Background: an optimization exercise with open tools, aiming at small area and a short achievable clock period. Do not read the settings as production practice.
Function was checked by simulation only, so behaviour that the tests miss may differ from the original.
The series may have gaps, and a smaller design here may also do less where the tests do not look.
The flow treats the clock pin as an ideal source, which a real chip does not have.
Power is estimated from default activity; no workload was simulated.

### flow/flow/post_cts.tcl
# After CTS: delay the output registers' clock (see pre_cts.tcl) by a chain
# of delay cells in front of skew_out_buf, then repair timing with the skew
# in place.
set skew_block [ord::get_db_block]
set skew_db [ord::get_db]
set skew_cells [expr {[info exists ::env(SKEW_CELLS)] ? $::env(SKEW_CELLS) : 2}]
set skew_master [$skew_db findMaster [expr {[info exists ::env(SKEW_CELL)] ? $::env(SKEW_CELL) : "sky130_fd_sc_hd__clkdlybuf4s25_1"}]]
set skew_inst [$skew_block findInst skew_out_buf]
set skew_a [$skew_inst findITerm A]
set skew_prev [$skew_a getNet]
$skew_a disconnect
set skew_loc [$skew_inst getLocation]
for {set k 0} {$k < $skew_cells} {incr k} {
  set d [odb::dbInst_create $skew_block $skew_master skew_dly_$k]
  set dn [odb::dbNet_create $skew_block clk_skew_dly_$k]
  $dn setSigType CLOCK
  [$d findITerm A] connect $skew_prev
  [$d findITerm X] connect $dn
  $d setLocation [lindex $skew_loc 0] [lindex $skew_loc 1]
  $d setPlacementStatus PLACED
  set skew_prev $dn
}
$skew_a connect $skew_prev
puts "post_cts: $skew_cells delay cells in front of skew_out_buf"
detailed_placement
estimate_parasitics -placement
# cts.tcl's own repair is skipped (SKIP_CTS_REPAIR_TIMING=1) so that it
# sees this skew; the same steps follow here.
repair_timing_helper
detailed_placement
check_placement -verbose
### flow/config.mk
export PLATFORM = sky130hd
export DESIGN_NAME = encrypter_top
export DESIGN_NICKNAME = encrypter_top
export VERILOG_FILES = /design/flow/design.v
export SDC_FILE = /design/flow/constraint.sdc
export NUM_CORES = 4
export LEC_CHECK = 0
export CAP_MARGIN = 20
export CORE_MARGIN = 2
export CORE_UTILIZATION = 55
export SLEW_MARGIN = 20
### flow/flow/my_synth.tcl
# synth_recipe.tcl with ABC's technology mapping script replaced.
proc synth {args} { yosys synth -nofsm -noshare {*}$args }
proc abc {args} {
  set out {}
  set i 0
  while {$i < [llength $args]} {
    set a [lindex $args $i]
    if {$a eq "-script"} {
      lappend out -script $::env(MY_ABC_SCRIPT)
      incr i 2
      continue
    }
    if {$a eq "-D"} {
      incr i 2
      continue
    }
    lappend out $a
    incr i
  }
  puts "abc (flow/abc.script): $out"
  yosys abc {*}$out
}
source $::env(SCRIPTS_DIR)/synth.tcl
# left out here: clear keep_hierarchy, flatten, clean up, hide names made inside functions, write 1_2_yosys.v
### flow/flow/run.sh
#!/bin/bash
# Layout flow: the standard ORFS flow, except that synthesis maps the
# logic with flow/abc.script (delay-targeted mapping with area recovery)
# instead of ORFS's ABC speed script, and leaves adders to ABC instead of
# extracting full/half adder cells. Registers, flattening and renaming are
# those of the standard synthesis. Placement buffers the ports with buf_1,
# CTS uses clkbuf_8 without dummy loads, and the output registers' clock is
# delayed as a group after CTS (flow/pre_cts.tcl, flow/post_cts.tcl).
set -uo pipefail
export MY_ABC_SCRIPT="$PWD/flow/abc.script"
export SKEW_CELLS=2 SKEW_CELL=sky130_fd_sc_hd__clkdlybuf4s25_1
bash standard.sh SYNTH_SCRIPT="$PWD/flow/my_synth.tcl" ADDER_MAP_FILE= \
    SETUP_SLACK_MARGIN=15.5 \
    SKIP_CTS_REPAIR_TIMING=1 \
    PRE_CTS_TCL="$PWD/flow/pre_cts.tcl" POST_CTS_TCL="$PWD/flow/post_cts.tcl" \
    "BUFFER_PORTS_ARGS=-buffer_cell sky130_fd_sc_hd__buf_1" \
    "CTS_ARGS=-sink_clustering_enable -repair_clock_nets -dont_use_dummy_load -buf_list sky130_fd_sc_hd__clkbuf_8 -sink_clustering_size 24" \
    finish > flow_make.log 2>&1
status=$?
cp -f orfs/logs/*/*/*/*.log . 2>/dev/null || true
exit $status
### flow/design.v
`timescale 1ns / 1ps
module encrypter_top(
    input             clk,
    input      [0:79] data_in,
    input      [0:63] master_key,
    input      [0:63] baby_key,
    output reg [0:79] data_out,
    output reg [0:7]  crc
    );
    reg  [0:79] data_q;
    reg  [0:63] master_q;
    reg  [0:63] baby_q;
    wire [0:79] data_c;
    wire [0:7]  crc_c;
    encrypter core (
        .data_in(data_q),
        .master_key(master_q),
        .baby_key(baby_q),
        .data_out(data_c),
        .crc(crc_c)
    );
    always @(posedge clk) begin
        data_q   <= data_in;
        master_q <= master_key;
        baby_q   <= baby_key;
        data_out <= data_c;
        crc      <= crc_c;
    end
endmodule

module CRC(
    input  [0:79] data_in,
    output [0:7]  crc
);
    wire [0:9] col [0:7];
    wire [0:9] par;
    genvar m, c;
    generate
        for (c = 0; c < 10; c = c + 1) begin : COL
            assign par[c] = data_in[c]      ^ data_in[c + 10] ^ data_in[c + 20] ^ data_in[c + 30] ^
                            data_in[c + 40] ^ data_in[c + 50] ^ data_in[c + 60] ^ data_in[c + 70];
        end
        for (c = 0; c < 8; c = c + 1) begin : OUT
            assign crc[c] = par[c + 2] ^ ((c % 2 == 0) ? par[0] : par[1]);
        end
    endgenerate
endmodule
module key_creation(
    input  [0:63] master_key,
    input  [0:63] baby_key,
    output [0:63] final_key,
    output [0:7]  gt
);
    genvar i;
    generate
        for (i = 0; i < 8; i = i + 1) begin : BYTE
            assign gt[i] = master_key[8*i +: 8] > baby_key[8*i +: 8];
            assign final_key[8*i +: 8] = gt[i] ? master_key[8*i +: 8] : baby_key[8*i +: 8];
        end
    endgenerate
endmodule
module bit_level_mixing_encode(
    input  [0:79] data_in,
    input  [0:63] final_key,
    output [0:79] data_out
);
    function [0:7] rotr;
        input [0:7] x;
        input [2:0] s;
        reg   [0:7] a, b;
        begin
            a    = s[0] ? {x[7],   x[0:6]} : x;
            b    = s[1] ? {a[6:7], a[0:5]} : a;
            rotr = s[2] ? {b[4:7], b[0:3]} : b;
        end
    endfunction
    genvar b;
    generate
        for (b = 0; b < 10; b = b + 1) begin : BYTE
            assign data_out[8*b +: 8] = rotr(data_in[8*b +: 8], final_key[8*(b % 8) + 5 +: 3]);
        end
    endgenerate
endmodule
module shift_encoding(
    input  [0:79] data_in,
    input  [0:63] final_key,
    input  [0:63] master_key,
    input  [0:63] baby_key,
    input  [0:7]  key_gt,        
    output [0:79] data_out
);
    function [4:0] res5;
        input [3:0] x;
        begin
            res5[0] = (x == 4'd0) | (x == 4'd5) | (x == 4'd10) | (x == 4'd15);
            res5[1] = (x == 4'd1) | (x == 4'd6) | (x == 4'd11);
            res5[2] = (x == 4'd2) | (x == 4'd7) | (x == 4'd12);
            res5[3] = (x == 4'd3) | (x == 4'd8) | (x == 4'd13);
            res5[4] = (x == 4'd4) | (x == 4'd9) | (x == 4'd14);
        end
    endfunction
    function [4:0] add5;
        input [4:0] a, b;
        begin
            add5[0] = (a[0] & b[0]) | (a[1] & b[4]) | (a[2] & b[3]) | (a[3] & b[2]) | (a[4] & b[1]);
            add5[1] = (a[0] & b[1]) | (a[1] & b[0]) | (a[2] & b[4]) | (a[3] & b[3]) | (a[4] & b[2]);
            add5[2] = (a[0] & b[2]) | (a[1] & b[1]) | (a[2] & b[0]) | (a[3] & b[4]) | (a[4] & b[3]);
            add5[3] = (a[0] & b[3]) | (a[1] & b[2]) | (a[2] & b[1]) | (a[3] & b[0]) | (a[4] & b[4]);
            add5[4] = (a[0] & b[4]) | (a[1] & b[3]) | (a[2] & b[2]) | (a[3] & b[1]) | (a[4] & b[0]);
        end
    endfunction
    wire [7:0] kb [0:7];
    wire [4:0] kr [0:7];
    genvar i;
    generate
        for (i = 0; i < 8; i = i + 1) begin : KRES
            wire [7:0] mb = master_key[8*i +: 8];
            wire [7:0] bb = baby_key[8*i +: 8];
            wire [4:0] mr = add5(res5(mb[7:4]), res5(mb[3:0]));
            wire [4:0] br = add5(res5(bb[7:4]), res5(bb[3:0]));
            assign kb[i] = final_key[8*i +: 8];
            assign kr[i] = key_gt[i] ? mr : br;
        end
    endgenerate
    wire [4:0] start5 = add5(add5(add5(kr[0], kr[1]), add5(kr[2], kr[3])),
                             add5(add5(kr[4], kr[5]), add5(kr[6], kr[7])));
    wire       start2 = kb[0][0] ^ kb[1][0] ^ kb[2][0] ^ kb[3][0] ^
                        kb[4][0] ^ kb[5][0] ^ kb[6][0] ^ kb[7][0];
    wire [9:0] st10;
    generate
        for (i = 0; i < 10; i = i + 1) begin : ST10
            assign st10[i] = start5[i % 5] & (start2 == (i % 2));
        end
    endgenerate
    wire [9:1] ts;
    generate
        for (i = 1; i <= 9; i = i + 1) begin : TS
            assign ts[i] = |(st10 >> i);
        end
    endgenerate
    wire [6:0] r7_m   = master_key[0:6];
    wire [6:0] r7_b   = baby_key[0:6];
    wire       top_m  = &r7_m;
    wire       top_b  = &r7_b;
    wire [4:0] s1r_m  = add5(res5(r7_m[6:3]), res5({r7_m[2:0], 1'b1}));
    wire [4:0] s1r_b  = add5(res5(r7_b[6:3]), res5({r7_b[2:0], 1'b1}));
    wire [4:0] sg_m   = s1r_m[0] ? (top_m ? 5'b00010 : 5'b00100) : s1r_m;
    wire [4:0] sg_b   = s1r_b[0] ? (top_b ? 5'b00010 : 5'b00100) : s1r_b;
    wire [4:0] sg     = key_gt[0] ? sg_m : sg_b;
    wire [4:0] sm [0:4];
    assign sm[0] = 5'b00001;
    assign sm[1] = sg;
    assign sm[2] = {sg[2], sg[4], sg[1], sg[3], 1'b0};    
    assign sm[3] = {sg[3], sg[1], sg[4], sg[2], 1'b0};    
    assign sm[4] = {sg[1], sg[2], sg[3], sg[4], 1'b0};    
    wire [4:0] tq [0:4];
    assign tq[0] = start5;
    generate
        for (i = 1; i < 5; i = i + 1) begin : TQ
            assign tq[i] = add5(start5, sm[i]);
        end
    endgenerate
    wire eq31_m = ((r7_m == 7'd15));
    wire eq31_b = ((r7_b == 7'd15));
    wire eq31 = key_gt[0] ? eq31_m : eq31_b;
    wire eq51_m = ((r7_m == 7'd25));
    wire eq51_b = ((r7_b == 7'd25));
    wire eq51 = key_gt[0] ? eq51_m : eq51_b;
    wire eq63_m = ((r7_m == 7'd31));
    wire eq63_b = ((r7_b == 7'd31));
    wire eq63 = key_gt[0] ? eq63_m : eq63_b;
    wire eq73_m = ((r7_m == 7'd36));
    wire eq73_b = ((r7_b == 7'd36));
    wire eq73 = key_gt[0] ? eq73_m : eq73_b;
    wire eq83_m = ((r7_m == 7'd41));
    wire eq83_b = ((r7_b == 7'd41));
    wire eq83 = key_gt[0] ? eq83_m : eq83_b;
    wire eq101_m = ((r7_m == 7'd50));
    wire eq101_b = ((r7_b == 7'd50));
    wire eq101 = key_gt[0] ? eq101_m : eq101_b;
    wire eq109_m = ((r7_m == 7'd54));
    wire eq109_b = ((r7_b == 7'd54));
    wire eq109 = key_gt[0] ? eq109_m : eq109_b;
    wire eq113_m = ((r7_m == 7'd56));
    wire eq113_b = ((r7_b == 7'd56));
    wire eq113 = key_gt[0] ? eq113_m : eq113_b;
    wire eq127_m = ((r7_m == 7'd62) | (r7_m == 7'd63));
    wire eq127_b = ((r7_b == 7'd62) | (r7_b == 7'd63));
    wire eq127 = key_gt[0] ? eq127_m : eq127_b;
    wire eq153_m = ((r7_m == 7'd76));
    wire eq153_b = ((r7_b == 7'd76));
    wire eq153 = key_gt[0] ? eq153_m : eq153_b;
    wire eq159_m = ((r7_m == 7'd79));
    wire eq159_b = ((r7_b == 7'd79));
    wire eq159 = key_gt[0] ? eq159_m : eq159_b;
    wire eq169_m = ((r7_m == 7'd84));
    wire eq169_b = ((r7_b == 7'd84));
    wire eq169 = key_gt[0] ? eq169_m : eq169_b;
    wire eq191_m = ((r7_m == 7'd95));
    wire eq191_b = ((r7_b == 7'd95));
    wire eq191 = key_gt[0] ? eq191_m : eq191_b;
    wire eq199_m = ((r7_m == 7'd99));
    wire eq199_b = ((r7_b == 7'd99));
    wire eq199 = key_gt[0] ? eq199_m : eq199_b;
    wire eq203_m = ((r7_m == 7'd101));
    wire eq203_b = ((r7_b == 7'd101));
    wire eq203 = key_gt[0] ? eq203_m : eq203_b;
    wire eq213_m = ((r7_m == 7'd106));
    wire eq213_b = ((r7_b == 7'd106));
    wire eq213 = key_gt[0] ? eq213_m : eq213_b;
    wire eq219_m = ((r7_m == 7'd109));
    wire eq219_b = ((r7_b == 7'd109));
    wire eq219 = key_gt[0] ? eq219_m : eq219_b;
    wire eq223_m = ((r7_m == 7'd111));
    wire eq223_b = ((r7_b == 7'd111));
    wire eq223 = key_gt[0] ? eq223_m : eq223_b;
    wire eq227_m = ((r7_m == 7'd112) | (r7_m == 7'd113));
    wire eq227_b = ((r7_b == 7'd112) | (r7_b == 7'd113));
    wire eq227 = key_gt[0] ? eq227_m : eq227_b;
    wire eq247_m = ((r7_m == 7'd122) | (r7_m == 7'd123));
    wire eq247_b = ((r7_b == 7'd122) | (r7_b == 7'd123));
    wire eq247 = key_gt[0] ? eq247_m : eq247_b;
    wire eq249_m = ((r7_m == 7'd124));
    wire eq249_b = ((r7_b == 7'd124));
    wire eq249 = key_gt[0] ? eq249_m : eq249_b;
    wire eq251_m = ((r7_m == 7'd125));
    wire eq251_b = ((r7_b == 7'd125));
    wire eq251 = key_gt[0] ? eq251_m : eq251_b;
    wire eq253_m = ((r7_m == 7'd126));
    wire eq253_b = ((r7_b == 7'd126));
    wire eq253 = key_gt[0] ? eq253_m : eq253_b;
    wire ge29_m = ((r7_m[6] | (r7_m[5] | (r7_m[4] | (r7_m[3] & (r7_m[2] & r7_m[1]))))) & ~top_m);
    wire ge29_b = ((r7_b[6] | (r7_b[5] | (r7_b[4] | (r7_b[3] & (r7_b[2] & r7_b[1]))))) & ~top_b);
    wire ge29 = key_gt[0] ? ge29_m : ge29_b;
    wire ge32_m = ((r7_m[6] | (r7_m[5] | r7_m[4])) & ~top_m);
    wire ge32_b = ((r7_b[6] | (r7_b[5] | r7_b[4])) & ~top_b);
    wire ge32 = key_gt[0] ? ge32_m : ge32_b;
    wire ge37_m = ((r7_m[6] | (r7_m[5] | (r7_m[4] & (r7_m[3] | (r7_m[2] | (r7_m[1] | r7_m[0])))))) & ~top_m);
    wire ge37_b = ((r7_b[6] | (r7_b[5] | (r7_b[4] & (r7_b[3] | (r7_b[2] | (r7_b[1] | r7_b[0])))))) & ~top_b);
    wire ge37 = key_gt[0] ? ge37_m : ge37_b;
    wire ge43_m = ((r7_m[6] | (r7_m[5] | (r7_m[4] & (r7_m[3] | (r7_m[2] & (r7_m[1] | r7_m[0])))))) & ~top_m);
    wire ge43_b = ((r7_b[6] | (r7_b[5] | (r7_b[4] & (r7_b[3] | (r7_b[2] & (r7_b[1] | r7_b[0])))))) & ~top_b);
    wire ge43 = key_gt[0] ? ge43_m : ge43_b;
    wire ge52_m = ((r7_m[6] | (r7_m[5] | (r7_m[4] & (r7_m[3] & (r7_m[2] | r7_m[1]))))) & ~top_m);
    wire ge52_b = ((r7_b[6] | (r7_b[5] | (r7_b[4] & (r7_b[3] & (r7_b[2] | r7_b[1]))))) & ~top_b);
    wire ge52 = key_gt[0] ? ge52_m : ge52_b;
    wire ge57_m = ((r7_m[6] | (r7_m[5] | (r7_m[4] & (r7_m[3] & (r7_m[2] | (r7_m[1] & r7_m[0])))))) & ~top_m);
    wire ge57_b = ((r7_b[6] | (r7_b[5] | (r7_b[4] & (r7_b[3] & (r7_b[2] | (r7_b[1] & r7_b[0])))))) & ~top_b);
    wire ge57 = key_gt[0] ? ge57_m : ge57_b;
    wire ge64_m = ((r7_m[6] | r7_m[5]) & ~top_m);
    wire ge64_b = ((r7_b[6] | r7_b[5]) & ~top_b);
    wire ge64 = key_gt[0] ? ge64_m : ge64_b;
    wire ge74_m = ((r7_m[6] | (r7_m[5] & (r7_m[4] | (r7_m[3] | (r7_m[2] & (r7_m[1] | r7_m[0])))))) & ~top_m);
    wire ge74_b = ((r7_b[6] | (r7_b[5] & (r7_b[4] | (r7_b[3] | (r7_b[2] & (r7_b[1] | r7_b[0])))))) & ~top_b);
    wire ge74 = key_gt[0] ? ge74_m : ge74_b;
    wire ge86_m = ((r7_m[6] | (r7_m[5] & (r7_m[4] | (r7_m[3] & (r7_m[2] | r7_m[1]))))) & ~top_m);
    wire ge86_b = ((r7_b[6] | (r7_b[5] & (r7_b[4] | (r7_b[3] & (r7_b[2] | r7_b[1]))))) & ~top_b);
    wire ge86 = key_gt[0] ? ge86_m : ge86_b;
    wire ge96_m = ((r7_m[6] | (r7_m[5] & (r7_m[4] | (r7_m[3] & (r7_m[2] & (r7_m[1] & r7_m[0])))))) & ~top_m);
    wire ge96_b = ((r7_b[6] | (r7_b[5] & (r7_b[4] | (r7_b[3] & (r7_b[2] & (r7_b[1] & r7_b[0])))))) & ~top_b);
    wire ge96 = key_gt[0] ? ge96_m : ge96_b;
    wire ge103_m = ((r7_m[6] | (r7_m[5] & (r7_m[4] & (r7_m[3] | (r7_m[2] | (r7_m[1] & r7_m[0])))))) & ~top_m);
    wire ge103_b = ((r7_b[6] | (r7_b[5] & (r7_b[4] & (r7_b[3] | (r7_b[2] | (r7_b[1] & r7_b[0])))))) & ~top_b);
    wire ge103 = key_gt[0] ? ge103_m : ge103_b;
    wire ge110_m = ((r7_m[6] | (r7_m[5] & (r7_m[4] & (r7_m[3] | (r7_m[2] & (r7_m[1] & r7_m[0])))))) & ~top_m);
    wire ge110_b = ((r7_b[6] | (r7_b[5] & (r7_b[4] & (r7_b[3] | (r7_b[2] & (r7_b[1] & r7_b[0])))))) & ~top_b);
    wire ge110 = key_gt[0] ? ge110_m : ge110_b;
    wire ge114_m = ((r7_m[6] | (r7_m[5] & (r7_m[4] & (r7_m[3] & (r7_m[2] | (r7_m[1] | r7_m[0])))))) & ~top_m);
    wire ge114_b = ((r7_b[6] | (r7_b[5] & (r7_b[4] & (r7_b[3] & (r7_b[2] | (r7_b[1] | r7_b[0])))))) & ~top_b);
    wire ge114 = key_gt[0] ? ge114_m : ge114_b;
    wire ge128_m = (r7_m[6] & ~top_m);
    wire ge128_b = (r7_b[6] & ~top_b);
    wire ge128 = key_gt[0] ? ge128_m : ge128_b;
    wire ge143_m = ((r7_m[6] & (r7_m[5] | (r7_m[4] | (r7_m[3] | (r7_m[2] & (r7_m[1] & r7_m[0])))))) & ~top_m);
    wire ge143_b = ((r7_b[6] & (r7_b[5] | (r7_b[4] | (r7_b[3] | (r7_b[2] & (r7_b[1] & r7_b[0])))))) & ~top_b);
    wire ge143 = key_gt[0] ? ge143_m : ge143_b;
    wire ge147_m = ((r7_m[6] & (r7_m[5] | (r7_m[4] | r7_m[3]))) & ~top_m);
    wire ge147_b = ((r7_b[6] & (r7_b[5] | (r7_b[4] | r7_b[3]))) & ~top_b);
    wire ge147 = key_gt[0] ? ge147_m : ge147_b;
    wire ge154_m = ((r7_m[6] & (r7_m[5] | (r7_m[4] | (r7_m[3] & (r7_m[2] & (r7_m[1] | r7_m[0])))))) & ~top_m);
    wire ge154_b = ((r7_b[6] & (r7_b[5] | (r7_b[4] | (r7_b[3] & (r7_b[2] & (r7_b[1] | r7_b[0])))))) & ~top_b);
    wire ge154 = key_gt[0] ? ge154_m : ge154_b;
    wire ge160_m = ((r7_m[6] & (r7_m[5] | r7_m[4])) & ~top_m);
    wire ge160_b = ((r7_b[6] & (r7_b[5] | r7_b[4])) & ~top_b);
    wire ge160 = key_gt[0] ? ge160_m : ge160_b;
    wire ge171_m = ((r7_m[6] & (r7_m[5] | (r7_m[4] & (r7_m[3] | (r7_m[2] & (r7_m[1] | r7_m[0])))))) & ~top_m);
    wire ge171_b = ((r7_b[6] & (r7_b[5] | (r7_b[4] & (r7_b[3] | (r7_b[2] & (r7_b[1] | r7_b[0])))))) & ~top_b);
    wire ge171 = key_gt[0] ? ge171_m : ge171_b;
    wire ge183_m = ((r7_m[6] & (r7_m[5] | (r7_m[4] & (r7_m[3] & (r7_m[2] | (r7_m[1] & r7_m[0])))))) & ~top_m);
    wire ge183_b = ((r7_b[6] & (r7_b[5] | (r7_b[4] & (r7_b[3] & (r7_b[2] | (r7_b[1] & r7_b[0])))))) & ~top_b);
    wire ge183 = key_gt[0] ? ge183_m : ge183_b;
    wire ge192_m = ((r7_m[6] & r7_m[5]) & ~top_m);
    wire ge192_b = ((r7_b[6] & r7_b[5]) & ~top_b);
    wire ge192 = key_gt[0] ? ge192_m : ge192_b;
    wire ge200_m = ((r7_m[6] & (r7_m[5] & (r7_m[4] | (r7_m[3] | r7_m[2])))) & ~top_m);
    wire ge200_b = ((r7_b[6] & (r7_b[5] & (r7_b[4] | (r7_b[3] | r7_b[2])))) & ~top_b);
    wire ge200 = key_gt[0] ? ge200_m : ge200_b;
    wire ge205_m = ((r7_m[6] & (r7_m[5] & (r7_m[4] | (r7_m[3] | (r7_m[2] & r7_m[1]))))) & ~top_m);
    wire ge205_b = ((r7_b[6] & (r7_b[5] & (r7_b[4] | (r7_b[3] | (r7_b[2] & r7_b[1]))))) & ~top_b);
    wire ge205 = key_gt[0] ? ge205_m : ge205_b;
    wire ge214_m = ((r7_m[6] & (r7_m[5] & (r7_m[4] | (r7_m[3] & (r7_m[2] | (r7_m[1] & r7_m[0])))))) & ~top_m);
    wire ge214_b = ((r7_b[6] & (r7_b[5] & (r7_b[4] | (r7_b[3] & (r7_b[2] | (r7_b[1] & r7_b[0])))))) & ~top_b);
    wire ge214 = key_gt[0] ? ge214_m : ge214_b;
    wire ge220_m = ((r7_m[6] & (r7_m[5] & (r7_m[4] | (r7_m[3] & (r7_m[2] & r7_m[1]))))) & ~top_m);
    wire ge220_b = ((r7_b[6] & (r7_b[5] & (r7_b[4] | (r7_b[3] & (r7_b[2] & r7_b[1]))))) & ~top_b);
    wire ge220 = key_gt[0] ? ge220_m : ge220_b;
    wire ge224_m = ((r7_m[6] & (r7_m[5] & r7_m[4])) & ~top_m);
    wire ge224_b = ((r7_b[6] & (r7_b[5] & r7_b[4])) & ~top_b);
    wire ge224 = key_gt[0] ? ge224_m : ge224_b;
    wire ge228_m = ((r7_m[6] & (r7_m[5] & (r7_m[4] & (r7_m[3] | (r7_m[2] | r7_m[1]))))) & ~top_m);
    wire ge228_b = ((r7_b[6] & (r7_b[5] & (r7_b[4] & (r7_b[3] | (r7_b[2] | r7_b[1]))))) & ~top_b);
    wire ge228 = key_gt[0] ? ge228_m : ge228_b;
    wire g_1_1 = (eq247 & ts[9]) | (eq249 & ts[7]) | (eq251 & ts[5]) | (eq253 & ts[3]);
    wire g_2_1 = ge128 | (eq127 & ts[2]);
    wire g_2_2 = (eq253 & ts[6]);
    wire g_3_1 = ge86 | (eq83 & ts[7]);
    wire g_3_2 = ge171 | (eq169 & ts[5]);
    wire g_3_3 = (eq253 & ts[9]);
    wire g_4_1 = ge64 | (eq63 & ts[4]);
    wire g_4_2 = ge128 | (eq127 & ts[4]);
    wire g_4_3 = ge192 | (eq191 & ts[4]);
    wire g_4_4 = 1'b0;
    wire g_5_1 = ge52 | (eq51 & ts[1]);
    wire g_5_2 = ge103 | (eq101 & ts[7]);
    wire g_5_3 = ge154 | (eq153 & ts[3]);
    wire g_5_4 = ge205 | (eq203 & ts[9]);
    wire g_5_5 = 1'b0;
    wire g_6_1 = ge43;
    wire g_6_2 = ge86;
    wire g_6_3 = ge128 | (eq127 & ts[6]);
    wire g_6_4 = ge171;
    wire g_6_5 = ge214 | (eq213 & ts[2]);
    wire g_6_6 = 1'b0;
    wire g_7_1 = ge37;
    wire g_7_2 = ge74 | (eq73 & ts[1]);
    wire g_7_3 = ge110 | (eq109 & ts[5]);
    wire g_7_4 = ge147;
    wire g_7_5 = ge183;
    wire g_7_6 = ge220 | (eq219 & ts[3]);
    wire g_7_7 = 1'b0;
    wire g_8_1 = ge32 | (eq31 & ts[8]);
    wire g_8_2 = ge64 | (eq63 & ts[8]);
    wire g_8_3 = ge96;
    wire g_8_4 = ge128 | (eq127 & ts[8]);
    wire g_8_5 = ge160 | (eq159 & ts[8]);
    wire g_8_6 = ge192 | (eq191 & ts[8]);
    wire g_8_7 = ge224 | (eq223 & ts[8]);
    wire g_8_8 = 1'b0;
    wire g_9_1 = ge29;
    wire g_9_2 = ge57;
    wire g_9_3 = ge86;
    wire g_9_4 = ge114 | (eq113 & ts[7]);
    wire g_9_5 = ge143;
    wire g_9_6 = ge171;
    wire g_9_7 = ge200 | (eq199 & ts[1]);
    wire g_9_8 = ge228 | (eq227 & ts[5]);
    wire g_9_9 = 1'b0;
    wire [4:0] ix5 [0:9];
    assign ix5[0] = start5;
    wire n1_0 = ~g_1_1;
    wire n1_1 = g_1_1;
    wire n1_2 = 1'b0;
    wire n1_3 = 1'b0;
    wire n1_4 = 1'b0;
    assign ix5[1][0] = (n1_0 & tq[1][0]) | (n1_1 & tq[1][1]);
    assign ix5[1][1] = (n1_0 & tq[1][1]) | (n1_1 & tq[1][2]);
    assign ix5[1][2] = (n1_0 & tq[1][2]) | (n1_1 & tq[1][3]);
    assign ix5[1][3] = (n1_0 & tq[1][3]) | (n1_1 & tq[1][4]);
    assign ix5[1][4] = (n1_0 & tq[1][4]) | (n1_1 & tq[1][0]);
    wire n2_0 = ~g_2_1;
    wire n2_1 = (g_2_1 & ~g_2_2);
    wire n2_2 = g_2_2;
    wire n2_3 = 1'b0;
    wire n2_4 = 1'b0;
    assign ix5[2][0] = (n2_0 & tq[2][0]) | (n2_1 & tq[2][1]) | (n2_2 & tq[2][2]);
    assign ix5[2][1] = (n2_0 & tq[2][1]) | (n2_1 & tq[2][2]) | (n2_2 & tq[2][3]);
    assign ix5[2][2] = (n2_0 & tq[2][2]) | (n2_1 & tq[2][3]) | (n2_2 & tq[2][4]);
    assign ix5[2][3] = (n2_0 & tq[2][3]) | (n2_1 & tq[2][4]) | (n2_2 & tq[2][0]);
    assign ix5[2][4] = (n2_0 & tq[2][4]) | (n2_1 & tq[2][0]) | (n2_2 & tq[2][1]);
    wire n3_0 = ~g_3_1;
    wire n3_1 = (g_3_1 & ~g_3_2);
    wire n3_2 = (g_3_2 & ~g_3_3);
    wire n3_3 = g_3_3;
    wire n3_4 = 1'b0;
    assign ix5[3][0] = (n3_0 & tq[3][0]) | (n3_1 & tq[3][1]) | (n3_2 & tq[3][2]) | (n3_3 & tq[3][3]);
    assign ix5[3][1] = (n3_0 & tq[3][1]) | (n3_1 & tq[3][2]) | (n3_2 & tq[3][3]) | (n3_3 & tq[3][4]);
    assign ix5[3][2] = (n3_0 & tq[3][2]) | (n3_1 & tq[3][3]) | (n3_2 & tq[3][4]) | (n3_3 & tq[3][0]);
    assign ix5[3][3] = (n3_0 & tq[3][3]) | (n3_1 & tq[3][4]) | (n3_2 & tq[3][0]) | (n3_3 & tq[3][1]);
    assign ix5[3][4] = (n3_0 & tq[3][4]) | (n3_1 & tq[3][0]) | (n3_2 & tq[3][1]) | (n3_3 & tq[3][2]);
    wire n4_0 = ~g_4_1;
    wire n4_1 = (g_4_1 & ~g_4_2);
    wire n4_2 = (g_4_2 & ~g_4_3);
    wire n4_3 = (g_4_3 & ~g_4_4);
    wire n4_4 = g_4_4;
    assign ix5[4][0] = (n4_0 & tq[4][0]) | (n4_1 & tq[4][1]) | (n4_2 & tq[4][2]) | (n4_3 & tq[4][3]) | (n4_4 & tq[4][4]);
    assign ix5[4][1] = (n4_0 & tq[4][1]) | (n4_1 & tq[4][2]) | (n4_2 & tq[4][3]) | (n4_3 & tq[4][4]) | (n4_4 & tq[4][0]);
    assign ix5[4][2] = (n4_0 & tq[4][2]) | (n4_1 & tq[4][3]) | (n4_2 & tq[4][4]) | (n4_3 & tq[4][0]) | (n4_4 & tq[4][1]);
    assign ix5[4][3] = (n4_0 & tq[4][3]) | (n4_1 & tq[4][4]) | (n4_2 & tq[4][0]) | (n4_3 & tq[4][1]) | (n4_4 & tq[4][2]);
    assign ix5[4][4] = (n4_0 & tq[4][4]) | (n4_1 & tq[4][0]) | (n4_2 & tq[4][1]) | (n4_3 & tq[4][2]) | (n4_4 & tq[4][3]);
    wire n5_0 = ~g_5_1 | g_5_5;
    wire n5_1 = (g_5_1 & ~g_5_2);
    wire n5_2 = (g_5_2 & ~g_5_3);
    wire n5_3 = (g_5_3 & ~g_5_4);
    wire n5_4 = (g_5_4 & ~g_5_5);
    assign ix5[5][0] = (n5_0 & tq[0][0]) | (n5_1 & tq[0][1]) | (n5_2 & tq[0][2]) | (n5_3 & tq[0][3]) | (n5_4 & tq[0][4]);
    assign ix5[5][1] = (n5_0 & tq[0][1]) | (n5_1 & tq[0][2]) | (n5_2 & tq[0][3]) | (n5_3 & tq[0][4]) | (n5_4 & tq[0][0]);
    assign ix5[5][2] = (n5_0 & tq[0][2]) | (n5_1 & tq[0][3]) | (n5_2 & tq[0][4]) | (n5_3 & tq[0][0]) | (n5_4 & tq[0][1]);
    assign ix5[5][3] = (n5_0 & tq[0][3]) | (n5_1 & tq[0][4]) | (n5_2 & tq[0][0]) | (n5_3 & tq[0][1]) | (n5_4 & tq[0][2]);
    assign ix5[5][4] = (n5_0 & tq[0][4]) | (n5_1 & tq[0][0]) | (n5_2 & tq[0][1]) | (n5_3 & tq[0][2]) | (n5_4 & tq[0][3]);
    wire n6_0 = ~g_6_1 | (g_6_5 & ~g_6_6);
    wire n6_1 = (g_6_1 & ~g_6_2) | g_6_6;
    wire n6_2 = (g_6_2 & ~g_6_3);
    wire n6_3 = (g_6_3 & ~g_6_4);
    wire n6_4 = (g_6_4 & ~g_6_5);
    assign ix5[6][0] = (n6_0 & tq[1][0]) | (n6_1 & tq[1][1]) | (n6_2 & tq[1][2]) | (n6_3 & tq[1][3]) | (n6_4 & tq[1][4]);
    assign ix5[6][1] = (n6_0 & tq[1][1]) | (n6_1 & tq[1][2]) | (n6_2 & tq[1][3]) | (n6_3 & tq[1][4]) | (n6_4 & tq[1][0]);
    assign ix5[6][2] = (n6_0 & tq[1][2]) | (n6_1 & tq[1][3]) | (n6_2 & tq[1][4]) | (n6_3 & tq[1][0]) | (n6_4 & tq[1][1]);
    assign ix5[6][3] = (n6_0 & tq[1][3]) | (n6_1 & tq[1][4]) | (n6_2 & tq[1][0]) | (n6_3 & tq[1][1]) | (n6_4 & tq[1][2]);
    assign ix5[6][4] = (n6_0 & tq[1][4]) | (n6_1 & tq[1][0]) | (n6_2 & tq[1][1]) | (n6_3 & tq[1][2]) | (n6_4 & tq[1][3]);
    wire n7_0 = ~g_7_1 | (g_7_5 & ~g_7_6);
    wire n7_1 = (g_7_1 & ~g_7_2) | (g_7_6 & ~g_7_7);
    wire n7_2 = (g_7_2 & ~g_7_3) | g_7_7;
    wire n7_3 = (g_7_3 & ~g_7_4);
    wire n7_4 = (g_7_4 & ~g_7_5);
    assign ix5[7][0] = (n7_0 & tq[2][0]) | (n7_1 & tq[2][1]) | (n7_2 & tq[2][2]) | (n7_3 & tq[2][3]) | (n7_4 & tq[2][4]);
    assign ix5[7][1] = (n7_0 & tq[2][1]) | (n7_1 & tq[2][2]) | (n7_2 & tq[2][3]) | (n7_3 & tq[2][4]) | (n7_4 & tq[2][0]);
    assign ix5[7][2] = (n7_0 & tq[2][2]) | (n7_1 & tq[2][3]) | (n7_2 & tq[2][4]) | (n7_3 & tq[2][0]) | (n7_4 & tq[2][1]);
    assign ix5[7][3] = (n7_0 & tq[2][3]) | (n7_1 & tq[2][4]) | (n7_2 & tq[2][0]) | (n7_3 & tq[2][1]) | (n7_4 & tq[2][2]);
    assign ix5[7][4] = (n7_0 & tq[2][4]) | (n7_1 & tq[2][0]) | (n7_2 & tq[2][1]) | (n7_3 & tq[2][2]) | (n7_4 & tq[2][3]);
    wire n8_0 = ~g_8_1 | (g_8_5 & ~g_8_6);
    wire n8_1 = (g_8_1 & ~g_8_2) | (g_8_6 & ~g_8_7);
    wire n8_2 = (g_8_2 & ~g_8_3) | (g_8_7 & ~g_8_8);
    wire n8_3 = (g_8_3 & ~g_8_4) | g_8_8;
    wire n8_4 = (g_8_4 & ~g_8_5);
    assign ix5[8][0] = (n8_0 & tq[3][0]) | (n8_1 & tq[3][1]) | (n8_2 & tq[3][2]) | (n8_3 & tq[3][3]) | (n8_4 & tq[3][4]);
    assign ix5[8][1] = (n8_0 & tq[3][1]) | (n8_1 & tq[3][2]) | (n8_2 & tq[3][3]) | (n8_3 & tq[3][4]) | (n8_4 & tq[3][0]);
    assign ix5[8][2] = (n8_0 & tq[3][2]) | (n8_1 & tq[3][3]) | (n8_2 & tq[3][4]) | (n8_3 & tq[3][0]) | (n8_4 & tq[3][1]);
    assign ix5[8][3] = (n8_0 & tq[3][3]) | (n8_1 & tq[3][4]) | (n8_2 & tq[3][0]) | (n8_3 & tq[3][1]) | (n8_4 & tq[3][2]);
    assign ix5[8][4] = (n8_0 & tq[3][4]) | (n8_1 & tq[3][0]) | (n8_2 & tq[3][1]) | (n8_3 & tq[3][2]) | (n8_4 & tq[3][3]);
    wire n9_0 = ~g_9_1 | (g_9_5 & ~g_9_6);
    wire n9_1 = (g_9_1 & ~g_9_2) | (g_9_6 & ~g_9_7);
    wire n9_2 = (g_9_2 & ~g_9_3) | (g_9_7 & ~g_9_8);
    wire n9_3 = (g_9_3 & ~g_9_4) | (g_9_8 & ~g_9_9);
    wire n9_4 = (g_9_4 & ~g_9_5) | g_9_9;
    assign ix5[9][0] = (n9_0 & tq[4][0]) | (n9_1 & tq[4][1]) | (n9_2 & tq[4][2]) | (n9_3 & tq[4][3]) | (n9_4 & tq[4][4]);
    assign ix5[9][1] = (n9_0 & tq[4][1]) | (n9_1 & tq[4][2]) | (n9_2 & tq[4][3]) | (n9_3 & tq[4][4]) | (n9_4 & tq[4][0]);
    assign ix5[9][2] = (n9_0 & tq[4][2]) | (n9_1 & tq[4][3]) | (n9_2 & tq[4][4]) | (n9_3 & tq[4][0]) | (n9_4 & tq[4][1]);
    assign ix5[9][3] = (n9_0 & tq[4][3]) | (n9_1 & tq[4][4]) | (n9_2 & tq[4][0]) | (n9_3 & tq[4][1]) | (n9_4 & tq[4][2]);
    assign ix5[9][4] = (n9_0 & tq[4][4]) | (n9_1 & tq[4][0]) | (n9_2 & tq[4][1]) | (n9_3 & tq[4][2]) | (n9_4 & tq[4][3]);
    wire [4:0] sel [0:9];
    genvar j, k;
    generate
        for (j = 0; j < 10; j = j + 1) begin : SEL
            if (j >= 8) begin : LAST
                assign sel[j] = ix5[j];
            end else if (j >= 6) begin : L1
                assign sel[j] = ix5[j] & ~ix5[j+2];
            end else if (j >= 4) begin : L2
                assign sel[j] = ix5[j] & ~(ix5[j+2] | ix5[j+4]);
            end else if (j >= 2) begin : L3
                assign sel[j] = ix5[j] & ~(ix5[j+2] | ix5[j+4] | ix5[j+6]);
            end else begin : L4
                assign sel[j] = ix5[j] & ~(ix5[j+2] | ix5[j+4] | ix5[j+6] | ix5[j+8]);
            end
        end
    endgenerate
    wire [7:0] ev [0:4];
    wire [7:0] od [0:4];
    generate
        for (k = 0; k < 5; k = k + 1) begin : SLOT
            assign ev[k] = ({8{sel[0][k]}} & data_in[0:7])   | ({8{sel[2][k]}} & data_in[16:23]) |
                           ({8{sel[4][k]}} & data_in[32:39]) | ({8{sel[6][k]}} & data_in[48:55]) |
                           ({8{sel[8][k]}} & data_in[64:71]);
            assign od[k] = ({8{sel[1][k]}} & data_in[8:15])  | ({8{sel[3][k]}} & data_in[24:31]) |
                           ({8{sel[5][k]}} & data_in[40:47]) | ({8{sel[7][k]}} & data_in[56:63]) |
                           ({8{sel[9][k]}} & data_in[72:79]);
        end
    endgenerate
    genvar p;
    generate
        for (p = 0; p < 10; p = p + 1) begin : POS
            assign data_out[8*p +: 8] = ((p % 2) == 0) ? (start2 ? od[p % 5] : ev[p % 5])
                                                       : (start2 ? ev[p % 5] : od[p % 5]);
        end
    endgenerate
endmodule
`timescale 1ns / 1ps
module xor_encoding(
        input [0:79] data_in,
        input [0:63] final_key,
        output [0:79] data_out
    );
    assign data_out[0:7] = data_in[0:7] ^ final_key[0:7];
    assign data_out[8:15] = data_in[8:15] ^ final_key[8:15];
    assign data_out[16:23] = data_in[16:23] ^ final_key[16:23];
    assign data_out[24:31] = data_in[24:31] ^ final_key[24:31];
    assign data_out[32:39] = data_in[32:39] ^ final_key[32:39];
    assign data_out[40:47] = data_in[40:47] ^ final_key[40:47];
    assign data_out[48:55] = data_in[48:55] ^ final_key[48:55];
    assign data_out[56:63] = data_in[56:63] ^ final_key[56:63];
    assign data_out[64:71] = data_in[64:71] ^ final_key[0:7];
    assign data_out[72:79] = data_in[72:79] ^ final_key[8:15];    
endmodule
`timescale 1ns / 1ps
module encrypter(
    input [0:79] data_in,
    input [0:63] master_key,
    input [0:63] baby_key,
    output [0:79] data_out,
    output [0:7] crc
    );
    wire [0:63] final_key;
    wire [0:7]  key_gt;
    wire [0:79] stage_1_out;
    wire [0:79] stage_2_out;
    CRC stage_crc( .data_in(data_in), .crc(crc));
    key_creation creat_key( .master_key(master_key), .baby_key(baby_key), .final_key(final_key), .gt(key_gt) );
    bit_level_mixing_encode stage_1( .data_in(data_in), .data_out(stage_1_out), .final_key(final_key));
    shift_encoding stage_2( .data_in(stage_1_out), .final_key(final_key), .master_key(master_key),
                            .baby_key(baby_key), .key_gt(key_gt), .data_out(stage_2_out));
    xor_encoding stage_3( .data_in(stage_2_out), .final_key(final_key), .data_out(data_out));
endmodule
### flow/constraint.sdc
create_clock -name core_clock -period 22.0 [get_ports {clk}]
set_input_delay 4.4000 -clock core_clock [delete_from_list [all_inputs] [get_ports {clk}]]
set_output_delay 4.4000 -clock core_clock [all_outputs]
set_load 0.01 [all_outputs]
### flow/flow/abc.script
strash
dch
map -D 4500
topo
stime -c
buffer -c
upsize -c -D 4500
dnsize -c -D 4500
### flow/flow/pre_cts.tcl
set skew_block [ord::get_db_block]
set skew_db [ord::get_db]
set skew_clknet [$skew_block findNet clk]
set skew_inst [odb::dbInst_create $skew_block [$skew_db findMaster sky130_fd_sc_hd__clkbuf_8] skew_out_buf]
set skew_net [odb::dbNet_create $skew_block clk_skew_out]
$skew_net setSigType CLOCK
[$skew_inst findITerm A] connect $skew_clknet
[$skew_inst findITerm X] connect $skew_net
set skew_n 0
set skew_x 0
set skew_y 0
foreach it [$skew_clknet getITerms] {
  set inst [$it getInst]
  if {[regexp {^(data_out|crc)\\?\[} [$inst getName]] && [[$it getMTerm] getName] eq "CLK"} {
    $it disconnect
    $it connect $skew_net
    set loc [$inst getLocation]
    incr skew_x [lindex $loc 0]
    incr skew_y [lindex $loc 1]
    incr skew_n
  }
}
puts "pre_cts: moved $skew_n output register clock pins to clk_skew_out"
$skew_inst setLocation [expr {$skew_x / $skew_n}] [expr {$skew_y / $skew_n}]
$skew_inst setPlacementStatus PLACED
detailed_placement
### flow/standard.sh
#!/bin/bash
# synth_recipe.tcl (not shown) runs the flow's synth.tcl, then flattens the netlist and writes it again
# the make line also repeats each setting of config.mk as NAME=value (left out here)
make -C /OpenROAD-flow-scripts/flow DESIGN_CONFIG=/design/flow/config.mk WORK_HOME=/design/flow/orfs CLKGATE_MAP_FILE= SYNTH_SCRIPT=/design/flow/synth_recipe.tcl "${@:-finish}"
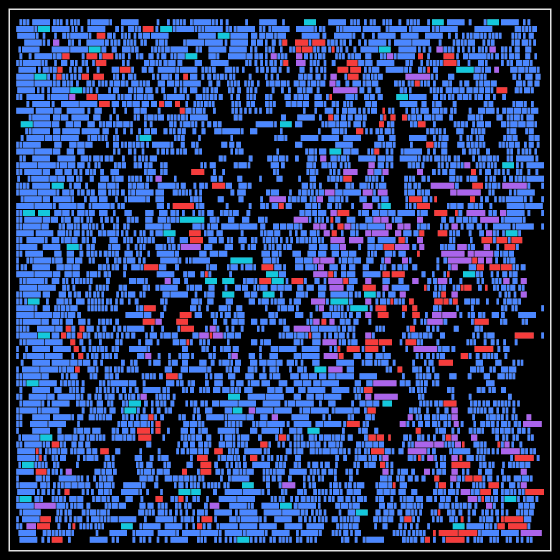
(run_1/sizing.png)
[x2] red | cells: 200 | share: 4.8%
[x3 and x4] purple | cells: 145 | share: 3.5%
[x1 and smaller] blue | cells: 3791 | share: 90%
[x6 and larger] cyan | cells: 59 | share: 1.4%

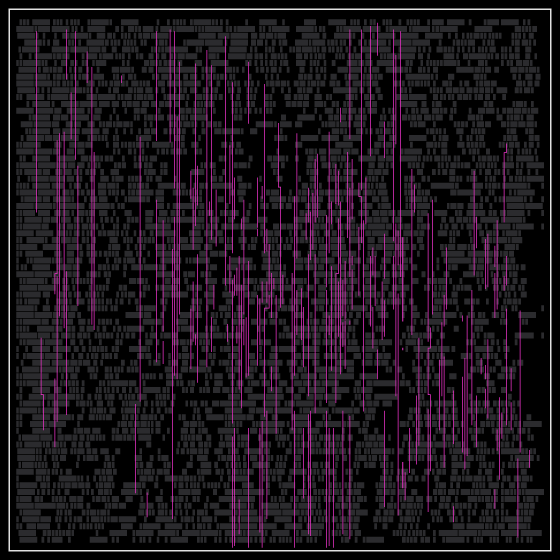
(run_1/m4.png)
longest straight run: 127 microns
main direction: vertical
nets with wire on the layer: 180

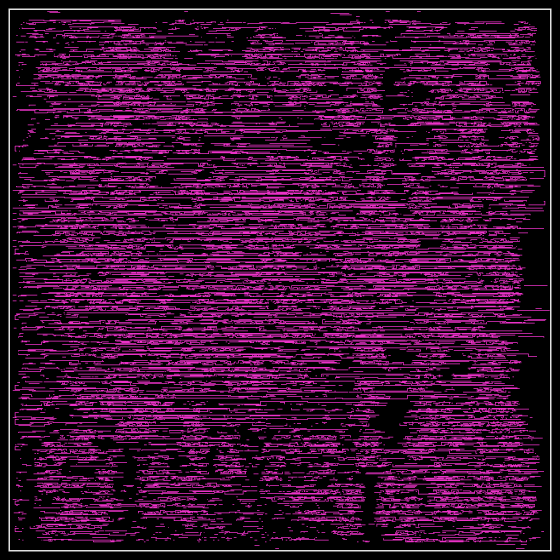
(run_1/m1.png)
main direction: horizontal
longest straight run: 87.4 microns
share of all routed wire: 39%
nets with wire on the layer: 4140

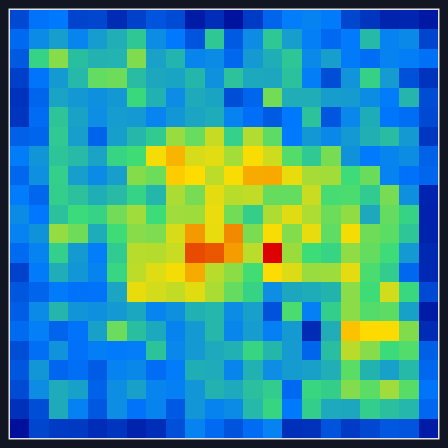
(run_1/route_heat.png)
The die is cut into 22 by 22 equal tiles; dark blue is low, red is high, scaled to the fullest tile. Values are wire area over tile area, all layers added.
tiles over half the peak: 26%
fullest tile: 1.0
mean over tiles: 0.38
densest ninth of the die: center

==> metrics.md, run 1 <==
| Metric | Value |
|---|---|
| Run status | `complete, but fails checks` |
| Violated checks | `hold timing` |
| Min Tclk post-route | `6.450 ns` |
| Min-Delay Startpoint | `baby_q[32]` |
| Share of Yosys cell area claimed by the top area cell type | `0.2405` |
| PortBufs | `296` |
| Routed WL | `99.70 mm` |
| Final setup viols | `0` |
| Arrival @ worst endpoint | `2.05 ns` |
| Yosys reg bits | `296` |
| Post-synthesis adder-cell area fraction | `0` |
| Site row count | `77` |
| DR DRC count | `0` |
| Ant. Diodes | `0` |
| Die height | `215.7 microns` |
| Worst vdd ir | `89.57 uV` |
| Least-Margin Pin Slew | `1.272 ns` |
| Count leader, synth | `nand2_1` |
| Starting density of the core | `0.5573` |
| Area contributors post-synth | `dfxtp_1 (24%), nand2_1 (11%), inv_1 (9.1%)` |
| CP Cell Sequence | `buf_1` |
| Sequential element share of the synthesized area | `0.2405` |
| Placed insts | `4666` |
| Syn Inst Count | `3824` |
| Worst Setup Slack, final | `15.55 ns` |
| Worst skew pair latency | `1.39 ns` |
| Pre-CTS WS | `14.14 ns` |
| Max Cap Viol | `0` |
| Post-synthesis mux area share | `0.03331` |
| Post-Layout Inst Area | `28480 sq um` |
| RSZ-0062 raised after global routing | `no` |
| Core area | `44220 sq um` |
| Max Fclk | `155.0 MHz` |
| Layout cells sized above 1 | `0.09631` |
| CTS clk-pin slew, worst paths | `0.12 ns` |
| Detailed placement HPWL | `76.86 mm` |
| Final hold viol count | `3` |
| Vias in the first global route | `26090` |
| Global-route wire length before repair | `147.9 mm` |
| # IOs | `297` |
| Tot GR Track Use | `0.4045` |
| Synth Area in Compound Gates | `0.3084` |
| Main combinational cell family by area after synthesis | `compound AO/OA/AOI/OAI gates` |
| Synth-to-Final Area Change | `15.58%` |
| Crit-path slowest cell | `dfxtp_1` |
| Routability cong. | `1.085` |
| Final period utilization | `0.2932` |
| Die area | `46510 sq um` |
| Setup crit start | `data_out[44]` |
| Fill cells | `4099` |
| Delay of the slowest cell on the worst path | `0.44 ns` |
| Placed Area | `26390 sq um` |
| YS warnings | `3` |
| Post-route ant nets | `0` |
| Setup Skew | `0.7283 ns` |
| Commonest cells in the synthesized netlist | `nand2_1 (750), inv_1 (598), nor2_1 (482)` |
| 1st-pass router iterations | `13` |
| Crit Reg-Reg Startpoint | `baby_q[3]` |
| Top_reg_cell synth | `dfxtp_1` |
| Post-synthesis xor/xnor area fraction | `0.05920` |
| Post-Synth Simple-Gate Area | `0.2467` |
| Critical Path End Type | `primary output` |
| Top Family by Delay on Critical Path | `flip-flops` |
| CP max FO | `1` |
| Critical path required time | `17.60 ns` |
| Fin nets | `4406` |
| Non-Filler Instances | `4787` |
| Relative slew slack | `0.1432` |
| Static Leakage | `12.51 nW` |
| Synth area leader | `dfxtp_1` |
| Pwr dens | `114.0 nW/um^2` |
| Pin count of the biggest net entering global routing | `56` |
| Ys async rst share | `0` |
| Mapped cell area | `24640 sq um` |
| Number of synthesized flops with an enable pin | `0` |
| Worst setup SP type | `register` |
| Vias per cell | `6.212` |
| Min Hold Slack | `-0.03292 ns` |
| Fin Setup TNS | `0 ns` |
| Die W | `215.7 microns` |
==> run 1: kinds of logic after synthesis <==
group,Yosys count
multiplexers,82
XOR/XNOR,165
AND/OR/NAND/NOR,1444
flip-flops,296
AO/OA/AOI/OAI,1119
buffers and inverters,718
==> run 1: layout by cell type (no fill, tap or decap), types with 23 or more instances in the layout <==
| cell type | instances |
|---|---|
| a211oi_1 | 23 |
| o211ai_1 | 25 |
| a21oi_1 | 138 |
| xor2_1 | 100 |
| o2111ai_1 | 55 |
| dfxtp_1 | 285 |
| o221ai_1 | 32 |
| o21ai_0 | 193 |
| inv_2 | 33 |
| nand3_1 | 48 |
| a221oi_1 | 41 |
| nor2_1 | 459 |
| o22ai_1 | 197 |
| buf_4 | 80 |
| nand2_1 | 739 |
| xnor2_1 | 63 |
| nor2_2 | 26 |
| o21ai_1 | 62 |
| inv_1 | 592 |
| a22oi_1 | 172 |
| mux2i_1 | 71 |
| clkbuf_8 | 50 |
| buf_1 | 296 |
| nand4_1 | 55 |
==> run 1: power breakdown <==
part	internal (mW)	switching (mW)	total (mW)
sequential	0.659	0.0882	0.747
clock	0.205	0.234	0.439
combinational	0.683	1.38	2.06
==> run 1: worst register-to-register path, delay by kind of cell, from the launching register on <==
kind	cells	cell delay [ns]
AOI/OAI and AO/OA	9	2.09
xor gates and xnor gates	1	0.20
buffers and inverters	6	1.05
DFF	1	0.51
muxes	1	0.20
and+or+nand+nor	18	2.86
==> run 1: per-layer routing <==
layer	part of all wire	up-vias	wire length [microns]	GRT usage
li1	-	13920	-	-
met1	0.39	13290	38940	0.5240
met2	0.42	2089	41930	0.6083
met3	0.12	432	11780	0.09570
met4	0.070	6	6966	0.2469
met5	0.00081	-	81	0
==> run 1: area by class of cell, clock buffers not listed <==
cell class | count | area, sq um | area share
flip-flops and latches | 296 | 5942 | 0.2086
well taps | 592 | 740.7 | 0.02601
inverters | 642 | 2434 | 0.08545
repair buffers | 391 | 1919 | 0.06739
plain buffers | 3 | 33.78 | 0.001186
multi-input cells | 2814 | 16740 | 0.5877
==> run 1: worst paths after layout <==
check	to	slack (ns)	cells after the start
max	data_out[44]	15.55	1
min	data_out[32]	-0.03	2
max reg2reg	data_out[60]	15.64	35
min reg2reg	data_out[32]	-0.03	2
==> run 1: sequential cells by signal (all words and copies together), names as in the netlist <==
signal    cells
data_q       80
crc           8
data_out     80
baby_q       64
master_q     64
==> run 1: through the flow <==
stage	total power, mW	util
finish	3.246	0.6441
global route	3.371	0.6441
detailed placement	2.552	0.5967
global placement	2.556	0.5967
floorplan	1.952	-
==> run 1 -> run 2 <==
--- a/flow/flow/run.sh
+++ b/flow/flow/run.sh
@@ -10,11 +10,11 @@
 export MY_ABC_SCRIPT="$PWD/flow/abc.script"
 export SKEW_CELLS=2 SKEW_CELL=sky130_fd_sc_hd__clkdlybuf4s25_1
 bash standard.sh SYNTH_SCRIPT="$PWD/flow/my_synth.tcl" ADDER_MAP_FILE= \
-    SETUP_SLACK_MARGIN=15.5 \
+    SETUP_SLACK_MARGIN=15.6 \
     SKIP_CTS_REPAIR_TIMING=1 \
     PRE_CTS_TCL="$PWD/flow/pre_cts.tcl" POST_CTS_TCL="$PWD/flow/post_cts.tcl" \
     "BUFFER_PORTS_ARGS=-buffer_cell sky130_fd_sc_hd__buf_1" \
-    "CTS_ARGS=-sink_clustering_enable -repair_clock_nets -dont_use_dummy_load -buf_list sky130_fd_sc_hd__clkbuf_8 -sink_clustering_size 24" \
+    "CTS_ARGS=-sink_clustering_enable -repair_clock_nets -dont_use_dummy_load -buf_list {sky130_fd_sc_hd__clkbuf_8 sky130_fd_sc_hd__clkbuf_16}" \
     finish > flow_make.log 2>&1
 status=$?
 cp -f orfs/logs/*/*/*/*.log . 2>/dev/null || true
==> flow/flow/abc.script (replaced) <==
strash
dch
map -D 4500
topo
stime -c
buffer -c
dnsize -c -D 4500
--- a/flow/config.mk
+++ b/flow/config.mk
@@ -5,7 +5,8 @@
 export SDC_FILE = /design/flow/constraint.sdc
 export NUM_CORES = 4
 export LEC_CHECK = 0
-export CAP_MARGIN = 20
+export CAP_MARGIN = 30
 export CORE_MARGIN = 2
 export CORE_UTILIZATION = 55
-export SLEW_MARGIN = 20
+export HOLD_SLACK_MARGIN = 0.1
+export SLEW_MARGIN = 30
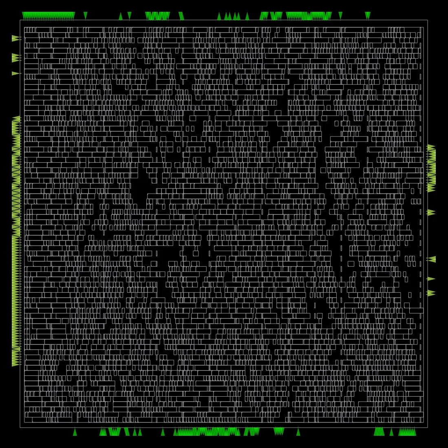
(run_2/placed.png)
Post-Route Utilization: 0.6744
site row count: 76
num sequential: 296
Well Taps: 585
core area: 43170 sq um

==> metrics.md, run 2 <==
| Metric | Value |
|---|---|
| Most frequent cells in the layout | `nand2_1 (739), inv_1 (613), nor2_1 (461)` |
| Critical path required time | `23.18 ns` |
| Critical path capture point | `data_out[10]` |
| Synthesized area per cell | `6.299 sq um` |
| CP max FO | `9` |
| 1st-pass router iterations | `9` |
| Worst setup SP type | `register` |
| Count leader, synth | `nand2_1` |
| Min Tclk post-route | `6.528 ns` |
| DR DRC count | `0` |
| Setup crit start | `master_q[2]` |
| Commonest non-fill, non-tap cell in the layout | `nand2_1` |
| Min Hold Slack | `0.1230 ns` |
| Share of Yosys cell area claimed by the top area cell type | `0.2460` |
| Die height | `213.3 microns` |
| Fin Setup TNS | `0 ns` |
| R2R cell count | `35` |
| Vias | `30090` |
| Worst vdd ir | `102.8 uV` |
| Layout cells sized above 1 | `0.09523` |
| Area contributors post-synth | `dfxtp_1 (25%), nand2_1 (12%), inv_1 (9.8%)` |
| Flop2flop setup slack | `15.47 ns` |
| CTS tree | `yes` |
| Placed insts | `4665` |
| Vias in the first global route | `26170` |
| Static Leakage | `12.78 nW` |
| Global-route wire length before repair | `147.2 mm` |
| Number of synthesized flops with an enable pin | `0` |
| Routability cong. | `1.122` |
| Detailed placement HPWL | `76.40 mm` |
| Starting density of the core | `0.5580` |
| Tot GR Track Use | `0.4204` |
| Top layer in use | `met4` |
| Final period utilization | `0.2967` |
| 1st-iter DRT viols | `4588` |
| Worst R2R End | `data_out[10]` |
| Least-Margin Pin Slew | `1.262 ns` |
| Initial antenna violation count | `1` |
| Largest registers | `data_out (80), data_q (80)` |
| CTS clk-pin slew, worst paths | `0.06 ns` |
| Commonest cells in the synthesized netlist | `nand2_1 (756), inv_1 (627), nor2_1 (496)` |
| Met3 WL post-DR | `12.49 mm` |
| Max Fclk | `153.2 MHz` |
| Count of cell types in the netlist | `52` |
| Relative slew slack | `0.1495` |
| Pre-CTS WS | `13.10 ns` |
| Ant. Diodes | `0` |
| Arrival @ worst endpoint | `7.71 ns` |
| Worst skew pair latency | `1.27 ns` |
| Critical Path End Type | `register` |
| # IOs | `297` |
| Routed WL | `101.8 mm` |
| Crit Path Class | `register to register` |
| Crit-path most repeated cell | `nand2_1` |
| Synth area leader | `dfxtp_1` |
| YS warnings | `3` |
| Yosys reg bits | `296` |
| Pin count of the biggest net entering global routing | `50` |
| Wl on met1 | `38.67 mm` |
| Pwr dens | `116.8 nW/um^2` |
| Final setup viols | `0` |
| Slew Viols, Final | `0` |
| Syn Inst Count | `3824` |
| Final hold viol count | `0` |
| Setup Skew | `0.6436 ns` |
| Hold Path Class | `register to register` |
| Max Cap Viol | `0` |
| PortBufs | `296` |
| Ys async rst share | `0` |
| Sequential element share of the synthesized area | `0.2460` |
| Post-route ant nets | `0` |
| Non-Filler Instances | `4796` |
| Top_reg_cell synth | `dfxtp_1` |
| Grt ovf | `0` |
| Crit Reg-Reg Startpoint | `master_q[2]` |
| Delay of the slowest cell on the worst path | `0.65 ns` |
| Run status | `complete, no violations` |
| Met2 WL | `42.79 mm` |
| Crit-path slowest cell | `mux2i_2` |
| Vias per cell | `6.274` |
| Die W | `213.3 microns` |
| Fin nets | `4422` |
| Die area | `45490 sq um` |
| RSZ-0062 raised after global routing | `no` |
| Mapped cell area | `24090 sq um` |
| WL per Instance | `21.23 microns` |
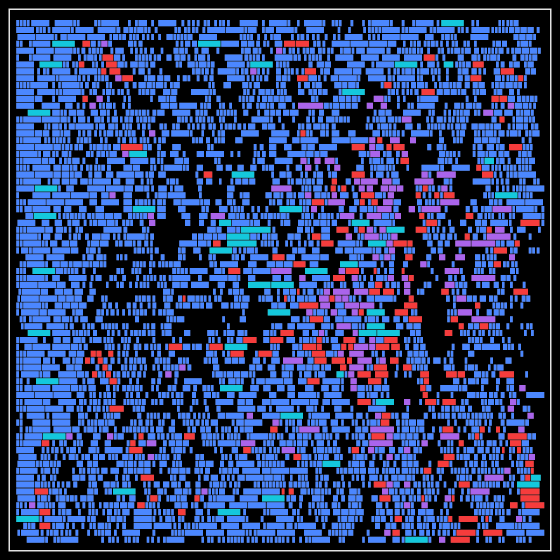
(run_2/sizing.png)
Synth-to-Final Area Change: 20.86%
Worst Setup Slack, final: 15.47 ns
Post-Layout Inst Area: 29110 sq um

run 2: cell count changes in the layout (fill, tap and decap cells not counted), sizes merged:
cell | before | now
a21o | 1 | 2
buf | 383 | 399
bufbuf | 0 | 2
clkbuf | 51 | 35
clkdlybuf4s18 | 0 | 1
clkinv | 8 | 7
clkinvlp | 1 | 7
dlygate4sd3 | 7 | 21
inv | 633 | 628
nor2 | 501 | 498
o21ai | 267 | 268
run 2: how the worst min path moves through the flow:
stage / start / end / cells after the start
2_1_floorplan: baby_q[24] / data_out[24] / 2
3_3_place_gp: baby_q[24] / data_out[24] / 2
3_5_place_dp: baby_q[24] / data_out[24] / 2
5_1_grt: master_q[26] / data_out[26] / 3
6_report: master_q[27] / data_out[27] / 3
run 2: kinds of logic after synthesis:
logic type / count (synthesis) / share of synthesized area
DFF: 296 / 0.2460
buffers and inverters: 718 / 0.1122
muxes: 82 / 0.03407
xor gates and xnor gates: 165 / 0.06057
and+or+nand+nor: 1444 / 0.2410
AOI/OAI and AO/OA: 1119 / 0.3062
run 2: power breakdown:
group | switching, mW | internal, mW
registers | 0.0937 | 0.659
logic | 1.41 | 0.735
clock network | 0.222 | 0.279
run 2: area by class of cell, clock buffers not listed:
type / instances / area [sq um]
inverter: 642 / 2452
fill: 3864 / 14060
sequential: 296 / 5938
multi-input combinational: 2813 / 16800
tap: 585 / 732.0
buffer: 3 / 33.78
timing repair buffer: 423 / 2303
run 2: worst max-delay path: cells and delay by family, from the launching register on:
kind / cells / cell delay [ns]
DFF: 1 / 0.53
AOI/OAI and AO/OA: 13 / 2.65
xor gates and xnor gates: 1 / 0.19
muxes: 1 / 0.65
buffers and inverters: 4 / 0.67
and+or+nand+nor: 16 / 2.35
run 2: through the flow:
step	instance area [sq um]	total power [mW]
after detailed placement	25990	2.478
after global placement	25930	2.477
after floorplan	24100	1.887
after global routing	29110	3.516
final	29110	3.399
run 2: per-layer routing:
metal,global-route usage,vias up
met4,0.2742,0
met3,0.1000,498
met1,0.5319,13490
met2,0.6389,2147
met5,0,-
li1,-,13950
==> run 2 -> run 3 <==
==> flow/flow/abc.script (replaced) <==
strash
dch
map -D 4500
topo
stime -c
buffer -c
upsize -c -D 4500
dnsize -c -D 4500
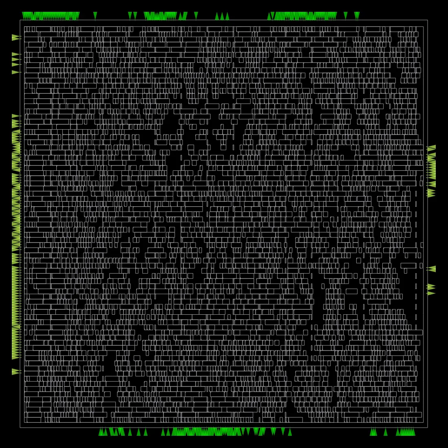
(run_3/placed.png)
Seq/total area: 0.2023
Post-Route Utilization: 0.6640
Well Taps: 592
Non-Filler Instances: 4830

==> metrics.md, run 3 <==
| Metric | Value |
|---|---|
| Run status | `complete, no violations` |
| Worst vdd ir | `94.19 uV` |
| Grt ovf | `0` |
| Ys async rst share | `0` |
| Final Power | `3.407 mW` |
| Critical Path End Type | `primary output` |
| Hold depth | `3` |
| Placed insts | `4666` |
| Critical path required time | `17.60 ns` |
| Site row count | `77` |
| Initial antenna violation count | `1` |
| Post-route ant nets | `0` |
| Pin count of the biggest net entering global routing | `56` |
| Pre-CTS WS | `14.20 ns` |
| Hold Path Class | `register to register` |
| Area contributors post-synth | `dfxtp_1 (24%), nand2_1 (11%), inv_1 (9.1%)` |
| Mapped cell area | `24640 sq um` |
| Number of synthesized flops with an enable pin | `0` |
| Commonest non-fill, non-tap cell in the layout | `nand2_1` |
| Setup Skew | `0.6862 ns` |
| Max Cap Viol | `0` |
| Vias in the first global route | `26480` |
| Routed WL | `101.6 mm` |
| Die W | `215.7 microns` |
| Final period utilization | `0.2901` |
| Detailed placement HPWL | `77.01 mm` |
| Arrival @ worst endpoint | `1.98 ns` |
| R2R cell count | `36` |
| Worst skew pair latency | `1.32 ns` |
| Fin nets | `4447` |
| Count of cell types in the netlist | `77` |
| Layout cells sized above 1 | `0.1095` |
| Fill cells | `4110` |
| Tot GR Track Use | `0.4075` |
| Fin Setup TNS | `0 ns` |
| Area of the multi-input gates | `16920 sq um` |
| Top_reg_cell synth | `dfxtp_1` |
| Final setup viols | `0` |
| Routability cong. | `1.085` |
| Worst Setup Slack, final | `15.62 ns` |
| Pwr dens | `116.0 nW/um^2` |
| Worst setup SP type | `register` |
| Die area | `46510 sq um` |
| CP Cell Sequence | `buf_1` |
| Sequential element share of the synthesized area | `0.2405` |
| Crit-path slowest cell | `dfxtp_1` |
| Relative slew slack | `0.2388` |
| Share of Yosys cell area claimed by the top area cell type | `0.2405` |
| Synth area leader | `dfxtp_1` |
| CP max FO | `1` |
| Max Fclk | `156.7 MHz` |
| Synth-to-Final Area Change | `19.16%` |
| Crit Path Class | `register to primary output` |
| Delay of the slowest cell on the worst path | `0.46 ns` |
| Stages on worst setup path | `1` |
| Vias | `30240` |
| Core area | `44220 sq um` |
| Commonest cells in the synthesized netlist | `nand2_1 (750), inv_1 (598), nor2_1 (482)` |
| Static Leakage | `12.90 nW` |
| Slew Viols, Final | `0` |
| 1st-iter DRT viols | `4513` |
| Final hold viol count | `0` |
| Most frequent cells in the layout | `nand2_1 (737), inv_1 (592), nor2_1 (450)` |
| # IOs | `297` |
| Count leader, synth | `nand2_1` |
| RSZ-0062 raised after global routing | `yes` |
| Syn Inst Count | `3824` |
| Global-route wire length before repair | `149.6 mm` |
| 1st-pass router iterations | `13` |
| Die height | `215.7 microns` |
| WL per Instance | `21.03 microns` |
| YS warnings | `3` |
| Min Tclk post-route | `6.382 ns` |
| Synthesized area per cell | `6.444 sq um` |
| CTS clk-pin slew, worst paths | `0.08 ns` |
| DR DRC count | `0` |
| Starting density of the core | `0.5573` |
| PortBufs | `296` |
| Least-Margin Pin Slew | `1.130 ns` |
| Vias per cell | `6.260` |
| Largest registers | `data_out (80), data_q (80)` |
| Worst Path Buf+Inv | `1` |
| Yosys reg bits | `296` |
| CTS tree | `yes` |
| Top Family by Delay on Critical Path | `flip-flops` |
| Sequential Area | `5939 sq um` |
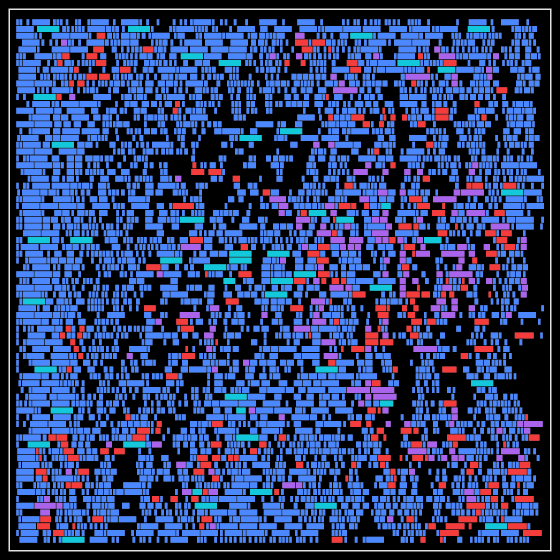
(run_3/sizing.png)
[x3 and x4] purple | cells: 171 | share: 4.0%
[x2] red | cells: 246 | share: 5.8%
[x1 and smaller] blue | cells: 3772 | share: 89%
[x6 and larger] cyan | cells: 47 | share: 1.1%

==> run 3: changes by cell type after synthesis, sizes merged <==
cell	previous run	this run
clkinv	14	8
clkbuf	59	44
buf	17	32
inv	628	634
==> run 3: per-layer routing <==
| layer | GRT usage | share of wire |
|---|---|---|
| met5 | 0 | 0 |
| met2 | 0.6146 | 0.42 |
| met4 | 0.2563 | 0.075 |
| met3 | 0.09725 | 0.12 |
| met1 | 0.5229 | 0.38 |
==> run 3: where the power goes <==
group | switching [mW] | internal [mW]
combinational | 1.41 | 0.728
clock | 0.238 | 0.286
sequential | 0.0882 | 0.659
total | 1.73 | 1.67
==> run 3: worst paths after layout <==
kind / start / end / slack, ns
max: data_out[78] / data_out[78] / 15.62
min: master_q[27] / data_out[27] / 0.08
max reg2reg: master_q[3] / data_out[8] / 15.67
min reg2reg: master_q[27] / data_out[27] / 0.08
==> run 3: final cells by class, clock buffers not listed <==
type | instances | share of cell area
diodes | 2 | 0.0001704
well taps | 592 | 0.02523
plain buffers | 3 | 0.001151
repair buffers | 446 | 0.08254
flip-flops and latches | 296 | 0.2023
inverters | 642 | 0.08275
multi-input cells | 2814 | 0.5761
==> run 3: kinds of logic (layout without fill, tap and decap cells) <==
| kind of cell | count (synthesis) | after routing | synth area share |
|---|---|---|---|
| AND/OR/NAND/NOR | 1444 | 1447 | 0.2467 |
| AO/OA/AOI/OAI | 1119 | 1120 | 0.3084 |
| buffers and inverters | 718 | 1126 | 0.1120 |
| flip-flops | 296 | 296 | 0.2405 |
| XOR/XNOR | 165 | 165 | 0.05920 |
| multiplexers | 82 | 82 | 0.03331 |
| other | 0 | 2 | 0 |
==> run 3: per-stage QoR <==
| stage | hold WS, ns | instance area (sq um) |
|---|---|---|
| final | 0.08173 | 29360 |
| after global routing | 0.1597 | 29360 |
| after detailed placement | 0.5778 | 26400 |
| after global placement | 0.5580 | 26390 |
| after floorplan | 0.5215 | 24640 |
==> run 3 -> run 4 <==
--- a/flow/flow/run.sh
+++ b/flow/flow/run.sh
@@ -10,7 +10,7 @@
 export MY_ABC_SCRIPT="$PWD/flow/abc.script"
 export SKEW_CELLS=2 SKEW_CELL=sky130_fd_sc_hd__clkdlybuf4s25_1
 bash standard.sh SYNTH_SCRIPT="$PWD/flow/my_synth.tcl" ADDER_MAP_FILE= \
-    SETUP_SLACK_MARGIN=15.6 \
+    SETUP_SLACK_MARGIN=15.5 \
     SKIP_CTS_REPAIR_TIMING=1 \
     PRE_CTS_TCL="$PWD/flow/pre_cts.tcl" POST_CTS_TCL="$PWD/flow/post_cts.tcl" \
     "BUFFER_PORTS_ARGS=-buffer_cell sky130_fd_sc_hd__buf_1" \
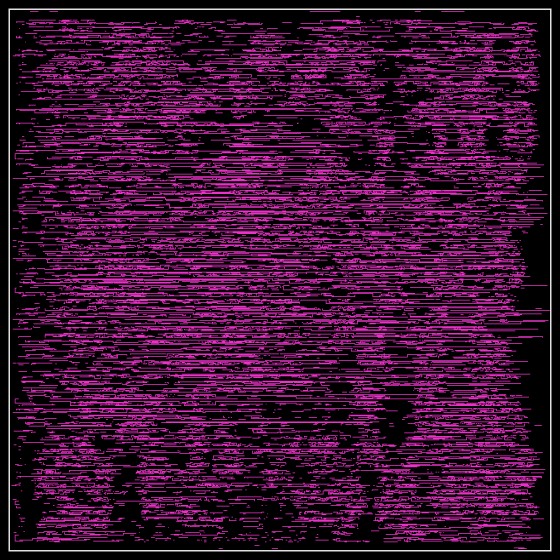
(run_4/m1.png)
main direction: horizontal
share of all routed wire: 39%
nets with wire on the layer: 4159
longest straight run: 84.2 microns

==> metrics.md, run 4 <==
| Metric | Value |
|---|---|
| Synth area leader | `dfxtp_1` |
| Top layer in use | `met5` |
| Detailed placement HPWL | `77.01 mm` |
| Largest registers | `data_out (80), data_q (80)` |
| Fill cells | `4146` |
| Most frequent cells in the layout | `nand2_1 (738), inv_1 (590), nor2_1 (451)` |
| Number of synthesized flops with an enable pin | `0` |
| Placed insts | `4666` |
| Min Tclk post-route | `6.480 ns` |
| Hold Path Class | `register to register` |
| Grt ovf | `0` |
| Met3 WL post-DR | `11.51 mm` |
| Final setup viols | `0` |
| Sequential Area | `5944 sq um` |
| Routed WL | `101.0 mm` |
| Setup Skew | `0.6812 ns` |
| PortBufs | `296` |
| Flop2flop setup slack | `15.52 ns` |
| CTS clk-pin slew, worst paths | `0.06 ns` |
| Crit-path most repeated cell | `nand2_1` |
| Vias in the first global route | `26460` |
| DR DRC count | `0` |
| Max Fclk | `154.3 MHz` |
| Fin Setup TNS | `0 ns` |
| R2R cell count | `33` |
| 1st-iter DRT viols | `4238` |
| Worst setup SP type | `register` |
| Core area | `44220 sq um` |
| Starting density of the core | `0.5573` |
| Crit-path slowest cell | `a22oi_1` |
| RSZ-0062 raised after global routing | `yes` |
| Fin nets | `4422` |
| Routability cong. | `1.085` |
| Synthesized area per cell | `6.444 sq um` |
| Crit Reg-Reg Startpoint | `baby_q[18]` |
| Least-Margin Pin Slew | `1.149 ns` |
| Vias per cell | `6.241` |
| Die height | `215.7 microns` |
| Non-Filler Instances | `4804` |
| Ys async rst share | `0` |
| Worst vdd ir | `93.62 uV` |
| 1st-pass router iterations | `9` |
| Critical path required time | `23.19 ns` |
| Pin count of the biggest net entering global routing | `56` |
| YS warnings | `3` |
| Min-Delay Startpoint | `master_q[27]` |
| Crit Path Class | `register to register` |
| Share of Yosys cell area claimed by the top area cell type | `0.2405` |
| # IOs | `297` |
| Die W | `215.7 microns` |
| Arrival @ worst endpoint | `7.67 ns` |
| Area contributors post-synth | `dfxtp_1 (24%), nand2_1 (11%), inv_1 (9.1%)` |
| Delay of the slowest cell on the worst path | `0.44 ns` |
| Area of the multi-input gates | `16820 sq um` |
| Pwr dens | `114.9 nW/um^2` |
| Met2 WL | `42.35 mm` |
| Run status | `complete, no violations` |
| Final hold viol count | `0` |
| Static Leakage | `12.75 nW` |
| Wl on met1 | `39.53 mm` |
| Sequential element share of the synthesized area | `0.2405` |
| CP max FO | `7` |
| Count of cell types in the netlist | `77` |
| Worst skew pair latency | `1.32 ns` |
| Count leader, synth | `nand2_1` |
| Site row count | `77` |
| CTS tree | `yes` |
| Post-route ant nets | `0` |
| Top Family by Delay on Critical Path | `compound AO/OA/AOI/OAI gates` |
| Slew Viols, Final | `0` |
| Initial antenna violation count | `2` |
| Critical Path End Type | `register` |
| Commonest cells in the synthesized netlist | `nand2_1 (750), inv_1 (598), nor2_1 (482)` |
| Worst Hold Endpoint | `data_out[27]` |
| Global-route wire length before repair | `149.4 mm` |
| Die area | `46510 sq um` |
| Top_reg_cell synth | `dfxtp_1` |
| Syn Inst Count | `3824` |
| Relative slew slack | `0.2261` |
| Yosys reg bits | `296` |
| Mapped cell area | `24640 sq um` |
| Hold depth | `3` |
| Worst Path Buf+Inv | `3` |
| Commonest non-fill, non-tap cell in the layout | `nand2_1` |
| Max Cap Viol | `0` |
| Worst R2R End | `data_out[15]` |
| Synth-to-Final Area Change | `17.88%` |
| Layout cells sized above 1 | `0.1002` |
| Final period utilization | `0.2946` |
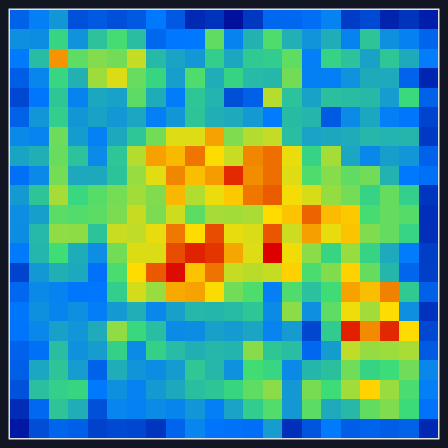
(run_4/route_heat.png)
The die is cut into 22 by 22 equal tiles; dark blue is low, red is high, scaled to the fullest tile. Values are wire area over tile area, all layers added.
WL per Instance: 21.03 microns
Vias: 29980

==> run 4: cell counts after synthesis <==
Identical to the previous run, type by type.
==> run 4: worst max path at each step <==
| stage | start | endpoint | slack [ns] | depth (start not counted) |
|---|---|---|---|---|
| after floorplan | master_q[16] | data_out[1] | 16.61 | 33 |
| after global placement | baby_q[49] | data_out[16] | 14.17 | 32 |
| after detailed placement | baby_q[3] | data_out[52] | 14.20 | 33 |
| after global routing | baby_q[18] | data_out[44] | 15.34 | 33 |
| final | baby_q[18] | data_out[15] | 15.52 | 33 |
==> run 4: logic make-up after synthesis <==
kind of cell / share of synthesized area
simple gates: 0.2467
flops: 0.2405
compound gates: 0.3084
xor+xnor: 0.05920
buf+inv: 0.1120
mux: 0.03331
==> run 4: cell type report, clock buffers not listed <==
cell class                      instances  share of cell area
Multi-Input combinational cell       2814              0.5789
Inverter                              642             0.08365
Tap cell                              592             0.02550
Sequential cell                       296              0.2046
Buffer                                  3            0.001163
Antenna cell                            1          0.00008615
Timing Repair Buffer                  421             0.07590
==> run 4: metal layers <==
metal,vias to the layer above,track usage
met5,-,0
met4,2,0.2547
met3,491,0.09471
met2,2033,0.6144
met1,13490,0.5253
li1,13960,-
==> run 4: worst min-delay path: stages (launching register included) <==
cell,delay (ns)
dfxtp_1,0.40
nand2_1,0.07
o21ai_0,0.12
xnor2_1,0.09
==> run 4: per-stage QoR <==
stage | instance area [sq um] | utilization | total power, mW | setup WS, ns
floorplan | 24640 | - | 1.952 | 16.61
global placement | 26390 | 0.5967 | 2.556 | 14.17
detailed placement | 26400 | 0.5970 | 2.554 | 14.20
global route | 29050 | 0.6568 | 3.465 | 15.34
finish | 29050 | 0.6569 | 3.338 | 15.52
==> run 4: power by group <==
group          total (mW)  switching [mW]  internal [mW]
clock network       0.525           0.239          0.286
registers           0.747          0.0881          0.659
logic                2.07            1.38          0.685
total                3.34            1.71           1.63
==> run 4 -> run 5 <==
--- a/flow/flow/run.sh
+++ b/flow/flow/run.sh
@@ -10,8 +10,8 @@
 export MY_ABC_SCRIPT="$PWD/flow/abc.script"
 export SKEW_CELLS=2 SKEW_CELL=sky130_fd_sc_hd__clkdlybuf4s25_1
 bash standard.sh SYNTH_SCRIPT="$PWD/flow/my_synth.tcl" ADDER_MAP_FILE= \
-    SETUP_SLACK_MARGIN=15.5 \
-    SKIP_CTS_REPAIR_TIMING=1 \
+    SETUP_SLACK_MARGIN=15.6 \
+    SKIP_CTS_REPAIR_TIMING=1 REMOVE_ABC_BUFFERS=1 \
     PRE_CTS_TCL="$PWD/flow/pre_cts.tcl" POST_CTS_TCL="$PWD/flow/post_cts.tcl" \
     "BUFFER_PORTS_ARGS=-buffer_cell sky130_fd_sc_hd__buf_1" \
     "CTS_ARGS=-sink_clustering_enable -repair_clock_nets -dont_use_dummy_load -buf_list {sky130_fd_sc_hd__clkbuf_8 sky130_fd_sc_hd__clkbuf_16}" \
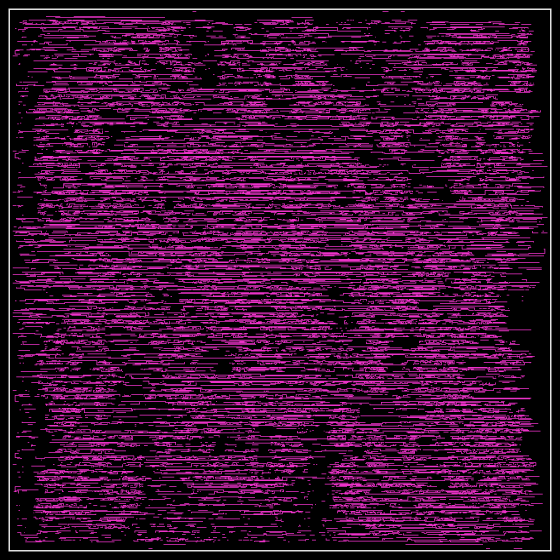
(run_5/m1.png)
longest straight run: 94.3 microns
main direction: horizontal
wire length on this layer: 39.2 mm
nets with wire on the layer: 4165
share of all routed wire: 39%

==> metrics.md, run 5 <==
| Metric | Value |
|---|---|
| Delay of the slowest cell on the worst path | `0.60 ns` |
| 1st-iter DRT viols | `4640` |
| Routed WL | `99.85 mm` |
| PortBufs | `296` |
| DR DRC count | `0` |
| YS warnings | `3` |
| Non-Filler Instances | `4803` |
| Die W | `215.7 microns` |
| Crit-path slowest cell | `a221oi_1` |
| Least-Margin Pin Slew | `1.200 ns` |
| Tot GR Track Use | `0.4055` |
| Detailed placement HPWL | `75.67 mm` |
| Site row count | `77` |
| Mapped cell area | `24640 sq um` |
| CTS clk-pin slew, worst paths | `0.07 ns` |
| Worst R2R End | `data_out[68]` |
| Count leader, synth | `nand2_1` |
| Worst setup SP type | `register` |
| Max Fclk | `156.8 MHz` |
| # IOs | `297` |
| Hold depth | `3` |
| Placed insts | `4673` |
| Min-Delay Startpoint | `baby_q[34]` |
| Wl on met1 | `39.23 mm` |
| Final period utilization | `0.2900` |
| Fin nets | `4422` |
| Syn Inst Count | `3824` |
| Largest registers | `data_out (80), data_q (80)` |
| Relative slew slack | `0.1916` |
| WL per Instance | `20.79 microns` |
| CP max FO | `8` |
| Vias | `29860` |
| Die area | `46510 sq um` |
| Ys async rst share | `0` |
| Pin count of the biggest net entering global routing | `55` |
| Routability cong. | `1.111` |
| Pwr dens | `114.6 nW/um^2` |
| RSZ-0062 raised after global routing | `yes` |
| Commonest cells in the synthesized netlist | `nand2_1 (750), inv_1 (598), nor2_1 (482)` |
| Ant. Diodes | `0` |
| R2R cell count | `32` |
| Core area | `44220 sq um` |
| Critical Path End Type | `register` |
| Max Cap Viol | `0` |
| Worst Hold Endpoint | `data_out[34]` |
| Min Tclk post-route | `6.380 ns` |
| Flop2flop setup slack | `15.62 ns` |
| Worst skew pair latency | `1.28 ns` |
| Sequential element share of the synthesized area | `0.2405` |
| Top layer in use | `met4` |
| Final hold viol count | `0` |
| Starting density of the core | `0.5573` |
| Setup Skew | `0.6396 ns` |
| Count of cell types in the netlist | `77` |
| Arrival @ worst endpoint | `7.50 ns` |
| Share of Yosys cell area claimed by the top area cell type | `0.2405` |
| Crit Path Class | `register to register` |
| Worst vdd ir | `100.1 uV` |
| Hold Path Class | `register to register` |
| Synth area leader | `dfxtp_1` |
| Synth-to-Final Area Change | `19.19%` |
| Area contributors post-synth | `dfxtp_1 (24%), nand2_1 (11%), inv_1 (9.1%)` |
| Vias in the first global route | `26440` |
| Most frequent cells in the layout | `nand2_1 (730), inv_1 (592), nor2_1 (444)` |
| Number of synthesized flops with an enable pin | `0` |
| Met3 WL post-DR | `12.43 mm` |
| Commonest non-fill, non-tap cell in the layout | `nand2_1` |
| Top_reg_cell synth | `dfxtp_1` |
| Final setup viols | `0` |
| Synthesized area per cell | `6.444 sq um` |
| Global-route wire length before repair | `149.4 mm` |
| Crit Reg-Reg Startpoint | `master_q[0]` |
| Post-route ant nets | `0` |
| Initial antenna violation count | `1` |
| Slew Viols, Final | `0` |
| Post-Route Utilization | `0.6642` |
| Met2 WL | `41.25 mm` |
| Grt ovf | `0` |
| Vias per cell | `6.217` |
| Die height | `215.7 microns` |
| Yosys reg bits | `296` |
| Critical path required time | `23.12 ns` |
| Static Leakage | `12.83 nW` |
| CTS tree | `yes` |
| Final Power | `3.366 mW` |
| Fin Setup TNS | `0 ns` |
| 1st-pass router iterations | `7` |
| Run status | `complete, no violations` |
| Layout cells sized above 1 | `0.1092` |
| Crit-path most repeated cell | `nand2_1` |
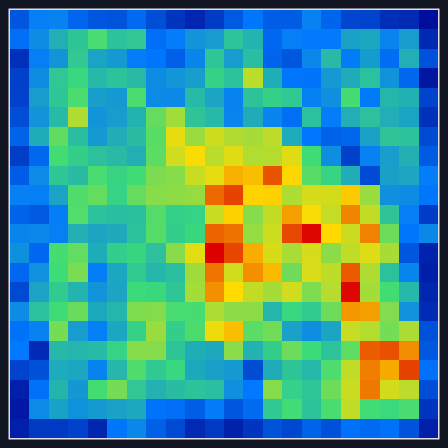
(run_5/route_heat.png)
The die is cut into 22 by 22 equal tiles; dark blue is low, red is high, scaled to the fullest tile. Values are wire area over tile area, all layers added.
emptiest ninth of the die: north-east
fullest tile: 0.90
mean over tiles: 0.38

[run 5: how the worst max path moves through the flow]
| stage | start | to | cells after the start |
|---|---|---|---|
| 2_1_floorplan | baby_q[3] | data_out[6] | 30 |
| 3_3_place_gp | baby_q[3] | data_out[14] | 36 |
| 3_5_place_dp | baby_q[3] | data_out[19] | 32 |
| 5_1_grt | master_q[0] | data_out[66] | 36 |
| 6_report | master_q[0] | data_out[68] | 32 |
[run 5: layer usage]
metal  vias to the layer above  track usage
met3                       431       0.1046
li1                      13940            -
met2                      1977       0.6026
met4                         0       0.2257
met5                         -            0
met1                     13510       0.5341
[run 5: logic make-up (layout without fill, tap and decap cells)]
group | count (synthesis) | in the layout | synth area share
flip-flops | 296 | 296 | 0.2405
AND/OR/NAND/NOR | 1444 | 1446 | 0.2467
multiplexers | 82 | 82 | 0.03331
XOR/XNOR | 165 | 165 | 0.05920
buffers and inverters | 718 | 1102 | 0.1120
AO/OA/AOI/OAI | 1119 | 1120 | 0.3084
[run 5: area by class of cell, clock buffers not listed]
cell class / count / area (sq um)
sequential: 296 / 5937
multi-input combinational: 2813 / 17080
inverter: 642 / 2431
timing repair buffer: 420 / 2222
buffer: 3 / 33.78
fill: 4062 / 14850
tap: 592 / 740.7
[run 5: report_power, final]
group          leakage (nW)  internal [mW]  switching, mW
clock                 0.471          0.301          0.229
sequential             2.50          0.659         0.0737
combinational          9.86          0.709           1.40
[run 5: per-stage QoR]
step | setup WS (ns) | cell area (sq um) | hold WS (ns)
after floorplan | 13.68 | 24300 | 0.5215
after global placement | 14.34 | 26440 | 0.5624
after detailed placement | 14.30 | 26460 | 0.5861
after global routing | 15.43 | 29370 | 0.1062
final | 15.62 | 29370 | 0.09811
[run 5: worst max-delay path: cells and delay by family, from the launching register on]
kind / cells / cell delay [ns]
compound gates: 10 / 2.38
xor+xnor: 1 / 0.20
flops: 1 / 0.50
mux: 1 / 0.18
buf+inv: 3 / 0.44
simple gates: 17 / 3.09
==> run 5 -> run 6 <==
--- a/flow/flow/run.sh
+++ b/flow/flow/run.sh
@@ -8,10 +8,10 @@
 # delayed as a group after CTS (flow/pre_cts.tcl, flow/post_cts.tcl).
 set -uo pipefail
 export MY_ABC_SCRIPT="$PWD/flow/abc.script"
-export SKEW_CELLS=2 SKEW_CELL=sky130_fd_sc_hd__clkdlybuf4s25_1
+export SKEW_CELLS=3 SKEW_CELL=sky130_fd_sc_hd__clkdlybuf4s25_1
 bash standard.sh SYNTH_SCRIPT="$PWD/flow/my_synth.tcl" ADDER_MAP_FILE= \
-    SETUP_SLACK_MARGIN=15.6 \
-    SKIP_CTS_REPAIR_TIMING=1 REMOVE_ABC_BUFFERS=1 \
+    SETUP_SLACK_MARGIN=15.35 \
+    SKIP_CTS_REPAIR_TIMING=1 \
     PRE_CTS_TCL="$PWD/flow/pre_cts.tcl" POST_CTS_TCL="$PWD/flow/post_cts.tcl" \
     "BUFFER_PORTS_ARGS=-buffer_cell sky130_fd_sc_hd__buf_1" \
     "CTS_ARGS=-sink_clustering_enable -repair_clock_nets -dont_use_dummy_load -buf_list {sky130_fd_sc_hd__clkbuf_8 sky130_fd_sc_hd__clkbuf_16}" \
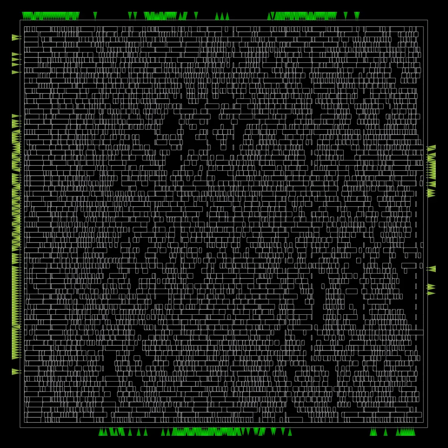
(run_6/placed.png)
Seq/total area: 0.2008
Post-Route Utilization: 0.6676
site row count: 77
Fill cells: 4028
core area: 44220 sq um

==> metrics.md, run 6 <==
| Metric | Value |
|---|---|
| Run status | `complete, no violations` |
| Post-route ant nets | `0` |
| Largest registers | `data_out (80), data_q (80)` |
| Static Leakage | `13.01 nW` |
| 1st-pass router iterations | `14` |
| CP max FO | `1` |
| Area of the multi-input gates | `16500 sq um` |
| Placed Area | `26400 sq um` |
| Pin count of the biggest net entering global routing | `56` |
| Die height | `215.7 microns` |
| Worst Hold Endpoint | `data_out[45]` |
| Main combinational cell family by area after synthesis | `compound AO/OA/AOI/OAI gates` |
| Max Cap Viol | `0` |
| Share of Yosys cell area claimed by the top area cell type | `0.2405` |
| Synthesized area per cell | `6.444 sq um` |
| CP Cell Sequence | `buf_1` |
| 1st-iter DRT viols | `4439` |
| Synth Area in Compound Gates | `0.3084` |
| Arrival @ worst endpoint | `2.23 ns` |
| Pre-CTS WS | `14.20 ns` |
| Worst vdd ir | `107.0 uV` |
| Grt ovf | `0` |
| RSZ-0062 raised after global routing | `no` |
| Post-synthesis adder-cell area fraction | `0` |
| Global-route wire length before repair | `153.0 mm` |
| Delay of the slowest cell on the worst path | `0.46 ns` |
| Post-Synth Simple-Gate Area | `0.2467` |
| Detailed placement HPWL | `77.01 mm` |
| Top Family by Delay on Critical Path | `flip-flops` |
| Post-Layout Inst Area | `29520 sq um` |
| Tot GR Track Use | `0.4155` |
| Switching Fraction | `0.5089` |
| Pint | `1.647 mW` |
| Flop2flop setup slack | `15.42 ns` |
| Setup Skew | `0.9401 ns` |
| R2R cell count | `31` |
| Fin Setup TNS | `0 ns` |
| CTS tree | `yes` |
| Final period utilization | `0.3013` |
| Layout cells sized above 1 | `0.07723` |
| Least-Margin Pin Slew | `1.212 ns` |
| Crit-path slowest cell | `dfxtp_1` |
| Yosys reg bits | `296` |
| Mapped cell area | `24640 sq um` |
| Crit Reg-Reg Startpoint | `master_q[18]` |
| Combinational share of power | `0.620` |
| Synth-to-Final Area Change | `19.81%` |
| Hold Path Class | `register to register` |
| Min-Delay Startpoint | `baby_q[45]` |
| Vias per cell | `6.193` |
| Syn Inst Count | `3824` |
| # IOs | `297` |
| Relative slew slack | `0.1838` |
| Count of cell types in the netlist | `77` |
| Fin nets | `4497` |
| Commonest non-fill, non-tap cell in the layout | `nand2_1` |
| YS warnings | `3` |
| Starting density of the core | `0.5573` |
| Sequential Area | `5929 sq um` |
| Most frequent cells in the layout | `nand2_1 (739), inv_1 (594), nor2_1 (465)` |
| Final setup viols | `0` |
| Number of synthesized flops with an enable pin | `0` |
| Critical path required time | `17.60 ns` |
| Worst Setup Slack, final | `15.37 ns` |
| Pwr dens | `113.6 nW/um^2` |
| WL per Instance | `21.03 microns` |
| Routed WL | `102.6 mm` |
| Area contributors post-synth | `dfxtp_1 (24%), nand2_1 (11%), inv_1 (9.1%)` |
| Die area | `46510 sq um` |
| Final hold viol count | `0` |
| Routability cong. | `1.085` |
| PortBufs | `296` |
| Post-synthesis mux area share | `0.03331` |
| Crit Path Class | `register to primary output` |
| Ys async rst share | `0` |
| Final Power | `3.354 mW` |
| Worst R2R End | `data_out[71]` |
| Post-synthesis xor/xnor area fraction | `0.05920` |
| Vias in the first global route | `27170` |
| Min Hold Slack | `0.06659 ns` |
| Min Tclk post-route | `6.628 ns` |
| Commonest cells in the synthesized netlist | `nand2_1 (750), inv_1 (598), nor2_1 (482)` |
| Placed insts | `4666` |
| Ant. Diodes | `0` |
| Die W | `215.7 microns` |
| Critical Path End Type | `primary output` |
| Top_reg_cell synth | `dfxtp_1` |
| Worst Path Buf+Inv | `1` |
| Count leader, synth | `nand2_1` |
| Seq pwr share | `0.222` |
| Initial antenna violation count | `2` |
| Sequential element share of the synthesized area | `0.2405` |
| Clock power frac | `0.158` |
| DR DRC count | `0` |
| Synth area leader | `dfxtp_1` |
| Slew Viols, Final | `0` |
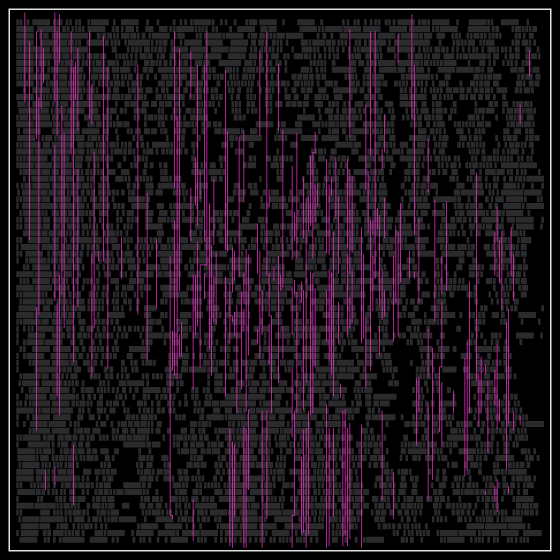
(run_6/m4.png)
nets with wire on the layer: 198
share of all routed wire: 7.5%

## run 6: per-layer routing
| layer | track usage | wire, microns | up-vias |
|---|---|---|---|
| met5 | 0.003125 | 13 | - |
| met4 | 0.2759 | 7709 | 2 |
| met3 | 0.09641 | 11750 | 456 |
| met2 | 0.6254 | 43310 | 2058 |
| met1 | 0.5301 | 39790 | 13600 |
| li1 | - | - | 14100 |
## run 6: power groups by stage
stage | logic (mW) | registers, mW | clock network [mW]
2_1_floorplan | 1.20 | 0.750 | 0
3_3_place_gp | 1.80 | 0.754 | 0
3_5_place_dp | 1.80 | 0.750 | 0
5_1_grt | 2.18 | 0.748 | 0.553
6_report | 2.08 | 0.746 | 0.529
## run 6: worst max-delay path by stage
stage,cells after the start,slack (ns),from,end
6_report,1,15.37,data_out[78],data_out[78]
3_5_place_dp,33,14.20,baby_q[3],data_out[52]
2_1_floorplan,33,16.61,master_q[16],data_out[1]
3_3_place_gp,32,14.17,baby_q[49],data_out[16]
5_1_grt,34,15.23,master_q[18],data_out[33]
## run 6: layout make-up, clock buffers not listed
cell class / instances / area share
multi-input combinational: 2812 / 0.5590
sequential: 296 / 0.2008
timing repair buffer: 497 / 0.1020
inverter: 642 / 0.08201
tap: 592 / 0.02509
buffer: 4 / 0.001483
## run 6: logic make-up after synthesis
kind of cell / count (synthesis)
AOI/OAI and AO/OA: 1119
xor gates and xnor gates: 165
buffers and inverters: 718
DFF: 296
muxes: 82
and+or+nand+nor: 1444
==> run 6 -> run 7 <==
--- a/flow/flow/run.sh
+++ b/flow/flow/run.sh
@@ -8,9 +8,9 @@
 # delayed as a group after CTS (flow/pre_cts.tcl, flow/post_cts.tcl).
 set -uo pipefail
 export MY_ABC_SCRIPT="$PWD/flow/abc.script"
-export SKEW_CELLS=3 SKEW_CELL=sky130_fd_sc_hd__clkdlybuf4s25_1
+export SKEW_CELLS="sky130_fd_sc_hd__clkdlybuf4s25_1 sky130_fd_sc_hd__clkdlybuf4s25_1 sky130_fd_sc_hd__clkbuf_1"
 bash standard.sh SYNTH_SCRIPT="$PWD/flow/my_synth.tcl" ADDER_MAP_FILE= \
-    SETUP_SLACK_MARGIN=15.35 \
+    SETUP_SLACK_MARGIN=15.6 \
     SKIP_CTS_REPAIR_TIMING=1 \
     PRE_CTS_TCL="$PWD/flow/pre_cts.tcl" POST_CTS_TCL="$PWD/flow/post_cts.tcl" \
     "BUFFER_PORTS_ARGS=-buffer_cell sky130_fd_sc_hd__buf_1" \
==> flow/flow/post_cts.tcl (replaced) <==
# After CTS: delay the output registers' clock (see pre_cts.tcl) by a chain
# of delay cells in front of skew_out_buf, then repair timing with the skew
# in place.
set skew_block [ord::get_db_block]
set skew_db [ord::get_db]
# SKEW_CELLS: the delay cells, first to last
set skew_list $::env(SKEW_CELLS)
set skew_inst [$skew_block findInst skew_out_buf]
set skew_a [$skew_inst findITerm A]
set skew_prev [$skew_a getNet]
$skew_a disconnect
set skew_loc [$skew_inst getLocation]
for {set k 0} {$k < [llength $skew_list]} {incr k} {
  set d [odb::dbInst_create $skew_block [$skew_db findMaster [lindex $skew_list $k]] skew_dly_$k]
  set dn [odb::dbNet_create $skew_block clk_skew_dly_$k]
  $dn setSigType CLOCK
  [$d findITerm A] connect $skew_prev
  [$d findITerm X] connect $dn
  $d setLocation [lindex $skew_loc 0] [lindex $skew_loc 1]
  $d setPlacementStatus PLACED
  set skew_prev $dn
}
$skew_a connect $skew_prev
puts "post_cts: delay cells $skew_list in front of skew_out_buf"
detailed_placement
estimate_parasitics -placement
# cts.tcl's own repair is skipped (SKIP_CTS_REPAIR_TIMING=1) so that it
# sees this skew; the same steps follow here.
repair_timing_helper
detailed_placement
check_placement -verbose
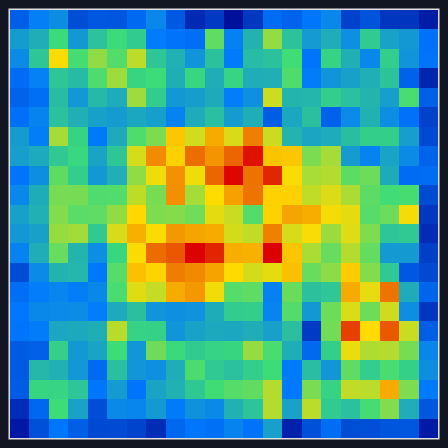
(run_7/route_heat.png)
The die is cut into 22 by 22 equal tiles; dark blue is low, red is high, scaled to the fullest tile. Values are wire area over tile area, all layers added.
fullest tile: 0.87
densest ninth of the die: center
tiles over half the peak: 37%
mean over tiles: 0.39

==> metrics.md, run 7 <==
| Metric | Value |
|---|---|
| Commonest cells in the synthesized netlist | `nand2_1 (750), inv_1 (598), nor2_1 (482)` |
| Starting density of the core | `0.5573` |
| Global-route wire length before repair | `150.7 mm` |
| Post-Layout Inst Area | `29410 sq um` |
| Vias per cell | `6.253` |
| Final period utilization | `0.2910` |
| Sequential element share of the synthesized area | `0.2405` |
| Initial antenna violation count | `1` |
| DR DRC count | `0` |
| Count of cell types in the netlist | `77` |
| Top Family by Delay on Critical Path | `flip-flops` |
| Final hold viol count | `0` |
| Min Hold Slack | `0.1103 ns` |
| Max Cap Viol | `0` |
| RSZ-0062 raised after global routing | `no` |
| Commonest non-fill, non-tap cell in the layout | `nand2_1` |
| Yosys reg bits | `296` |
| Synth-to-Final Area Change | `19.34%` |
| Setup Skew | `0.7467 ns` |
| Routability cong. | `1.085` |
| Placed insts | `4666` |
| Count leader, synth | `nand2_1` |
| Number of synthesized flops with an enable pin | `0` |
| Worst skew pair latency | `1.39 ns` |
| Top_reg_cell synth | `dfxtp_1` |
| Ys async rst share | `0` |
| Relative slew slack | `0.2084` |
| Synth area leader | `dfxtp_1` |
| Mapped cell area | `24640 sq um` |
| Max Fclk | `156.2 MHz` |
| Layout cells sized above 1 | `0.1027` |
| # IOs | `297` |
| PortBufs | `296` |
| Routed WL | `102.0 mm` |
| Largest registers | `data_out (80), data_q (80)` |
| Core area | `44220 sq um` |
| Non-Filler Instances | `4846` |
| Die height | `215.7 microns` |
| Post-route ant nets | `0` |
| Site row count | `77` |
| YS warnings | `3` |
| WL per Instance | `21.05 microns` |
| 1st-pass router iterations | `9` |
| Synthesized area per cell | `6.444 sq um` |
| Critical Path End Type | `primary output` |
| Detailed placement HPWL | `77.01 mm` |
| CTS clk-pin slew, worst paths | `0.07 ns` |
| Pin count of the biggest net entering global routing | `56` |
| Die area | `46510 sq um` |
| Crit-path slowest cell | `dfxtp_1` |
| Slew Viols, Final | `0` |
| Run status | `complete, no violations` |
| Vias in the first global route | `26660` |
| Least-Margin Pin Slew | `1.175 ns` |
| Fin nets | `4465` |
| Min Tclk post-route | `6.403 ns` |
| Worst Path Buf+Inv | `1` |
| Final Power | `3.389 mW` |
| Crit Path Class | `register to primary output` |
| Share of Yosys cell area claimed by the top area cell type | `0.2405` |
| Most frequent cells in the layout | `nand2_1 (738), inv_1 (592), nor2_1 (456)` |
| Grt ovf | `0` |
| Critical path required time | `17.60 ns` |
| Delay of the slowest cell on the worst path | `0.43 ns` |
| Placed Area | `26400 sq um` |
| Area contributors post-synth | `dfxtp_1 (24%), nand2_1 (11%), inv_1 (9.1%)` |
| CP Cell Sequence | `buf_2` |
| Vias | `30300` |
| Worst setup SP type | `register` |
| Arrival @ worst endpoint | `2.00 ns` |
| Pwr dens | `115.2 nW/um^2` |
| Syn Inst Count | `3824` |
| Tot GR Track Use | `0.4099` |
| Die W | `215.7 microns` |
| Fin Setup TNS | `0 ns` |
| Final setup viols | `0` |
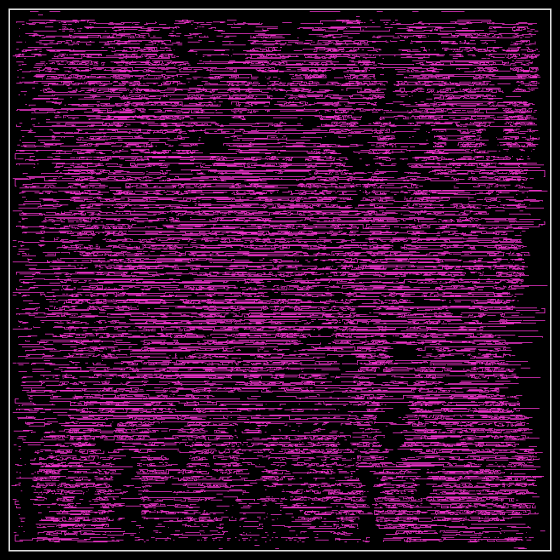
(run_7/m1.png)
nets with wire on the layer: 4204
share of all routed wire: 39%
longest straight run: 75.9 microns
wire length on this layer: 39.6 mm
main direction: horizontal

[run 7: worst register-to-register path: cells and delay by family (launching register included)]
| family | cells | cell delay, ns |
|---|---|---|
| simple gates | 15 | 2.55 |
| mux | 1 | 0.16 |
| buf+inv | 4 | 0.53 |
| flops | 1 | 0.38 |
| xor+xnor | 1 | 0.18 |
| compound gates | 14 | 3.13 |
[run 7: through the flow]
stage          worst slack, ns  utilization
3_5_place_dp             14.20       0.5970
5_1_grt                  15.34       0.6650
2_1_floorplan            16.61            -
3_3_place_gp             14.17       0.5967
6_report                 15.60       0.6650
[run 7: final timing paths]
kind                start  cells after the start            to
max reg2reg  master_q[23]                     35  data_out[40]
max          data_out[44]                      1  data_out[44]
min          master_q[12]                      3  data_out[76]
min reg2reg  master_q[12]                      3  data_out[76]
[run 7: metal layers]
layer	global-route usage	part of all wire	vias to the layer above
li1	-	-	14050
met1	0.5286	0.39	13730
met2	0.6175	0.42	2072
met3	0.09331	0.12	451
met4	0.2602	0.075	0
met5	0	0	-
[run 7: logic make-up (layout without fill, tap and decap cells)]
group | count (synthesis) | after routing | synth area share
and+or+nand+nor | 1444 | 1448 | 0.2467
AOI/OAI and AO/OA | 1119 | 1120 | 0.3084
buffers and inverters | 718 | 1143 | 0.1120
DFF | 296 | 296 | 0.2405
xor gates and xnor gates | 165 | 165 | 0.05920
muxes | 82 | 82 | 0.03331
[run 7: layout make-up, clock buffers not listed]
cell class              count  area (sq um)
well taps                 592         740.7
multi-input cells        2815         16790
inverters                 642          2430
fillers                  4116         14810
flip-flops and latches    296          5939
repair buffers            462          2596
plain buffers               4         37.54
[run 7: report_power, final]
| part | switching, mW | leakage [nW] | internal, mW |
|---|---|---|---|
| logic | 1.40 | 10.0 | 0.714 |
| clock network | 0.241 | 0.447 | 0.287 |
| registers | 0.0882 | 2.50 | 0.659 |
==> run 7 -> run 8 <==
--- a/flow/design.v
+++ b/flow/design.v
@@ -91,12 +91,15 @@
 );
     function [4:0] res5;
         input [3:0] x;
+        reg   [3:0] h, l;
         begin
-            res5[0] = (x == 4'd0) | (x == 4'd5) | (x == 4'd10) | (x == 4'd15);
-            res5[1] = (x == 4'd1) | (x == 4'd6) | (x == 4'd11);
-            res5[2] = (x == 4'd2) | (x == 4'd7) | (x == 4'd12);
-            res5[3] = (x == 4'd3) | (x == 4'd8) | (x == 4'd13);
-            res5[4] = (x == 4'd4) | (x == 4'd9) | (x == 4'd14);
+            h = {x[3] & x[2], x[3] & ~x[2], ~x[3] & x[2], ~x[3] & ~x[2]};
+            l = {x[1] & x[0], x[1] & ~x[0], ~x[1] & x[0], ~x[1] & ~x[0]};
+            res5[0] = (h[0] & l[0]) | (h[1] & l[1]) | (h[2] & l[2]) | (h[3] & l[3]);
+            res5[1] = (h[0] & l[1]) | (h[1] & l[2]) | (h[2] & l[3]);
+            res5[2] = (h[0] & l[2]) | (h[1] & l[3]) | (h[3] & l[0]);
+            res5[3] = (h[0] & l[3]) | (h[2] & l[0]) | (h[3] & l[1]);
+            res5[4] = (h[1] & l[0]) | (h[2] & l[1]) | (h[3] & l[2]);
         end
     endfunction
     function [4:0] add5;
==> flow/flow/run.sh (replaced) <==
#!/bin/bash
set -uo pipefail
export MY_ABC_SCRIPT="$PWD/flow/abc.script"
export SKEW_CELLS="sky130_fd_sc_hd__clkdlybuf4s25_1 sky130_fd_sc_hd__clkdlybuf4s25_1 sky130_fd_sc_hd__clkbuf_1"
bash standard.sh SYNTH_SCRIPT="$PWD/flow/my_synth.tcl" ADDER_MAP_FILE= \
    SETUP_SLACK_MARGIN=15.6 \
    SKIP_CTS_REPAIR_TIMING=1 \
    PRE_CTS_TCL="$PWD/flow/pre_cts.tcl" POST_CTS_TCL="$PWD/flow/post_cts.tcl" \
    "BUFFER_PORTS_ARGS=-buffer_cell sky130_fd_sc_hd__buf_1" \
    "CTS_ARGS=-sink_clustering_enable -repair_clock_nets -dont_use_dummy_load -buf_list {sky130_fd_sc_hd__clkbuf_8 sky130_fd_sc_hd__clkbuf_16}" \
    finish > flow_make.log 2>&1
status=$?
cp -f orfs/logs/*/*/*/*.log . 2>/dev/null || true
exit $status
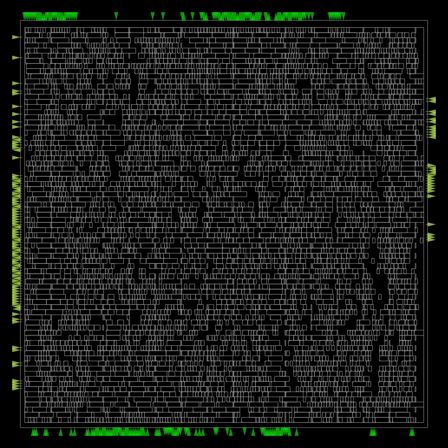
(run_8/placed.png)
Non-Filler Instances: 4870
Fill cells: 4015
Seq/total area: 0.2005
Post-Route Utilization: 0.6703

==> metrics.md, run 8 <==
| Metric | Value |
|---|---|
| Post-route ant nets | `0` |
| Site row count | `77` |
| Critical Path End Type | `primary output` |
| CP max FO | `1` |
| 1st-pass router iterations | `27` |
| Post-synthesis xor/xnor area fraction | `0.06010` |
| CP Cell Sequence | `buf_2` |
| Placed Area | `26570 sq um` |
| # IOs | `297` |
| RSZ-0062 raised after global routing | `no` |
| Run status | `complete, no violations` |
| Main combinational cell family by area after synthesis | `compound AO/OA/AOI/OAI gates` |
| Worst vdd ir | `103.0 uV` |
| Hold Path Class | `register to register` |
| Largest registers | `data_out (80), data_q (80)` |
| Routability cong. | `1.081` |
| Slew Viols, Final | `0` |
| Detailed placement HPWL | `74.69 mm` |
| Ant. Diodes | `0` |
| Synth Area in Compound Gates | `0.3133` |
| Crit Reg-Reg Startpoint | `master_q[18]` |
| Vias | `29880` |
| Delay of the slowest cell on the worst path | `0.42 ns` |
| Synth-to-Final Area Change | `20.22%` |
| Static Leakage | `13.11 nW` |
| Final period utilization | `0.2916` |
| Commonest cells in the synthesized netlist | `nand2_1 (751), inv_1 (621), nor2_1 (478)` |
| Arrival @ worst endpoint | `2.02 ns` |
| Vias in the first global route | `26280` |
| Post-Synth Simple-Gate Area | `0.2424` |
| Sequential element share of the synthesized area | `0.2398` |
| Setup Skew | `0.8111 ns` |
| Fin Setup TNS | `0 ns` |
| Global-route wire length before repair | `146.5 mm` |
| Die W | `216.0 microns` |
| Fin nets | `4489` |
| Worst setup SP type | `register` |
| Final setup viols | `0` |
| YS warnings | `3` |
| Most frequent cells in the layout | `nand2_1 (742), inv_1 (619), nor2_1 (464)` |
| Top Family by Delay on Critical Path | `flip-flops` |
| Least-Margin Pin Slew | `1.286 ns` |
| Vias per cell | `6.136` |
| Die height | `216.0 microns` |
| Number of synthesized flops with an enable pin | `0` |
| Min Tclk post-route | `6.416 ns` |
| Routed WL | `98.94 mm` |
| Synthesized area per cell | `6.413 sq um` |
| Layout cells sized above 1 | `0.1024` |
| PortBufs | `296` |
| Grt ovf | `0` |
| Count leader, synth | `nand2_1` |
| CTS tree | `yes` |
| Max Cap Viol | `0` |
| Min-Delay Startpoint | `baby_q[27]` |
| Max Fclk | `155.9 MHz` |
| Tot GR Track Use | `0.3976` |
| Hold depth | `3` |
| Starting density of the core | `0.5576` |
| Placed insts | `4699` |
| Syn Inst Count | `3853` |
| Pwr dens | `117.6 nW/um^2` |
| Flop2flop setup slack | `15.76 ns` |
| R2R cell count | `32` |
| Crit Path Class | `register to primary output` |
| CTS clk-pin slew, worst paths | `0.06 ns` |
| Initial antenna violation count | `0` |
| Area contributors post-synth | `dfxtp_1 (24%), nand2_1 (11%), inv_1 (9.4%)` |
| Worst Path Buf+Inv | `1` |
| Count of cell types in the netlist | `80` |
| Final Power | `3.492 mW` |
| Pin count of the biggest net entering global routing | `52` |
| Min Hold Slack | `0.07174 ns` |
| WL per Instance | `20.32 microns` |
| Post-synthesis mux area share | `0.02998` |
| Synth area leader | `dfxtp_1` |
| Crit-path slowest cell | `dfxtp_1` |
| 1st-iter DRT viols | `4018` |
| Yosys reg bits | `296` |
| Relative slew slack | `0.1334` |
| Post-Layout Inst Area | `29710 sq um` |
| Commonest non-fill, non-tap cell in the layout | `nand2_1` |
| Worst R2R End | `data_out[15]` |
| Mapped cell area | `24710 sq um` |
| Worst skew pair latency | `1.42 ns` |
| Critical path required time | `17.60 ns` |
| Die area | `46640 sq um` |
| Post-synthesis adder-cell area fraction | `0` |
| Ys async rst share | `0` |
| DR DRC count | `0` |
| Share of Yosys cell area claimed by the top area cell type | `0.2398` |
| Core area | `44320 sq um` |
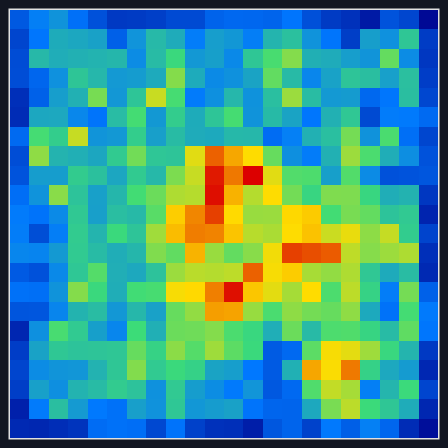
(run_8/route_heat.png)
The die is cut into 22 by 22 equal tiles; dark blue is low, red is high, scaled to the fullest tile. Values are wire area over tile area, all layers added.
mean over tiles: 0.38
tiles over half the peak: 31%
fullest tile: 0.91
nearly empty tiles: 0.20%
densest ninth of the die: center

run 8: cell families after synthesis:
kind of cell / Yosys count
flops: 296
xor+xnor: 167
mux: 74
compound gates: 1136
buf+inv: 737
simple gates: 1443
run 8: how the worst max path moves through the flow:
stage          slack [ns]  cells past startpoint         start            to
5_1_grt             15.42                     37   master_q[2]  data_out[59]
2_1_floorplan       16.40                     32   master_q[1]  data_out[21]
3_3_place_gp        13.98                     29    baby_q[17]  data_out[74]
6_report            15.58                      1  data_out[32]  data_out[32]
3_5_place_dp        13.91                     29    baby_q[17]  data_out[74]
run 8: final cells by class, clock buffers not listed:
class	count	area (sq um)
Tap cell	592	740.7
Timing Repair Buffer	462	2611
Inverter	656	2467
Multi-Input combinational cell	2824	16990
Buffer	4	37.54
Fill cell	4015	14610
Sequential cell	296	5957
run 8: per-stage QoR:
step	setup slack [ns]	utilization
after detailed placement	13.91	0.5994
after floorplan	16.40	-
final	15.58	0.6703
after global routing	15.42	0.6703
after global placement	13.98	0.5989
run 8: report_power, final:
part	leakage (nW)	switching (mW)	internal, mW
sequential	2.50	0.0862	0.663
clock	0.460	0.226	0.294
combinational	10.2	1.46	0.768
run 8: routing by layer:
| metal | routed length (microns) | global-route usage | vias to the layer above | share of wire |
|---|---|---|---|---|
| met5 | 0 | 0 | - | 0 |
| met4 | 6638 | 0.2139 | 0 | 0.067 |
| met3 | 11900 | 0.1004 | 410 | 0.12 |
| met2 | 41820 | 0.6138 | 1909 | 0.42 |
| met1 | 38590 | 0.5093 | 13460 | 0.39 |
| li1 | - | - | 14110 | - |
==> run 8 -> run 9 <==
--- a/flow/flow/post_cts.tcl
+++ b/flow/flow/post_cts.tcl
@@ -22,6 +22,21 @@
 }
 $skew_a connect $skew_prev
 puts "post_cts: delay cells $skew_list in front of skew_out_buf"
+# The output registers and port buffers drive the output ports' paths,
+# which the delayed clock makes the tightest at the ports: one size up.
+set up_n 0
+foreach inst [$skew_block getInsts] {
+  set n [$inst getName]
+  set m [[$inst getMaster] getName]
+  if {[regexp {^(data_out|crc)\\?\[} $n] && $m eq "sky130_fd_sc_hd__dfxtp_1"} {
+    $inst swapMaster [$skew_db findMaster sky130_fd_sc_hd__dfxtp_2]
+    incr up_n
+  } elseif {[regexp {^output[0-9]+$} $n] && $m eq "sky130_fd_sc_hd__buf_1"} {
+    $inst swapMaster [$skew_db findMaster sky130_fd_sc_hd__buf_2]
+    incr up_n
+  }
+}
+puts "post_cts: sized up $up_n output registers and port buffers"
 detailed_placement
 estimate_parasitics -placement
 # cts.tcl's own repair is skipped (SKIP_CTS_REPAIR_TIMING=1) so that it
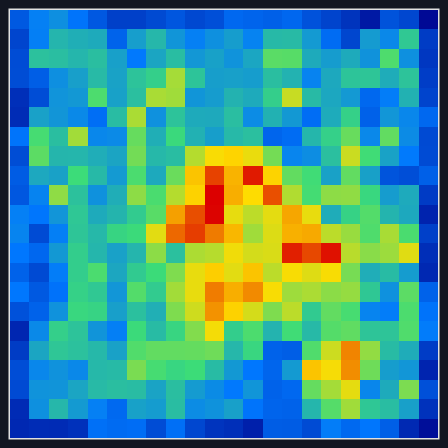
(run_9/route_heat.png)
The die is cut into 22 by 22 equal tiles; dark blue is low, red is high, scaled to the fullest tile. Values are wire area over tile area, all layers added.
WL per Instance: 20.43 microns
Vias: 29990

==> metrics.md, run 9 <==
| Metric | Value |
|---|---|
| DR DRC count | `0` |
| RSZ-0062 raised after global routing | `yes` |
| Number of synthesized flops with an enable pin | `0` |
| Commonest non-fill, non-tap cell in the layout | `nand2_1` |
| Pin count of the biggest net entering global routing | `52` |
| Tot GR Track Use | `0.3990` |
| Run status | `complete, no violations` |
| Non-Filler Instances | `4879` |
| Layout cells sized above 1 | `0.1402` |
| Global-route wire length before repair | `147.1 mm` |
| Final Power | `3.530 mW` |
| Most frequent cells in the layout | `nand2_1 (741), inv_1 (619), nor2_1 (464)` |
| Initial antenna violation count | `1` |
| Count leader, synth | `nand2_1` |
| Largest registers | `data_out (80), data_q (80)` |
| Pwr dens | `117.9 nW/um^2` |
| Arrival @ worst endpoint | `1.99 ns` |
| Synth-to-Final Area Change | `21.18%` |
| Post-route ant nets | `0` |
| Critical Path End Type | `primary output` |
| Routability cong. | `1.081` |
| Setup Skew | `0.7993 ns` |
| Fin Setup TNS | `0 ns` |
| Ys async rst share | `0` |
| Commonest cells in the synthesized netlist | `nand2_1 (751), inv_1 (621), nor2_1 (478)` |
| Worst setup SP type | `register` |
| Critical path required time | `17.60 ns` |
| Static Leakage | `13.37 nW` |
| Synth area leader | `dfxtp_1` |
| Site row count | `77` |
| Hold Path Class | `register to register` |
| Starting density of the core | `0.5576` |
| YS warnings | `3` |
| 1st-pass router iterations | `27` |
| Worst Setup Slack, final | `15.61 ns` |
| Vias per cell | `6.146` |
| PortBufs | `296` |
| Die area | `46640 sq um` |
| Fin nets | `4497` |
| Min Tclk post-route | `6.393 ns` |
| CTS clk-pin slew, worst paths | `0.07 ns` |
| Die height | `216.0 microns` |
| Top Family by Delay on Critical Path | `flip-flops` |
| Crit-path slowest cell | `dfxtp_2` |
| Sequential Area | `6047 sq um` |
| Worst skew pair latency | `1.41 ns` |
| CP max FO | `1` |
| Post-Route Utilization | `0.6756` |
| Delay of the slowest cell on the worst path | `0.41 ns` |
| Grt ovf | `0` |
| CTS tree | `yes` |
| Core area | `44320 sq um` |
| Worst Path Buf+Inv | `1` |
| Placed Area | `26570 sq um` |
| Syn Inst Count | `3853` |
| Relative slew slack | `0.1265` |
| Post-Layout Inst Area | `29940 sq um` |
| Least-Margin Pin Slew | `1.297 ns` |
| Detailed placement HPWL | `74.69 mm` |
| Yosys reg bits | `296` |
| Placed insts | `4699` |
| Final hold viol count | `0` |
| CP Cell Sequence | `buf_2` |
| Max Fclk | `156.4 MHz` |
| Mapped cell area | `24710 sq um` |
| Min Hold Slack | `0.08179 ns` |
| Final setup viols | `0` |
| Pre-CTS WS | `13.91 ns` |
| Share of Yosys cell area claimed by the top area cell type | `0.2398` |
| Area contributors post-synth | `dfxtp_1 (24%), nand2_1 (11%), inv_1 (9.4%)` |
| Max Cap Viol | `0` |
| Die W | `216.0 microns` |
| Count of cell types in the netlist | `80` |
| # IOs | `297` |
| Sequential element share of the synthesized area | `0.2398` |
| Top_reg_cell synth | `dfxtp_1` |
| Synthesized area per cell | `6.413 sq um` |
| Routed WL | `99.66 mm` |
| 1st-iter DRT viols | `4141` |
| Vias in the first global route | `26380` |
| Crit Path Class | `register to primary output` |
| Final period utilization | `0.2906` |
| Area of the multi-input gates | `16970 sq um` |
| Worst vdd ir | `104.3 uV` |
| Slew Viols, Final | `0` |
| Fill cells | `3964` |
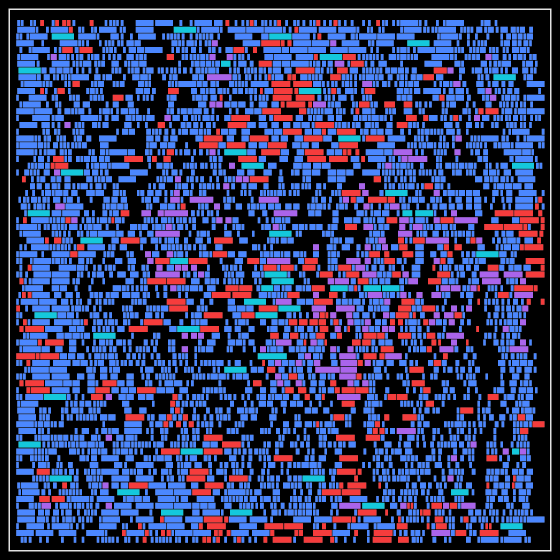
(run_9/sizing.png)
[x2] red | cells: 382 | share: 8.9%
[x3 and x4] purple | cells: 171 | share: 4.0%
[x6 and larger] cyan | cells: 48 | share: 1.1%
[x1 and smaller] blue | cells: 3685 | share: 86%

[run 9: cell count changes in the layout (fill, tap and decap cells not counted), moves of 4 or more]
cell / before / now
buf_4: 107 / 113
buf_2: 1 / 88
dfxtp_1: 275 / 201
buf_1: 291 / 208
clkbuf_2: 4 / 0
dfxtp_2: 19 / 94
[run 9: cell type report, clock buffers not listed]
| cell class | instances | area share |
|---|---|---|
| Multi-Input combinational cell | 2824 | 0.5666 |
| Sequential cell | 296 | 0.2020 |
| Timing Repair Buffer | 470 | 0.09285 |
| Inverter | 656 | 0.08240 |
| Tap cell | 592 | 0.02474 |
| Buffer | 4 | 0.001254 |
| Antenna cell | 1 | 0.00008357 |
[run 9: cells by family after synthesis]
| group | Yosys count | synth area share |
|---|---|---|
| compound gates | 1136 | 0.3133 |
| mux | 74 | 0.02998 |
| simple gates | 1443 | 0.2424 |
| flops | 296 | 0.2398 |
| xor+xnor | 167 | 0.06010 |
| buf+inv | 737 | 0.1143 |
[run 9: layer usage]
metal,up-vias,share of wire,global-route usage
met1,13500,0.39,0.5086
met3,431,0.12,0.1019
met2,1915,0.43,0.6191
li1,14140,-,-
met4,0,0.066,0.2123
met5,-,0,0
[run 9: path summary, 6_finish.rpt]
check                from           end  slack, ns  cells past startpoint
max          data_out[56]  data_out[56]      15.61                      1
min          master_q[28]  data_out[28]       0.08                      3
max reg2reg  master_q[18]  data_out[59]      15.66                     30
min reg2reg  master_q[28]  data_out[28]       0.08                      3
[run 9: worst reg2reg max path, delay by kind of cell, from the launching register on]
kind | cells | cell delay, ns
AO/OA/AOI/OAI | 8 | 2.31
XOR/XNOR | 7 | 1.66
buffers and inverters | 6 | 1.35
flip-flops | 1 | 0.36
multiplexers | 1 | 0.15
AND/OR/NAND/NOR | 8 | 1.11
[run 9: report_power, final]
part           internal, mW  switching [mW]  total, mW
logic                 0.790            1.46       2.25
clock network         0.294           0.227      0.520
registers             0.677          0.0841      0.761
==> run 9 -> run 10 <==
--- a/flow/flow/run.sh
+++ b/flow/flow/run.sh
@@ -1,7 +1,14 @@
 #!/bin/bash
+# Layout flow: the standard ORFS flow, except that synthesis maps the
+# logic with flow/abc.script (delay-targeted mapping with area recovery)
+# instead of ORFS's ABC speed script, and leaves adders to ABC instead of
+# extracting full/half adder cells. Registers, flattening and renaming are
+# those of the standard synthesis. Placement buffers the ports with buf_1,
+# CTS uses clkbuf_8 without dummy loads, and the output registers' clock is
+# delayed as a group after CTS (flow/pre_cts.tcl, flow/post_cts.tcl).
 set -uo pipefail
 export MY_ABC_SCRIPT="$PWD/flow/abc.script"
-export SKEW_CELLS="sky130_fd_sc_hd__clkdlybuf4s25_1 sky130_fd_sc_hd__clkdlybuf4s25_1 sky130_fd_sc_hd__clkbuf_1"
+export SKEW_CELLS=2 SKEW_CELL=sky130_fd_sc_hd__clkdlybuf4s25_1
 bash standard.sh SYNTH_SCRIPT="$PWD/flow/my_synth.tcl" ADDER_MAP_FILE= \
     SETUP_SLACK_MARGIN=15.6 \
     SKIP_CTS_REPAIR_TIMING=1 \
==> flow/flow/post_cts.tcl (replaced) <==
# After CTS: delay the output registers' clock (see pre_cts.tcl) by a chain
# of delay cells in front of skew_out_buf, then repair timing with the skew
# in place.
set skew_block [ord::get_db_block]
set skew_db [ord::get_db]
set skew_cells [expr {[info exists ::env(SKEW_CELLS)] ? $::env(SKEW_CELLS) : 2}]
set skew_master [$skew_db findMaster [expr {[info exists ::env(SKEW_CELL)] ? $::env(SKEW_CELL) : "sky130_fd_sc_hd__clkdlybuf4s25_1"}]]
set skew_inst [$skew_block findInst skew_out_buf]
set skew_a [$skew_inst findITerm A]
set skew_prev [$skew_a getNet]
$skew_a disconnect
set skew_loc [$skew_inst getLocation]
for {set k 0} {$k < $skew_cells} {incr k} {
  set d [odb::dbInst_create $skew_block $skew_master skew_dly_$k]
  set dn [odb::dbNet_create $skew_block clk_skew_dly_$k]
  $dn setSigType CLOCK
  [$d findITerm A] connect $skew_prev
  [$d findITerm X] connect $dn
  $d setLocation [lindex $skew_loc 0] [lindex $skew_loc 1]
  $d setPlacementStatus PLACED
  set skew_prev $dn
}
$skew_a connect $skew_prev
puts "post_cts: $skew_cells delay cells in front of skew_out_buf"
detailed_placement
estimate_parasitics -placement
# cts.tcl's own repair is skipped (SKIP_CTS_REPAIR_TIMING=1) so that it
# sees this skew; the same steps follow here.
repair_timing_helper
detailed_placement
check_placement -verbose
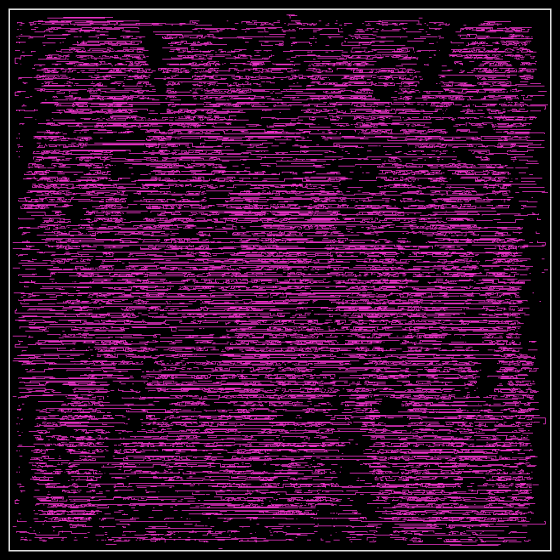
(run_10/m1.png)
main direction: horizontal
wire length on this layer: 38.1 mm
longest straight run: 69.5 microns
share of all routed wire: 39%

==> metrics.md, run 10 <==
| Metric | Value |
|---|---|
| Critical path required time | `17.60 ns` |
| Top layer in use | `met5` |
| Synth-to-Final Area Change | `20.08%` |
| CP Cell Sequence | `buf_1` |
| Area of the multi-input gates | `17120 sq um` |
| Run status | `complete, no violations` |
| Slew Viols, Final | `0` |
| Setup crit start | `data_out[56]` |
| Top Family by Delay on Critical Path | `flip-flops` |
| Final hold viol count | `0` |
| Site row count | `77` |
| DR DRC count | `0` |
| Largest registers | `data_out (80), data_q (80)` |
| Routability cong. | `1.081` |
| Delay of the slowest cell on the worst path | `0.49 ns` |
| 1st-pass router iterations | `27` |
| Syn Inst Count | `3853` |
| Static Leakage | `13.11 nW` |
| Wl on met1 | `38.08 mm` |
| Crit-path slowest cell | `dfxtp_1` |
| Vias per cell | `6.129` |
| Final period utilization | `0.2888` |
| Max Fclk | `157.4 MHz` |
| Hold depth | `2` |
| Crit Path Class | `register to primary output` |
| Detailed placement HPWL | `74.69 mm` |
| Commonest cells in the synthesized netlist | `nand2_1 (751), inv_1 (621), nor2_1 (478)` |
| Commonest non-fill, non-tap cell in the layout | `nand2_1` |
| Synth area leader | `dfxtp_1` |
| Area contributors post-synth | `dfxtp_1 (24%), nand2_1 (11%), inv_1 (9.4%)` |
| Fin nets | `4481` |
| YS warnings | `3` |
| Synthesized area per cell | `6.413 sq um` |
| Starting density of the core | `0.5576` |
| Worst setup SP type | `register` |
| Sequential Area | `5942 sq um` |
| Top_reg_cell synth | `dfxtp_1` |
| Placed insts | `4699` |
| Post-route ant nets | `0` |
| Met3 WL post-DR | `11.69 mm` |
| PortBufs | `296` |
| Final setup viols | `0` |
| Vias | `29800` |
| Pin count of the biggest net entering global routing | `52` |
| Worst Setup Slack, final | `15.65 ns` |
| Die W | `216.0 microns` |
| Count leader, synth | `nand2_1` |
| Vias in the first global route | `26120` |
| Met2 WL | `41.76 mm` |
| Worst R2R End | `data_out[46]` |
| Layout cells sized above 1 | `0.1110` |
| Pre-CTS WS | `13.91 ns` |
| CTS clk-pin slew, worst paths | `0.07 ns` |
| Min-Delay Startpoint | `baby_q[51]` |
| Worst Hold Endpoint | `data_out[51]` |
| CP max FO | `1` |
| Routed WL | `98.53 mm` |
| Arrival @ worst endpoint | `1.95 ns` |
| Sequential element share of the synthesized area | `0.2398` |
| Tot GR Track Use | `0.3933` |
| Setup Skew | `0.6624 ns` |
| Relative slew slack | `0.1751` |
| R2R cell count | `37` |
| Worst skew pair latency | `1.27 ns` |
| Flop2flop setup slack | `15.73 ns` |
| Least-Margin Pin Slew | `1.224 ns` |
| Worst Path Buf+Inv | `1` |
| Grt ovf | `0` |
| Worst vdd ir | `106.2 uV` |
| Max Cap Viol | `0` |
| Count of cell types in the netlist | `80` |
| Fin Setup TNS | `0 ns` |
| Yosys reg bits | `296` |
| Initial antenna violation count | `2` |
| WL per Instance | `20.26 microns` |
| Ys async rst share | `0` |
| # IOs | `297` |
| Die area | `46640 sq um` |
| Global-route wire length before repair | `145.2 mm` |
| Pwr dens | `119.7 nW/um^2` |
| Share of Yosys cell area claimed by the top area cell type | `0.2398` |
| Die height | `216.0 microns` |
| Mapped cell area | `24710 sq um` |
| Hold Path Class | `register to register` |
| RSZ-0062 raised after global routing | `yes` |
| CTS tree | `yes` |
| Crit Reg-Reg Startpoint | `baby_q[0]` |
| Min Tclk post-route | `6.353 ns` |
| Critical Path End Type | `primary output` |
| 1st-iter DRT viols | `4171` |
| Most frequent cells in the layout | `nand2_1 (737), inv_1 (617), nor2_1 (462)` |
| Number of synthesized flops with an enable pin | `0` |
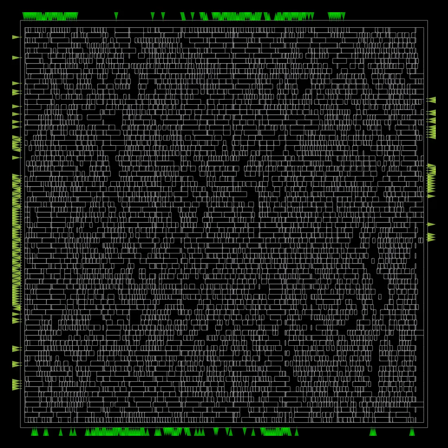
(run_10/placed.png)
Seq/total area: 0.2003
core area: 44320 sq um
Non-Filler Instances: 4863
Post-Route Utilization: 0.6695
Fill cells: 4034

==> run 10: cell counts after synthesis <==
Identical to the previous run, type by type.
==> run 10: how the worst max path moves through the flow <==
stage                   end  cells after the start
6_report       data_out[56]                      1
3_5_place_dp   data_out[74]                     29
5_1_grt        data_out[61]                     38
3_3_place_gp   data_out[74]                     29
2_1_floorplan  data_out[21]                     32
==> run 10: cell type report, clock buffers not listed <==
cell class / count / area share
sequential: 296 / 0.2003
inverter: 656 / 0.08324
buffer: 3 / 0.001139
tap: 592 / 0.02496
antenna: 1 / 0.00008433
multi-input combinational: 2826 / 0.5771
timing repair buffer: 453 / 0.08286
==> run 10: logic make-up (layout without fill, tap and decap cells) <==
group                     after synthesis  in the layout  synth area share
and+or+nand+nor                      1443           1448            0.2424
other                                   0              1                 0
buffers and inverters                 737           1148            0.1143
AOI/OAI and AO/OA                    1136           1137            0.3133
DFF                                   296            296            0.2398
xor gates and xnor gates              167            167           0.06010
muxes                                  74             74           0.02998
==> run 10: layer usage <==
layer / global-route usage / vias to the layer above
met4: 0.2208 / 4
met2: 0.6056 / 1969
met5: 0.006250 / -
met3: 0.09669 / 456
li1: - / 14100
met1: 0.5024 / 13280
==> run 10: where the power goes <==
part	total, mW	internal, mW	switching (mW)
logic	2.29	0.813	1.47
clock network	0.517	0.293	0.224
registers	0.745	0.659	0.0860
==> run 10: metrics by stage <==
| stage | hold WS (ns) | power (mW) | area (sq um) |
|---|---|---|---|
| finish | 0.08683 | 3.550 | 29670 |
| global placement | 0.5618 | 2.597 | 26540 |
| floorplan | 0.5339 | 2.004 | 24710 |
| global route | 0.1116 | 3.699 | 29670 |
| detailed placement | 0.5680 | 2.600 | 26570 |
==> run 10 -> run 11 <==
--- a/flow/design.v
+++ b/flow/design.v
@@ -141,15 +141,10 @@
             assign ts[i] = |(st10 >> i);
         end
     endgenerate
-    wire [6:0] r7_m   = master_key[0:6];
-    wire [6:0] r7_b   = baby_key[0:6];
-    wire       top_m  = &r7_m;
-    wire       top_b  = &r7_b;
-    wire [4:0] s1r_m  = add5(res5(r7_m[6:3]), res5({r7_m[2:0], 1'b1}));
-    wire [4:0] s1r_b  = add5(res5(r7_b[6:3]), res5({r7_b[2:0], 1'b1}));
-    wire [4:0] sg_m   = s1r_m[0] ? (top_m ? 5'b00010 : 5'b00100) : s1r_m;
-    wire [4:0] sg_b   = s1r_b[0] ? (top_b ? 5'b00010 : 5'b00100) : s1r_b;
-    wire [4:0] sg     = key_gt[0] ? sg_m : sg_b;
+    wire [6:0] r7_k   = kb[0][7:1];
+    wire       top_k  = &r7_k;
+    wire [4:0] s1r_k  = add5(res5(r7_k[6:3]), res5({r7_k[2:0], 1'b1}));
+    wire [4:0] sg     = s1r_k[0] ? (top_k ? 5'b00010 : 5'b00100) : s1r_k;
     wire [4:0] sm [0:4];
     assign sm[0] = 5'b00001;
     assign sm[1] = sg;
@@ -163,156 +158,56 @@
             assign tq[i] = add5(start5, sm[i]);
         end
     endgenerate
-    wire eq31_m = ((r7_m == 7'd15));
-    wire eq31_b = ((r7_b == 7'd15));
-    wire eq31 = key_gt[0] ? eq31_m : eq31_b;
-    wire eq51_m = ((r7_m == 7'd25));
-    wire eq51_b = ((r7_b == 7'd25));
-    wire eq51 = key_gt[0] ? eq51_m : eq51_b;
-    wire eq63_m = ((r7_m == 7'd31));
-    wire eq63_b = ((r7_b == 7'd31));
-    wire eq63 = key_gt[0] ? eq63_m : eq63_b;
-    wire eq73_m = ((r7_m == 7'd36));
-    wire eq73_b = ((r7_b == 7'd36));
-    wire eq73 = key_gt[0] ? eq73_m : eq73_b;
-    wire eq83_m = ((r7_m == 7'd41));
-    wire eq83_b = ((r7_b == 7'd41));
-    wire eq83 = key_gt[0] ? eq83_m : eq83_b;
-    wire eq101_m = ((r7_m == 7'd50));
-    wire eq101_b = ((r7_b == 7'd50));
-    wire eq101 = key_gt[0] ? eq101_m : eq101_b;
-    wire eq109_m = ((r7_m == 7'd54));
-    wire eq109_b = ((r7_b == 7'd54));
-    wire eq109 = key_gt[0] ? eq109_m : eq109_b;
-    wire eq113_m = ((r7_m == 7'd56));
-    wire eq113_b = ((r7_b == 7'd56));
-    wire eq113 = key_gt[0] ? eq113_m : eq113_b;
-    wire eq127_m = ((r7_m == 7'd62) | (r7_m == 7'd63));
-    wire eq127_b = ((r7_b == 7'd62) | (r7_b == 7'd63));
-    wire eq127 = key_gt[0] ? eq127_m : eq127_b;
-    wire eq153_m = ((r7_m == 7'd76));
-    wire eq153_b = ((r7_b == 7'd76));
-    wire eq153 = key_gt[0] ? eq153_m : eq153_b;
-    wire eq159_m = ((r7_m == 7'd79));
-    wire eq159_b = ((r7_b == 7'd79));
-    wire eq159 = key_gt[0] ? eq159_m : eq159_b;
-    wire eq169_m = ((r7_m == 7'd84));
-    wire eq169_b = ((r7_b == 7'd84));
-    wire eq169 = key_gt[0] ? eq169_m : eq169_b;
-    wire eq191_m = ((r7_m == 7'd95));
-    wire eq191_b = ((r7_b == 7'd95));
-    wire eq191 = key_gt[0] ? eq191_m : eq191_b;
-    wire eq199_m = ((r7_m == 7'd99));
-    wire eq199_b = ((r7_b == 7'd99));
-    wire eq199 = key_gt[0] ? eq199_m : eq199_b;
-    wire eq203_m = ((r7_m == 7'd101));
-    wire eq203_b = ((r7_b == 7'd101));
-    wire eq203 = key_gt[0] ? eq203_m : eq203_b;
-    wire eq213_m = ((r7_m == 7'd106));
-    wire eq213_b = ((r7_b == 7'd106));
-    wire eq213 = key_gt[0] ? eq213_m : eq213_b;
-    wire eq219_m = ((r7_m == 7'd109));
-    wire eq219_b = ((r7_b == 7'd109));
-    wire eq219 = key_gt[0] ? eq219_m : eq219_b;
-    wire eq223_m = ((r7_m == 7'd111));
-    wire eq223_b = ((r7_b == 7'd111));
-    wire eq223 = key_gt[0] ? eq223_m : eq223_b;
-    wire eq227_m = ((r7_m == 7'd112) | (r7_m == 7'd113));
-    wire eq227_b = ((r7_b == 7'd112) | (r7_b == 7'd113));
-    wire eq227 = key_gt[0] ? eq227_m : eq227_b;
-    wire eq247_m = ((r7_m == 7'd122) | (r7_m == 7'd123));
-    wire eq247_b = ((r7_b == 7'd122) | (r7_b == 7'd123));
-    wire eq247 = key_gt[0] ? eq247_m : eq247_b;
-    wire eq249_m = ((r7_m == 7'd124));
-    wire eq249_b = ((r7_b == 7'd124));
-    wire eq249 = key_gt[0] ? eq249_m : eq249_b;
-    wire eq251_m = ((r7_m == 7'd125));
-    wire eq251_b = ((r7_b == 7'd125));
-    wire eq251 = key_gt[0] ? eq251_m : eq251_b;
-    wire eq253_m = ((r7_m == 7'd126));
-    wire eq253_b = ((r7_b == 7'd126));
-    wire eq253 = key_gt[0] ? eq253_m : eq253_b;
-    wire ge29_m = ((r7_m[6] | (r7_m[5] | (r7_m[4] | (r7_m[3] & (r7_m[2] & r7_m[1]))))) & ~top_m);
-    wire ge29_b = ((r7_b[6] | (r7_b[5] | (r7_b[4] | (r7_b[3] & (r7_b[2] & r7_b[1]))))) & ~top_b);
-    wire ge29 = key_gt[0] ? ge29_m : ge29_b;
-    wire ge32_m = ((r7_m[6] | (r7_m[5] | r7_m[4])) & ~top_m);
-    wire ge32_b = ((r7_b[6] | (r7_b[5] | r7_b[4])) & ~top_b);
-    wire ge32 = key_gt[0] ? ge32_m : ge32_b;
-    wire ge37_m = ((r7_m[6] | (r7_m[5] | (r7_m[4] & (r7_m[3] | (r7_m[2] | (r7_m[1] | r7_m[0])))))) & ~top_m);
-    wire ge37_b = ((r7_b[6] | (r7_b[5] | (r7_b[4] & (r7_b[3] | (r7_b[2] | (r7_b[1] | r7_b[0])))))) & ~top_b);
-    wire ge37 = key_gt[0] ? ge37_m : ge37_b;
-    wire ge43_m = ((r7_m[6] | (r7_m[5] | (r7_m[4] & (r7_m[3] | (r7_m[2] & (r7_m[1] | r7_m[0])))))) & ~top_m);
-    wire ge43_b = ((r7_b[6] | (r7_b[5] | (r7_b[4] & (r7_b[3] | (r7_b[2] & (r7_b[1] | r7_b[0])))))) & ~top_b);
-    wire ge43 = key_gt[0] ? ge43_m : ge43_b;
-    wire ge52_m = ((r7_m[6] | (r7_m[5] | (r7_m[4] & (r7_m[3] & (r7_m[2] | r7_m[1]))))) & ~top_m);
-    wire ge52_b = ((r7_b[6] | (r7_b[5] | (r7_b[4] & (r7_b[3] & (r7_b[2] | r7_b[1]))))) & ~top_b);
-    wire ge52 = key_gt[0] ? ge52_m : ge52_b;
-    wire ge57_m = ((r7_m[6] | (r7_m[5] | (r7_m[4] & (r7_m[3] & (r7_m[2] | (r7_m[1] & r7_m[0])))))) & ~top_m);
-    wire ge57_b = ((r7_b[6] | (r7_b[5] | (r7_b[4] & (r7_b[3] & (r7_b[2] | (r7_b[1] & r7_b[0])))))) & ~top_b);
-    wire ge57 = key_gt[0] ? ge57_m : ge57_b;
-    wire ge64_m = ((r7_m[6] | r7_m[5]) & ~top_m);
-    wire ge64_b = ((r7_b[6] | r7_b[5]) & ~top_b);
-    wire ge64 = key_gt[0] ? ge64_m : ge64_b;
-    wire ge74_m = ((r7_m[6] | (r7_m[5] & (r7_m[4] | (r7_m[3] | (r7_m[2] & (r7_m[1] | r7_m[0])))))) & ~top_m);
-    wire ge74_b = ((r7_b[6] | (r7_b[5] & (r7_b[4] | (r7_b[3] | (r7_b[2] & (r7_b[1] | r7_b[0])))))) & ~top_b);
-    wire ge74 = key_gt[0] ? ge74_m : ge74_b;
-    wire ge86_m = ((r7_m[6] | (r7_m[5] & (r7_m[4] | (r7_m[3] & (r7_m[2] | r7_m[1]))))) & ~top_m);
-    wire ge86_b = ((r7_b[6] | (r7_b[5] & (r7_b[4] | (r7_b[3] & (r7_b[2] | r7_b[1]))))) & ~top_b);
-    wire ge86 = key_gt[0] ? ge86_m : ge86_b;
-    wire ge96_m = ((r7_m[6] | (r7_m[5] & (r7_m[4] | (r7_m[3] & (r7_m[2] & (r7_m[1] & r7_m[0])))))) & ~top_m);
-    wire ge96_b = ((r7_b[6] | (r7_b[5] & (r7_b[4] | (r7_b[3] & (r7_b[2] & (r7_b[1] & r7_b[0])))))) & ~top_b);
-    wire ge96 = key_gt[0] ? ge96_m : ge96_b;
-    wire ge103_m = ((r7_m[6] | (r7_m[5] & (r7_m[4] & (r7_m[3] | (r7_m[2] | (r7_m[1] & r7_m[0])))))) & ~top_m);
-    wire ge103_b = ((r7_b[6] | (r7_b[5] & (r7_b[4] & (r7_b[3] | (r7_b[2] | (r7_b[1] & r7_b[0])))))) & ~top_b);
-    wire ge103 = key_gt[0] ? ge103_m : ge103_b;
-    wire ge110_m = ((r7_m[6] | (r7_m[5] & (r7_m[4] & (r7_m[3] | (r7_m[2] & (r7_m[1] & r7_m[0])))))) & ~top_m);
-    wire ge110_b = ((r7_b[6] | (r7_b[5] & (r7_b[4] & (r7_b[3] | (r7_b[2] & (r7_b[1] & r7_b[0])))))) & ~top_b);
-    wire ge110 = key_gt[0] ? ge110_m : ge110_b;
-    wire ge114_m = ((r7_m[6] | (r7_m[5] & (r7_m[4] & (r7_m[3] & (r7_m[2] | (r7_m[1] | r7_m[0])))))) & ~top_m);
-    wire ge114_b = ((r7_b[6] | (r7_b[5] & (r7_b[4] & (r7_b[3] & (r7_b[2] | (r7_b[1] | r7_b[0])))))) & ~top_b);
-    wire ge114 = key_gt[0] ? ge114_m : ge114_b;
-    wire ge128_m = (r7_m[6] & ~top_m);
-    wire ge128_b = (r7_b[6] & ~top_b);
-    wire ge128 = key_gt[0] ? ge128_m : ge128_b;
-    wire ge143_m = ((r7_m[6] & (r7_m[5] | (r7_m[4] | (r7_m[3] | (r7_m[2] & (r7_m[1] & r7_m[0])))))) & ~top_m);
-    wire ge143_b = ((r7_b[6] & (r7_b[5] | (r7_b[4] | (r7_b[3] | (r7_b[2] & (r7_b[1] & r7_b[0])))))) & ~top_b);
-    wire ge143 = key_gt[0] ? ge143_m : ge143_b;
-    wire ge147_m = ((r7_m[6] & (r7_m[5] | (r7_m[4] | r7_m[3]))) & ~top_m);
-    wire ge147_b = ((r7_b[6] & (r7_b[5] | (r7_b[4] | r7_b[3]))) & ~top_b);
-    wire ge147 = key_gt[0] ? ge147_m : ge147_b;
-    wire ge154_m = ((r7_m[6] & (r7_m[5] | (r7_m[4] | (r7_m[3] & (r7_m[2] & (r7_m[1] | r7_m[0])))))) & ~top_m);
-    wire ge154_b = ((r7_b[6] & (r7_b[5] | (r7_b[4] | (r7_b[3] & (r7_b[2] & (r7_b[1] | r7_b[0])))))) & ~top_b);
-    wire ge154 = key_gt[0] ? ge154_m : ge154_b;
-    wire ge160_m = ((r7_m[6] & (r7_m[5] | r7_m[4])) & ~top_m);
-    wire ge160_b = ((r7_b[6] & (r7_b[5] | r7_b[4])) & ~top_b);
-    wire ge160 = key_gt[0] ? ge160_m : ge160_b;
-    wire ge171_m = ((r7_m[6] & (r7_m[5] | (r7_m[4] & (r7_m[3] | (r7_m[2] & (r7_m[1] | r7_m[0])))))) & ~top_m);
-    wire ge171_b = ((r7_b[6] & (r7_b[5] | (r7_b[4] & (r7_b[3] | (r7_b[2] & (r7_b[1] | r7_b[0])))))) & ~top_b);
-    wire ge171 = key_gt[0] ? ge171_m : ge171_b;
-    wire ge183_m = ((r7_m[6] & (r7_m[5] | (r7_m[4] & (r7_m[3] & (r7_m[2] | (r7_m[1] & r7_m[0])))))) & ~top_m);
-    wire ge183_b = ((r7_b[6] & (r7_b[5] | (r7_b[4] & (r7_b[3] & (r7_b[2] | (r7_b[1] & r7_b[0])))))) & ~top_b);
-    wire ge183 = key_gt[0] ? ge183_m : ge183_b;
-    wire ge192_m = ((r7_m[6] & r7_m[5]) & ~top_m);
-    wire ge192_b = ((r7_b[6] & r7_b[5]) & ~top_b);
-    wire ge192 = key_gt[0] ? ge192_m : ge192_b;
-    wire ge200_m = ((r7_m[6] & (r7_m[5] & (r7_m[4] | (r7_m[3] | r7_m[2])))) & ~top_m);
-    wire ge200_b = ((r7_b[6] & (r7_b[5] & (r7_b[4] | (r7_b[3] | r7_b[2])))) & ~top_b);
-    wire ge200 = key_gt[0] ? ge200_m : ge200_b;
-    wire ge205_m = ((r7_m[6] & (r7_m[5] & (r7_m[4] | (r7_m[3] | (r7_m[2] & r7_m[1]))))) & ~top_m);
-    wire ge205_b = ((r7_b[6] & (r7_b[5] & (r7_b[4] | (r7_b[3] | (r7_b[2] & r7_b[1]))))) & ~top_b);
-    wire ge205 = key_gt[0] ? ge205_m : ge205_b;
-    wire ge214_m = ((r7_m[6] & (r7_m[5] & (r7_m[4] | (r7_m[3] & (r7_m[2] | (r7_m[1] & r7_m[0])))))) & ~top_m);
-    wire ge214_b = ((r7_b[6] & (r7_b[5] & (r7_b[4] | (r7_b[3] & (r7_b[2] | (r7_b[1] & r7_b[0])))))) & ~top_b);
-    wire ge214 = key_gt[0] ? ge214_m : ge214_b;
-    wire ge220_m = ((r7_m[6] & (r7_m[5] & (r7_m[4] | (r7_m[3] & (r7_m[2] & r7_m[1]))))) & ~top_m);
-    wire ge220_b = ((r7_b[6] & (r7_b[5] & (r7_b[4] | (r7_b[3] & (r7_b[2] & r7_b[1]))))) & ~top_b);
-    wire ge220 = key_gt[0] ? ge220_m : ge220_b;
-    wire ge224_m = ((r7_m[6] & (r7_m[5] & r7_m[4])) & ~top_m);
-    wire ge224_b = ((r7_b[6] & (r7_b[5] & r7_b[4])) & ~top_b);
-    wire ge224 = key_gt[0] ? ge224_m : ge224_b;
-    wire ge228_m = ((r7_m[6] & (r7_m[5] & (r7_m[4] & (r7_m[3] | (r7_m[2] | r7_m[1]))))) & ~top_m);
-    wire ge228_b = ((r7_b[6] & (r7_b[5] & (r7_b[4] & (r7_b[3] | (r7_b[2] | r7_b[1]))))) & ~top_b);
-    wire ge228 = key_gt[0] ? ge228_m : ge228_b;
+    wire eq31 = ((r7_k == 7'd15));
+    wire eq51 = ((r7_k == 7'd25));
+    wire eq63 = ((r7_k == 7'd31));
+    wire eq73 = ((r7_k == 7'd36));
+    wire eq83 = ((r7_k == 7'd41));
+    wire eq101 = ((r7_k == 7'd50));
+    wire eq109 = ((r7_k == 7'd54));
+    wire eq113 = ((r7_k == 7'd56));
+    wire eq127 = ((r7_k == 7'd62) | (r7_k == 7'd63));
+    wire eq153 = ((r7_k == 7'd76));
+    wire eq159 = ((r7_k == 7'd79));
+    wire eq169 = ((r7_k == 7'd84));
+    wire eq191 = ((r7_k == 7'd95));
+    wire eq199 = ((r7_k == 7'd99));
+    wire eq203 = ((r7_k == 7'd101));
+    wire eq213 = ((r7_k == 7'd106));
+    wire eq219 = ((r7_k == 7'd109));
+    wire eq223 = ((r7_k == 7'd111));
+    wire eq227 = ((r7_k == 7'd112) | (r7_k == 7'd113));
+    wire eq247 = ((r7_k == 7'd122) | (r7_k == 7'd123));
+    wire eq249 = ((r7_k == 7'd124));
+    wire eq251 = ((r7_k == 7'd125));
+    wire eq253 = ((r7_k == 7'd126));
+    wire ge29 = ((r7_k[6] | (r7_k[5] | (r7_k[4] | (r7_k[3] & (r7_k[2] & r7_k[1]))))) & ~top_k);
+    wire ge32 = ((r7_k[6] | (r7_k[5] | r7_k[4])) & ~top_k);
+    wire ge37 = ((r7_k[6] | (r7_k[5] | (r7_k[4] & (r7_k[3] | (r7_k[2] | (r7_k[1] | r7_k[0])))))) & ~top_k);
+    wire ge43 = ((r7_k[6] | (r7_k[5] | (r7_k[4] & (r7_k[3] | (r7_k[2] & (r7_k[1] | r7_k[0])))))) & ~top_k);
+    wire ge52 = ((r7_k[6] | (r7_k[5] | (r7_k[4] & (r7_k[3] & (r7_k[2] | r7_k[1]))))) & ~top_k);
+    wire ge57 = ((r7_k[6] | (r7_k[5] | (r7_k[4] & (r7_k[3] & (r7_k[2] | (r7_k[1] & r7_k[0])))))) & ~top_k);
+    wire ge64 = ((r7_k[6] | r7_k[5]) & ~top_k);
+    wire ge74 = ((r7_k[6] | (r7_k[5] & (r7_k[4] | (r7_k[3] | (r7_k[2] & (r7_k[1] | r7_k[0])))))) & ~top_k);
+    wire ge86 = ((r7_k[6] | (r7_k[5] & (r7_k[4] | (r7_k[3] & (r7_k[2] | r7_k[1]))))) & ~top_k);
+    wire ge96 = ((r7_k[6] | (r7_k[5] & (r7_k[4] | (r7_k[3] & (r7_k[2] & (r7_k[1] & r7_k[0])))))) & ~top_k);
+    wire ge103 = ((r7_k[6] | (r7_k[5] & (r7_k[4] & (r7_k[3] | (r7_k[2] | (r7_k[1] & r7_k[0])))))) & ~top_k);
+    wire ge110 = ((r7_k[6] | (r7_k[5] & (r7_k[4] & (r7_k[3] | (r7_k[2] & (r7_k[1] & r7_k[0])))))) & ~top_k);
+    wire ge114 = ((r7_k[6] | (r7_k[5] & (r7_k[4] & (r7_k[3] & (r7_k[2] | (r7_k[1] | r7_k[0])))))) & ~top_k);
+    wire ge128 = (r7_k[6] & ~top_k);
+    wire ge143 = ((r7_k[6] & (r7_k[5] | (r7_k[4] | (r7_k[3] | (r7_k[2] & (r7_k[1] & r7_k[0])))))) & ~top_k);
+    wire ge147 = ((r7_k[6] & (r7_k[5] | (r7_k[4] | r7_k[3]))) & ~top_k);
+    wire ge154 = ((r7_k[6] & (r7_k[5] | (r7_k[4] | (r7_k[3] & (r7_k[2] & (r7_k[1] | r7_k[0])))))) & ~top_k);
+    wire ge160 = ((r7_k[6] & (r7_k[5] | r7_k[4])) & ~top_k);
+    wire ge171 = ((r7_k[6] & (r7_k[5] | (r7_k[4] & (r7_k[3] | (r7_k[2] & (r7_k[1] | r7_k[0])))))) & ~top_k);
+    wire ge183 = ((r7_k[6] & (r7_k[5] | (r7_k[4] & (r7_k[3] & (r7_k[2] | (r7_k[1] & r7_k[0])))))) & ~top_k);
+    wire ge192 = ((r7_k[6] & r7_k[5]) & ~top_k);
+    wire ge200 = ((r7_k[6] & (r7_k[5] & (r7_k[4] | (r7_k[3] | r7_k[2])))) & ~top_k);
+    wire ge205 = ((r7_k[6] & (r7_k[5] & (r7_k[4] | (r7_k[3] | (r7_k[2] & r7_k[1]))))) & ~top_k);
+    wire ge214 = ((r7_k[6] & (r7_k[5] & (r7_k[4] | (r7_k[3] & (r7_k[2] | (r7_k[1] & r7_k[0])))))) & ~top_k);
+    wire ge220 = ((r7_k[6] & (r7_k[5] & (r7_k[4] | (r7_k[3] & (r7_k[2] & r7_k[1]))))) & ~top_k);
+    wire ge224 = ((r7_k[6] & (r7_k[5] & r7_k[4])) & ~top_k);
+    wire ge228 = ((r7_k[6] & (r7_k[5] & (r7_k[4] & (r7_k[3] | (r7_k[2] | r7_k[1]))))) & ~top_k);
     wire g_1_1 = (eq247 & ts[9]) | (eq249 & ts[7]) | (eq251 & ts[5]) | (eq253 & ts[3]);
     wire g_2_1 = ge128 | (eq127 & ts[2]);
     wire g_2_2 = (eq253 & ts[6]);
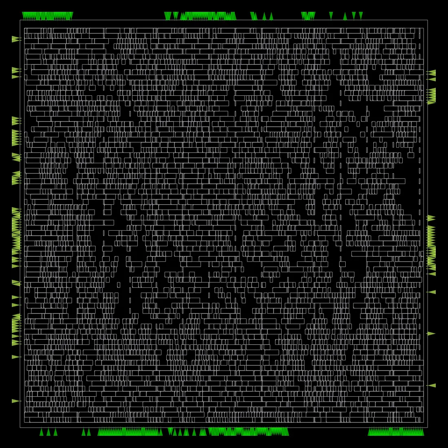
(run_11/placed.png)
Fill cells: 3766
Non-Filler Instances: 4703

==> metrics.md, run 11 <==
| Metric | Value |
|---|---|
| Run status | `complete, no violations` |
| Post-Layout Inst Area | `29160 sq um` |
| Top Family by Delay on Critical Path | `flip-flops` |
| Commonest non-fill, non-tap cell in the layout | `nand2_1` |
| Ys async rst share | `0` |
| WL per Instance | `22.07 microns` |
| # IOs | `297` |
| Count leader, synth | `nand2_1` |
| Initial antenna violation count | `2` |
| Detailed placement HPWL | `79.05 mm` |
| Crit-path slowest cell | `dfxtp_1` |
| Final setup viols | `0` |
| Relative slew slack | `0.07580` |
| Critical Path End Type | `primary output` |
| Worst Setup Slack, final | `15.61 ns` |
| Least-Margin Pin Slew | `1.372 ns` |
| Largest registers | `data_out (80), data_q (80)` |
| Worst skew pair latency | `1.28 ns` |
| CP max FO | `1` |
| Sequential element share of the synthesized area | `0.2450` |
| Commonest cells in the synthesized netlist | `nand2_1 (694), inv_1 (572), nor2_1 (498)` |
| Placed Area | `25940 sq um` |
| Delay of the slowest cell on the worst path | `0.53 ns` |
| CTS tree | `yes` |
| Die W | `213.7 microns` |
| Post-route ant nets | `0` |
| YS warnings | `3` |
| Global-route wire length before repair | `150.7 mm` |
| Pre-CTS WS | `13.91 ns` |
| Static Leakage | `12.55 nW` |
| Worst Hold Endpoint | `data_out[19]` |
| PortBufs | `296` |
| Crit Reg-Reg Startpoint | `master_q[21]` |
| Tot GR Track Use | `0.4269` |
| Crit Path Class | `register to primary output` |
| Area contributors post-synth | `dfxtp_1 (24%), nand2_1 (11%), inv_1 (8.9%)` |
| Setup crit start | `data_out[26]` |
| Slew Viols, Final | `0` |
| Hold depth | `3` |
| Min-Delay Startpoint | `baby_q[19]` |
| Synthesized area per cell | `6.489 sq um` |
| Worst Path Buf+Inv | `1` |
| Flop2flop setup slack | `15.68 ns` |
| Grt ovf | `0` |
| R2R cell count | `33` |
| RSZ-0062 raised after global routing | `yes` |
| Fin Setup TNS | `0 ns` |
| Top_reg_cell synth | `dfxtp_1` |
| Vias in the first global route | `27130` |
| Worst R2R End | `data_out[42]` |
| Synth area leader | `dfxtp_1` |
| Final Power | `3.937 mW` |
| Most frequent cells in the layout | `nand2_1 (689), inv_1 (567), nor2_1 (462)` |
| CP Cell Sequence | `buf_1` |
| Syn Inst Count | `3728` |
| Routability cong. | `1.124` |
| Die area | `45670 sq um` |
| Core area | `43270 sq um` |
| Post-Route Utilization | `0.6741` |
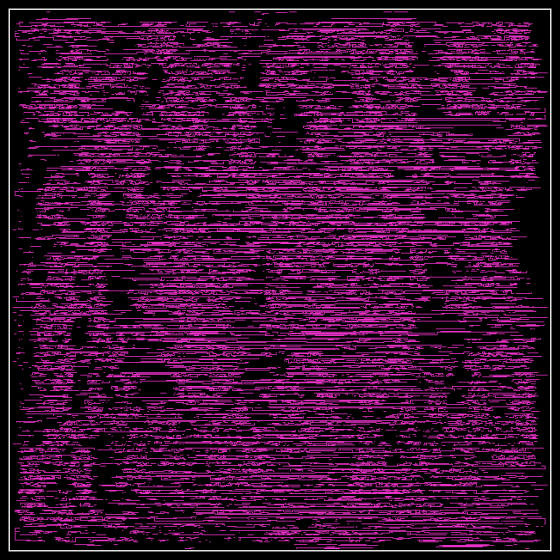
(run_11/m1.png)
Vias: 29860
Routed WL: 103.8 mm
met1 Use GR: 0.5126

-- run 11: cell count changes after synthesis, moves of 19 or more --
cell / previous run / this run
nand2_1: 751 / 694
inv_1: 621 / 572
o2111ai_1: 36 / 80
xnor2_1: 67 / 102
nand4_1: 51 / 17
xor2_1: 97 / 63
a21oi_1: 118 / 151
clkbuf_1: 39 / 60
a22oi_1: 206 / 186
nor2_1: 478 / 498
o211ai_1: 34 / 15
-- run 11: final cells by class, clock buffers not listed --
type / instances / area, sq um
antenna: 3 / 7.507
tap: 585 / 732.0
timing repair buffer: 431 / 2281
timing repair inverter: 1 / 5.005
inverter: 619 / 2337
multi-input combinational: 2730 / 16960
sequential: 296 / 5929
buffer: 3 / 33.78
fill: 3766 / 14100
-- run 11: logic make-up (layout without fill, tap and decap cells) --
group	count (synthesis)	after routing	share of synthesized area
AO/OA/AOI/OAI	1126	1128	0.3154
other	0	3	0
AND/OR/NAND/NOR	1367	1372	0.2401
XOR/XNOR	166	166	0.06042
flip-flops	296	296	0.2450
buffers and inverters	709	1089	0.1127
multiplexers	64	64	0.02648
-- run 11: worst max-delay path by stage --
| stage | endpoint | cells past startpoint |
|---|---|---|
| floorplan | data_out[68] | 35 |
| global placement | data_out[43] | 28 |
| detailed placement | data_out[43] | 32 |
| global route | data_out[5] | 34 |
| finish | data_out[26] | 1 |
-- run 11: layer usage --
layer | part of all wire | GRT usage | vias to the layer above | routed length, microns
met5 | 0.00020 | 0.006466 | - | 21
met4 | 0.076 | 0.2627 | 4 | 7876
met3 | 0.12 | 0.1352 | 515 | 12860
met2 | 0.43 | 0.6650 | 2045 | 44350
met1 | 0.37 | 0.5126 | 13710 | 38670
li1 | - | - | 13580 | -
-- run 11: through the flow --
stage / instances / hold slack, ns
2_1_floorplan: 3728 / 0.5215
3_3_place_gp: 4553 / 0.5669
3_5_place_dp: 4553 / 0.5783
5_1_grt: 4700 / 0.1336
6_report: 4703 / 0.1120
-- run 11: power breakdown --
group | switching, mW | internal [mW]
clock | 0.230 | 0.286
sequential | 0.0932 | 0.664
combinational | 1.76 | 0.903
total | 2.08 | 1.85

## Gallery

Routed metal per tile.
image #1
The die is cut into 21 by 21 equal tiles; dark blue is low, red is high, scaled to the fullest tile. Values are wire area over tile area, all layers added.
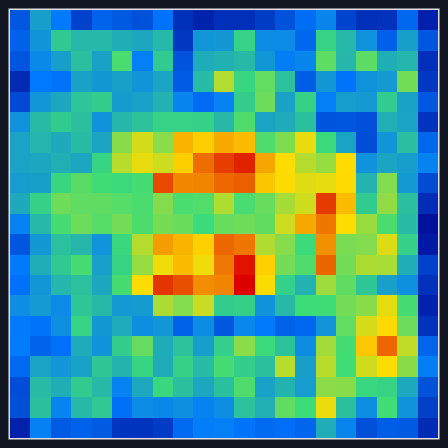
image #2
The die is cut into 21 by 21 equal tiles; dark blue is low, red is high, scaled to the fullest tile. Values are wire area over tile area, all layers added.
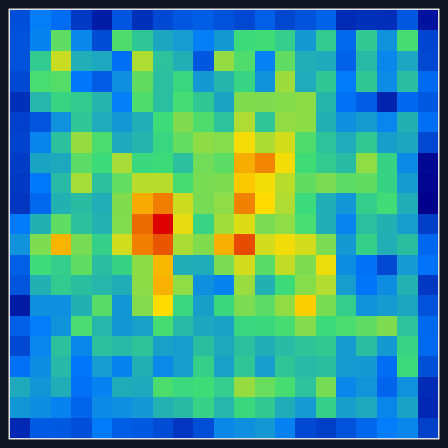
image #3
The die is cut into 22 by 22 equal tiles; dark blue is low, red is high, scaled to the fullest tile. Values are wire area over tile area, all layers added.
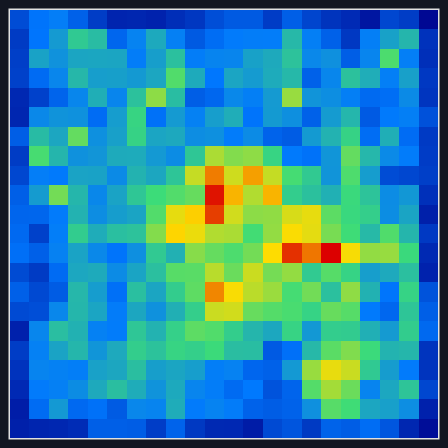
image #4
The die is cut into 22 by 22 equal tiles; dark blue is low, red is high, scaled to the fullest tile. Values are wire area over tile area, all layers added.
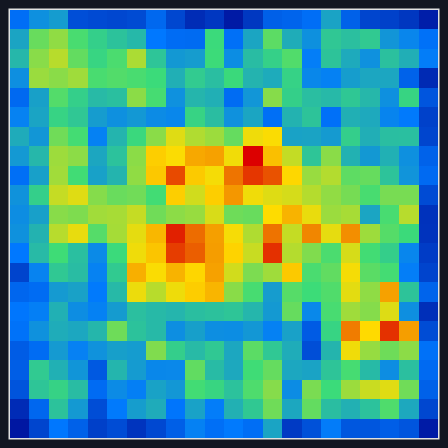
For run 11, see image #2.
For run 2, see image #1.
For run 6, see image #4.
For run 10, see image #3.

Key to image #1:
fullest tile: 0.93
tiles over half the peak: 33%
densest ninth of the die: center
mean over tiles: 0.40

[afterwards: timing with drivers on the ports]
Ports are ideal in the flow. The routed layouts listed here were re-timed in OpenROAD. Step 1: set_driving_cell puts a clkbuf_16 on clk and a buf_2 on each other input, an assumption about the parent block. Step 2, shift: input delay + t, output delay - t, t = (earliest + latest rising clock arrival at the registers) / 2. This alone moves slack from input paths to output paths. Three values: ideal, step 1, step 2; two values: the first two.
run | shift t [ns] | setup slack, ns | hold WS [ns] | clock arrival spread, ns
run 1 | 1.091 | 15.550 / 15.485 / 15.644 | -0.033 / -0.033 / -0.033 | 0.728 / 0.728
run 2 | 1.019 | 15.472 / 15.472 / 15.472 | 0.123 / 0.123 / 0.123 | 0.644 / 0.643
run 3 | 1.050 | 15.618 / 15.548 / 15.668 | 0.082 / 0.082 / 0.082 | 0.686 / 0.687
run 4 | 1.051 | 15.520 / 15.520 / 15.520 | 0.087 / 0.087 / 0.087 | 0.681 / 0.681
run 5 | 1.024 | 15.620 / 15.620 / 15.620 | 0.098 / 0.098 / 0.098 | 0.640 / 0.640
run 6 | 1.180 | 15.372 / 15.302 / 15.425 | 0.067 / 0.067 / 0.067 | 0.941 / 0.940
run 7 | 1.086 | 15.597 / 15.527 / 15.649 | 0.110 / 0.110 / 0.110 | 0.746 / 0.746
run 8 | 1.090 | 15.584 / 15.511 / 15.756 | 0.072 / 0.072 / 0.072 | 0.811 / 0.811
run 9 | 1.087 | 15.607 / 15.533 / 15.663 | 0.082 / 0.082 / 0.082 | 0.800 / 0.800
run 10 | 1.016 | 15.647 / 15.571 / 15.725 | 0.087 / 0.087 / 0.087 | 0.662 / 0.662
run 11 | 1.033 | 15.613 / 15.536 / 15.675 | 0.112 / 0.112 / 0.112 | 0.650 / 0.650
In every run listed the clock reaches the registers at very different times; t lies between them, and the last value is a rough guide only.
